Background: an optimization exercise with open tools, aiming at small area and a short achievable clock period. Do not read the settings as production practice. Some runs may be left out. An edit can pass the tests and still lose a function that they never use. No run shown here included a check of the RTL's function; only the layout flow was run. Power and IR drop assume default switching activity.

File: flow/run.sh
#!/bin/bash
# synth_recipe.tcl (not shown) runs the flow's synth.tcl, then flattens the netlist and writes it again
# the make line also repeats each setting of config.mk as NAME=value (left out here)
make -C /OpenROAD-flow-scripts/flow DESIGN_CONFIG=/design/flow/config.mk WORK_HOME=/design/flow/orfs CLKGATE_MAP_FILE= SYNTH_SCRIPT=/design/flow/synth_recipe.tcl finish
File: flow/config.mk
export PLATFORM = sky130hd
export DESIGN_NAME = FIR
export DESIGN_NICKNAME = FIR
export VERILOG_FILES = /design/flow/design.v
export SDC_FILE = /design/flow/constraint.sdc
export NUM_CORES = 4
export LEC_CHECK = 0
export CAP_MARGIN = 20
export CORE_MARGIN = 2
export CORE_UTILIZATION = 40
export SETUP_SLACK_MARGIN = 1.6
export SLEW_MARGIN = 20
export SYNTH_HIERARCHICAL = 1
File: flow/constraint.sdc
create_clock -name core_clock -period 4.2 [get_ports {clk}]
set_input_delay 0.8400 -clock core_clock [delete_from_list [all_inputs] [get_ports {clk}]]
set_output_delay 0.8400 -clock core_clock [all_outputs]
set_load 0.01 [all_outputs]
File: flow/design.v
`timescale 1ns / 1ps
module FIR #
(
    parameter inbit = 11,
    parameter outbit = 23,
    parameter n=32
)
(
    input rst,
    input clk,
    input wire signed [inbit-1:0] infix,
    output reg signed [outbit-1:0] outfix
);
  wire [10:0] wi = infix ^ 11'h400;
  reg  [10:0] X;      
  reg  [11:0] U0;   
  reg  [11:0] U1;   
  reg  [11:0] U2;   
  reg  [11:0] U3;   
  reg  [11:0] U4;   
  reg  [11:0] U5;   
  reg  [11:0] U6;   
  reg  [11:0] U7;   
  reg  [11:0] U8;   
  reg  [11:0] U9;   
  reg  [11:0] U10;   
  reg  [11:0] U11;   
  reg  [11:0] U12;   
  reg  [11:0] U13;   
  reg  [11:0] U14;   
  reg  [11:0] U15;   
  reg  [11:0] U16;   
  reg  [11:0] U17;   
  reg  [11:0] U18;   
  reg  [11:0] U19;   
  reg  [11:0] U20;   
  reg  [11:0] U21;   
  reg  [11:0] U22;   
  reg  A0_0_0;
  reg  A0_0_1;
  reg  A0_1_0;
  reg  A0_1_1;
  reg  A0_2_0;
  reg  A0_2_1;
  reg  A0_3_0;
  reg  A0_3_1;
  reg  A0_4_0;
  reg  A0_4_1;
  reg  A0_5_0;
  reg  A0_5_1;
  reg  A0_6_0;
  reg  A0_6_1;
  reg  A0_7_0;
  reg  A0_7_1;
  reg  A0_8_0;
  reg  A0_8_1;
  reg  A0_9_0;
  reg  A0_9_1;
  reg  A0_10_0;
  reg  A0_10_1;
  reg  A0_11_0;
  reg  A0_11_1;
  reg  A0_12_0;
  reg  A0_12_1;
  reg  A0_13_0;
  reg  A0_13_1;
  reg  A0_14_0;
  reg  A0_14_1;
  reg  A0_15_0;
  reg  A0_15_1;
  reg  A0_16_0;
  reg  A0_16_1;
  reg  A0_17_0;
  reg  A0_17_1;
  reg  A0_18_0;
  reg  A0_18_1;
  reg  A0_19_0;
  reg  A0_19_1;
  reg  A1_0_0;
  reg  A1_0_1;
  reg  A1_1_0;
  reg  A1_1_1;
  reg  A1_2_0;
  reg  A1_2_1;
  reg  A1_3_0;
  reg  A1_4_0;
  reg  A1_4_1;
  reg  A1_5_0;
  reg  A1_5_1;
  reg  A1_6_0;
  reg  A1_6_1;
  reg  A1_7_0;
  reg  A1_7_1;
  reg  A1_8_0;
  reg  A1_8_1;
  reg  A1_9_0;
  reg  A1_9_1;
  reg  A1_10_0;
  reg  A1_10_1;
  reg  A1_11_0;
  reg  A1_11_1;
  reg  A1_12_0;
  reg  A1_12_1;
  reg  A1_13_0;
  reg  A1_13_1;
  reg  A1_14_0;
  reg  A1_14_1;
  reg  A1_15_0;
  reg  A1_15_1;
  reg  A1_16_0;
  reg  A1_16_1;
  reg  A1_17_0;
  reg  A1_17_1;
  reg  A1_18_0;
  reg  A1_18_1;
  reg  A1_19_0;
  reg  A1_19_1;
  reg  A2_0_0;
  reg  A2_0_1;
  reg  A2_1_0;
  reg  A2_2_0;
  reg  A2_3_0;
  reg  A2_4_0;
  reg  A2_5_0;
  reg  A2_5_1;
  reg  A2_6_0;
  reg  A2_6_1;
  reg  A2_7_0;
  reg  A2_7_1;
  reg  A2_8_0;
  reg  A2_8_1;
  reg  A2_9_0;
  reg  A2_9_1;
  reg  A2_10_0;
  reg  A2_10_1;
  reg  A2_11_0;
  reg  A2_11_1;
  reg  A2_12_0;
  reg  A2_12_1;
  reg  A2_13_0;
  reg  A2_13_1;
  reg  A2_14_0;
  reg  A2_14_1;
  reg  A2_15_0;
  reg  A2_15_1;
  reg  A2_16_0;
  reg  A2_16_1;
  reg  A2_17_0;
  reg  A2_17_1;
  reg  A2_18_0;
  reg  A2_18_1;
  reg  A2_19_0;
  reg  A2_19_1;
  reg  A3_0_0;
  reg  A3_0_1;
  reg  A3_1_0;
  reg  A3_2_0;
  reg  A3_2_1;
  reg  A3_3_0;
  reg  A3_3_1;
  reg  A3_4_0;
  reg  A3_4_1;
  reg  A3_5_0;
  reg  A3_6_0;
  reg  A3_6_1;
  reg  A3_7_0;
  reg  A3_7_1;
  reg  A3_8_0;
  reg  A3_8_1;
  reg  A3_9_0;
  reg  A3_9_1;
  reg  A3_10_0;
  reg  A3_10_1;
  reg  A3_11_0;
  reg  A3_11_1;
  reg  A3_12_0;
  reg  A3_12_1;
  reg  A3_13_0;
  reg  A3_13_1;
  reg  A3_14_0;
  reg  A3_14_1;
  reg  A3_15_0;
  reg  A3_15_1;
  reg  A3_16_0;
  reg  A3_16_1;
  reg  A3_17_0;
  reg  A3_17_1;
  reg  A3_18_0;
  reg  A3_18_1;
  reg  A3_19_0;
  reg  A3_19_1;
  reg  A4_0_0;
  reg  A4_0_1;
  reg  A4_1_0;
  reg  A4_2_0;
  reg  A4_2_1;
  reg  A4_3_0;
  reg  A4_3_1;
  reg  A4_4_0;
  reg  A4_4_1;
  reg  A4_5_0;
  reg  A4_6_0;
  reg  A4_6_1;
  reg  A4_7_0;
  reg  A4_7_1;
  reg  A4_8_0;
  reg  A4_8_1;
  reg  A4_9_0;
  reg  A4_9_1;
  reg  A4_10_0;
  reg  A4_10_1;
  reg  A4_11_0;
  reg  A4_11_1;
  reg  A4_12_0;
  reg  A4_12_1;
  reg  A4_13_0;
  reg  A4_13_1;
  reg  A4_14_0;
  reg  A4_14_1;
  reg  A4_15_0;
  reg  A4_15_1;
  reg  A4_16_0;
  reg  A4_16_1;
  reg  A4_17_0;
  reg  A4_17_1;
  reg  A4_18_0;
  reg  A4_18_1;
  reg  A4_19_0;
  reg  A5_0_0;
  reg  A5_0_1;
  reg  A5_1_0;
  reg  A5_1_1;
  reg  A5_2_0;
  reg  A5_2_1;
  reg  A5_3_0;
  reg  A5_4_0;
  reg  A5_5_0;
  reg  A5_5_1;
  reg  A5_6_0;
  reg  A5_6_1;
  reg  A5_7_0;
  reg  A5_7_1;
  reg  A5_8_0;
  reg  A5_8_1;
  reg  A5_9_0;
  reg  A5_9_1;
  reg  A5_10_0;
  reg  A5_10_1;
  reg  A5_11_0;
  reg  A5_11_1;
  reg  A5_12_0;
  reg  A5_12_1;
  reg  A5_13_0;
  reg  A5_13_1;
  reg  A5_14_0;
  reg  A5_14_1;
  reg  A5_15_0;
  reg  A5_15_1;
  reg  A5_16_0;
  reg  A5_16_1;
  reg  A5_17_0;
  reg  A5_17_1;
  reg  A5_18_0;
  reg  A5_18_1;
  reg  A6_0_0;
  reg  A6_0_1;
  reg  A6_1_0;
  reg  A6_1_1;
  reg  A6_2_0;
  reg  A6_2_1;
  reg  A6_3_0;
  reg  A6_4_0;
  reg  A6_4_1;
  reg  A6_5_0;
  reg  A6_5_1;
  reg  A6_6_0;
  reg  A6_6_1;
  reg  A6_7_0;
  reg  A6_7_1;
  reg  A6_8_0;
  reg  A6_8_1;
  reg  A6_9_0;
  reg  A6_9_1;
  reg  A6_10_0;
  reg  A6_10_1;
  reg  A6_11_0;
  reg  A6_11_1;
  reg  A6_12_0;
  reg  A6_12_1;
  reg  A6_13_0;
  reg  A6_13_1;
  reg  A6_14_0;
  reg  A6_14_1;
  reg  A6_15_0;
  reg  A6_15_1;
  reg  A6_16_0;
  reg  A6_16_1;
  reg  A6_17_0;
  reg  A6_17_1;
  reg  A6_18_0;
  reg  A7_0_0;
  reg  A7_0_1;
  reg  A7_1_0;
  reg  A7_1_1;
  reg  A7_2_0;
  reg  A7_2_1;
  reg  A7_3_0;
  reg  A7_4_0;
  reg  A7_5_0;
  reg  A7_5_1;
  reg  A7_6_0;
  reg  A7_6_1;
  reg  A7_7_0;
  reg  A7_7_1;
  reg  A7_8_0;
  reg  A7_8_1;
  reg  A7_9_0;
  reg  A7_9_1;
  reg  A7_10_0;
  reg  A7_10_1;
  reg  A7_11_0;
  reg  A7_11_1;
  reg  A7_12_0;
  reg  A7_12_1;
  reg  A7_13_0;
  reg  A7_13_1;
  reg  A7_14_0;
  reg  A7_15_0;
  reg  A7_16_0;
  reg  A7_17_0;
  reg  A7_18_0;
  wire s1, c2, s3, c4, s5, c6, s7, c8, s9, c10, s11, c12, s13, c14, s15, c16;
  wire s17, c18, s19, c20, s21, c22, s23, c24, s25, c26, s27, c28, s29, c30, s31, c32;
  wire s33, c34, s35, c36, s37, c38, s39, c40, s41, c42, s43, c44, s45, c46, s47, c48;
  wire s49, c50, s51, c52, s53, c54, s55, c56, s57, c58, s59, c60, s61, c62, s63, c64;
  wire s65, c66, s67, c68, s69, c70, s71, c72, s73, c74, s75, c76, s77, c78, s79, c80;
  wire s81, c82, s83, c84, s85, c86, s87, c88, s89, c90, s91, c92, s93, c94, s95, c96;
  wire s97, c98, s99, c100, s101, c102, s103, c104, s105, c106, s107, c108, s109, c110, s111, c112;
  wire s113, c114, s115, c116, s117, c118, s119, c120, s121, c122, s123, c124, s125, c126, s127, c128;
  wire s129, c130, s131, c132, s133, c134, s135, c136, s137, c138, s139, c140, s141, c142, s143, c144;
  wire s145, c146, s147, c148, s149, c150, s151, c152, s153, c154, s155, c156, s157, c158, s159, c160;
  wire s161, c162, s163, c164, s165, c166, s167, c168, s169, c170, s171, c172, s173, c174, s175, c176;
  wire s177, c178, s179, c180, s181, c182, s183, c184, s185, c186, s187, c188, s189, c190, s191, c192;
  wire s193, c194, s195, c196, s197, c198, s199, c200, s201, c202, s203, c204, s205, c206, s207, c208;
  wire s209, c210, s211, c212, s213, c214, s215, c216, s217, c218, s219, c220, s221, c222, s223, c224;
  wire s225, c226, s227, c228, s229, c230, s231, c232, s233, c234, s235, c236, s237, c238, s239, c240;
  wire s241, c242, s243, c244, s245, c246, s247, c248, s249, c250, s251, c252, s253, c254, s255, c256;
  wire s257, c258, s259, c260, s261, c262, s263, c264, s265, c266, s267, c268, s269, c270, s271, c272;
  wire s273, c274, s275, c276, s277, c278, s279, c280, s281, c282, s283, c284, s285, c286, s287, c288;
  wire s289, c290, s291, c292, s293, c294, s295, c296, s297, c298, s299, c300, s301, c302, s303, c304;
  wire s305, c306, s307, c308, s309, c310, s311, c312, s313, c314, s315, c316, s317, c318, s319, c320;
  wire s321, c322, s323, c324, s325, c326, s327, c328, s329, c330, s331, c332, s333, c334, s335, c336;
  wire s337, c338, s339, c340, s341, c342, s343, c344, s345, c346, s347, c348, s349, c350, s351, c352;
  wire s353, c354, s355, c356, s357, c358, s359, c360, s361, c362, s363, c364, s365, c366, s367, c368;
  wire s369, c370, s371, c372, s373, c374, s375, c376, s377, c378, s379, c380, s381, c382, s383, c384;
  wire s385, c386, s387, c388, s389, c390, s391, c392, s393, c394, s395, c396, s397, c398, s399, c400;
  wire s401, c402, s403, c404, s405, c406, s407, c408, s409, c410, s411, c412, s413, c414, s415, c416;
  wire s417, c418, s419, c420, s421, c422, s423, c424, s425, c426, s427, c428, s429, c430, s431, c432;
  wire s433, c434, s435, c436, s437, c438, s439, c440, s441, c442, s443, c444, s445, c446, s447, c448;
  wire s449, c450, s451, c452, s453, c454, s455, c456, s457, c458, s459, c460, s461, c462, s463, c464;
  wire s465, c466, s467, c468, s469, c470, s471, c472, s473, c474, s475, c476, s477, c478, s479, c480;
  wire s481, c482, s483, c484, s485, c486, s487, c488, s489, c490, s491, c492, s493, c494, s495, c496;
  wire s497, c498, s499, c500, s501, c502, s503, c504, s505, c506, s507, c508, s509, c510, s511, c512;
  wire s513, c514, s515, c516, s517, c518, s519, c520, s521, c522, s523, c524, s525, c526, s527, c528;
  wire s529, c530, s531, c532, s533, c534, s535, c536, s537, c538, s539, c540, s541, c542, s543, c544;
  wire s545, c546, s547, c548, s549, c550, s551, c552, s553, c554, s555, c556, s557, c558, s559, c560;
  wire s561, c562, s563, c564, s565, c566, s567, c568, s569, c570, s571, c572, s573, c574, s575, c576;
  wire s577, c578, s579, c580, s581, c582, s583, c584, s585, c586, s587, c588, s589, c590, s591, c592;
  wire s593, c594, s595, c596, s597, c598, s599, c600, s601, c602, s603, c604, s605, c606, s607, c608;
  wire s609, c610, s611, c612, s613, c614, s615, c616, s617, c618, s619, c620, s621, c622, s623, c624;
  wire s625, c626, s627, c628, s629, c630, s631, c632, s633, c634, s635, c636, s637, c638, s639, c640;
  wire s641, c642, s643, c644, s645, c646, s647, c648, s649, c650, s651, c652, s653, c654, s655, c656;
  wire s657, c658, s659, c660, s661, c662, s663, c664, s665, c666, s667, c668, s669, c670, s671, c672;
  wire s673, c674, s675, c676, s677, c678, s679, c680, s681, c682, s683, c684, s685, c686, s687, c688;
  wire s689, c690, s691, c692, s693, c694, s695, c696, s697, c698, s699, c700, s701, c702, s703, c704;
  wire s705, c706, s707, c708, s709, c710, s711, c712, s713, c714, s715, c716, s717, c718, s719, c720;
  wire s721, c722, s723, c724, s725, c726, s727, c728, s729, c730, s731, c732, s733, c734, s735, c736;
  wire s737, c738, s739, c740, s741, c742, s743, c744, s745, c746, s747, c748, s749, c750, s751, c752;
  wire s753, c754, s755, c756, s757, c758, s759, c760, s761, c762, s763, c764, s765, c766, s767, c768;
  wire s769, c770, s771, c772, s773, c774, s775, c776, s777, c778, s779, c780, s781, c782, s783, c784;
  wire s785, c786, s787, c788, s789, c790, s791, c792, s793, c794, s795, c796, s797, c798, s799, c800;
  wire s801, c802, s803, c804, s805, c806, s807, c808, s809, c810, s811, c812, s813, c814, s815, c816;
  wire s817, c818, s819, c820, s821, c822, s823, c824, s825, c826, s827, c828, s829, c830, s831, c832;
  wire s833, c834, s835, c836, s837, c838, s839, c840, s841, c842, s843, c844, s845, c846, s847, c848;
  wire s849, c850, s851, c852, s853, c854, s855, c856, s857, c858, s859, c860, s861, c862, s863, c864;
  wire s865, c866, s867, c868, s869, c870, s871, c872, s873, c874, s875, c876, s877, c878, s879, s880;
  wire c881, s882, c883, s884, c885, s886, c887, s888, c889, s890, c891, s892, c893, s894, c895, s896;
  wire c897, s898, c899, s900, c901, s902, c903, s904, c905, s906, c907, s908, c909, s910, c911, s912;
  wire c913, s914, c915, s916, c917, s918, c919, s920, c921, s922, c923, s924, c925, s926, c927, s928;
  wire c929, s930, c931, s932, c933, s934, c935, s936, c937, s938, c939, s940, c941, s942, c943, s944;
  wire c945, s946, c947, s948, c949, s950, c951, s952, c953, s954, c955, s956, c957, s958, c959, s960;
  wire c961, s962, c963, s964, c965, s966, c967, s968, c969, s970, c971, s972, c973, s974, c975, s976;
  wire c977, s978, c979, s980, c981, s982, c983, s984, c985, s986, c987, s988, c989, s990, c991, s992;
  wire c993, s994, c995, s996, c997, s998, c999, s1000, c1001, s1002, c1003, s1004, c1005, s1006, c1007, s1008;
  wire c1009, s1010, c1011, s1012, c1013, s1014, c1015, s1016, c1017, s1018, c1019, s1020, c1021, s1022, c1023, s1024;
  wire c1025, s1026, c1027, s1028, s1029, c1030, s1031, c1032, s1033, c1034, s1035, c1036, s1037, c1038, s1039, c1040;
  wire s1041, c1042, s1043, c1044, s1045, c1046, s1047, c1048, s1049, c1050, s1051, c1052, s1053, c1054, s1055, c1056;
  wire s1057, c1058, s1059, c1060, s1061, c1062, s1063, c1064, s1065, c1066, s1067, c1068, s1069, c1070, s1071, c1072;
  wire s1073, c1074, s1075, c1076, s1077, c1078, s1079, c1080, s1081, c1082, s1083, c1084, s1085, c1086, s1087, c1088;
  wire s1089, c1090, s1091, c1092, s1093, c1094, s1095, c1096, s1097, c1098, s1099, c1100, s1101, c1102, s1103, c1104;
  wire s1105, c1106, s1107, c1108, s1109, c1110, s1111, c1112, s1113, c1114, s1115, c1116, s1117, c1118, s1119, c1120;
  wire s1121, c1122, s1123, c1124, s1125, c1126, s1127, c1128, s1129, c1130, s1131, c1132, s1133, c1134, s1135, c1136;
  wire s1137, c1138, s1139, c1140, s1141, c1142, s1143, c1144, s1145, c1146, s1147, c1148, s1149, c1150, s1151, c1152;
  wire s1153, c1154, s1155, c1156, s1157, c1158, s1159;
  wire [11:0] v0 = {1'b0, wi} + {1'b0, X};    
  fa3 f0 (.a(U22[0]), .b(U19[0]), .c(U18[0]), .s(s1), .co(c2));
  fa3 f1 (.a(U22[1]), .b(U19[1]), .c(U18[1]), .s(s3), .co(c4));
  fa3 f2 (.a(~U21[1]), .b(~U20[0]), .c(c2), .s(s5), .co(c6));
  fa3 f3 (.a(U22[2]), .b(U19[2]), .c(U18[2]), .s(s7), .co(c8));
  fa3 f4 (.a(~U21[2]), .b(~U20[1]), .c(~U17[0]), .s(s9), .co(c10));
  fa3 f5 (.a(c4), .b(s7), .c(s9), .s(s11), .co(c12));
  fa3 f6 (.a(U22[3]), .b(U19[3]), .c(U18[3]), .s(s13), .co(c14));
  fa3 f7 (.a(~U21[3]), .b(~U20[2]), .c(~U17[1]), .s(s15), .co(c16));
  fa3 f8 (.a(c8), .b(c10), .c(s13), .s(s17), .co(c18));
  fa3 f9 (.a(s15), .b(c12), .c(s17), .s(s19), .co(c20));
  assign s21 = ~(U22[4] ^ U19[4]);
  assign c22 = U22[4] | U19[4];
  fa3 f11 (.a(U18[4]), .b(~U21[4]), .c(~U20[3]), .s(s23), .co(c24));
  fa3 f12 (.a(~U17[2]), .b(s21), .c(c14), .s(s25), .co(c26));
  fa3 f13 (.a(c16), .b(s23), .c(s25), .s(s27), .co(c28));
  fa3 f14 (.a(c18), .b(s27), .c(c20), .s(s29), .co(c30));
  fa3 f15 (.a(U22[5]), .b(U19[5]), .c(U18[5]), .s(s31), .co(c32));
  fa3 f16 (.a(~U21[5]), .b(~U20[4]), .c(~U17[3]), .s(s33), .co(c34));
  fa3 f17 (.a(c22), .b(c24), .c(s31), .s(s35), .co(c36));
  fa3 f18 (.a(s33), .b(c26), .c(s35), .s(s37), .co(c38));
  ha2 h19 (.a(c28), .b(s37), .s(s39), .co(c40));
  assign s41 = ~(U22[6] ^ U19[6]);
  assign c42 = U22[6] | U19[6];
  fa3 f21 (.a(U18[6]), .b(~U21[6]), .c(~U20[5]), .s(s43), .co(c44));
  fa3 f22 (.a(~U17[4]), .b(s41), .c(c32), .s(s45), .co(c46));
  fa3 f23 (.a(c34), .b(s43), .c(s45), .s(s47), .co(c48));
  fa3 f24 (.a(c36), .b(s47), .c(c38), .s(s49), .co(c50));
  fa3 f25 (.a(U22[7]), .b(U19[7]), .c(U18[7]), .s(s51), .co(c52));
  fa3 f26 (.a(~U21[7]), .b(~U20[6]), .c(~U17[5]), .s(s53), .co(c54));
  fa3 f27 (.a(c42), .b(c44), .c(s51), .s(s55), .co(c56));
  fa3 f28 (.a(s53), .b(c46), .c(s55), .s(s57), .co(c58));
  ha2 h29 (.a(c48), .b(s57), .s(s59), .co(c60));
  fa3 f30 (.a(U22[8]), .b(U19[8]), .c(U18[8]), .s(s61), .co(c62));
  fa3 f31 (.a(~U21[8]), .b(~U20[7]), .c(~U17[6]), .s(s63), .co(c64));
  fa3 f32 (.a(c52), .b(c54), .c(s61), .s(s65), .co(c66));
  fa3 f33 (.a(s63), .b(c56), .c(s65), .s(s67), .co(c68));
  ha2 h34 (.a(c58), .b(s67), .s(s69), .co(c70));
  fa3 f35 (.a(U22[9]), .b(U19[9]), .c(U18[9]), .s(s71), .co(c72));
  fa3 f36 (.a(~U21[9]), .b(~U20[8]), .c(~U17[7]), .s(s73), .co(c74));
  fa3 f37 (.a(c62), .b(c64), .c(s71), .s(s75), .co(c76));
  fa3 f38 (.a(s73), .b(c66), .c(s75), .s(s77), .co(c78));
  ha2 h39 (.a(c68), .b(s77), .s(s79), .co(c80));
  fa3 f40 (.a(U22[10]), .b(U19[10]), .c(U18[10]), .s(s81), .co(c82));
  fa3 f41 (.a(~U21[10]), .b(~U20[9]), .c(~U17[8]), .s(s83), .co(c84));
  fa3 f42 (.a(c72), .b(c74), .c(s81), .s(s85), .co(c86));
  fa3 f43 (.a(s83), .b(c76), .c(s85), .s(s87), .co(c88));
  ha2 h44 (.a(c78), .b(s87), .s(s89), .co(c90));
  assign s91 = ~(U22[11] ^ U19[11]);
  assign c92 = U22[11] | U19[11];
  fa3 f46 (.a(U18[11]), .b(~U21[11]), .c(~U20[10]), .s(s93), .co(c94));
  fa3 f47 (.a(~U17[9]), .b(s91), .c(c82), .s(s95), .co(c96));
  fa3 f48 (.a(c84), .b(s93), .c(s95), .s(s97), .co(c98));
  fa3 f49 (.a(c86), .b(s97), .c(c88), .s(s99), .co(c100));
  assign s101 = ~(~U20[11] ^ ~U17[10]);
  assign c102 = ~U20[11] | ~U17[10];
  fa3 f51 (.a(c92), .b(s101), .c(c94), .s(s103), .co(c104));
  fa3 f52 (.a(c96), .b(s103), .c(c98), .s(s105), .co(c106));
  assign s107 = ~(~U17[11] ^ c102);
  assign c108 = ~U17[11] | c102;
  ha2 h54 (.a(s107), .b(c104), .s(s109), .co(c110));
  assign s111 = ~(c108 ^ c110);
  assign c112 = c108 | c110;
  assign s113 = ~c112;
  assign c114 = c112;
  fa3 f57 (.a(U15[0]), .b(U10[0]), .c(A7_0_0), .s(s115), .co(c116));
  fa3 f58 (.a(A7_0_1), .b(~U18[0]), .c(~U16[0]), .s(s117), .co(c118));
  fa3 f59 (.a(U15[1]), .b(U10[1]), .c(A7_1_0), .s(s119), .co(c120));
  fa3 f60 (.a(A7_1_1), .b(~U18[1]), .c(~U16[1]), .s(s121), .co(c122));
  fa3 f61 (.a(c116), .b(c118), .c(s119), .s(s123), .co(c124));
  fa3 f62 (.a(U15[2]), .b(U10[2]), .c(A7_2_0), .s(s125), .co(c126));
  fa3 f63 (.a(A7_2_1), .b(~U18[2]), .c(~U16[0]), .s(s127), .co(c128));
  fa3 f64 (.a(~U16[2]), .b(c120), .c(c122), .s(s129), .co(c130));
  fa3 f65 (.a(s125), .b(s127), .c(c124), .s(s131), .co(c132));
  fa3 f66 (.a(U15[3]), .b(U14[0]), .c(U10[3]), .s(s133), .co(c134));
  fa3 f67 (.a(A7_3_0), .b(~U18[3]), .c(~U16[1]), .s(s135), .co(c136));
  fa3 f68 (.a(~U16[3]), .b(c126), .c(c128), .s(s137), .co(c138));
  fa3 f69 (.a(s133), .b(s135), .c(c130), .s(s139), .co(c140));
  fa3 f70 (.a(s137), .b(c132), .c(s139), .s(s141), .co(c142));
  fa3 f71 (.a(U15[4]), .b(U14[1]), .c(U10[4]), .s(s143), .co(c144));
  fa3 f72 (.a(A7_4_0), .b(~U18[4]), .c(~U16[2]), .s(s145), .co(c146));
  fa3 f73 (.a(~U16[4]), .b(c134), .c(c136), .s(s147), .co(c148));
  fa3 f74 (.a(s143), .b(s145), .c(c138), .s(s149), .co(c150));
  fa3 f75 (.a(s147), .b(c140), .c(s149), .s(s151), .co(c152));
  fa3 f76 (.a(U15[5]), .b(U14[2]), .c(U10[5]), .s(s153), .co(c154));
  fa3 f77 (.a(A7_5_0), .b(A7_5_1), .c(~U18[5]), .s(s155), .co(c156));
  fa3 f78 (.a(~U16[3]), .b(~U16[5]), .c(~U9[0]), .s(s157), .co(c158));
  fa3 f79 (.a(c144), .b(c146), .c(s153), .s(s159), .co(c160));
  fa3 f80 (.a(s155), .b(s157), .c(c148), .s(s161), .co(c162));
  fa3 f81 (.a(s159), .b(c150), .c(s161), .s(s163), .co(c164));
  fa3 f82 (.a(U15[6]), .b(U14[3]), .c(U10[6]), .s(s165), .co(c166));
  fa3 f83 (.a(A7_6_0), .b(A7_6_1), .c(~U18[6]), .s(s167), .co(c168));
  fa3 f84 (.a(~U16[4]), .b(~U16[6]), .c(~U9[1]), .s(s169), .co(c170));
  fa3 f85 (.a(c154), .b(c156), .c(c158), .s(s171), .co(c172));
  fa3 f86 (.a(s165), .b(s167), .c(s169), .s(s173), .co(c174));
  fa3 f87 (.a(c160), .b(s171), .c(s173), .s(s175), .co(c176));
  ha2 h88 (.a(c162), .b(s175), .s(s177), .co(c178));
  fa3 f89 (.a(U15[7]), .b(U14[4]), .c(U10[7]), .s(s179), .co(c180));
  fa3 f90 (.a(A7_7_0), .b(A7_7_1), .c(~U18[7]), .s(s181), .co(c182));
  fa3 f91 (.a(~U16[5]), .b(~U16[7]), .c(~U9[2]), .s(s183), .co(c184));
  fa3 f92 (.a(c166), .b(c168), .c(c170), .s(s185), .co(c186));
  fa3 f93 (.a(s179), .b(s181), .c(s183), .s(s187), .co(c188));
  fa3 f94 (.a(c172), .b(c174), .c(s185), .s(s189), .co(c190));
  fa3 f95 (.a(s187), .b(c176), .c(s189), .s(s191), .co(c192));
  fa3 f96 (.a(U15[8]), .b(U14[5]), .c(U10[8]), .s(s193), .co(c194));
  fa3 f97 (.a(A7_8_0), .b(A7_8_1), .c(~U18[8]), .s(s195), .co(c196));
  fa3 f98 (.a(~U16[6]), .b(~U16[8]), .c(~U9[3]), .s(s197), .co(c198));
  fa3 f99 (.a(c180), .b(c182), .c(c184), .s(s199), .co(c200));
  fa3 f100 (.a(s193), .b(s195), .c(s197), .s(s201), .co(c202));
  fa3 f101 (.a(c186), .b(c188), .c(s199), .s(s203), .co(c204));
  fa3 f102 (.a(s201), .b(c190), .c(s203), .s(s205), .co(c206));
  fa3 f103 (.a(U15[9]), .b(U14[6]), .c(U10[9]), .s(s207), .co(c208));
  fa3 f104 (.a(A7_9_0), .b(A7_9_1), .c(~U18[9]), .s(s209), .co(c210));
  fa3 f105 (.a(~U16[7]), .b(~U16[9]), .c(~U9[4]), .s(s211), .co(c212));
  fa3 f106 (.a(c194), .b(c196), .c(c198), .s(s213), .co(c214));
  fa3 f107 (.a(s207), .b(s209), .c(s211), .s(s215), .co(c216));
  fa3 f108 (.a(c200), .b(c202), .c(s213), .s(s217), .co(c218));
  fa3 f109 (.a(s215), .b(c204), .c(s217), .s(s219), .co(c220));
  fa3 f110 (.a(U15[10]), .b(U14[7]), .c(U10[10]), .s(s221), .co(c222));
  fa3 f111 (.a(A7_10_0), .b(A7_10_1), .c(~U18[10]), .s(s223), .co(c224));
  fa3 f112 (.a(~U16[8]), .b(~U16[10]), .c(~U9[5]), .s(s225), .co(c226));
  fa3 f113 (.a(c208), .b(c210), .c(c212), .s(s227), .co(c228));
  fa3 f114 (.a(s221), .b(s223), .c(s225), .s(s229), .co(c230));
  fa3 f115 (.a(c214), .b(c216), .c(s227), .s(s231), .co(c232));
  fa3 f116 (.a(s229), .b(c218), .c(s231), .s(s233), .co(c234));
  fa3 f117 (.a(U15[11]), .b(U14[8]), .c(U10[11]), .s(s235), .co(c236));
  fa3 f118 (.a(A7_11_0), .b(A7_11_1), .c(~U18[11]), .s(s237), .co(c238));
  fa3 f119 (.a(~U16[9]), .b(~U16[11]), .c(~U9[6]), .s(s239), .co(c240));
  fa3 f120 (.a(c222), .b(c224), .c(c226), .s(s241), .co(c242));
  fa3 f121 (.a(s235), .b(s237), .c(s239), .s(s243), .co(c244));
  fa3 f122 (.a(c228), .b(c230), .c(s241), .s(s245), .co(c246));
  fa3 f123 (.a(s243), .b(c232), .c(s245), .s(s247), .co(c248));
  fa3 f124 (.a(U14[9]), .b(A7_12_0), .c(A7_12_1), .s(s249), .co(c250));
  fa3 f125 (.a(~U16[10]), .b(~U9[7]), .c(c236), .s(s251), .co(c252));
  fa3 f126 (.a(c238), .b(c240), .c(s249), .s(s253), .co(c254));
  fa3 f127 (.a(s251), .b(c242), .c(c244), .s(s255), .co(c256));
  fa3 f128 (.a(s253), .b(c246), .c(s255), .s(s257), .co(c258));
  fa3 f129 (.a(U14[10]), .b(A7_13_0), .c(A7_13_1), .s(s259), .co(c260));
  fa3 f130 (.a(~U16[11]), .b(~U9[8]), .c(c250), .s(s261), .co(c262));
  fa3 f131 (.a(s259), .b(c252), .c(s261), .s(s263), .co(c264));
  fa3 f132 (.a(c254), .b(s263), .c(c256), .s(s265), .co(c266));
  fa3 f133 (.a(U14[11]), .b(A7_14_0), .c(~U9[9]), .s(s267), .co(c268));
  fa3 f134 (.a(c260), .b(s267), .c(c262), .s(s269), .co(c270));
  ha2 h135 (.a(c264), .b(s269), .s(s271), .co(c272));
  fa3 f136 (.a(A7_15_0), .b(~U9[10]), .c(c268), .s(s273), .co(c274));
  ha2 h137 (.a(s273), .b(c270), .s(s275), .co(c276));
  fa3 f138 (.a(A7_16_0), .b(~U9[11]), .c(c274), .s(s277), .co(c278));
  fa3 f139 (.a(U15[0]), .b(A6_1_0), .c(A6_1_1), .s(s279), .co(c280));
  fa3 f140 (.a(U15[1]), .b(A6_2_0), .c(A6_2_1), .s(s281), .co(c282));
  fa3 f141 (.a(~U14[1]), .b(~U11[0]), .c(c280), .s(s283), .co(c284));
  fa3 f142 (.a(U15[2]), .b(U14[0]), .c(U13[0]), .s(s285), .co(c286));
  fa3 f143 (.a(U10[0]), .b(A6_3_0), .c(~U14[2]), .s(s287), .co(c288));
  fa3 f144 (.a(~U11[1]), .b(c282), .c(s285), .s(s289), .co(c290));
  fa3 f145 (.a(s287), .b(c284), .c(s289), .s(s291), .co(c292));
  fa3 f146 (.a(U15[3]), .b(U14[1]), .c(U13[1]), .s(s293), .co(c294));
  fa3 f147 (.a(U10[1]), .b(A6_4_0), .c(A6_4_1), .s(s295), .co(c296));
  fa3 f148 (.a(~U14[3]), .b(~U12[0]), .c(~U11[2]), .s(s297), .co(c298));
  fa3 f149 (.a(c286), .b(c288), .c(s293), .s(s299), .co(c300));
  fa3 f150 (.a(s295), .b(s297), .c(c290), .s(s301), .co(c302));
  fa3 f151 (.a(s299), .b(c292), .c(s301), .s(s303), .co(c304));
  fa3 f152 (.a(U15[4]), .b(U14[2]), .c(U13[2]), .s(s305), .co(c306));
  fa3 f153 (.a(U10[2]), .b(A6_5_0), .c(A6_5_1), .s(s307), .co(c308));
  fa3 f154 (.a(~U14[4]), .b(~U12[1]), .c(~U11[3]), .s(s309), .co(c310));
  fa3 f155 (.a(c294), .b(c296), .c(c298), .s(s311), .co(c312));
  fa3 f156 (.a(s305), .b(s307), .c(s309), .s(s313), .co(c314));
  fa3 f157 (.a(c300), .b(s311), .c(s313), .s(s315), .co(c316));
  ha2 h158 (.a(c302), .b(s315), .s(s317), .co(c318));
  fa3 f159 (.a(U15[5]), .b(U14[3]), .c(U13[3]), .s(s319), .co(c320));
  fa3 f160 (.a(U10[3]), .b(A6_6_0), .c(A6_6_1), .s(s321), .co(c322));
  fa3 f161 (.a(~U14[5]), .b(~U12[2]), .c(~U11[4]), .s(s323), .co(c324));
  fa3 f162 (.a(c306), .b(c308), .c(c310), .s(s325), .co(c326));
  fa3 f163 (.a(s319), .b(s321), .c(s323), .s(s327), .co(c328));
  fa3 f164 (.a(c312), .b(s325), .c(c314), .s(s329), .co(c330));
  fa3 f165 (.a(s327), .b(c316), .c(s329), .s(s331), .co(c332));
  fa3 f166 (.a(U15[6]), .b(U14[4]), .c(U13[4]), .s(s333), .co(c334));
  fa3 f167 (.a(U10[4]), .b(A6_7_0), .c(A6_7_1), .s(s335), .co(c336));
  fa3 f168 (.a(~U14[6]), .b(~U12[3]), .c(~U11[5]), .s(s337), .co(c338));
  fa3 f169 (.a(c320), .b(c322), .c(c324), .s(s339), .co(c340));
  fa3 f170 (.a(s333), .b(s335), .c(s337), .s(s341), .co(c342));
  fa3 f171 (.a(c326), .b(s339), .c(c328), .s(s343), .co(c344));
  fa3 f172 (.a(s341), .b(c330), .c(s343), .s(s345), .co(c346));
  fa3 f173 (.a(U15[7]), .b(U14[5]), .c(U13[5]), .s(s347), .co(c348));
  fa3 f174 (.a(U10[5]), .b(A6_8_0), .c(A6_8_1), .s(s349), .co(c350));
  fa3 f175 (.a(~U14[7]), .b(~U12[4]), .c(~U11[6]), .s(s351), .co(c352));
  fa3 f176 (.a(c334), .b(c336), .c(c338), .s(s353), .co(c354));
  fa3 f177 (.a(s347), .b(s349), .c(s351), .s(s355), .co(c356));
  fa3 f178 (.a(c340), .b(s353), .c(c342), .s(s357), .co(c358));
  fa3 f179 (.a(s355), .b(c344), .c(s357), .s(s359), .co(c360));
  fa3 f180 (.a(U15[8]), .b(U14[6]), .c(U13[6]), .s(s361), .co(c362));
  fa3 f181 (.a(U10[6]), .b(A6_9_0), .c(A6_9_1), .s(s363), .co(c364));
  fa3 f182 (.a(~U14[8]), .b(~U12[5]), .c(~U11[7]), .s(s365), .co(c366));
  fa3 f183 (.a(c348), .b(c350), .c(c352), .s(s367), .co(c368));
  fa3 f184 (.a(s361), .b(s363), .c(s365), .s(s369), .co(c370));
  fa3 f185 (.a(c354), .b(s367), .c(c356), .s(s371), .co(c372));
  fa3 f186 (.a(s369), .b(c358), .c(s371), .s(s373), .co(c374));
  fa3 f187 (.a(U15[9]), .b(U14[7]), .c(U13[7]), .s(s375), .co(c376));
  fa3 f188 (.a(U10[7]), .b(A6_10_0), .c(A6_10_1), .s(s377), .co(c378));
  fa3 f189 (.a(~U14[9]), .b(~U12[6]), .c(~U11[8]), .s(s379), .co(c380));
  fa3 f190 (.a(c362), .b(c364), .c(c366), .s(s381), .co(c382));
  fa3 f191 (.a(s375), .b(s377), .c(s379), .s(s383), .co(c384));
  fa3 f192 (.a(c368), .b(s381), .c(c370), .s(s385), .co(c386));
  fa3 f193 (.a(s383), .b(c372), .c(s385), .s(s387), .co(c388));
  fa3 f194 (.a(U15[10]), .b(U14[8]), .c(U13[8]), .s(s389), .co(c390));
  fa3 f195 (.a(U10[8]), .b(A6_11_0), .c(A6_11_1), .s(s391), .co(c392));
  fa3 f196 (.a(~U14[10]), .b(~U12[7]), .c(~U11[9]), .s(s393), .co(c394));
  fa3 f197 (.a(c376), .b(c378), .c(c380), .s(s395), .co(c396));
  fa3 f198 (.a(s389), .b(s391), .c(s393), .s(s397), .co(c398));
  fa3 f199 (.a(c382), .b(s395), .c(c384), .s(s399), .co(c400));
  fa3 f200 (.a(s397), .b(c386), .c(s399), .s(s401), .co(c402));
  fa3 f201 (.a(U15[11]), .b(U14[9]), .c(U13[9]), .s(s403), .co(c404));
  fa3 f202 (.a(U10[9]), .b(A6_12_0), .c(A6_12_1), .s(s405), .co(c406));
  fa3 f203 (.a(~U14[11]), .b(~U12[8]), .c(~U11[10]), .s(s407), .co(c408));
  fa3 f204 (.a(c390), .b(c392), .c(c394), .s(s409), .co(c410));
  fa3 f205 (.a(s403), .b(s405), .c(s407), .s(s411), .co(c412));
  fa3 f206 (.a(c396), .b(s409), .c(c398), .s(s413), .co(c414));
  fa3 f207 (.a(s411), .b(c400), .c(s413), .s(s415), .co(c416));
  fa3 f208 (.a(U14[10]), .b(U13[10]), .c(U10[10]), .s(s417), .co(c418));
  fa3 f209 (.a(A6_13_0), .b(A6_13_1), .c(~U12[9]), .s(s419), .co(c420));
  fa3 f210 (.a(~U11[11]), .b(c404), .c(c406), .s(s421), .co(c422));
  fa3 f211 (.a(c408), .b(s417), .c(s419), .s(s423), .co(c424));
  fa3 f212 (.a(c410), .b(s421), .c(c412), .s(s425), .co(c426));
  fa3 f213 (.a(s423), .b(c414), .c(s425), .s(s427), .co(c428));
  fa3 f214 (.a(U14[11]), .b(U13[11]), .c(U10[11]), .s(s429), .co(c430));
  fa3 f215 (.a(A6_14_0), .b(A6_14_1), .c(~U12[10]), .s(s431), .co(c432));
  fa3 f216 (.a(c418), .b(c420), .c(s429), .s(s433), .co(c434));
  fa3 f217 (.a(s431), .b(c422), .c(c424), .s(s435), .co(c436));
  fa3 f218 (.a(s433), .b(c426), .c(s435), .s(s437), .co(c438));
  fa3 f219 (.a(A6_15_0), .b(A6_15_1), .c(~U12[11]), .s(s439), .co(c440));
  fa3 f220 (.a(c430), .b(c432), .c(s439), .s(s441), .co(c442));
  fa3 f221 (.a(c434), .b(s441), .c(c436), .s(s443), .co(c444));
  fa3 f222 (.a(A6_16_0), .b(A6_16_1), .c(c440), .s(s445), .co(c446));
  ha2 h223 (.a(c442), .b(s445), .s(s447), .co(c448));
  fa3 f224 (.a(A6_17_0), .b(A6_17_1), .c(c446), .s(s449), .co(c450));
  fa3 f225 (.a(U10[0]), .b(U8[0]), .c(A5_0_0), .s(s451), .co(c452));
  fa3 f226 (.a(U10[1]), .b(U8[1]), .c(A5_1_0), .s(s453), .co(c454));
  fa3 f227 (.a(A5_1_1), .b(~U13[0]), .c(~U11[0]), .s(s455), .co(c456));
  fa3 f228 (.a(c452), .b(s453), .c(s455), .s(s457), .co(c458));
  fa3 f229 (.a(U10[2]), .b(U8[2]), .c(A5_2_0), .s(s459), .co(c460));
  fa3 f230 (.a(A5_2_1), .b(~U13[1]), .c(~U11[1]), .s(s461), .co(c462));
  fa3 f231 (.a(~U10[0]), .b(c454), .c(c456), .s(s463), .co(c464));
  fa3 f232 (.a(s459), .b(s461), .c(s463), .s(s465), .co(c466));
  fa3 f233 (.a(U10[3]), .b(U8[3]), .c(A5_3_0), .s(s467), .co(c468));
  fa3 f234 (.a(~U13[2]), .b(~U11[2]), .c(~U10[1]), .s(s469), .co(c470));
  fa3 f235 (.a(c460), .b(c462), .c(s467), .s(s471), .co(c472));
  fa3 f236 (.a(s469), .b(c464), .c(s471), .s(s473), .co(c474));
  fa3 f237 (.a(U10[4]), .b(U8[4]), .c(A5_4_0), .s(s475), .co(c476));
  fa3 f238 (.a(~U13[3]), .b(~U11[3]), .c(~U10[2]), .s(s477), .co(c478));
  fa3 f239 (.a(c468), .b(c470), .c(s475), .s(s479), .co(c480));
  fa3 f240 (.a(s477), .b(c472), .c(s479), .s(s481), .co(c482));
  fa3 f241 (.a(U10[5]), .b(U8[5]), .c(A5_5_0), .s(s483), .co(c484));
  fa3 f242 (.a(A5_5_1), .b(~U13[4]), .c(~U11[4]), .s(s485), .co(c486));
  fa3 f243 (.a(~U10[3]), .b(c476), .c(c478), .s(s487), .co(c488));
  fa3 f244 (.a(s483), .b(s485), .c(c480), .s(s489), .co(c490));
  fa3 f245 (.a(s487), .b(s489), .c(c482), .s(s491), .co(c492));
  fa3 f246 (.a(U10[0]), .b(U10[6]), .c(U8[6]), .s(s493), .co(c494));
  fa3 f247 (.a(A5_6_0), .b(A5_6_1), .c(~U13[5]), .s(s495), .co(c496));
  fa3 f248 (.a(~U11[5]), .b(~U10[4]), .c(c484), .s(s497), .co(c498));
  fa3 f249 (.a(c486), .b(s493), .c(s495), .s(s499), .co(c500));
  fa3 f250 (.a(s497), .b(c488), .c(s499), .s(s501), .co(c502));
  ha2 h251 (.a(c490), .b(s501), .s(s503), .co(c504));
  fa3 f252 (.a(U10[1]), .b(U10[7]), .c(U8[7]), .s(s505), .co(c506));
  fa3 f253 (.a(A5_7_0), .b(A5_7_1), .c(~U13[6]), .s(s507), .co(c508));
  fa3 f254 (.a(~U11[6]), .b(~U10[5]), .c(c494), .s(s509), .co(c510));
  fa3 f255 (.a(c496), .b(s505), .c(s507), .s(s511), .co(c512));
  fa3 f256 (.a(c498), .b(s509), .c(c500), .s(s513), .co(c514));
  fa3 f257 (.a(s511), .b(s513), .c(c502), .s(s515), .co(c516));
  fa3 f258 (.a(U10[2]), .b(U10[8]), .c(U8[8]), .s(s517), .co(c518));
  fa3 f259 (.a(A5_8_0), .b(A5_8_1), .c(~U13[7]), .s(s519), .co(c520));
  fa3 f260 (.a(~U11[7]), .b(~U10[6]), .c(c506), .s(s521), .co(c522));
  fa3 f261 (.a(c508), .b(s517), .c(s519), .s(s523), .co(c524));
  fa3 f262 (.a(c510), .b(s521), .c(c512), .s(s525), .co(c526));
  fa3 f263 (.a(s523), .b(c514), .c(s525), .s(s527), .co(c528));
  fa3 f264 (.a(U10[3]), .b(U10[9]), .c(U8[9]), .s(s529), .co(c530));
  fa3 f265 (.a(A5_9_0), .b(A5_9_1), .c(~U13[8]), .s(s531), .co(c532));
  fa3 f266 (.a(~U11[8]), .b(~U10[7]), .c(c518), .s(s533), .co(c534));
  fa3 f267 (.a(c520), .b(s529), .c(s531), .s(s535), .co(c536));
  fa3 f268 (.a(c522), .b(s533), .c(c524), .s(s537), .co(c538));
  fa3 f269 (.a(s535), .b(c526), .c(s537), .s(s539), .co(c540));
  fa3 f270 (.a(U10[4]), .b(U10[10]), .c(U8[10]), .s(s541), .co(c542));
  fa3 f271 (.a(A5_10_0), .b(A5_10_1), .c(~U13[9]), .s(s543), .co(c544));
  fa3 f272 (.a(~U11[9]), .b(~U10[8]), .c(c530), .s(s545), .co(c546));
  fa3 f273 (.a(c532), .b(s541), .c(s543), .s(s547), .co(c548));
  fa3 f274 (.a(c534), .b(s545), .c(c536), .s(s549), .co(c550));
  fa3 f275 (.a(s547), .b(c538), .c(s549), .s(s551), .co(c552));
  fa3 f276 (.a(U10[5]), .b(U10[11]), .c(U8[11]), .s(s553), .co(c554));
  fa3 f277 (.a(A5_11_0), .b(A5_11_1), .c(~U13[10]), .s(s555), .co(c556));
  fa3 f278 (.a(~U11[10]), .b(~U10[9]), .c(c542), .s(s557), .co(c558));
  fa3 f279 (.a(c544), .b(s553), .c(s555), .s(s559), .co(c560));
  fa3 f280 (.a(c546), .b(s557), .c(c548), .s(s561), .co(c562));
  fa3 f281 (.a(s559), .b(c550), .c(s561), .s(s563), .co(c564));
  fa3 f282 (.a(U10[6]), .b(A5_12_0), .c(A5_12_1), .s(s565), .co(c566));
  fa3 f283 (.a(~U13[11]), .b(~U11[11]), .c(~U10[10]), .s(s567), .co(c568));
  fa3 f284 (.a(c554), .b(c556), .c(s565), .s(s569), .co(c570));
  fa3 f285 (.a(s567), .b(c558), .c(c560), .s(s571), .co(c572));
  fa3 f286 (.a(s569), .b(c562), .c(s571), .s(s573), .co(c574));
  fa3 f287 (.a(U10[7]), .b(A5_13_0), .c(A5_13_1), .s(s575), .co(c576));
  fa3 f288 (.a(~U10[11]), .b(c566), .c(c568), .s(s577), .co(c578));
  fa3 f289 (.a(s575), .b(c570), .c(s577), .s(s579), .co(c580));
  ha2 h290 (.a(c572), .b(s579), .s(s581), .co(c582));
  fa3 f291 (.a(U10[8]), .b(A5_14_0), .c(A5_14_1), .s(s583), .co(c584));
  fa3 f292 (.a(c576), .b(s583), .c(c578), .s(s585), .co(c586));
  ha2 h293 (.a(c580), .b(s585), .s(s587), .co(c588));
  fa3 f294 (.a(U10[9]), .b(A5_15_0), .c(A5_15_1), .s(s589), .co(c590));
  fa3 f295 (.a(c584), .b(s589), .c(c586), .s(s591), .co(c592));
  fa3 f296 (.a(U10[10]), .b(A5_16_0), .c(A5_16_1), .s(s593), .co(c594));
  ha2 h297 (.a(c590), .b(s593), .s(s595), .co(c596));
  fa3 f298 (.a(U10[11]), .b(A5_17_0), .c(A5_17_1), .s(s597), .co(c598));
  ha2 h299 (.a(c594), .b(s597), .s(s599), .co(c600));
  fa3 f300 (.a(A5_18_0), .b(A5_18_1), .c(c598), .s(s601), .co(c602));
  fa3 f301 (.a(U10[0]), .b(U8[0]), .c(A4_1_0), .s(s603), .co(c604));
  fa3 f302 (.a(U10[1]), .b(U8[1]), .c(A4_2_0), .s(s605), .co(c606));
  fa3 f303 (.a(A4_2_1), .b(~U9[0]), .c(c604), .s(s607), .co(c608));
  fa3 f304 (.a(U10[0]), .b(U10[2]), .c(U8[2]), .s(s609), .co(c610));
  fa3 f305 (.a(A4_3_0), .b(A4_3_1), .c(~U9[1]), .s(s611), .co(c612));
  fa3 f306 (.a(c606), .b(s609), .c(s611), .s(s613), .co(c614));
  fa3 f307 (.a(U10[1]), .b(U10[3]), .c(U8[3]), .s(s615), .co(c616));
  fa3 f308 (.a(A4_4_0), .b(A4_4_1), .c(~U9[2]), .s(s617), .co(c618));
  fa3 f309 (.a(~U8[0]), .b(c610), .c(c612), .s(s619), .co(c620));
  fa3 f310 (.a(s615), .b(s617), .c(c614), .s(s621), .co(c622));
  fa3 f311 (.a(U10[0]), .b(U10[2]), .c(U10[4]), .s(s623), .co(c624));
  fa3 f312 (.a(U8[4]), .b(A4_5_0), .c(~U9[3]), .s(s625), .co(c626));
  fa3 f313 (.a(~U8[1]), .b(c616), .c(c618), .s(s627), .co(c628));
  fa3 f314 (.a(s623), .b(s625), .c(c620), .s(s629), .co(c630));
  fa3 f315 (.a(s627), .b(s629), .c(c622), .s(s631), .co(c632));
  fa3 f316 (.a(U10[1]), .b(U10[3]), .c(U10[5]), .s(s633), .co(c634));
  fa3 f317 (.a(U8[5]), .b(A4_6_0), .c(A4_6_1), .s(s635), .co(c636));
  fa3 f318 (.a(~U9[4]), .b(~U8[2]), .c(c624), .s(s637), .co(c638));
  fa3 f319 (.a(c626), .b(s633), .c(s635), .s(s639), .co(c640));
  fa3 f320 (.a(c628), .b(s637), .c(s639), .s(s641), .co(c642));
  ha2 h321 (.a(c630), .b(s641), .s(s643), .co(c644));
  fa3 f322 (.a(U10[2]), .b(U10[4]), .c(U10[6]), .s(s645), .co(c646));
  fa3 f323 (.a(U8[6]), .b(A4_7_0), .c(A4_7_1), .s(s647), .co(c648));
  fa3 f324 (.a(~U9[5]), .b(~U8[3]), .c(c634), .s(s649), .co(c650));
  fa3 f325 (.a(c636), .b(s645), .c(s647), .s(s651), .co(c652));
  fa3 f326 (.a(c638), .b(s649), .c(c640), .s(s653), .co(c654));
  fa3 f327 (.a(s651), .b(s653), .c(c642), .s(s655), .co(c656));
  fa3 f328 (.a(U10[3]), .b(U10[5]), .c(U10[7]), .s(s657), .co(c658));
  fa3 f329 (.a(U8[7]), .b(A4_8_0), .c(A4_8_1), .s(s659), .co(c660));
  fa3 f330 (.a(~U9[6]), .b(~U8[4]), .c(c646), .s(s661), .co(c662));
  fa3 f331 (.a(c648), .b(s657), .c(s659), .s(s663), .co(c664));
  fa3 f332 (.a(c650), .b(s661), .c(c652), .s(s665), .co(c666));
  fa3 f333 (.a(s663), .b(c654), .c(s665), .s(s667), .co(c668));
  fa3 f334 (.a(U10[4]), .b(U10[6]), .c(U10[8]), .s(s669), .co(c670));
  fa3 f335 (.a(U8[8]), .b(A4_9_0), .c(A4_9_1), .s(s671), .co(c672));
  fa3 f336 (.a(~U9[7]), .b(~U8[5]), .c(c658), .s(s673), .co(c674));
  fa3 f337 (.a(c660), .b(s669), .c(s671), .s(s675), .co(c676));
  fa3 f338 (.a(c662), .b(s673), .c(c664), .s(s677), .co(c678));
  fa3 f339 (.a(s675), .b(c666), .c(s677), .s(s679), .co(c680));
  fa3 f340 (.a(U10[5]), .b(U10[7]), .c(U10[9]), .s(s681), .co(c682));
  fa3 f341 (.a(U8[9]), .b(A4_10_0), .c(A4_10_1), .s(s683), .co(c684));
  fa3 f342 (.a(~U9[8]), .b(~U8[6]), .c(c670), .s(s685), .co(c686));
  fa3 f343 (.a(c672), .b(s681), .c(s683), .s(s687), .co(c688));
  fa3 f344 (.a(c674), .b(s685), .c(c676), .s(s689), .co(c690));
  fa3 f345 (.a(s687), .b(c678), .c(s689), .s(s691), .co(c692));
  fa3 f346 (.a(U10[6]), .b(U10[8]), .c(U10[10]), .s(s693), .co(c694));
  fa3 f347 (.a(U8[10]), .b(A4_11_0), .c(A4_11_1), .s(s695), .co(c696));
  fa3 f348 (.a(~U9[9]), .b(~U8[7]), .c(c682), .s(s697), .co(c698));
  fa3 f349 (.a(c684), .b(s693), .c(s695), .s(s699), .co(c700));
  fa3 f350 (.a(c686), .b(s697), .c(c688), .s(s701), .co(c702));
  fa3 f351 (.a(s699), .b(c690), .c(s701), .s(s703), .co(c704));
  fa3 f352 (.a(U10[7]), .b(U10[9]), .c(U10[11]), .s(s705), .co(c706));
  fa3 f353 (.a(U8[11]), .b(A4_12_0), .c(A4_12_1), .s(s707), .co(c708));
  fa3 f354 (.a(~U9[10]), .b(~U8[8]), .c(c694), .s(s709), .co(c710));
  fa3 f355 (.a(c696), .b(s705), .c(s707), .s(s711), .co(c712));
  fa3 f356 (.a(c698), .b(s709), .c(c700), .s(s713), .co(c714));
  fa3 f357 (.a(s711), .b(c702), .c(s713), .s(s715), .co(c716));
  fa3 f358 (.a(U10[8]), .b(U10[10]), .c(A4_13_0), .s(s717), .co(c718));
  fa3 f359 (.a(A4_13_1), .b(~U9[11]), .c(~U8[9]), .s(s719), .co(c720));
  fa3 f360 (.a(c706), .b(c708), .c(s717), .s(s721), .co(c722));
  fa3 f361 (.a(s719), .b(c710), .c(c712), .s(s723), .co(c724));
  fa3 f362 (.a(s721), .b(c714), .c(s723), .s(s725), .co(c726));
  fa3 f363 (.a(U10[9]), .b(U10[11]), .c(A4_14_0), .s(s727), .co(c728));
  fa3 f364 (.a(A4_14_1), .b(~U8[10]), .c(c718), .s(s729), .co(c730));
  fa3 f365 (.a(c720), .b(s727), .c(s729), .s(s731), .co(c732));
  fa3 f366 (.a(c722), .b(c724), .c(s731), .s(s733), .co(c734));
  fa3 f367 (.a(U10[10]), .b(A4_15_0), .c(A4_15_1), .s(s735), .co(c736));
  fa3 f368 (.a(~U8[11]), .b(c728), .c(s735), .s(s737), .co(c738));
  fa3 f369 (.a(c730), .b(s737), .c(c732), .s(s739), .co(c740));
  fa3 f370 (.a(U10[11]), .b(A4_16_0), .c(A4_16_1), .s(s741), .co(c742));
  fa3 f371 (.a(c736), .b(s741), .c(c738), .s(s743), .co(c744));
  fa3 f372 (.a(A4_17_0), .b(A4_17_1), .c(c742), .s(s745), .co(c746));
  ha2 h373 (.a(A4_18_0), .b(A4_18_1), .s(s747), .co(c748));
  fa3 f374 (.a(U7[0]), .b(A3_1_0), .c(~U6[0]), .s(s749), .co(c750));
  fa3 f375 (.a(U7[1]), .b(A3_2_0), .c(A3_2_1), .s(s751), .co(c752));
  fa3 f376 (.a(~U6[1]), .b(c750), .c(s751), .s(s753), .co(c754));
  fa3 f377 (.a(U7[2]), .b(U6[0]), .c(A3_3_0), .s(s755), .co(c756));
  fa3 f378 (.a(A3_3_1), .b(~U8[0]), .c(~U7[0]), .s(s757), .co(c758));
  fa3 f379 (.a(~U6[2]), .b(c752), .c(s755), .s(s759), .co(c760));
  fa3 f380 (.a(s757), .b(c754), .c(s759), .s(s761), .co(c762));
  fa3 f381 (.a(U7[3]), .b(U6[1]), .c(A3_4_0), .s(s763), .co(c764));
  fa3 f382 (.a(A3_4_1), .b(~U8[1]), .c(~U7[1]), .s(s765), .co(c766));
  fa3 f383 (.a(~U6[3]), .b(c756), .c(c758), .s(s767), .co(c768));
  fa3 f384 (.a(s763), .b(s765), .c(c760), .s(s769), .co(c770));
  fa3 f385 (.a(s767), .b(c762), .c(s769), .s(s771), .co(c772));
  fa3 f386 (.a(U7[4]), .b(U6[2]), .c(A3_5_0), .s(s773), .co(c774));
  fa3 f387 (.a(~U8[2]), .b(~U7[2]), .c(~U6[4]), .s(s775), .co(c776));
  fa3 f388 (.a(c764), .b(c766), .c(s773), .s(s777), .co(c778));
  fa3 f389 (.a(s775), .b(c768), .c(s777), .s(s779), .co(c780));
  ha2 h390 (.a(c770), .b(s779), .s(s781), .co(c782));
  fa3 f391 (.a(U7[5]), .b(U6[3]), .c(A3_6_0), .s(s783), .co(c784));
  fa3 f392 (.a(A3_6_1), .b(~U8[3]), .c(~U7[3]), .s(s785), .co(c786));
  fa3 f393 (.a(~U6[5]), .b(c774), .c(c776), .s(s787), .co(c788));
  fa3 f394 (.a(s783), .b(s785), .c(c778), .s(s789), .co(c790));
  fa3 f395 (.a(s787), .b(s789), .c(c780), .s(s791), .co(c792));
  fa3 f396 (.a(U7[6]), .b(U6[4]), .c(A3_7_0), .s(s793), .co(c794));
  fa3 f397 (.a(A3_7_1), .b(~U8[4]), .c(~U7[4]), .s(s795), .co(c796));
  fa3 f398 (.a(~U6[6]), .b(c784), .c(c786), .s(s797), .co(c798));
  fa3 f399 (.a(s793), .b(s795), .c(c788), .s(s799), .co(c800));
  fa3 f400 (.a(s797), .b(c790), .c(s799), .s(s801), .co(c802));
  fa3 f401 (.a(U7[7]), .b(U6[5]), .c(A3_8_0), .s(s803), .co(c804));
  fa3 f402 (.a(A3_8_1), .b(~U8[5]), .c(~U7[5]), .s(s805), .co(c806));
  fa3 f403 (.a(~U6[7]), .b(c794), .c(c796), .s(s807), .co(c808));
  fa3 f404 (.a(s803), .b(s805), .c(c798), .s(s809), .co(c810));
  fa3 f405 (.a(s807), .b(c800), .c(s809), .s(s811), .co(c812));
  fa3 f406 (.a(U7[8]), .b(U6[6]), .c(A3_9_0), .s(s813), .co(c814));
  fa3 f407 (.a(A3_9_1), .b(~U8[6]), .c(~U7[6]), .s(s815), .co(c816));
  fa3 f408 (.a(~U6[8]), .b(c804), .c(c806), .s(s817), .co(c818));
  fa3 f409 (.a(s813), .b(s815), .c(c808), .s(s819), .co(c820));
  fa3 f410 (.a(s817), .b(c810), .c(s819), .s(s821), .co(c822));
  fa3 f411 (.a(U7[9]), .b(U6[7]), .c(A3_10_0), .s(s823), .co(c824));
  fa3 f412 (.a(A3_10_1), .b(~U8[7]), .c(~U7[7]), .s(s825), .co(c826));
  fa3 f413 (.a(~U6[9]), .b(c814), .c(c816), .s(s827), .co(c828));
  fa3 f414 (.a(s823), .b(s825), .c(c818), .s(s829), .co(c830));
  fa3 f415 (.a(s827), .b(c820), .c(s829), .s(s831), .co(c832));
  fa3 f416 (.a(U7[10]), .b(U6[8]), .c(A3_11_0), .s(s833), .co(c834));
  fa3 f417 (.a(A3_11_1), .b(~U8[8]), .c(~U7[8]), .s(s835), .co(c836));
  fa3 f418 (.a(~U6[10]), .b(c824), .c(c826), .s(s837), .co(c838));
  fa3 f419 (.a(s833), .b(s835), .c(c828), .s(s839), .co(c840));
  fa3 f420 (.a(s837), .b(c830), .c(s839), .s(s841), .co(c842));
  fa3 f421 (.a(U7[11]), .b(U6[9]), .c(A3_12_0), .s(s843), .co(c844));
  fa3 f422 (.a(A3_12_1), .b(~U8[9]), .c(~U7[9]), .s(s845), .co(c846));
  fa3 f423 (.a(~U6[11]), .b(c834), .c(c836), .s(s847), .co(c848));
  fa3 f424 (.a(s843), .b(s845), .c(c838), .s(s849), .co(c850));
  fa3 f425 (.a(s847), .b(c840), .c(s849), .s(s851), .co(c852));
  fa3 f426 (.a(U6[10]), .b(A3_13_0), .c(A3_13_1), .s(s853), .co(c854));
  fa3 f427 (.a(~U8[10]), .b(~U7[10]), .c(c844), .s(s855), .co(c856));
  fa3 f428 (.a(c846), .b(s853), .c(s855), .s(s857), .co(c858));
  fa3 f429 (.a(c848), .b(c850), .c(s857), .s(s859), .co(c860));
  fa3 f430 (.a(U6[11]), .b(A3_14_0), .c(A3_14_1), .s(s861), .co(c862));
  fa3 f431 (.a(~U8[11]), .b(~U7[11]), .c(c854), .s(s863), .co(c864));
  fa3 f432 (.a(s861), .b(c856), .c(s863), .s(s865), .co(c866));
  ha2 h433 (.a(c858), .b(s865), .s(s867), .co(c868));
  fa3 f434 (.a(A3_15_0), .b(A3_15_1), .c(c862), .s(s869), .co(c870));
  fa3 f435 (.a(c864), .b(s869), .c(c866), .s(s871), .co(c872));
  fa3 f436 (.a(A3_16_0), .b(A3_16_1), .c(c870), .s(s873), .co(c874));
  ha2 h437 (.a(A3_17_0), .b(A3_17_1), .s(s875), .co(c876));
  ha2 h438 (.a(A3_18_0), .b(A3_18_1), .s(s877), .co(c878));
  ha2 h439 (.a(A3_19_0), .b(A3_19_1), .s(s879), .co());
  fa3 f440 (.a(U5[0]), .b(U3[0]), .c(U2[0]), .s(s880), .co(c881));
  fa3 f441 (.a(A2_0_0), .b(A2_0_1), .c(~U6[0]), .s(s882), .co(c883));
  fa3 f442 (.a(U5[1]), .b(U3[1]), .c(U2[1]), .s(s884), .co(c885));
  fa3 f443 (.a(A2_1_0), .b(~U6[1]), .c(c881), .s(s886), .co(c887));
  ha2 h444 (.a(c883), .b(s884), .s(s888), .co(c889));
  fa3 f445 (.a(U5[0]), .b(U5[2]), .c(U3[2]), .s(s890), .co(c891));
  fa3 f446 (.a(U2[2]), .b(A2_2_0), .c(~U6[2]), .s(s892), .co(c893));
  fa3 f447 (.a(~U3[0]), .b(c885), .c(s890), .s(s894), .co(c895));
  fa3 f448 (.a(s892), .b(c889), .c(c887), .s(s896), .co(c897));
  fa3 f449 (.a(U5[1]), .b(U5[3]), .c(U3[3]), .s(s898), .co(c899));
  fa3 f450 (.a(U2[3]), .b(A2_3_0), .c(~U6[3]), .s(s900), .co(c901));
  fa3 f451 (.a(~U3[1]), .b(c891), .c(c893), .s(s902), .co(c903));
  fa3 f452 (.a(s898), .b(s900), .c(c895), .s(s904), .co(c905));
  fa3 f453 (.a(s902), .b(c897), .c(s904), .s(s906), .co(c907));
  fa3 f454 (.a(U5[2]), .b(U5[4]), .c(U3[4]), .s(s908), .co(c909));
  fa3 f455 (.a(U2[4]), .b(A2_4_0), .c(~U6[4]), .s(s910), .co(c911));
  fa3 f456 (.a(~U3[2]), .b(c899), .c(c901), .s(s912), .co(c913));
  fa3 f457 (.a(s908), .b(s910), .c(c903), .s(s914), .co(c915));
  fa3 f458 (.a(s912), .b(c905), .c(s914), .s(s916), .co(c917));
  fa3 f459 (.a(U5[3]), .b(U5[5]), .c(U3[5]), .s(s918), .co(c919));
  fa3 f460 (.a(U2[5]), .b(A2_5_0), .c(A2_5_1), .s(s920), .co(c921));
  fa3 f461 (.a(~U6[5]), .b(~U3[3]), .c(c909), .s(s922), .co(c923));
  fa3 f462 (.a(c911), .b(s918), .c(s920), .s(s924), .co(c925));
  fa3 f463 (.a(c913), .b(s922), .c(s924), .s(s926), .co(c927));
  ha2 h464 (.a(c915), .b(s926), .s(s928), .co(c929));
  fa3 f465 (.a(U5[4]), .b(U5[6]), .c(U3[6]), .s(s930), .co(c931));
  fa3 f466 (.a(U2[6]), .b(A2_6_0), .c(A2_6_1), .s(s932), .co(c933));
  fa3 f467 (.a(~U6[6]), .b(~U3[4]), .c(c919), .s(s934), .co(c935));
  fa3 f468 (.a(c921), .b(s930), .c(s932), .s(s936), .co(c937));
  fa3 f469 (.a(c923), .b(s934), .c(c925), .s(s938), .co(c939));
  fa3 f470 (.a(s936), .b(s938), .c(c927), .s(s940), .co(c941));
  fa3 f471 (.a(U5[5]), .b(U5[7]), .c(U3[7]), .s(s942), .co(c943));
  fa3 f472 (.a(U2[7]), .b(A2_7_0), .c(A2_7_1), .s(s944), .co(c945));
  fa3 f473 (.a(~U6[7]), .b(~U3[5]), .c(c931), .s(s946), .co(c947));
  fa3 f474 (.a(c933), .b(s942), .c(s944), .s(s948), .co(c949));
  fa3 f475 (.a(c935), .b(s946), .c(c937), .s(s950), .co(c951));
  fa3 f476 (.a(s948), .b(c939), .c(s950), .s(s952), .co(c953));
  fa3 f477 (.a(U5[6]), .b(U5[8]), .c(U3[8]), .s(s954), .co(c955));
  fa3 f478 (.a(U2[8]), .b(A2_8_0), .c(A2_8_1), .s(s956), .co(c957));
  fa3 f479 (.a(~U6[8]), .b(~U3[6]), .c(c943), .s(s958), .co(c959));
  fa3 f480 (.a(c945), .b(s954), .c(s956), .s(s960), .co(c961));
  fa3 f481 (.a(c947), .b(s958), .c(c949), .s(s962), .co(c963));
  fa3 f482 (.a(s960), .b(c951), .c(s962), .s(s964), .co(c965));
  fa3 f483 (.a(U5[7]), .b(U5[9]), .c(U3[9]), .s(s966), .co(c967));
  fa3 f484 (.a(U2[9]), .b(A2_9_0), .c(A2_9_1), .s(s968), .co(c969));
  fa3 f485 (.a(~U6[9]), .b(~U3[7]), .c(c955), .s(s970), .co(c971));
  fa3 f486 (.a(c957), .b(s966), .c(s968), .s(s972), .co(c973));
  fa3 f487 (.a(c959), .b(s970), .c(c961), .s(s974), .co(c975));
  fa3 f488 (.a(s972), .b(c963), .c(s974), .s(s976), .co(c977));
  fa3 f489 (.a(U5[8]), .b(U5[10]), .c(U3[10]), .s(s978), .co(c979));
  fa3 f490 (.a(U2[10]), .b(A2_10_0), .c(A2_10_1), .s(s980), .co(c981));
  fa3 f491 (.a(~U6[10]), .b(~U3[8]), .c(c967), .s(s982), .co(c983));
  fa3 f492 (.a(c969), .b(s978), .c(s980), .s(s984), .co(c985));
  fa3 f493 (.a(c971), .b(s982), .c(c973), .s(s986), .co(c987));
  fa3 f494 (.a(s984), .b(c975), .c(s986), .s(s988), .co(c989));
  fa3 f495 (.a(U5[9]), .b(U5[11]), .c(U3[11]), .s(s990), .co(c991));
  fa3 f496 (.a(U2[11]), .b(A2_11_0), .c(A2_11_1), .s(s992), .co(c993));
  fa3 f497 (.a(~U6[11]), .b(~U3[9]), .c(c979), .s(s994), .co(c995));
  fa3 f498 (.a(c981), .b(s990), .c(s992), .s(s996), .co(c997));
  fa3 f499 (.a(c983), .b(s994), .c(c985), .s(s998), .co(c999));
  fa3 f500 (.a(s996), .b(c987), .c(s998), .s(s1000), .co(c1001));
  fa3 f501 (.a(U5[10]), .b(A2_12_0), .c(A2_12_1), .s(s1002), .co(c1003));
  fa3 f502 (.a(~U3[10]), .b(c991), .c(c993), .s(s1004), .co(c1005));
  fa3 f503 (.a(s1002), .b(c995), .c(c997), .s(s1006), .co(c1007));
  fa3 f504 (.a(s1004), .b(c999), .c(s1006), .s(s1008), .co(c1009));
  fa3 f505 (.a(U5[11]), .b(A2_13_0), .c(A2_13_1), .s(s1010), .co(c1011));
  fa3 f506 (.a(~U3[11]), .b(c1003), .c(s1010), .s(s1012), .co(c1013));
  fa3 f507 (.a(c1005), .b(s1012), .c(c1007), .s(s1014), .co(c1015));
  fa3 f508 (.a(A2_14_0), .b(A2_14_1), .c(c1011), .s(s1016), .co(c1017));
  ha2 h509 (.a(s1016), .b(c1013), .s(s1018), .co(c1019));
  fa3 f510 (.a(A2_15_0), .b(A2_15_1), .c(c1017), .s(s1020), .co(c1021));
  ha2 h511 (.a(A2_16_0), .b(A2_16_1), .s(s1022), .co(c1023));
  ha2 h512 (.a(A2_17_0), .b(A2_17_1), .s(s1024), .co(c1025));
  ha2 h513 (.a(A2_18_0), .b(A2_18_1), .s(s1026), .co(c1027));
  ha2 h514 (.a(A2_19_0), .b(A2_19_1), .s(s1028), .co());
  fa3 f515 (.a(U0[0]), .b(X[0]), .c(A1_0_0), .s(s1029), .co(c1030));
  fa3 f516 (.a(A1_0_1), .b(~U2[0]), .c(wi[0]), .s(s1031), .co(c1032));
  fa3 f517 (.a(U1[0]), .b(U0[1]), .c(X[1]), .s(s1033), .co(c1034));
  fa3 f518 (.a(A1_1_0), .b(A1_1_1), .c(~U2[1]), .s(s1035), .co(c1036));
  fa3 f519 (.a(wi[1]), .b(c1030), .c(s1033), .s(s1037), .co(c1038));
  ha2 h520 (.a(s1035), .b(c1032), .s(s1039), .co(c1040));
  fa3 f521 (.a(U1[1]), .b(U0[2]), .c(X[2]), .s(s1041), .co(c1042));
  fa3 f522 (.a(A1_2_0), .b(A1_2_1), .c(~U2[2]), .s(s1043), .co(c1044));
  fa3 f523 (.a(wi[2]), .b(c1034), .c(c1036), .s(s1045), .co(c1046));
  fa3 f524 (.a(s1041), .b(s1043), .c(c1040), .s(s1047), .co(c1048));
  ha2 h525 (.a(c1038), .b(s1045), .s(s1049), .co(c1050));
  fa3 f526 (.a(U1[2]), .b(U0[3]), .c(X[3]), .s(s1051), .co(c1052));
  fa3 f527 (.a(A1_3_0), .b(~U2[3]), .c(wi[3]), .s(s1053), .co(c1054));
  fa3 f528 (.a(c1042), .b(c1044), .c(s1051), .s(s1055), .co(c1056));
  fa3 f529 (.a(s1053), .b(c1046), .c(s1055), .s(s1057), .co(c1058));
  ha2 h530 (.a(c1048), .b(c1050), .s(s1059), .co(c1060));
  fa3 f531 (.a(U1[3]), .b(U0[4]), .c(X[4]), .s(s1061), .co(c1062));
  fa3 f532 (.a(A1_4_0), .b(A1_4_1), .c(~U2[4]), .s(s1063), .co(c1064));
  fa3 f533 (.a(wi[4]), .b(c1052), .c(s1061), .s(s1065), .co(c1066));
  fa3 f534 (.a(s1063), .b(c1054), .c(c1056), .s(s1067), .co(c1068));
  fa3 f535 (.a(s1065), .b(s1067), .c(c1058), .s(s1069), .co(c1070));
  fa3 f536 (.a(U1[4]), .b(U0[5]), .c(X[5]), .s(s1071), .co(c1072));
  fa3 f537 (.a(A1_5_0), .b(A1_5_1), .c(~U2[5]), .s(s1073), .co(c1074));
  fa3 f538 (.a(wi[5]), .b(c1062), .c(c1064), .s(s1075), .co(c1076));
  fa3 f539 (.a(s1071), .b(s1073), .c(c1066), .s(s1077), .co(c1078));
  fa3 f540 (.a(s1075), .b(c1068), .c(s1077), .s(s1079), .co(c1080));
  fa3 f541 (.a(U1[5]), .b(U0[6]), .c(X[6]), .s(s1081), .co(c1082));
  fa3 f542 (.a(A1_6_0), .b(A1_6_1), .c(~U2[6]), .s(s1083), .co(c1084));
  fa3 f543 (.a(wi[6]), .b(c1072), .c(c1074), .s(s1085), .co(c1086));
  fa3 f544 (.a(s1081), .b(s1083), .c(c1076), .s(s1087), .co(c1088));
  fa3 f545 (.a(s1085), .b(c1078), .c(s1087), .s(s1089), .co(c1090));
  fa3 f546 (.a(U1[6]), .b(U0[7]), .c(X[7]), .s(s1091), .co(c1092));
  fa3 f547 (.a(A1_7_0), .b(A1_7_1), .c(~U2[7]), .s(s1093), .co(c1094));
  fa3 f548 (.a(wi[7]), .b(c1082), .c(c1084), .s(s1095), .co(c1096));
  fa3 f549 (.a(s1091), .b(s1093), .c(c1086), .s(s1097), .co(c1098));
  fa3 f550 (.a(s1095), .b(c1088), .c(s1097), .s(s1099), .co(c1100));
  fa3 f551 (.a(U1[7]), .b(U0[8]), .c(X[8]), .s(s1101), .co(c1102));
  fa3 f552 (.a(A1_8_0), .b(A1_8_1), .c(~U2[8]), .s(s1103), .co(c1104));
  fa3 f553 (.a(wi[8]), .b(c1092), .c(c1094), .s(s1105), .co(c1106));
  fa3 f554 (.a(s1101), .b(s1103), .c(c1096), .s(s1107), .co(c1108));
  fa3 f555 (.a(s1105), .b(c1098), .c(s1107), .s(s1109), .co(c1110));
  fa3 f556 (.a(U1[8]), .b(U0[9]), .c(X[9]), .s(s1111), .co(c1112));
  fa3 f557 (.a(A1_9_0), .b(A1_9_1), .c(~U2[9]), .s(s1113), .co(c1114));
  fa3 f558 (.a(wi[9]), .b(c1102), .c(c1104), .s(s1115), .co(c1116));
  fa3 f559 (.a(s1111), .b(s1113), .c(c1106), .s(s1117), .co(c1118));
  fa3 f560 (.a(s1115), .b(c1108), .c(s1117), .s(s1119), .co(c1120));
  fa3 f561 (.a(U1[9]), .b(U0[10]), .c(X[10]), .s(s1121), .co(c1122));
  fa3 f562 (.a(A1_10_0), .b(A1_10_1), .c(~U2[10]), .s(s1123), .co(c1124));
  fa3 f563 (.a(wi[10]), .b(c1112), .c(c1114), .s(s1125), .co(c1126));
  fa3 f564 (.a(s1121), .b(s1123), .c(c1116), .s(s1127), .co(c1128));
  fa3 f565 (.a(s1125), .b(c1118), .c(s1127), .s(s1129), .co(c1130));
  fa3 f566 (.a(U1[10]), .b(U0[11]), .c(A1_11_0), .s(s1131), .co(c1132));
  fa3 f567 (.a(A1_11_1), .b(~U2[11]), .c(c1122), .s(s1133), .co(c1134));
  fa3 f568 (.a(c1124), .b(s1131), .c(c1126), .s(s1135), .co(c1136));
  fa3 f569 (.a(s1133), .b(c1128), .c(s1135), .s(s1137), .co(c1138));
  fa3 f570 (.a(U1[11]), .b(A1_12_0), .c(A1_12_1), .s(s1139), .co(c1140));
  fa3 f571 (.a(c1132), .b(s1139), .c(c1134), .s(s1141), .co(c1142));
  ha2 h572 (.a(c1136), .b(s1141), .s(s1143), .co(c1144));
  fa3 f573 (.a(A1_13_0), .b(A1_13_1), .c(c1140), .s(s1145), .co(c1146));
  ha2 h574 (.a(s1145), .b(c1142), .s(s1147), .co(c1148));
  fa3 f575 (.a(A1_14_0), .b(A1_14_1), .c(c1146), .s(s1149), .co(c1150));
  ha2 h576 (.a(A1_15_0), .b(A1_15_1), .s(s1151), .co(c1152));
  ha2 h577 (.a(A1_16_0), .b(A1_16_1), .s(s1153), .co(c1154));
  ha2 h578 (.a(A1_17_0), .b(A1_17_1), .s(s1155), .co(c1156));
  ha2 h579 (.a(A1_18_0), .b(A1_18_1), .s(s1157), .co(c1158));
  ha2 h580 (.a(A1_19_0), .b(A1_19_1), .s(s1159), .co());
  wire [19:0] fs0 = {A0_19_0, A0_18_0, A0_17_0, A0_16_0, A0_15_0, A0_14_0, A0_13_0, A0_12_0, A0_11_0, A0_10_0, A0_9_0, A0_8_0, A0_7_0, A0_6_0, A0_5_0, A0_4_0, A0_3_0, A0_2_0, A0_1_0, A0_0_0};
  wire [19:0] fs1 = {A0_19_1, A0_18_1, A0_17_1, A0_16_1, A0_15_1, A0_14_1, A0_13_1, A0_12_1, A0_11_1, A0_10_1, A0_9_1, A0_8_1, A0_7_1, A0_6_1, A0_5_1, A0_4_1, A0_3_1, A0_2_1, A0_1_1, A0_0_1};
  wire [19:0] fsum = fs0 + fs1;
  always @(posedge clk) begin
    X <= rst ? 11'h400 : wi;
    U0 <= rst ? 12'h800 : v0;
    U1 <= rst ? 12'h7ff : ~U0;
    U2 <= rst ? 12'h800 : ~U1;
    U3 <= rst ? 12'h7ff : ~U2;
    U4 <= rst ? 12'h800 : ~U3;
    U5 <= rst ? 12'h7ff : ~U4;
    U6 <= rst ? 12'h800 : ~U5;
    U7 <= rst ? 12'h7ff : ~U6;
    U8 <= rst ? 12'h800 : ~U7;
    U9 <= rst ? 12'h7ff : ~U8;
    U10 <= rst ? 12'h800 : ~U9;
    U11 <= rst ? 12'h7ff : ~U10;
    U12 <= rst ? 12'h800 : ~U11;
    U13 <= rst ? 12'h7ff : ~U12;
    U14 <= rst ? 12'h800 : ~U13;
    U15 <= rst ? 12'h7ff : ~U14;
    U16 <= rst ? 12'h800 : ~U15;
    U17 <= rst ? 12'h7ff : ~U16;
    U18 <= rst ? 12'h800 : ~U17;
    U19 <= rst ? 12'h7ff : ~U18;
    U20 <= rst ? 12'h800 : ~U19;
    U21 <= rst ? 12'h7ff : ~U20;
    U22 <= rst ? 12'h800 : ~U21;
    A7_0_0 <= rst ? 1'b0 : ~U21[0];
    A7_0_1 <= rst ? 1'b1 : s1;
    A7_1_0 <= rst ? 1'b1 : s3;
    A7_1_1 <= rst ? 1'b1 : s5;
    A7_2_0 <= rst ? 1'b0 : c6;
    A7_2_1 <= rst ? 1'b0 : s11;
    A7_3_0 <= rst ? 1'b1 : s19;
    A7_4_0 <= rst ? 1'b0 : s29;
    A7_5_0 <= rst ? 1'b1 : s39;
    A7_5_1 <= rst ? 1'b1 : c30;
    A7_6_0 <= rst ? 1'b0 : c40;
    A7_6_1 <= rst ? 1'b0 : s49;
    A7_7_0 <= rst ? 1'b1 : s59;
    A7_7_1 <= rst ? 1'b1 : c50;
    A7_8_0 <= rst ? 1'b0 : c60;
    A7_8_1 <= rst ? 1'b1 : s69;
    A7_9_0 <= rst ? 1'b0 : c70;
    A7_9_1 <= rst ? 1'b1 : s79;
    A7_10_0 <= rst ? 1'b0 : c80;
    A7_10_1 <= rst ? 1'b1 : s89;
    A7_11_0 <= rst ? 1'b0 : c90;
    A7_11_1 <= rst ? 1'b0 : s99;
    A7_12_0 <= rst ? 1'b1 : s105;
    A7_12_1 <= rst ? 1'b1 : c100;
    A7_13_0 <= rst ? 1'b1 : s109;
    A7_13_1 <= rst ? 1'b0 : c106;
    A7_14_0 <= rst ? 1'b0 : s111;
    A7_15_0 <= rst ? 1'b0 : s113;
    A7_16_0 <= rst ? 1'b1 : c114;
    A7_17_0 <= rst ? 1'b1 : 1'b1;
    A7_18_0 <= rst ? 1'b1 : 1'b1;
    A6_0_0 <= rst ? 1'b1 : s115;
    A6_0_1 <= rst ? 1'b1 : s117;
    A6_1_0 <= rst ? 1'b1 : s121;
    A6_1_1 <= rst ? 1'b1 : s123;
    A6_2_0 <= rst ? 1'b1 : s129;
    A6_2_1 <= rst ? 1'b1 : s131;
    A6_3_0 <= rst ? 1'b1 : s141;
    A6_4_0 <= rst ? 1'b0 : c142;
    A6_4_1 <= rst ? 1'b1 : s151;
    A6_5_0 <= rst ? 1'b0 : c152;
    A6_5_1 <= rst ? 1'b1 : s163;
    A6_6_0 <= rst ? 1'b0 : c164;
    A6_6_1 <= rst ? 1'b0 : s177;
    A6_7_0 <= rst ? 1'b1 : c178;
    A6_7_1 <= rst ? 1'b1 : s191;
    A6_8_0 <= rst ? 1'b0 : c192;
    A6_8_1 <= rst ? 1'b1 : s205;
    A6_9_0 <= rst ? 1'b1 : c206;
    A6_9_1 <= rst ? 1'b0 : s219;
    A6_10_0 <= rst ? 1'b1 : c220;
    A6_10_1 <= rst ? 1'b0 : s233;
    A6_11_0 <= rst ? 1'b1 : c234;
    A6_11_1 <= rst ? 1'b1 : s247;
    A6_12_0 <= rst ? 1'b0 : c248;
    A6_12_1 <= rst ? 1'b1 : s257;
    A6_13_0 <= rst ? 1'b0 : c258;
    A6_13_1 <= rst ? 1'b1 : s265;
    A6_14_0 <= rst ? 1'b0 : s271;
    A6_14_1 <= rst ? 1'b0 : c266;
    A6_15_0 <= rst ? 1'b0 : s275;
    A6_15_1 <= rst ? 1'b1 : c272;
    A6_16_0 <= rst ? 1'b0 : s277;
    A6_16_1 <= rst ? 1'b0 : c276;
    A6_17_0 <= rst ? 1'b1 : A7_17_0;
    A6_17_1 <= rst ? 1'b1 : c278;
    A6_18_0 <= rst ? 1'b1 : A7_18_0;
    A5_0_0 <= rst ? 1'b1 : A6_0_0;
    A5_0_1 <= rst ? 1'b1 : A6_0_1;
    A5_1_0 <= rst ? 1'b1 : ~U14[0];
    A5_1_1 <= rst ? 1'b1 : s279;
    A5_2_0 <= rst ? 1'b1 : s281;
    A5_2_1 <= rst ? 1'b0 : s283;
    A5_3_0 <= rst ? 1'b0 : s291;
    A5_4_0 <= rst ? 1'b0 : s303;
    A5_5_0 <= rst ? 1'b0 : s317;
    A5_5_1 <= rst ? 1'b1 : c304;
    A5_6_0 <= rst ? 1'b0 : c318;
    A5_6_1 <= rst ? 1'b0 : s331;
    A5_7_0 <= rst ? 1'b1 : c332;
    A5_7_1 <= rst ? 1'b1 : s345;
    A5_8_0 <= rst ? 1'b0 : c346;
    A5_8_1 <= rst ? 1'b1 : s359;
    A5_9_0 <= rst ? 1'b0 : c360;
    A5_9_1 <= rst ? 1'b1 : s373;
    A5_10_0 <= rst ? 1'b1 : c374;
    A5_10_1 <= rst ? 1'b0 : s387;
    A5_11_0 <= rst ? 1'b1 : c388;
    A5_11_1 <= rst ? 1'b1 : s401;
    A5_12_0 <= rst ? 1'b0 : c402;
    A5_12_1 <= rst ? 1'b1 : s415;
    A5_13_0 <= rst ? 1'b0 : c416;
    A5_13_1 <= rst ? 1'b1 : s427;
    A5_14_0 <= rst ? 1'b1 : c428;
    A5_14_1 <= rst ? 1'b1 : s437;
    A5_15_0 <= rst ? 1'b0 : s443;
    A5_15_1 <= rst ? 1'b1 : c438;
    A5_16_0 <= rst ? 1'b1 : s447;
    A5_16_1 <= rst ? 1'b0 : c444;
    A5_17_0 <= rst ? 1'b0 : c448;
    A5_17_1 <= rst ? 1'b0 : s449;
    A5_18_0 <= rst ? 1'b1 : A6_18_0;
    A5_18_1 <= rst ? 1'b1 : c450;
    A4_0_0 <= rst ? 1'b1 : A5_0_1;
    A4_0_1 <= rst ? 1'b1 : s451;
    A4_1_0 <= rst ? 1'b0 : s457;
    A4_2_0 <= rst ? 1'b1 : c458;
    A4_2_1 <= rst ? 1'b0 : s465;
    A4_3_0 <= rst ? 1'b1 : c466;
    A4_3_1 <= rst ? 1'b1 : s473;
    A4_4_0 <= rst ? 1'b0 : c474;
    A4_4_1 <= rst ? 1'b1 : s481;
    A4_5_0 <= rst ? 1'b0 : s491;
    A4_6_0 <= rst ? 1'b1 : s503;
    A4_6_1 <= rst ? 1'b1 : c492;
    A4_7_0 <= rst ? 1'b0 : c504;
    A4_7_1 <= rst ? 1'b1 : s515;
    A4_8_0 <= rst ? 1'b0 : c516;
    A4_8_1 <= rst ? 1'b1 : s527;
    A4_9_0 <= rst ? 1'b0 : c528;
    A4_9_1 <= rst ? 1'b1 : s539;
    A4_10_0 <= rst ? 1'b0 : c540;
    A4_10_1 <= rst ? 1'b1 : s551;
    A4_11_0 <= rst ? 1'b1 : c552;
    A4_11_1 <= rst ? 1'b1 : s563;
    A4_12_0 <= rst ? 1'b0 : c564;
    A4_12_1 <= rst ? 1'b0 : s573;
    A4_13_0 <= rst ? 1'b1 : s581;
    A4_13_1 <= rst ? 1'b1 : c574;
    A4_14_0 <= rst ? 1'b1 : s587;
    A4_14_1 <= rst ? 1'b0 : c582;
    A4_15_0 <= rst ? 1'b0 : c588;
    A4_15_1 <= rst ? 1'b0 : s591;
    A4_16_0 <= rst ? 1'b1 : s595;
    A4_16_1 <= rst ? 1'b1 : c592;
    A4_17_0 <= rst ? 1'b0 : c596;
    A4_17_1 <= rst ? 1'b1 : s599;
    A4_18_0 <= rst ? 1'b0 : c600;
    A4_18_1 <= rst ? 1'b0 : s601;
    A4_19_0 <= rst ? 1'b1 : c602;
    A3_0_0 <= rst ? 1'b1 : A4_0_0;
    A3_0_1 <= rst ? 1'b1 : A4_0_1;
    A3_1_0 <= rst ? 1'b0 : s603;
    A3_2_0 <= rst ? 1'b1 : s605;
    A3_2_1 <= rst ? 1'b0 : s607;
    A3_3_0 <= rst ? 1'b0 : c608;
    A3_3_1 <= rst ? 1'b0 : s613;
    A3_4_0 <= rst ? 1'b0 : s619;
    A3_4_1 <= rst ? 1'b1 : s621;
    A3_5_0 <= rst ? 1'b0 : s631;
    A3_6_0 <= rst ? 1'b1 : c632;
    A3_6_1 <= rst ? 1'b1 : s643;
    A3_7_0 <= rst ? 1'b0 : c644;
    A3_7_1 <= rst ? 1'b1 : s655;
    A3_8_0 <= rst ? 1'b0 : c656;
    A3_8_1 <= rst ? 1'b1 : s667;
    A3_9_0 <= rst ? 1'b0 : c668;
    A3_9_1 <= rst ? 1'b1 : s679;
    A3_10_0 <= rst ? 1'b1 : c680;
    A3_10_1 <= rst ? 1'b0 : s691;
    A3_11_0 <= rst ? 1'b1 : c692;
    A3_11_1 <= rst ? 1'b1 : s703;
    A3_12_0 <= rst ? 1'b0 : c704;
    A3_12_1 <= rst ? 1'b0 : s715;
    A3_13_0 <= rst ? 1'b1 : c716;
    A3_13_1 <= rst ? 1'b1 : s725;
    A3_14_0 <= rst ? 1'b0 : c726;
    A3_14_1 <= rst ? 1'b1 : s733;
    A3_15_0 <= rst ? 1'b0 : s739;
    A3_15_1 <= rst ? 1'b0 : c734;
    A3_16_0 <= rst ? 1'b1 : s743;
    A3_16_1 <= rst ? 1'b1 : c740;
    A3_17_0 <= rst ? 1'b0 : s745;
    A3_17_1 <= rst ? 1'b0 : c744;
    A3_18_0 <= rst ? 1'b0 : s747;
    A3_18_1 <= rst ? 1'b1 : c746;
    A3_19_0 <= rst ? 1'b1 : A4_19_0;
    A3_19_1 <= rst ? 1'b0 : c748;
    A2_0_0 <= rst ? 1'b1 : A3_0_0;
    A2_0_1 <= rst ? 1'b1 : A3_0_1;
    A2_1_0 <= rst ? 1'b0 : s749;
    A2_2_0 <= rst ? 1'b0 : s753;
    A2_3_0 <= rst ? 1'b1 : s761;
    A2_4_0 <= rst ? 1'b0 : s771;
    A2_5_0 <= rst ? 1'b1 : s781;
    A2_5_1 <= rst ? 1'b1 : c772;
    A2_6_0 <= rst ? 1'b0 : c782;
    A2_6_1 <= rst ? 1'b1 : s791;
    A2_7_0 <= rst ? 1'b0 : c792;
    A2_7_1 <= rst ? 1'b1 : s801;
    A2_8_0 <= rst ? 1'b0 : c802;
    A2_8_1 <= rst ? 1'b1 : s811;
    A2_9_0 <= rst ? 1'b0 : c812;
    A2_9_1 <= rst ? 1'b1 : s821;
    A2_10_0 <= rst ? 1'b0 : c822;
    A2_10_1 <= rst ? 1'b1 : s831;
    A2_11_0 <= rst ? 1'b0 : c832;
    A2_11_1 <= rst ? 1'b0 : s841;
    A2_12_0 <= rst ? 1'b1 : c842;
    A2_12_1 <= rst ? 1'b0 : s851;
    A2_13_0 <= rst ? 1'b0 : c852;
    A2_13_1 <= rst ? 1'b1 : s859;
    A2_14_0 <= rst ? 1'b0 : s867;
    A2_14_1 <= rst ? 1'b1 : c860;
    A2_15_0 <= rst ? 1'b0 : c868;
    A2_15_1 <= rst ? 1'b0 : s871;
    A2_16_0 <= rst ? 1'b0 : s873;
    A2_16_1 <= rst ? 1'b1 : c872;
    A2_17_0 <= rst ? 1'b0 : s875;
    A2_17_1 <= rst ? 1'b1 : c874;
    A2_18_0 <= rst ? 1'b0 : c876;
    A2_18_1 <= rst ? 1'b1 : s877;
    A2_19_0 <= rst ? 1'b0 : c878;
    A2_19_1 <= rst ? 1'b1 : s879;
    A1_0_0 <= rst ? 1'b0 : s880;
    A1_0_1 <= rst ? 1'b1 : s882;
    A1_1_0 <= rst ? 1'b1 : s888;
    A1_1_1 <= rst ? 1'b0 : s886;
    A1_2_0 <= rst ? 1'b0 : s894;
    A1_2_1 <= rst ? 1'b0 : s896;
    A1_3_0 <= rst ? 1'b0 : s906;
    A1_4_0 <= rst ? 1'b1 : c907;
    A1_4_1 <= rst ? 1'b1 : s916;
    A1_5_0 <= rst ? 1'b0 : c917;
    A1_5_1 <= rst ? 1'b1 : s928;
    A1_6_0 <= rst ? 1'b0 : c929;
    A1_6_1 <= rst ? 1'b1 : s940;
    A1_7_0 <= rst ? 1'b1 : c941;
    A1_7_1 <= rst ? 1'b0 : s952;
    A1_8_0 <= rst ? 1'b0 : c953;
    A1_8_1 <= rst ? 1'b1 : s964;
    A1_9_0 <= rst ? 1'b0 : c965;
    A1_9_1 <= rst ? 1'b1 : s976;
    A1_10_0 <= rst ? 1'b0 : c977;
    A1_10_1 <= rst ? 1'b1 : s988;
    A1_11_0 <= rst ? 1'b0 : c989;
    A1_11_1 <= rst ? 1'b0 : s1000;
    A1_12_0 <= rst ? 1'b1 : c1001;
    A1_12_1 <= rst ? 1'b0 : s1008;
    A1_13_0 <= rst ? 1'b1 : c1009;
    A1_13_1 <= rst ? 1'b1 : s1014;
    A1_14_0 <= rst ? 1'b0 : s1018;
    A1_14_1 <= rst ? 1'b0 : c1015;
    A1_15_0 <= rst ? 1'b1 : c1019;
    A1_15_1 <= rst ? 1'b0 : s1020;
    A1_16_0 <= rst ? 1'b1 : s1022;
    A1_16_1 <= rst ? 1'b0 : c1021;
    A1_17_0 <= rst ? 1'b0 : c1023;
    A1_17_1 <= rst ? 1'b1 : s1024;
    A1_18_0 <= rst ? 1'b0 : c1025;
    A1_18_1 <= rst ? 1'b1 : s1026;
    A1_19_0 <= rst ? 1'b0 : c1027;
    A1_19_1 <= rst ? 1'b1 : s1028;
    A0_0_0 <= rst ? 1'b0 : s1029;
    A0_0_1 <= rst ? 1'b0 : s1031;
    A0_1_0 <= rst ? 1'b1 : s1039;
    A0_1_1 <= rst ? 1'b1 : s1037;
    A0_2_0 <= rst ? 1'b1 : s1049;
    A0_2_1 <= rst ? 1'b0 : s1047;
    A0_3_0 <= rst ? 1'b0 : s1057;
    A0_3_1 <= rst ? 1'b1 : s1059;
    A0_4_0 <= rst ? 1'b0 : c1060;
    A0_4_1 <= rst ? 1'b1 : s1069;
    A0_5_0 <= rst ? 1'b1 : c1070;
    A0_5_1 <= rst ? 1'b0 : s1079;
    A0_6_0 <= rst ? 1'b1 : c1080;
    A0_6_1 <= rst ? 1'b0 : s1089;
    A0_7_0 <= rst ? 1'b1 : c1090;
    A0_7_1 <= rst ? 1'b0 : s1099;
    A0_8_0 <= rst ? 1'b1 : c1100;
    A0_8_1 <= rst ? 1'b0 : s1109;
    A0_9_0 <= rst ? 1'b1 : c1110;
    A0_9_1 <= rst ? 1'b0 : s1119;
    A0_10_0 <= rst ? 1'b1 : c1120;
    A0_10_1 <= rst ? 1'b0 : s1129;
    A0_11_0 <= rst ? 1'b0 : c1130;
    A0_11_1 <= rst ? 1'b1 : s1137;
    A0_12_0 <= rst ? 1'b1 : s1143;
    A0_12_1 <= rst ? 1'b0 : c1138;
    A0_13_0 <= rst ? 1'b1 : s1147;
    A0_13_1 <= rst ? 1'b0 : c1144;
    A0_14_0 <= rst ? 1'b1 : s1149;
    A0_14_1 <= rst ? 1'b0 : c1148;
    A0_15_0 <= rst ? 1'b1 : s1151;
    A0_15_1 <= rst ? 1'b0 : c1150;
    A0_16_0 <= rst ? 1'b0 : c1152;
    A0_16_1 <= rst ? 1'b1 : s1153;
    A0_17_0 <= rst ? 1'b0 : c1154;
    A0_17_1 <= rst ? 1'b1 : s1155;
    A0_18_0 <= rst ? 1'b0 : c1156;
    A0_18_1 <= rst ? 1'b1 : s1157;
    A0_19_0 <= rst ? 1'b0 : c1158;
    A0_19_1 <= rst ? 1'b1 : s1159;
    outfix <= rst ? 0 : {{3{fsum[19]}}, fsum};
  end
endmodule
module fa3 (input a, input b, input c, output s, output co);
  assign s = a ^ b ^ c;
  assign co = (a & b) | (a & c) | (b & c);
endmodule
module ha2 (input a, input b, output s, output co);
  assign s = a ^ b;
  assign co = a & b;
endmodule
==> summary.md, run 1 <==
| Metric | Value |
|---|---|
| Leak Pwr | `13.1 nW` |
| Detail Route Antenna Nets | `0` |
| CP startpoint kind | `flip-flop` |
| PD cells | `429 mW/mm²` |
| RSZ-0062 raised after global routing | `true` |
| Sequential fraction of the synthesis area | `0.412` |
| Met2 WL | `25.4 mm` |
| Seq. cell area | `approximately 0.012 mm²` |
| Status | `complete, no violations` |
| DRT iter0 DRCs | `between 500 and 600` |
| GPL Wtd Cong | `0.811` |
| MaxCap Viol Count | `0` |
| Starting density of the core | `0.404` |
| Buf/Inv on CP | `1` |
| GRT Util Overall | `0.144` |
| Share of post-route cells with drive strength above 1 | `0.280` |
| Synth area leaders | `dfxtp_1 (41%), fa_1 (37%), nor2b_1 (3.3%), ha_1 (3.3%), or2_2 (3.3%)` |
| Largest net degree at the start of global routing | `168` |
| Die width | `272 µm` |
| Top cell type's share of synthesized area | `0.412` |
| Slew @ Worst Pin | `around 0.97 ns` |
| Max VDD drop | `about 0.32 mV` |
| Count of final setup violators | `0` |
| Period utilisation layout | `0.643` |
| Fin. Hold Viols | `0` |
| CP Class | `reg -> reg` |
| CTS tree | `yes` |
| Initial antenna violation count | `0` |
| Max reg flops | `20` |
| Final routed DRC violation total | `0` |
| Core Area | `0.0714 mm²` |
| Syn Area/Cell | `around 13 µm²` |
| Routed wl met3 | `between 1 and 1.5 mm` |
| CP endpoint kind | `flip-flop` |
| Sw Pwr | `0.00374 W` |
| Die Y | `272 µm` |
| Port Buf Inserts | `35` |
| Skew final | `0.0197 ns` |
| Most common library cell in the layout ignoring fill and taps | `dfxtp_1` |
| Relative slew slack | `0.352` |
| Setup TNS Final | `0 ns` |
| Final #Nets | `2,938` |
| Hold Crit Class | `reg -> reg` |
| Die ar. | `~0.074 mm²` |
| Largest area contributor in the netlist | `dfxtp_1` |
| Fill cells | `6,312` |
| Wirelength per Cell | `between 10 and 15 µm` |
| Critical Path, Cell by Cell | `buf_12 -> fa_2 -> fa_2 -> fa_2 -> fa_1 -> or2_4` |
| Pre-antenna DRT Iters | `4` |
| Pint | `0.0108 W` |
| FMAX | `370 MHz` |
| Worst endpoint required time | `approximately 4.7 ns` |
| Clock power share | `0.406` |
| Final min period | `2.70 ns` |
| Worst-Skew Late Latency | `about 0.60 ns` |
| Slowest stage delay, CP | `approximately 0.56 ns` |
| Cells after Synth | `2,208` |
| CTS Hold Bufs | `0` |
| M1 wire length | `21.5 mm` |
| Post-synth EDFFs | `0` |
| Crit-path max FO | `5` |
| Post-DP HPWL | `35.9 mm` |
| Switch share | `0.258` |
| Most frequent cells in the layout | `dfxtp_1 (494), fa_1 (344), fa_2 (192), inv_1 (174), nor2_1 (170)` |
| CP max stage cell | `fa_2` |
| GRT overflow | `0` |
| Max-slew violation count | `0` |
| Dominant synthesized flop cell | `dfxtp_1` |
| Reg with most FFs | `outfix` |
| Final Instance Area | `0.0338 mm²` |
| Sequential power share | `0.418` |
| Highest routing layer actually used | `met4` |
| Warnings, synthesis | `7` |
| Clock-pin slew on the worst setup and hold paths | `0.06 ns` |
| Critical path's top delay family | `adder cells` |
| Ant diodes | `0` |
| Async S/R FF share, synth | `0` |
| Synth unique cells | `44` |
| Vias in the first global route | `roughly 17k` |
| First-pass GRT wire length | `roughly 85 mm` |
| Combinational share of power | `0.176` |
| IO Count | `36` |
| CP most frequent cell | `fa_2` |
| Area occupied by multi-input gates | `0.0165 mm²` |
| CP Data Arrival Time | `3.19 ns` |
| Row count | `98` |
| Via density | `4.40` |
| CTS max path bufs | `3` |
| Util after Layout | `0.474` |
| Synth Cell Area | `0.0288 mm²` |
| TritonCTS Buffers | `69` |
| Number of synthesized register bits | `593` |
| Placed Area | `0.0302 mm²` |
## run 1: per-layer routing
layer,global-route usage,vias to the layer above
li1,-,6857
met1,0.179,7498
met2,0.255,152
met3,0.0244,77
met4,0.0468,0
met5,0,-
## run 1: Yosys stat by module (local to each module, per instance)
module	cell area, µm²	cells	flip-flops and latches
ha2	12.5	1	0
FIR	17600	1634	593
fa3	20.0	1	0
## run 1: power groups by stage
stage	clock network (W)	registers (W)	logic (W)
floorplan	0	0.00621	0.00179
global placement	0	0.00620	0.00242
detailed placement	0	0.00621	0.00249
CTS	0.00607	0.00608	0.00253
global route	0.00629	0.00610	0.00289
finish	0.00590	0.00606	0.00255
## run 1: what timing repair did
item,CTS,global route
gates resized for setup,219,164
endpoints found under the setup margin,69,81
pin swaps,95,106
setup buffers,42,18
## run 1: metrics by stage
step	total power (W)	setup WS, ns	cells	hold slack (ns)
3_5_place_dp	0.00869	0.853	3132	0.362
5_1_grt	0.0153	1.44	3313	0.379
4_1_cts	0.0147	1.52	3295	0.368
2_1_floorplan	0.00800	1.59	2209	0.356
3_3_place_gp	0.00863	0.852	3132	0.360
6_report	0.0145	1.50	3313	0.363
## run 1: synth_stat cells (4+ instances only)
master	count
a211oi_1	8
a21o_1	7
a21oi_1	13
clkbuf_1	63
dfxtp_1	593
fa_1	536
ha_1	76
inv_1	208
mux2_2	4
nand2_1	6
nand2b_1	137
nand3_1	4
nor2_1	170
nor2b_1	153
nor3_1	6
o21ai_0	16
or2_2	150
xnor2_1	14
xor2_1	6
## run 1: area by class of cell
type | instances | share of cell area
repair buffers | 102 | 0.0304
clock inverters | 11 | 0.00407
flip-flops and latches | 593 | 0.357
clock buffers | 110 | 0.0628
inverters | 208 | 0.0235
multi-input cells | 1339 | 0.487
well taps | 950 | 0.0351
## run 1: logic make-up (layout without fill, tap and decap cells)
group,after synthesis,after routing,share of synthesized area
and+or+nand+nor,633,633,0.122
adders and majority gates,612,612,0.406
DFF,593,593,0.412
buffers and inverters,277,431,0.0365
AOI/OAI and AO/OA,68,68,0.0157
xor gates and xnor gates,20,20,0.00608
muxes,4,4,0.00156
other,1,2,0.000130
## run 1: path summary, 6_finish.rpt
check	from	to	slack, ns	cells after the start
setup / recovery	U10[7]	A3_11_1	1.50	6
hold / removal	U4[0]	U5[0]	0.36	1
setup reg to reg	U10[7]	A3_11_1	1.50	6
hold reg to reg	U4[0]	U5[0]	0.36	1
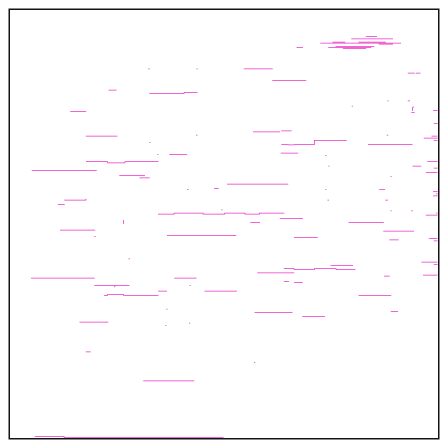
*The metal 3 layer, run 1*
52 nets have wire on it. The layer carries 1,390 µm of wire.
final WL: 49.4 mm
via count: 14.6k
met3 usage: 0.0244

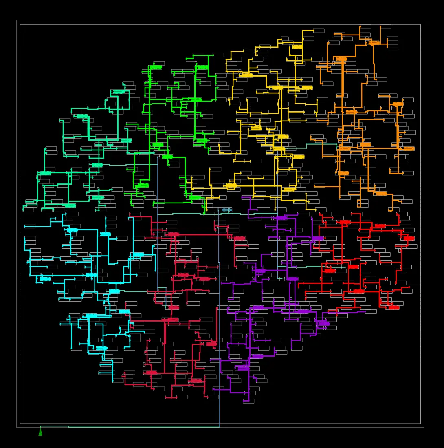
*Clock tree after CTS, run 1*
Seq cells: 593
H-tree levels: 3
# clock sinks: 593
root buf cell: clkbuf_16

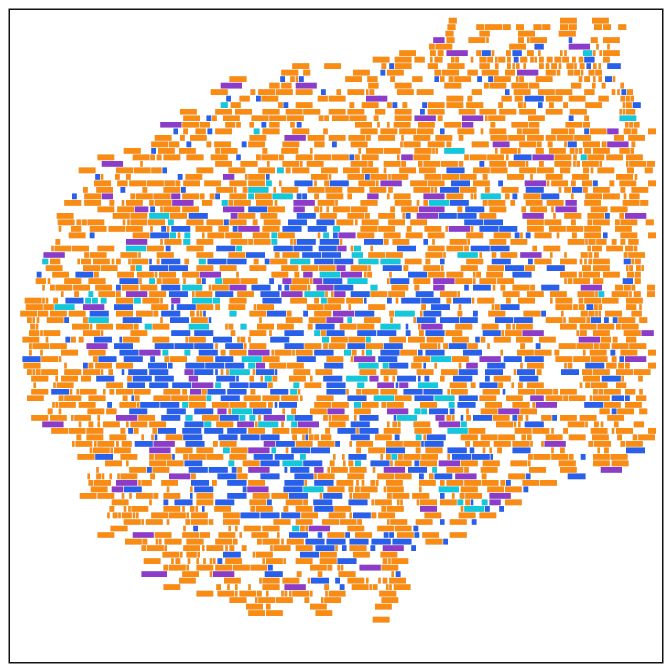
*Cell sizes after repair, run 1*
x3 and x4: in cyan, cells 113, most used buf_4. x1 and smaller: in orange, cells 1,701, most used dfxtp_1. x2: in blue, cells 430, most used fa_2. x6 and larger: in purple, cells 119, most used clkbuf_16.
count of non-CTS buffers in the layout: 102
final setup margin: 1.50 ns
Area growth, synth to finish: 17.5%

==> run 2: too many edits to list; what changed since run 1 <==
flow/design.v: 1325 -> 3057 lines; modules unchanged: 2
  FIR: edited, 1316 -> 3023 lines
  hb2: new, 4 lines
  xn2: new, 3 lines
  or2m: new, 3 lines
  xr2: new, 3 lines
  an2: new, 3 lines
  ao21: new, 3 lines
  rz: new, 3 lines
  rs: new, 3 lines
==> module ao21 as of run 2 <==
module ao21 (input a, input b, input c, output y);
  assign y = (a & b) | c;
endmodule
==> module or2m as of run 2 <==
module or2m (input a, input b, output y);
  assign y = a | b;
endmodule
==> module rz as of run 2 <==
module rz (input r, input a, output y);
  assign y = ~(r | a);
endmodule
==> module rs as of run 2 <==
module rs (input rn, input a, output y);
  assign y = ~(rn & a);
endmodule
==> module xn2 as of run 2 <==
module xn2 (input a, input b, output y);
  assign y = ~(a ^ b);
endmodule
==> module an2 as of run 2 <==
module an2 (input a, input b, output y);
  assign y = a & b;
endmodule
==> module xr2 as of run 2 <==
module xr2 (input a, input b, output y);
  assign y = a ^ b;
endmodule
==> module hb2 as of run 2 <==
module hb2 (input a, input b, output s, output co);
  xn2 x (.a(a), .b(b), .y(s));
  or2m o (.a(a), .b(b), .y(co));
endmodule
--- a/flow/config.mk
+++ b/flow/config.mk
@@ -9,5 +9,8 @@
 export CORE_MARGIN = 2
 export CORE_UTILIZATION = 40
-export SETUP_SLACK_MARGIN = 1.6
+export CTS_BUF_LIST = sky130_fd_sc_hd__clkbuf_16
+export CTS_CLUSTER_DIAMETER = 110
+export CTS_CLUSTER_SIZE = 32
+export SETUP_SLACK_MARGIN = 2.1
 export SLEW_MARGIN = 20
 export SYNTH_HIERARCHICAL = 1
==> run 2 against run 1 <==
  * Sequential share of layout area up 6.6 points
  * Clock skew up 0.0098 ns
  * Maximum frequency is 27% higher
  * Utilization decreased by 3.1 points
  * Cell count up 6.2%
  * Clock power down 43%
  * Area after synthesis grew 8.4%
  * Worst hold slack better by 0.011 ns
  * Critical path depth decreased by 2
  * Synthesized cell count is 8.4% higher
  * Via count is 8.6% higher
  * Global-route usage grew 1.4 points
  * Highest routed layer unchanged
==> summary.md, run 2 <==
| Metric | Value |
|---|---|
| DRT iter0 DRCs | `between 800 and 900` |
| H-tree levels | `1` |
| Wirelength per Cell | `approximately 17 µm` |
| Final routed DRC violation total | `0` |
| Count of final setup violators | `0` |
| Via density | `4.50` |
| GPL Wtd Cong | `between 0.8 and 0.9` |
| Worst endpoint required time | `4.72 ns` |
| Max reg flops | `20` |
| PD cells | `461 mW/mm²` |
| CP Class | `reg -> reg` |
| Hold Slack | `0.374 ns` |
| TritonCTS Buffers | `27` |
| R2R Setup Slk | `2.08 ns` |
| Synth top cells by count | `dfxtp_1 (707), fa_1 (533), nand2_1 (262), nor2_1 (256), or2_1 (124)` |
| Skew final | `0.0295 ns` |
| Slew @ Worst Pin | `0.910 ns` |
| Synth Cell Area | `around 0.031 mm²` |
| CTS tree | `yes` |
| Port Buf Inserts | `35` |
| Async S/R FF share, synth | `0` |
| MaxCap Viol Count | `0` |
| Fin. Hold Viols | `0` |
| Share of post-route cells with drive strength above 1 | `0.0945` |
| Reg with most FFs | `outfix` |
| Most Used Layer, Global Route | `met2` |
| Cells after Synth | `roughly 2.4k` |
| Syn Area/Cell | `13.0 µm²` |
| CP Data Arrival Time | `about 2.6 ns` |
| Total Power | `0.0158 W` |
| Reg2reg end | `A4_7_1` |
| Die ar. | `0.0803 mm²` |
| CTS Hold Bufs | `0` |
| Final min period | `2.12 ns` |
| Crit-path max FO | `6` |
| First-pass GRT wire length | `100 mm` |
| Final setup margin | `2.08 ns` |
| Max-slew violation count | `0` |
| Relative slew slack | `0.393` |
| Critical Path, Cell by Cell | `fa_2 -> fa_1 -> fa_1 -> nand2_1` |
| Fin cells | `3,517` |
| Worst Hold Path EP | `A9_18_0` |
| Slowest stage delay, CP | `0.58 ns` |
| Dpl ws | `1.33 ns` |
| CP startpoint kind | `flip-flop` |
| Top-count cell post-synth | `dfxtp_1` |
| Dominant synthesized flop cell | `dfxtp_1` |
| Number of synthesized register bits | `707` |
| Die width | `283 µm` |
| Met2 Use GR | `0.278` |
| Most frequent cells in the layout | `dfxtp_1 (586), fa_1 (498), nand2_1 (262), nor2_1 (254), or2_1 (124)` |
| Critical path's top delay family | `adder cells` |
| GRT overflow | `0` |
| Clock-pin slew on the worst setup and hold paths | `about 0.12 ns` |
| Pre-antenna DRT Iters | `4` |
| Die Y | `283 µm` |
| CP max stage cell | `fa_2` |
| IO Count | `36` |
| Area growth, synth to finish | `9.79%` |
| Row count | `102` |
| Detail Route Antenna Nets | `0` |
| Post-synth EDFFs | `0` |
| Leak Pwr | `about 14 nW` |
| Sequential fraction of the synthesis area | `0.453` |
| Synth unique cells | `19` |
| Status | `complete, no violations` |
| CP most frequent cell | `fa_1` |
| Hold path depth | `1` |
| RSZ-0062 raised after global routing | `true` |
| Warnings, synthesis | `7` |
| FMAX | `472 MHz` |
| Post-DP HPWL | `44.1 mm` |
| GRT Util Overall | `0.158` |
| Vias in the first global route | `between 15k and 20k` |
| Worst-Skew Late Latency | `0.62 ns` |
| Met1 GRT Util | `0.215` |
| CP endpoint kind | `flip-flop` |
| Critical hold path startpoint | `A10_18_0` |
| Buf/Inv on CP | `0` |
| Setup TNS Final | `0 ns` |
| Max VDD drop | `0.336 mV` |
| Synth area leaders | `dfxtp_1 (45%), fa_1 (34%), nand2_1 (3.1%), nor2_1 (3.1%), or2_1 (2.5%)` |
| R2R cell count | `4` |
| # clock sinks | `707` |
| CTS max path bufs | `3` |
| Dpl cells | `3,453` |
| Most common library cell in the layout ignoring fill and taps | `dfxtp_1` |
| Root buf cell | `clkbuf_16` |
| Period utilisation layout | `0.504` |
| Core Area | `0.0773 mm²` |
| Largest net degree at the start of global routing | `195` |
| Largest area contributor in the netlist | `dfxtp_1` |
| Final #Nets | `3,052` |
| Starting density of the core | `0.404` |
| Hold Crit Class | `reg -> reg` |
| FF-to-FF Start | `U8[5]` |
| Initial antenna violation count | `1` |
| Top cell type's share of synthesized area | `0.453` |
-- run 2: cell types whose count changed after synthesis, sizes merged, moves of 21 or more --
| cell | delta |
|---|---|
| nand2b | -136 |
| clkbuf | -56 |
| and2b | +21 |
| a21o | +84 |
| inv | -154 |
| ha | -41 |
| or2 | -26 |
| xor2 | +56 |
| nand2 | +255 |
| and2 | +95 |
| dfxtp | +114 |
| nor2b | -56 |
| nor2 | +86 |
-- run 2: how the worst max path moves through the flow --
stage | slack (ns) | end | startpoint | cells after the start
after floorplan | 0.38 | A10_0_0 | rst | 5
after global placement | 1.32 | U0[9] | infix[7] | 8
after detailed placement | 1.33 | U0[10] | infix[7] | 8
after CTS | 2.06 | outfix[21] | outfix[19] | 1
after global routing | 2.04 | A4_7_1 | U8[5] | 4
final | 2.08 | A4_7_1 | U8[5] | 4
-- run 2: through the flow --
step	utilization	instance area [µm²]
floorplan	-	31200
global placement	0.424	32800
detailed placement	0.424	32800
CTS	0.438	33900
global route	0.443	34300
finish	0.443	34300
-- run 2: repair_timing --
| action | CTS | global route |
|---|---|---|
| pin swaps | 3 | 10 |
| cloned | 0 | 0 |
| gates resized for setup | 194 | 94 |
| buffers inserted | 6 | 23 |
| endpoints found under the setup margin | 203 | 97 |
-- run 2: cell type report --
type / count / area, µm²
well taps: 1040 / 1300
fillers: 7105 / 43100
flip-flops and latches: 707 / 14500
clock buffers: 27 / 676
multi-input cells: 1609 / 16800
inverters: 54 / 206
diodes: 2 / 5.00
repair buffers: 72 / 709
clock inverters: 6 / 100
-- run 2: cells by family (layout without fill, tap and decap cells) --
logic type	after synthesis	after routing	synth area share
AO/OA/AOI/OAI	91	91	0.0219
XOR/XNOR	92	92	0.0258
adder cells (fa/ha/maj)	568	568	0.356
buffers and inverters	78	159	0.0123
flip-flops	707	707	0.453
other	1	4	0.000120
AND/OR/NAND/NOR	856	856	0.131
-- run 2: Yosys stat by module, one instance, submodules excluded, excerpt --
module  times used  cell area (µm²)  flops+latches
FIR              1            15800            707
an2             95             6.26              0
ao21            91             7.51              0
fa3            533             20.0              0
ha2             29             12.5              0
or2m            54             6.26              0
rs             262             3.75              0
rz             256             3.75              0
xn2             30             8.76              0
xr2             62             8.76              0
-- run 2: metal layers --
layer / part of all wire / routed length (µm) / up-vias
met4: 0.019 / 1110 / 0
met2: 0.51 / 30300 / 112
li1: - / - / 7440
met1: 0.45 / 26900 / 8236
met3: 0.023 / 1400 / 50
met5: 0 / 0 / -
-- run 2: power breakdown --
group,internal (W),switching [W]
Clock,0.00127,0.00210
Combinational,0.00230,0.00217
Sequential,0.00747,0.000497
-- run 2: worst reg2reg max path: cells and delay by family (launching register included) --
family                   cells  cell delay (ns)
adder cells (fa/ha/maj)      3             1.54
flip-flops                   1             0.43
AND/OR/NAND/NOR              1             0.05
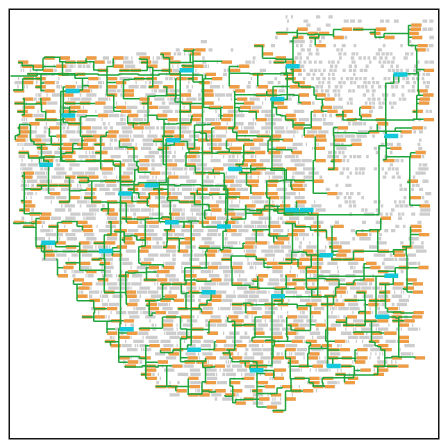
*Routed clock nets over the placement, run 2*
clock-net drivers: in cyan, count 27. clock wires: in green, length 7,700 µm. flip-flops: in orange, count 707.
Position of the flops: all over the die. There are 28 routed clock nets.

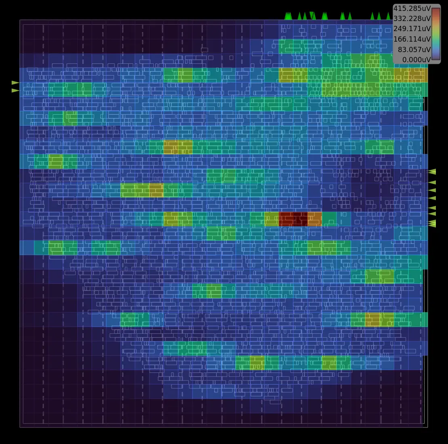
*Supply voltage drop heat map, run 2*
Pint: 0.0110 W
Sw Pwr: 0.00477 W

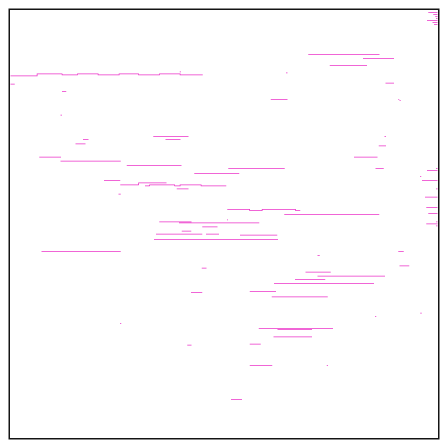
*The metal 3 layer, run 2*
49 nets have wire on it. The layer holds 2.3% of the routed length.
via count: 15.8k
final WL: 59.7 mm
met3 usage: 0.0138

==> run 2 -> run 3 <==
--- a/flow/config.mk
+++ b/flow/config.mk
@@ -9,8 +9,8 @@
 export CORE_MARGIN = 2
 export CORE_UTILIZATION = 40
 export CTS_BUF_LIST = sky130_fd_sc_hd__clkbuf_16
-export CTS_CLUSTER_DIAMETER = 110
-export CTS_CLUSTER_SIZE = 32
+export CTS_CLUSTER_DIAMETER = 100
+export CTS_CLUSTER_SIZE = 25
 export SETUP_SLACK_MARGIN = 2.1
 export SLEW_MARGIN = 20
 export SYNTH_HIERARCHICAL = 1
==> run 3 against run 2 <==
  * Still clean
  * Clock power increased by 14%
  * Sequential share of layout area decreased by 0.35 points
  * Non-clock buffer count grew 7
  * Wire length is 0.60% higher
  * Critical path type unchanged
  * Largest cell class unchanged
==> summary.md, run 3 <==
| Metric | Value |
|---|---|
| CTS Hold Bufs | `0` |
| Detail Route Antenna Nets | `0` |
| Slowest stage delay, CP | `around 0.58 ns` |
| Max VDD drop | `roughly 0.25 mV` |
| Reg with most FFs | `outfix` |
| Hold Crit Class | `reg -> reg` |
| Relative slew slack | `0.394` |
| Top cell type's share of synthesized area | `0.453` |
| Cells after Synth | `2,393` |
| Leak Pwr | `about 14 nW` |
| Most common library cell in the layout ignoring fill and taps | `dfxtp_1` |
| Post-DP HPWL | `44.1 mm` |
| Wirelength per Cell | `17.0 µm` |
| Worst-Skew Late Latency | `0.58 ns` |
| Initial antenna violation count | `1` |
| Final routed DRC violation total | `0` |
| Final Instance Area | `around 0.035 mm²` |
| Largest net degree at the start of global routing | `195` |
| Slew @ Worst Pin | `0.910 ns` |
| Die ar. | `0.0803 mm²` |
| CP Depth | `4` |
| Crit-path max FO | `6` |
| Switch share | `0.299` |
| Clock-pin slew on the worst setup and hold paths | `0.10 ns` |
| CP endpoint kind | `flip-flop` |
| Clock power share | `0.235` |
| CP startpoint kind | `flip-flop` |
| Hold Slack | `0.368 ns` |
| Status | `complete, no violations` |
| R2R Setup Slk | `2.08 ns` |
| Async S/R FF share, synth | `0` |
| Most frequent cells in the layout | `dfxtp_1 (585), fa_1 (496), nand2_1 (262), nor2_1 (254), or2_1 (124)` |
| Top-count cell post-synth | `dfxtp_1` |
| Vias in the first global route | `18.5k` |
| Sequential power share | `0.489` |
| Syn Area/Cell | `13.0 µm²` |
| MaxCap Viol Count | `0` |
| Buf/Inv on CP | `0` |
| Share of post-route cells with drive strength above 1 | `0.100` |
| Placed Area | `roughly 0.033 mm²` |
| Critical Path Sink | `A4_7_1` |
| Via density | `approximately 4.5` |
| First-pass GRT wire length | `roughly 100 mm` |
| Starting density of the core | `0.404` |
| Setup TNS Final | `0 ns` |
| CP max stage cell | `fa_2` |
| Synth area leaders | `dfxtp_1 (45%), fa_1 (34%), nand2_1 (3.1%), nor2_1 (3.1%), or2_1 (2.5%)` |
| GRT overflow | `0` |
| Root buf cell | `clkbuf_16` |
| Critical path's top delay family | `adder cells` |
| CP Data Arrival Time | `2.59 ns` |
| Port Buf Inserts | `35` |
| Util after Layout | `0.447` |
| Via count | `15.9k` |
| Die Y | `283 µm` |
| Row count | `102` |
| Synth top cells by count | `dfxtp_1 (707), fa_1 (533), nand2_1 (262), nor2_1 (256), or2_1 (124)` |
| Skew final | `0.0217 ns` |
| CTS max path bufs | `3` |
| Core Area | `0.0773 mm²` |
| Die width | `283 µm` |
| GRT Util Overall | `0.160` |
| Max-slew violation count | `0` |
| Combinational share of power | `0.275` |
| H-tree levels | `2` |
| RSZ-0062 raised after global routing | `true` |
| CP Class | `reg -> reg` |
| R2R cell count | `4` |
| Final min period | `~2.1 ns` |
| Area growth, synth to finish | `10.8%` |
| Synth Cell Area | `0.0312 mm²` |
| GPL Wtd Cong | `between 0.8 and 0.9` |
| FMAX | `472 MHz` |
| Sw Pwr | `0.00487 W` |
| Pre-antenna DRT Iters | `4` |
| Sequential fraction of the synthesis area | `0.453` |
| CP most frequent cell | `fa_1` |
| Post-synth EDFFs | `0` |
| Worst endpoint required time | `4.67 ns` |
| CTS tree | `yes` |
| DRT iter0 DRCs | `695` |
| Synth unique cells | `19` |
| Warnings, synthesis | `7` |
| Period utilisation layout | `0.505` |
| Final WL | `60.1 mm` |
| Critical Path, Cell by Cell | `fa_2 -> fa_1 -> fa_1 -> nand2_1` |
| Largest area contributor in the netlist | `dfxtp_1` |
| Fin. Hold Viols | `0` |
| Reg2reg end | `A4_7_1` |
| Count of final setup violators | `0` |
| Start point of the critical path | `U8[5]` |
| Number of synthesized register bits | `707` |
| FF-to-FF Start | `U8[5]` |
| Final #Nets | `3,068` |
| Max reg flops | `20` |
| IO Count | `36` |
| Dominant synthesized flop cell | `dfxtp_1` |
[run 3: timing repair]
action	in CTS	in global routing
setup endpoints to repair	200	81
cloned	0	0
setup buffers	8	28
resized for setup	193	85
pin swaps	4	13
[run 3: Yosys stat by module, one instance, submodules excluded, a selection]
module	cells inside	area [µm²]	times used	flip-flops and latches
FIR	981	15800	1	707
fa3	1	20.0	533	0
ao21	1	7.51	91	0
an2	1	6.26	95	0
rs	1	3.75	262	0
rz	1	3.75	256	0
[run 3: cell families (layout without fill, tap and decap cells)]
logic type      count (synthesis)  after routing  share of synthesized area
compound gates                 91             91                     0.0219
fa+ha+maj                     568            568                      0.356
simple gates                  856            856                      0.131
other cells                     1              4                   0.000120
flops                         707            707                      0.453
xor+xnor                       92             92                     0.0258
buf+inv                        78            176                     0.0123
[run 3: routing by layer]
| layer | GRT usage | wire length [µm] | vias to the layer above |
|---|---|---|---|
| li1 | - | - | 7479 |
| met2 | 0.278 | 30300 | 128 |
| met1 | 0.216 | 27300 | 8267 |
| met5 | 0 | 0 | - |
| met4 | 0.0354 | 1170 | 0 |
| met3 | 0.0166 | 1320 | 55 |
[run 3: power groups by stage]
| stage | Clock (W) | Sequential (W) | Combinational (W) |
|---|---|---|---|
| after global routing | 0.00422 | 0.00808 | 0.00527 |
| after floorplan | 0 | 0.00807 | 0.00342 |
| after CTS | 0.00398 | 0.00801 | 0.00459 |
| after global placement | 0 | 0.00818 | 0.00453 |
| after detailed placement | 0 | 0.00819 | 0.00460 |
| final | 0.00383 | 0.00796 | 0.00448 |
[run 3: final cells by class]
cell class	instances	area, µm²
antenna	2	5.00
clock buffer	37	926
inverter	54	206
sequential	707	14500
multi-input combinational	1609	16800
timing repair buffer	79	763
tap	1040	1300
clock inverter	6	83.8
fill	7082	42800
[run 3: worst min-delay path by stage]
stage	to	start	depth (start not counted)
2_1_floorplan	A10_0_0	A11_0_1	1
3_3_place_gp	A9_18_0	A10_18_0	1
3_5_place_dp	A9_17_0	A10_17_0	1
4_1_cts	A9_17_0	A10_17_0	1
5_1_grt	A9_18_0	A10_18_0	1
6_report	A9_17_0	A10_17_0	1
[run 3: through the flow]
| step | cells | worst slack (ns) |
|---|---|---|
| after floorplan | 2394 | 0.378 |
| after global placement | 3453 | 1.32 |
| after detailed placement | 3453 | 1.33 |
| after CTS | 3504 | 2.08 |
| after global routing | 3533 | 2.03 |
| final | 3534 | 2.08 |
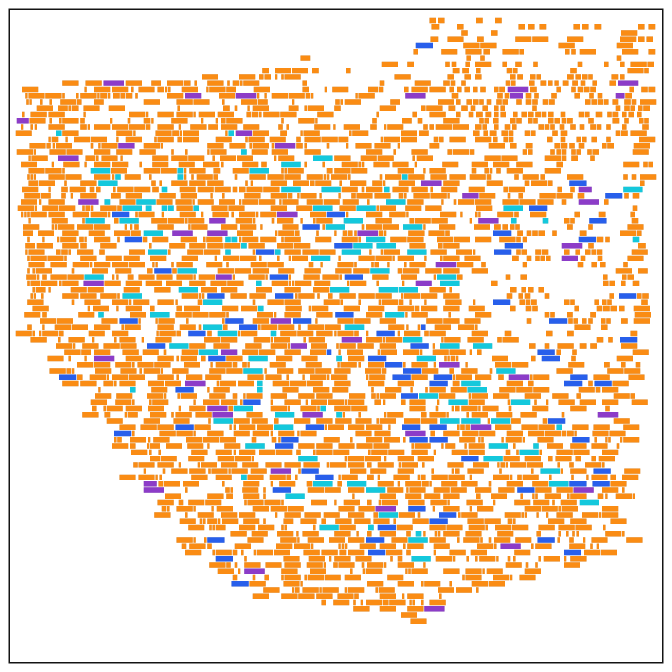
*Cell sizes after repair, run 3*
x3 and x4: in cyan, cells 117, most used dfxtp_4. x6 and larger: in purple, cells 52, most used clkbuf_16. x2: in blue, cells 81, most used dfxtp_2. x1 and smaller: in orange, cells 2,242, most used dfxtp_1.

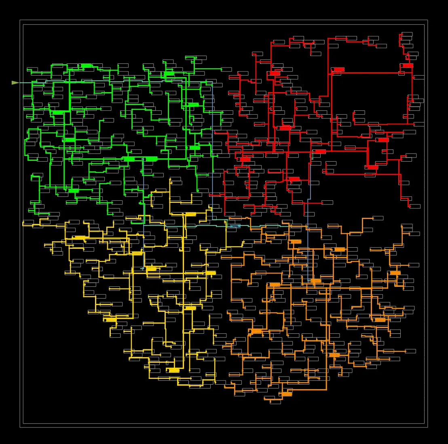
*Clock tree after CTS, run 3*
TritonCTS Buffers: 36
# clock sinks: 707
Seq cells: 707

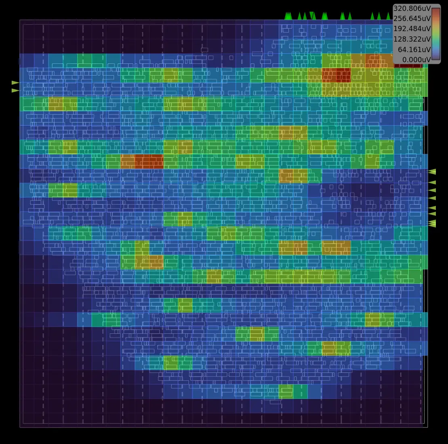
*Supply voltage drop heat map, run 3*
PD cells: 471 mW/mm²
Total Power: 0.0163 W
Pint: 0.0114 W

==> run 3 -> run 4 <==
--- a/flow/config.mk
+++ b/flow/config.mk
@@ -10,7 +10,7 @@
 export CORE_UTILIZATION = 40
 export CTS_BUF_LIST = sky130_fd_sc_hd__clkbuf_16
 export CTS_CLUSTER_DIAMETER = 100
-export CTS_CLUSTER_SIZE = 25
+export CTS_CLUSTER_SIZE = 28
 export SETUP_SLACK_MARGIN = 2.1
 export SLEW_MARGIN = 20
 export SYNTH_HIERARCHICAL = 1
==> run 4 against run 3 <==
  * Clock-buffer cell count is 6 lower
  * Critical endpoint unchanged
  * Combinational power about the same
  * Global-route usage decreased by 0.21 points
==> summary.md, run 4 <==
| Metric | Value |
|---|---|
| CP endpoint kind | `flip-flop` |
| Largest net degree at the start of global routing | `just under 200` |
| Post-DP HPWL | `44.1 mm` |
| Max reg flops | `20` |
| Final routed DRC violation total | `0` |
| CTS tree | `yes` |
| GPL Wtd Cong | `0.802` |
| Fill cells | `7,096` |
| Setup TNS Final | `0 ns` |
| CP startpoint kind | `flip-flop` |
| CP max stage cell | `fa_2` |
| Sequential fraction of the synthesis area | `0.453` |
| Core Area | `0.0773 mm²` |
| Final setup margin | `2.08 ns` |
| Initial antenna violation count | `1` |
| Die ar. | `0.0803 mm²` |
| Status | `complete, no violations` |
| Share of post-route cells with drive strength above 1 | `0.102` |
| Via count | `15.9k` |
| Util after Layout | `0.446` |
| CP most frequent cell | `fa_1` |
| Dpl ws | `roughly 1.3 ns` |
| Syn Area/Cell | `13.0 µm²` |
| Clock-pin slew on the worst setup and hold paths | `0.11 ns` |
| RSZ-0062 raised after global routing | `true` |
| PD cells | `463 mW/mm²` |
| Die Y | `283 µm` |
| Die width | `283 µm` |
| Post-synth EDFFs | `0` |
| Period utilisation layout | `0.505` |
| Root buf cell | `clkbuf_16` |
| Leak Pwr | `13.7 nW` |
| Fin. Hold Viols | `0` |
| Synth unique cells | `19` |
| CTS max path bufs | `3` |
| MaxCap Viol Count | `0` |
| Wirelength per Cell | `16.9 µm` |
| Reg with most FFs | `outfix` |
| Final min period | `2.12 ns` |
| Combinational share of power | `0.280` |
| H-tree levels | `1` |
| Largest area contributor in the netlist | `dfxtp_1` |
| Row count | `around 100` |
| Final #Nets | `roughly 3.1k` |
| Final WL | `59.7 mm` |
| Relative slew slack | `0.398` |
| Most frequent cells in the layout | `dfxtp_1 (586), fa_1 (496), nand2_1 (262), nor2_1 (254), or2_1 (124)` |
| Critical Path, Cell by Cell | `fa_2 -> fa_1 -> fa_1 -> nand2_1` |
| Hold Crit Class | `reg -> reg` |
| DRT iter0 DRCs | `between 700 and 800` |
| Slew @ Worst Pin | `0.903 ns` |
| Slowest stage delay, CP | `0.58 ns` |
| Port Buf Inserts | `35` |
| Hold path depth | `1` |
| Worst endpoint required time | `approximately 4.7 ns` |
| Cells after Synth | `2,393` |
| # clock sinks | `a little over 700` |
| Max VDD drop | `0.337 mV` |
| Synth top cells by count | `dfxtp_1 (707), fa_1 (533), nand2_1 (262), nor2_1 (256), or2_1 (124)` |
| FMAX | `472 MHz` |
| Sequential power share | `0.499` |
| Vias in the first global route | `18.3k` |
| Sw Pwr | `0.00481 W` |
| Detail Route Antenna Nets | `0` |
| R2R cell count | `4` |
| IO Count | `36` |
| Top cell type's share of synthesized area | `0.453` |
| Starting density of the core | `0.404` |
| Total Power | `0.0160 W` |
| Via density | `between 4 and 5` |
| Synth Cell Area | `around 0.031 mm²` |
| TritonCTS Buffers | `31` |
| Area growth, synth to finish | `10.4%` |
| Top-count cell post-synth | `dfxtp_1` |
| Synth area leaders | `dfxtp_1 (45%), fa_1 (34%), nand2_1 (3.1%), nor2_1 (3.1%), or2_1 (2.5%)` |
| First-pass GRT wire length | `100 mm` |
| Number of synthesized register bits | `707` |
| CP Data Arrival Time | `2.66 ns` |
| Async S/R FF share, synth | `0` |
| Dpl cells | `3,453` |
| Count of final setup violators | `0` |
| Warnings, synthesis | `7` |
| Max-slew violation count | `0` |
| GRT Util Overall | `0.158` |
| Crit-path max FO | `6` |
| Pint | `0.0112 W` |
| Switch share | `0.301` |
| CP Class | `reg -> reg` |
| Dominant synthesized flop cell | `dfxtp_1` |
| Pre-antenna DRT Iters | `4` |
| GRT overflow | `0` |
==> run 4: layer usage <==
metal | vias up | GRT usage | routed length, µm
li1 | 7466 | - | -
met4 | 0 | 0.0270 | 1060
met5 | - | 0 | 0
met2 | 122 | 0.277 | 30100
met3 | 56 | 0.0149 | 1370
met1 | 8276 | 0.215 | 27200
==> run 4: cell type report <==
class / instances / area [µm²] / share of cell area
flip-flops and latches: 707 / 14500 / 0.421
well taps: 1040 / 1300 / 0.0378
repair buffers: 77 / 768 / 0.0223
clock buffers: 31 / 776 / 0.0225
multi-input cells: 1609 / 16800 / 0.487
clock inverters: 10 / 111 / 0.00323
inverters: 54 / 206 / 0.00599
diodes: 1 / 2.50 / 0.0000726
==> run 4: modules after synthesis, one instance, submodules excluded, excerpt <==
module | flip-flops and latches | cells inside | cell area (µm²) | times used
FIR | 707 | 981 | 15800 | 1
fa3 | 0 | 1 | 20.0 | 533
ha2 | 0 | 1 | 12.5 | 29
xn2 | 0 | 1 | 8.76 | 30
xr2 | 0 | 1 | 8.76 | 62
ao21 | 0 | 1 | 7.51 | 91
or2m | 0 | 1 | 6.26 | 54
rz | 0 | 1 | 3.75 | 256
rs | 0 | 1 | 3.75 | 262
==> run 4: kinds of logic after synthesis <==
| kind of cell | synth area share |
|---|---|
| buffers and inverters | 0.0123 |
| other | 0.000120 |
| XOR/XNOR | 0.0258 |
| adder cells (fa/ha/maj) | 0.356 |
| AO/OA/AOI/OAI | 0.0219 |
| flip-flops | 0.453 |
| AND/OR/NAND/NOR | 0.131 |
==> run 4: path summary, 6_finish.rpt <==
path	endpoint	slack, ns	startpoint
max reg2reg	A4_7_1	2.08	U8[5]
min reg2reg	A9_18_0	0.37	A10_18_0
min	A9_18_0	0.37	A10_18_0
max	A4_7_1	2.08	U8[5]
==> run 4: worst max-delay path, delay by kind of cell, from the launching register on <==
| family | cells | cell delay [ns] |
|---|---|---|
| adder cells (fa/ha/maj) | 3 | 1.53 |
| flip-flops | 1 | 0.43 |
| AND/OR/NAND/NOR | 1 | 0.05 |
==> run 4: through the flow <==
stage	hold WS [ns]	area (µm²)
2_1_floorplan	0.343	31200
3_3_place_gp	0.345	32800
3_5_place_dp	0.349	32800
4_1_cts	0.376	34000
5_1_grt	0.384	34500
6_report	0.372	34500
==> run 4: what timing repair did <==
action | CTS | global route
resized for setup | 216 | 94
setup endpoints to repair | 202 | 92
pin swaps | 6 | 16
buffers inserted | 7 | 27
hold buffers | 0 | 0
==> run 4: power by group through the flow <==
stage | clock, W | sequential (W) | combinational (W)
after global routing | 0.00391 | 0.00808 | 0.00527
final | 0.00352 | 0.00796 | 0.00447
after floorplan | 0 | 0.00807 | 0.00342
after detailed placement | 0 | 0.00819 | 0.00460
after global placement | 0 | 0.00818 | 0.00453
after CTS | 0.00369 | 0.00801 | 0.00460
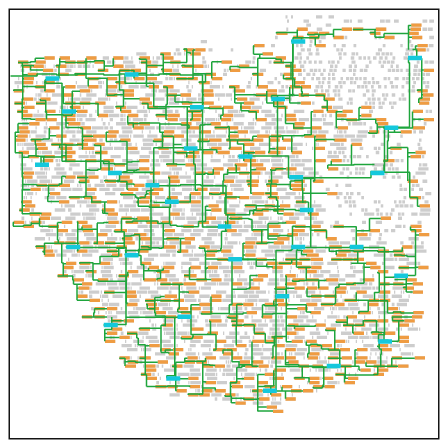
*Routed clock nets over the placement, run 4*
flip-flops: in orange, count 707. clock-net drivers: in cyan, count 31. clock wires: in green, length 7,600 µm.
There are 32 routed clock nets. Position of the flops: all over the die.
clock power share: 0.221
Worst-Skew Late Latency: 0.65 ns
skew final: 0.0295 ns
clock distribution power: 0.00352 W

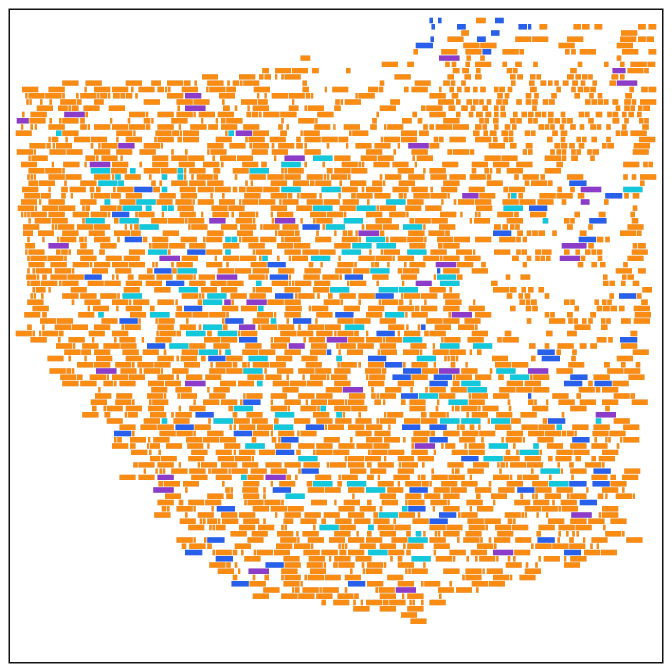
*Cell sizes after repair, run 4*
x6 and larger: in purple, cells 45, most used clkbuf_16. x1 and smaller: in orange, cells 2,234, most used dfxtp_1. x2: in blue, cells 92, most used dfxtp_2. x3 and x4: in cyan, cells 117, most used dfxtp_4.

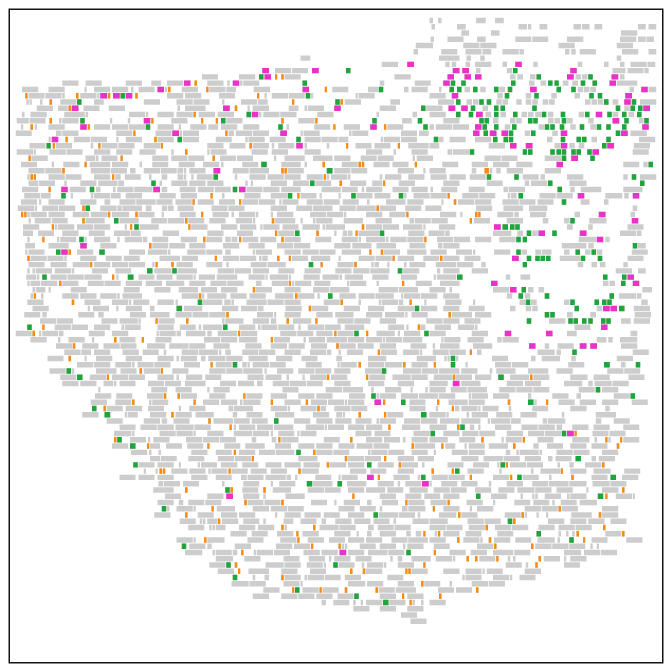
*Selected gate families, run 4*
and/or cells: in green, cells 240, most used or2_1. nand cells: in orange, cells 263, most used nand2_1, where all over the die. xor and xnor cells: in magenta, cells 92, most used xor2_1.
fin cells: 3,529
most common library cell in the layout ignoring fill and taps: dfxtp_1

==> run 4 -> run 5 <==
--- a/flow/config.mk
+++ b/flow/config.mk
@@ -10,7 +10,7 @@
 export CORE_UTILIZATION = 40
 export CTS_BUF_LIST = sky130_fd_sc_hd__clkbuf_16
 export CTS_CLUSTER_DIAMETER = 100
-export CTS_CLUSTER_SIZE = 28
-export SETUP_SLACK_MARGIN = 2.1
+export CTS_CLUSTER_SIZE = 25
+export SETUP_SLACK_MARGIN = 2.0
 export SLEW_MARGIN = 20
 export SYNTH_HIERARCHICAL = 1
==> run 5 against run 4 <==
  * First-iteration DRC count decreased by 5.0%
  * Cell area decreased by 1.4%
  * Utilization decreased by 0.63 points
  * Synthesized cell count unchanged
  * Sequential power about the same
  * Setup slack got worse by 0.058 ns
  * Still clean
  * Largest power group unchanged
  * Wire length decreased by 0.19%
  * Worst hold slack got worse by 0.0042 ns
  * Sequential share of layout area about the same
==> summary.md, run 5 <==
| Metric | Value |
|---|---|
| Synth Area in Simple Gates | `0.131` |
| Post-synth EDFFs | `0` |
| GRT Util Overall | `0.159` |
| Leak Pwr | `roughly 14 nW` |
| Buf/Inv on CP | `0` |
| Synth top cells by count | `dfxtp_1 (707), fa_1 (533), nand2_1 (262), nor2_1 (256), or2_1 (124)` |
| Fin. Hold Viols | `0` |
| Initial antenna violation count | `0` |
| Die ar. | `0.0803 mm²` |
| Adder-Cell Fraction of Synth Area | `0.356` |
| Synth area leaders | `dfxtp_1 (45%), fa_1 (34%), nand2_1 (3.1%), nor2_1 (3.1%), or2_1 (2.5%)` |
| Mux contribution to synthesized area | `0` |
| R2R Setup Slk | `2.02 ns` |
| Final min period | `2.18 ns` |
| Reg with most FFs | `outfix` |
| Final routed DRC violation total | `0` |
| Dominant synthesized flop cell | `dfxtp_1` |
| Largest family of logic cells by synthesized area | `adder cells` |
| CP startpoint kind | `flip-flop` |
| Syn Area/Cell | `13.0 µm²` |
| Ant diodes | `0` |
| Share of post-route cells with drive strength above 1 | `0.0577` |
| Synth Cell Area | `0.0312 mm²` |
| XOR/XNOR share of the synthesized area | `0.0258` |
| Synth unique cells | `19` |
| Top cell type's share of synthesized area | `0.453` |
| CP max stage cell | `fa_1` |
| Sequential fraction of the synthesis area | `0.453` |
| Critical path's top delay family | `adder cells` |
| Post-CTS Setup Bufs | `0` |
| Most common library cell in the layout ignoring fill and taps | `dfxtp_1` |
| Slowest stage delay, CP | `around 0.53 ns` |
| Vias in the first global route | `18.4k` |
| Fin cells | `roughly 3.5k` |
| Final Instance Area | `0.0340 mm²` |
| Warnings, synthesis | `7` |
| Worst endpoint required time | `between 4 and 5 ns` |
| Util after Layout | `0.439` |
| Dpl ws | `1.41 ns` |
| Final setup margin | `2.02 ns` |
| Cells after Synth | `2,393` |
| Root buf cell | `clkbuf_16` |
| # clock sinks | `707` |
| Wirelength per Cell | `17.0 µm` |
| Period utilisation layout | `0.519` |
| Row count | `a little over 100` |
| Starting density of the core | `0.404` |
| H-tree levels | `2` |
| Async S/R FF share, synth | `0` |
| Critical Path, Cell by Cell | `fa_1 -> fa_1 -> fa_1 -> nor2_1` |
| Max VDD drop | `around 0.27 mV` |
| Largest area contributor in the netlist | `dfxtp_1` |
| CP Data Arrival Time | `2.63 ns` |
| Relative slew slack | `0.302` |
| Slew @ Worst Pin | `1.05 ns` |
| Detail Route Antenna Nets | `0` |
| Max reg flops | `20` |
| MaxCap Viol Count | `0` |
| Pre-antenna DRT Iters | `5` |
| CP Class | `reg -> reg` |
| Via density | `4.51` |
| GRT overflow | `0` |
| CTS Hold Bufs | `0` |
| CTS max path bufs | `3` |
| Skew final | `0.0328 ns` |
| Setup TNS Final | `0 ns` |
| Number of synthesized register bits | `707` |
| Placed Area | `between 0.03 and 0.04 mm²` |
| Crit-path max FO | `6` |
| Worst-Skew Late Latency | `0.59 ns` |
| Max-slew violation count | `0` |
| Clock-pin slew on the worst setup and hold paths | `0.10 ns` |
| Post-DP HPWL | `44.5 mm` |
| Most frequent cells in the layout | `dfxtp_1 (621), fa_1 (533), nand2_1 (262), nor2_1 (256), or2_1 (124)` |
| Dpl cells | `3,456` |
| Status | `complete, no violations` |
| Final #Nets | `3,034` |
| Largest net degree at the start of global routing | `164` |
| Core Area | `0.0773 mm²` |
| Area growth, synth to finish | `8.81%` |
| Top-count cell post-synth | `dfxtp_1` |
| Complex-gate fraction of the synthesized area | `0.0219` |
| CP most frequent cell | `fa_1` |
| TritonCTS Buffers | `35` |
| RSZ-0062 raised after global routing | `true` |
| FMAX | `about 460 MHz` |
| First-pass GRT wire length | `101 mm` |
| Port Buf Inserts | `35` |
| Count of final setup violators | `0` |
| CTS tree | `yes` |
| Die width | `283 µm` |
| GPL Wtd Cong | `around 0.79` |
| Hold Crit Class | `reg -> reg` |
| Die Y | `283 µm` |
| CP endpoint kind | `flip-flop` |
| DRT iter0 DRCs | `725` |
| IO Count | `36` |
[run 5: cell families after synthesis]
group | after synthesis
adders and majority gates | 568
buffers and inverters | 78
xor gates and xnor gates | 92
and+or+nand+nor | 856
DFF | 707
other | 1
AOI/OAI and AO/OA | 91
[run 5: metal layers]
layer | vias to the layer above | GRT usage | routed length, µm
met2 | 143 | 0.278 | 30300
met1 | 8189 | 0.212 | 26600
li1 | 7409 | - | -
met4 | 0 | 0.0335 | 950
met5 | - | 0 | 0
met3 | 51 | 0.0224 | 1700
[run 5: report_power, final]
part           leakage, nW  total, W  internal, W  switching [W]
clock network        0.492   0.00377      0.00158        0.00218
registers             5.78   0.00799      0.00750       0.000490
logic                 7.37   0.00442      0.00227        0.00215
[run 5: worst paths after layout]
| kind | startpoint | end | depth (start not counted) |
|---|---|---|---|
| max | U9[8] | A10_11_1 | 4 |
| min | A7_0_0 | A6_0_0 | 1 |
| max reg2reg | U9[8] | A10_11_1 | 4 |
| min reg2reg | A7_0_0 | A6_0_0 | 1 |
[run 5: Yosys stat by module (local to each module, per instance), a selection]
module / cells / area (µm²)
FIR: 981 / 15800
ao21: 1 / 7.51
fa3: 1 / 20.0
ha2: 1 / 12.5
or2m: 1 / 6.26
rs: 1 / 3.75
rz: 1 / 3.75
xr2: 1 / 8.76
[run 5: layout make-up]
class	count	area, µm²
well taps	1040	1300
repair buffers	46	479
clock buffers	36	901
inverters	54	206
clock inverters	9	87.6
fillers	7137	43400
flip-flops and latches	707	14300
multi-input cells	1609	16700
[run 5: per-stage QoR]
stage               hold slack (ns)  power (W)
global route                  0.386     0.0175
CTS                           0.371     0.0165
finish                        0.368     0.0162
global placement              0.345     0.0127
floorplan                     0.343     0.0115
detailed placement            0.347     0.0128
[run 5: repair_timing]
item / CTS / global route
resized for setup: 93 / 43
endpoints found under the setup margin: 124 / 36
endpoints found under the hold margin: 0 / 0
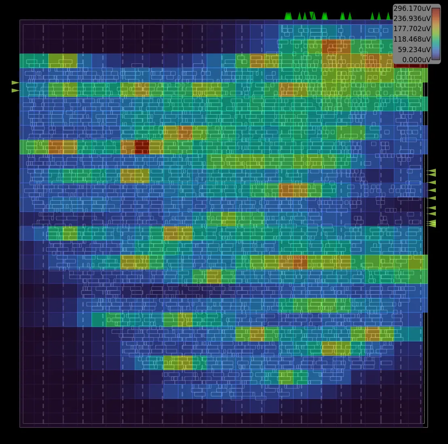
*Supply voltage drop heat map, run 5*
Sw Pwr: 0.00482 W
PD cells: 476 mW/mm²
Total Power: 0.0162 W
Pint: 0.0114 W

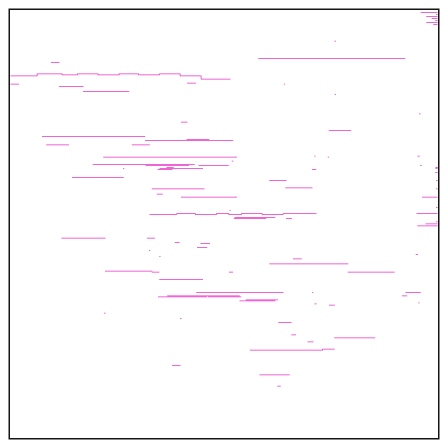
*The metal 3 layer, run 5*
The layer carries 1,700 µm of wire. The longest straight run is 97.1 µm.
via count: 15.8k
met3 usage: 0.0224
final WL: 59.6 mm

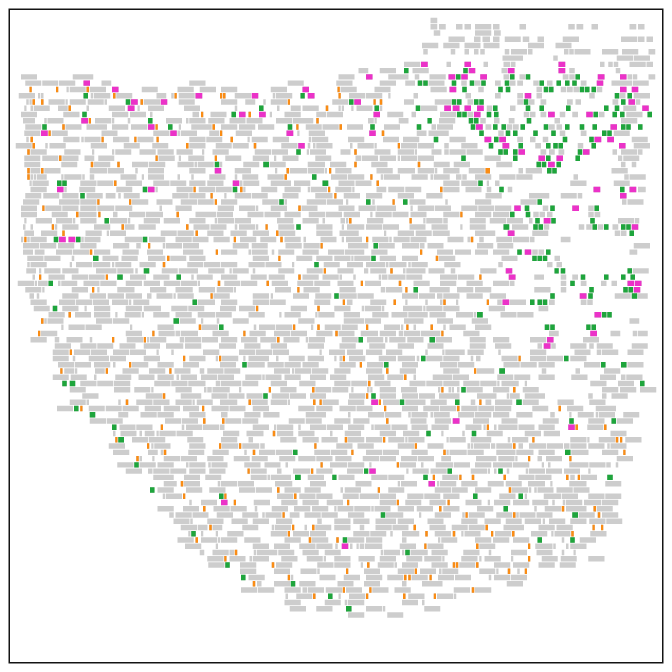
*Selected gate families, run 5*
and/or cells: in green, cells 240, most used or2_1. nand cells: in orange, cells 263, most used nand2_1, where all over the die. xor and xnor cells: in magenta, cells 92, most used xor2_1.

## Run 6: large edit since run 5, in outline
flow/design.v: 3057 -> 2982 lines; modules unchanged: 10
  FIR: edited, 3023 -> 2948 lines
--- a/flow/config.mk
+++ b/flow/config.mk
@@ -12,5 +12,5 @@
 export CTS_CLUSTER_DIAMETER = 100
 export CTS_CLUSTER_SIZE = 25
-export SETUP_SLACK_MARGIN = 2.0
+export SETUP_SLACK_MARGIN = 2.1
 export SLEW_MARGIN = 20
 export SYNTH_HIERARCHICAL = 1
==> run 6 against run 5 <==
  * Flip-flop and latch count shrank 17
  * Setup slack lost 0.0096 ns
  * First-iteration DRC count grew 18%
  * Clock-buffer cell count shrank 1
  * Synthesized cell count shrank 2.8%
  * Global-route usage grew 0.97 points
  * Area after synthesis shrank 2.2%
  * Combinational power shrank 5.9%
  * Largest power group unchanged
==> summary.md, run 6 <==
| Metric | Value |
|---|---|
| Status | `complete, no violations` |
| TritonCTS Buffers | `34` |
| Setup TNS Final | `0 ns` |
| Post-synth EDFFs | `0` |
| FF-to-FF Start | `U4[9]` |
| MaxCap Viol Count | `0` |
| Slew @ Worst Pin | `1.04 ns` |
| Met1 GRT Util | `0.228` |
| Seq. cell area | `0.0142 mm²` |
| CP Data Arrival Time | `2.62 ns` |
| Post-DP HPWL | `around 46 mm` |
| Synth area leaders | `dfxtp_1 (45%), fa_1 (35%), nand2_1 (3.4%), nor2_1 (3.1%), a21o_1 (2.2%)` |
| Top cell type's share of synthesized area | `0.452` |
| Met2 Use GR | `0.286` |
| Max reg flops | `20` |
| Total Power | `0.0156 W` |
| Via count | `15.9k` |
| R2R cell count | `5` |
| Final WL | `roughly 63 mm` |
| GRT overflow | `0` |
| Die Y | `280 µm` |
| Worst endpoint required time | `roughly 4.6 ns` |
| Pint | `0.0110 W` |
| RSZ-0062 raised after global routing | `true` |
| Sequential power share | `0.492` |
| CP endpoint kind | `flip-flop` |
| Crit-path max FO | `3` |
| Leak Pwr | `about 13 nW` |
| Synth top cells by count | `dfxtp_1 (690), fa_1 (532), nand2_1 (274), nor2_1 (251), nor2b_1 (106)` |
| Dominant synthesized flop cell | `dfxtp_1` |
| Util after Layout | `0.450` |
| Cells after Synth | `about 2.3k` |
| GPL Wtd Cong | `0.802` |
| Count of final setup violators | `0` |
| Met3 usage | `0.0256` |
| Reg2reg end | `A3_9_1` |
| Fill cells | `6,897` |
| Final setup margin | `2.01 ns` |
| First-pass GRT wire length | `100 mm` |
| CP most frequent cell | `fa_2` |
| Switch share | `0.293` |
| Combinational share of power | `0.267` |
| Period utilisation layout | `0.521` |
| Most common library cell in the layout ignoring fill and taps | `dfxtp_1` |
| Reg with most FFs | `outfix` |
| Wirelength per Cell | `around 18 µm` |
| CTS Hold Bufs | `0` |
| Slowest stage delay, CP | `0.52 ns` |
| Die width | `280 µm` |
| CP max stage cell | `fa_2` |
| Relative slew slack | `0.304` |
| Area occupied by multi-input gates | `about 0.017 mm²` |
| Largest net degree at the start of global routing | `217` |
| Via density | `about 4.7` |
| Port Buf Inserts | `35` |
| Hold Crit Class | `reg -> reg` |
| CP Class | `reg -> reg` |
| Final #Nets | `around 3k` |
| # clock sinks | `690` |
| Detail Route Antenna Nets | `0` |
| Dpl cells | `3,326` |
| DRT iter0 DRCs | `857` |
| Root buf cell | `clkbuf_16` |
| Synth unique cells | `20` |
| CTS tree | `yes` |
| Final min period | `2.19 ns` |
| Hold path depth | `1` |
| Area growth, synth to finish | `11.6%` |
| Share of post-route cells with drive strength above 1 | `0.165` |
| Starting density of the core | `0.403` |
==> run 6: layer usage <==
| metal | share of wire | vias up |
|---|---|---|
| li1 | - | 7331 |
| met1 | 0.44 | 8268 |
| met2 | 0.50 | 230 |
| met3 | 0.040 | 79 |
| met4 | 0.024 | 0 |
| met5 | 0 | - |
==> run 6: power by group through the flow <==
stage               clock network, W  logic (W)  registers, W
floorplan                          0    0.00314       0.00776
global placement                   0    0.00411       0.00786
detailed placement                 0    0.00418       0.00788
CTS                          0.00390    0.00422       0.00770
global route                 0.00414    0.00482       0.00776
finish                       0.00377    0.00416       0.00767
==> run 6: worst max path at each step <==
stage / start / end / slack (ns) / cells past startpoint
2_1_floorplan: rst / A10_0_0 / 0.41 / 4
3_3_place_gp: infix[8] / A0_9_1 / 1.12 / 5
3_5_place_dp: infix[8] / A0_9_1 / 1.10 / 5
4_1_cts: U4[4] / A0_6_1 / 2.00 / 4
5_1_grt: U4[9] / A3_9_1 / 1.96 / 5
6_report: U4[9] / A3_9_1 / 2.01 / 5
==> run 6: final cells by class <==
type	count	area share
well taps	978	0.0359
inverters	27	0.00352
clock inverters	5	0.00294
flip-flops and latches	690	0.415
clock buffers	35	0.0257
repair buffers	93	0.0240
multi-input cells	1590	0.493
==> run 6: logic make-up (layout without fill, tap and decap cells) <==
family	count (synthesis)	in the layout	synth area share
AO/OA/AOI/OAI	91	91	0.0224
other	1	2	0.000123
AND/OR/NAND/NOR	838	838	0.129
XOR/XNOR	92	92	0.0264
buffers and inverters	48	160	0.00733
flip-flops	690	690	0.452
adder cells (fa/ha/maj)	567	567	0.363
==> run 6: stage by stage <==
stage | hold WS (ns) | instance area [µm²]
floorplan | 0.343 | 30600
global placement | 0.346 | 32100
detailed placement | 0.350 | 32100
CTS | 0.373 | 33700
global route | 0.386 | 34100
finish | 0.370 | 34100
==> run 6: critical path, delay by kind of cell (launching register included) <==
family	cells	cell delay, ns
adders and majority gates	3	1.47
buffers and inverters	1	0.14
DFF	1	0.39
and+or+nand+nor	1	0.05
==> run 6: Yosys stat by module, one instance, submodules excluded, excerpt <==
module | area (µm²) | flops+latches
FIR | 15100 | 690
an2 | 6.26 | 0
ao21 | 7.51 | 0
fa3 | 20.0 | 0
ha2 | 12.5 | 0
or2m | 6.26 | 0
rs | 3.75 | 0
rz | 3.75 | 0
xn2 | 8.76 | 0
xr2 | 8.76 | 0
==> run 6: what timing repair did <==
| action | in CTS | in global routing |
|---|---|---|
| gates resized for setup | 269 | 81 |
| setup endpoints to repair | 224 | 217 |
| buffers inserted | 31 | 21 |
| pin swaps | 34 | 61 |
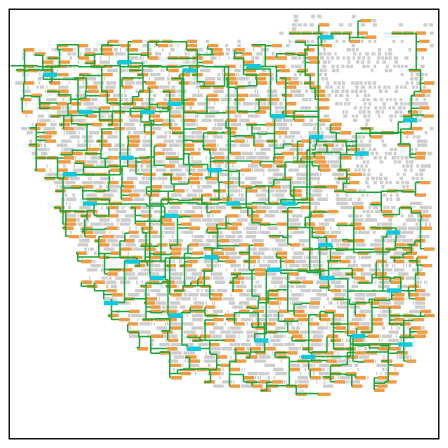
*Routed clock nets over the placement, run 6*
clock wires: in green, length 7,640 µm. flip-flops: in orange, count 690. clock-net drivers: in cyan, count 34.
There are 35 routed clock nets. Position of the flops: all over the die.
skew final: 0.0255 ns
clock power share: 0.242
Worst-Skew Late Latency: 0.58 ns
clock distribution power: 0.00377 W

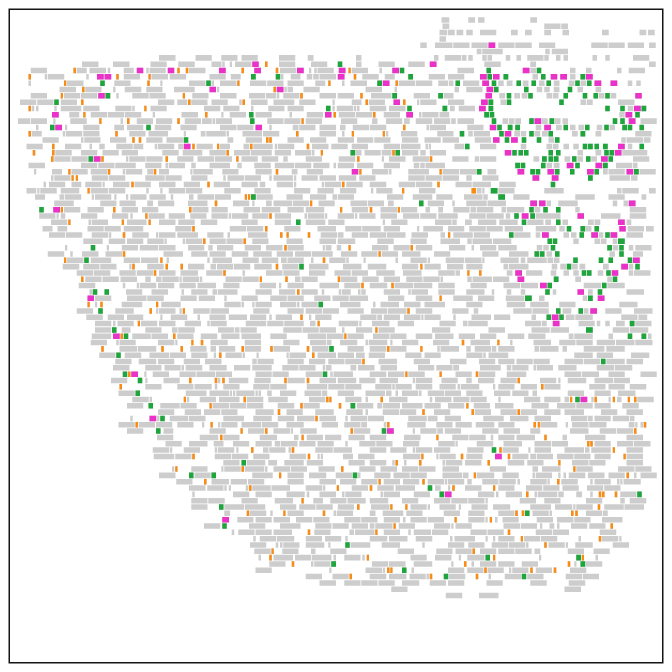
*Selected gate families, run 6*
nand cells: in orange, cells 275, most used nand2_1, where all over the die. xor and xnor cells: in magenta, cells 92, most used xor2_1. and/or cells: in green, cells 206, most used and2_1.
fin cells: 3,418
multi-input logic portion of the cell area: 0.493

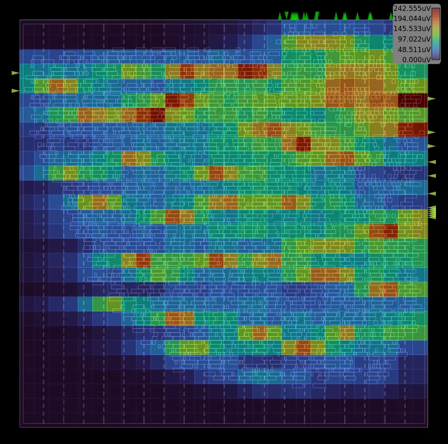
*Supply voltage drop heat map, run 6*
PD cells: 458 mW/mm²
Sw Pwr: 0.00457 W

==> run 7: too many edits to list; what changed since run 6 <==
flow/design.v: 2982 -> 2704 lines; modules unchanged: 10
  FIR: edited, 2948 -> 2670 lines
==> run 7 against run 6 <==
  * Still clean
  * Register-to-register slack got worse by 0.02 ns
  * Via count decreased by 4.5%
  * Combinational power decreased by about 10%
  * Flip-flop and latch count unchanged
  * Non-clock buffer count increased by 1
  * First-iteration DRC count decreased by 22%
  * Die area decreased by 2.3%
  * Utilization about the same
  * Cell count decreased by 3.4%
  * Clock-buffer cell count decreased by 4
  * Cell area decreased by 2.2%
  * Highest routed layer unchanged
==> summary.md, run 7 <==
| Metric | Value |
|---|---|
| Vias in the first global route | `17.8k` |
| # clock sinks | `690` |
| CP most frequent cell | `fa_2` |
| Via density | `4.60` |
| Sequential power share | `0.514` |
| FF-to-FF Start | `U0[6]` |
| Row count | `100` |
| Clock power share | `0.233` |
| Buf/Inv on CP | `1` |
| TritonCTS Buffers | `31` |
| Reg2reg end | `A0_6_1` |
| Die Y | `277 µm` |
| Combinational share of power | `0.252` |
| Wirelength per Cell | `about 18 µm` |
| Die width | `277 µm` |
| Detail Route Antenna Nets | `0` |
| Worst Hold Path EP | `A5_1_0` |
| Post-synth EDFFs | `0` |
| CTS tree | `yes` |
| Ant diodes | `0` |
| Max VDD drop | `between 0.3 and 0.4 mV` |
| Area growth, synth to finish | `11.6%` |
| Via count | `around 15k` |
| Worst-Skew Late Latency | `0.61 ns` |
| Leak Pwr | `13.0 nW` |
| Most common library cell in the layout ignoring fill and taps | `dfxtp_1` |
| Share of post-route cells with drive strength above 1 | `0.169` |
| Number of synthesized register bits | `690` |
| Dpl ws | `roughly 1.1 ns` |
| GRT overflow | `0` |
| Initial antenna violation count | `0` |
| Dpl cells | `3,214` |
| Synth area leaders | `dfxtp_1 (46%), fa_1 (36%), nand2_1 (3.4%), nor2_1 (3.2%), nor2b_1 (2.2%)` |
| Slew @ Worst Pin | `around 1.0 ns` |
| H-tree levels | `1` |
| Status | `complete, no violations` |
| Largest net degree at the start of global routing | `204` |
| Warnings, synthesis | `7` |
| R2R Setup Slk | `1.99 ns` |
| CP endpoint kind | `flip-flop` |
| Final routed DRC violation total | `0` |
| Largest area contributor in the netlist | `dfxtp_1` |
| Pint | `0.0106 W` |
| Crit-path max FO | `4` |
| Root buf cell | `clkbuf_16` |
| CP startpoint kind | `primary input` |
| Die ar. | `0.0768 mm²` |
| Critical path's top delay family | `adder cells` |
| Hold Crit Class | `reg -> reg` |
| Async S/R FF share, synth | `0` |
| Dominant synthesized flop cell | `dfxtp_1` |
| Fin. Hold Viols | `0` |
| MaxCap Viol Count | `0` |
| Port Buf Inserts | `35` |
| Core Area | `0.0742 mm²` |
| Synth unique cells | `20` |
| Post-DP HPWL | `44.1 mm` |
| CTS Hold Bufs | `0` |
| GPL Wtd Cong | `0.803` |
| Worst endpoint required time | `4.70 ns` |
| Max-slew violation count | `0` |
| Most frequent cells in the layout | `dfxtp_1 (561), fa_1 (435), nand2_1 (274), nor2_1 (251), nor2b_1 (106)` |
| Util after Layout | `0.449` |
| Reg with most FFs | `outfix` |
| Seq. cell area | `0.0142 mm²` |
| Critical Path, Cell by Cell | `dlygate4sd2_1 -> fa_2 -> fa_1 -> fa_2 -> or2_2` |
| Syn Area/Cell | `13.4 µm²` |
| Final #Nets | `2,910` |
| Synth Cell Area | `0.0298 mm²` |
| Top-count cell post-synth | `dfxtp_1` |
| Final setup margin | `between 1.5 and 2 ns` |
| Final WL | `59.7 mm` |
| Final min period | `approximately 2.2 ns` |
| GRT Util Overall | `0.167` |
| CP Data Arrival Time | `between 2 and 3 ns` |
| Skew final | `0.0151 ns` |
| Fill cells | `6,678` |
| Sw Pwr | `0.00418 W` |
| Count of final setup violators | `0` |
| CP max stage cell | `fa_1` |
| Area occupied by multi-input gates | `0.0161 mm²` |
| Hold path depth | `1` |
| CTS max path bufs | `3` |
| First-pass GRT wire length | `between 100 and 150 mm` |
| Synth top cells by count | `dfxtp_1 (690), fa_1 (532), nand2_1 (274), nor2_1 (251), nor2b_1 (106)` |
| Max reg flops | `20` |
| Clock-pin slew on the worst setup and hold paths | `0.10 ns` |
| Sequential fraction of the synthesis area | `0.463` |
| Top cell type's share of synthesized area | `0.463` |
| Starting density of the core | `0.402` |
| CP Class | `in -> reg` |
| PD cells | `444 mW/mm²` |
| RSZ-0062 raised after global routing | `true` |
| Setup TNS Final | `0 ns` |
| Critical hold path startpoint | `A6_1_0` |
| Slowest stage delay, CP | `about 0.55 ns` |
| IO Count | `36` |
| Period utilisation layout | `0.534` |
| Relative slew slack | `0.311` |
| Switch share | `0.282` |
| DRT iter0 DRCs | `669` |
| R2R cell count | `4` |
| Cells after Synth | `2,223` |
| Pre-antenna DRT Iters | `6` |
| FMAX | `446 MHz` |
==> run 7: cell types whose count changed after synthesis <==
cell    change
and2_1     -39
a21o_1     -38
or2_1      -27
==> run 7: modules after synthesis (local to each module, per instance), excerpt <==
| module | flip-flops and latches | copies in the design |
|---|---|---|
| FIR | 690 | 1 |
| fa3 | 0 | 532 |
| ha2 | 0 | 29 |
| xn2 | 0 | 30 |
| xr2 | 0 | 62 |
| ao21 | 0 | 53 |
| an2 | 0 | 56 |
| or2m | 0 | 26 |
| rs | 0 | 274 |
| rz | 0 | 251 |
==> run 7: final cells by class <==
| type | instances | share of cell area |
|---|---|---|
| inverters | 27 | 0.00334 |
| flip-flops and latches | 690 | 0.425 |
| multi-input cells | 1486 | 0.483 |
| clock buffers | 31 | 0.0233 |
| clock inverters | 4 | 0.00203 |
| well taps | 969 | 0.0364 |
| repair buffers | 94 | 0.0268 |
==> run 7: kinds of logic (layout without fill, tap and decap cells) <==
logic type | Yosys count | after routing | synth area share
and+or+nand+nor | 772 | 772 | 0.118
DFF | 690 | 690 | 0.463
adders and majority gates | 567 | 567 | 0.371
xor gates and xnor gates | 92 | 92 | 0.0270
AOI/OAI and AO/OA | 53 | 53 | 0.0133
buffers and inverters | 48 | 156 | 0.00750
other | 1 | 2 | 0.000126
==> run 7: power by group through the flow <==
stage                     Sequential [W]  Combinational [W]  Clock (W)
after floorplan                  0.00775            0.00277          0
after global placement           0.00781            0.00364          0
after detailed placement         0.00782            0.00371          0
after CTS                        0.00765            0.00372    0.00357
after global routing             0.00772            0.00440    0.00380
final                            0.00761            0.00374    0.00345
==> run 7: layer usage <==
metal	GRT usage	wire (µm)
met1	0.214	25200
met2	0.298	31100
met3	0.0209	1490
met4	0.0481	1940
met5	0	0
==> run 7: worst max-delay path by stage <==
stage | start | end | slack [ns] | depth (start not counted)
2_1_floorplan | rst | A10_0_0 | 0.41 | 4
3_3_place_gp | infix[9] | A0_10_1 | 1.14 | 5
6_report | infix[8] | A0_9_1 | 1.96 | 5
3_5_place_dp | infix[8] | A0_9_1 | 1.09 | 5
4_1_cts | X[6] | A0_6_1 | 1.97 | 4
5_1_grt | U0[6] | A0_6_1 | 1.94 | 4
==> run 7: per-stage QoR <==
| stage | hold slack (ns) | power, W | instance area, µm² |
|---|---|---|---|
| floorplan | 0.343 | 0.0105 | 29900 |
| global placement | 0.350 | 0.0115 | 31500 |
| detailed placement | 0.350 | 0.0115 | 31500 |
| CTS | 0.375 | 0.0149 | 32900 |
| global route | 0.403 | 0.0159 | 33300 |
| finish | 0.368 | 0.0148 | 33300 |
==> run 7: repair_timing <==
item | 4_1_cts | 5_1_grt
endpoints found under the setup margin | 225 | 114
setup buffers | 28 | 24
pin swaps | 31 | 59
gates resized for setup | 253 | 105
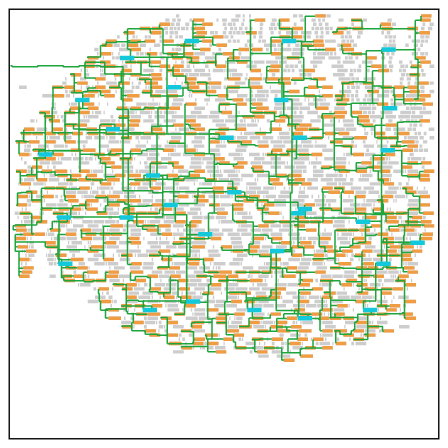
*Routed clock nets over the placement, run 7*
flip-flops: in orange, count 690. clock wires: in green, length 7,390 µm. clock-net drivers: in cyan, count 31.
There are 32 routed clock nets.

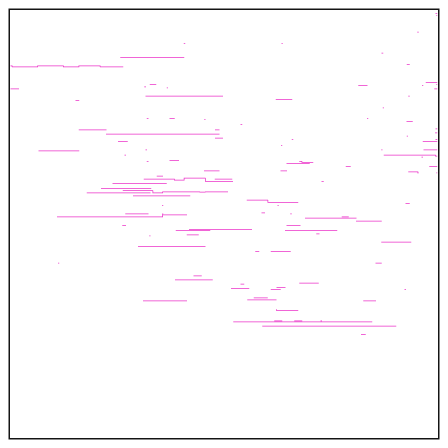
*The metal 3 layer, run 7*
The layer holds 2.5% of the routed length. 61 nets have wire on it.

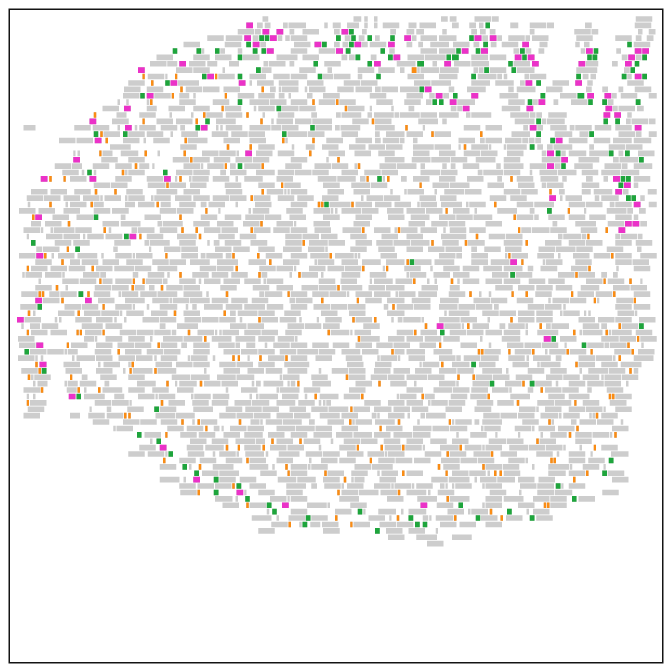
*Selected gate families, run 7*
xor and xnor cells: in magenta, cells 92, most used xor2_1. and/or cells: in green, cells 140, most used and2_1, where all over the die. nand cells: in orange, cells 275, most used nand2_1.
multi-input logic portion of the cell area: 0.483
fin cells: 3,301

-- static timing again, ports no longer ideal --
The results above use ideal ports. As a check the final layouts listed here were re-extracted and re-timed, cells and wires unchanged.
Step 1, drivers: a clkbuf_16 drives clk and a buf_2 each remaining input, both assumed.
Step 2, shift: input delay + t, output delay - t, t = (earliest + latest rising clock arrival at the registers) / 2. This alone moves slack from input paths to output paths.
Three values: no drivers, after step 1, after step 2; two values: the first two.
run	t, ns	slack for setup (ns)	hold slack, ns	worst setup path after step 2
run 1	0.644	1.499 / 1.499 / 1.027	0.363 / 0.363 / 0.363	input to register
run 2	0.668	2.081 / 2.081 / 1.555	0.374 / 0.374 / 0.374	input to register
run 3	0.631	2.080 / 2.080 / 1.592	0.368 / 0.368 / 0.368	input to register
run 4	0.692	2.080 / 2.080 / 1.499	0.372 / 0.372 / 0.372	input to register
run 5	0.636	2.022 / 2.022 / 1.452	0.368 / 0.368 / 0.368	input to register
run 6	0.629	2.012 / 2.012 / 1.408	0.370 / 0.370 / 0.370	input to register
run 7	0.665	1.959 / 1.991 / 1.337	0.368 / 0.368 / 0.368	input to register
After both steps every run listed still meets setup and hold. For run 7, which loses most, drivers alone change the setup slack by +0.032 ns; drivers and shift together by -0.622 ns.
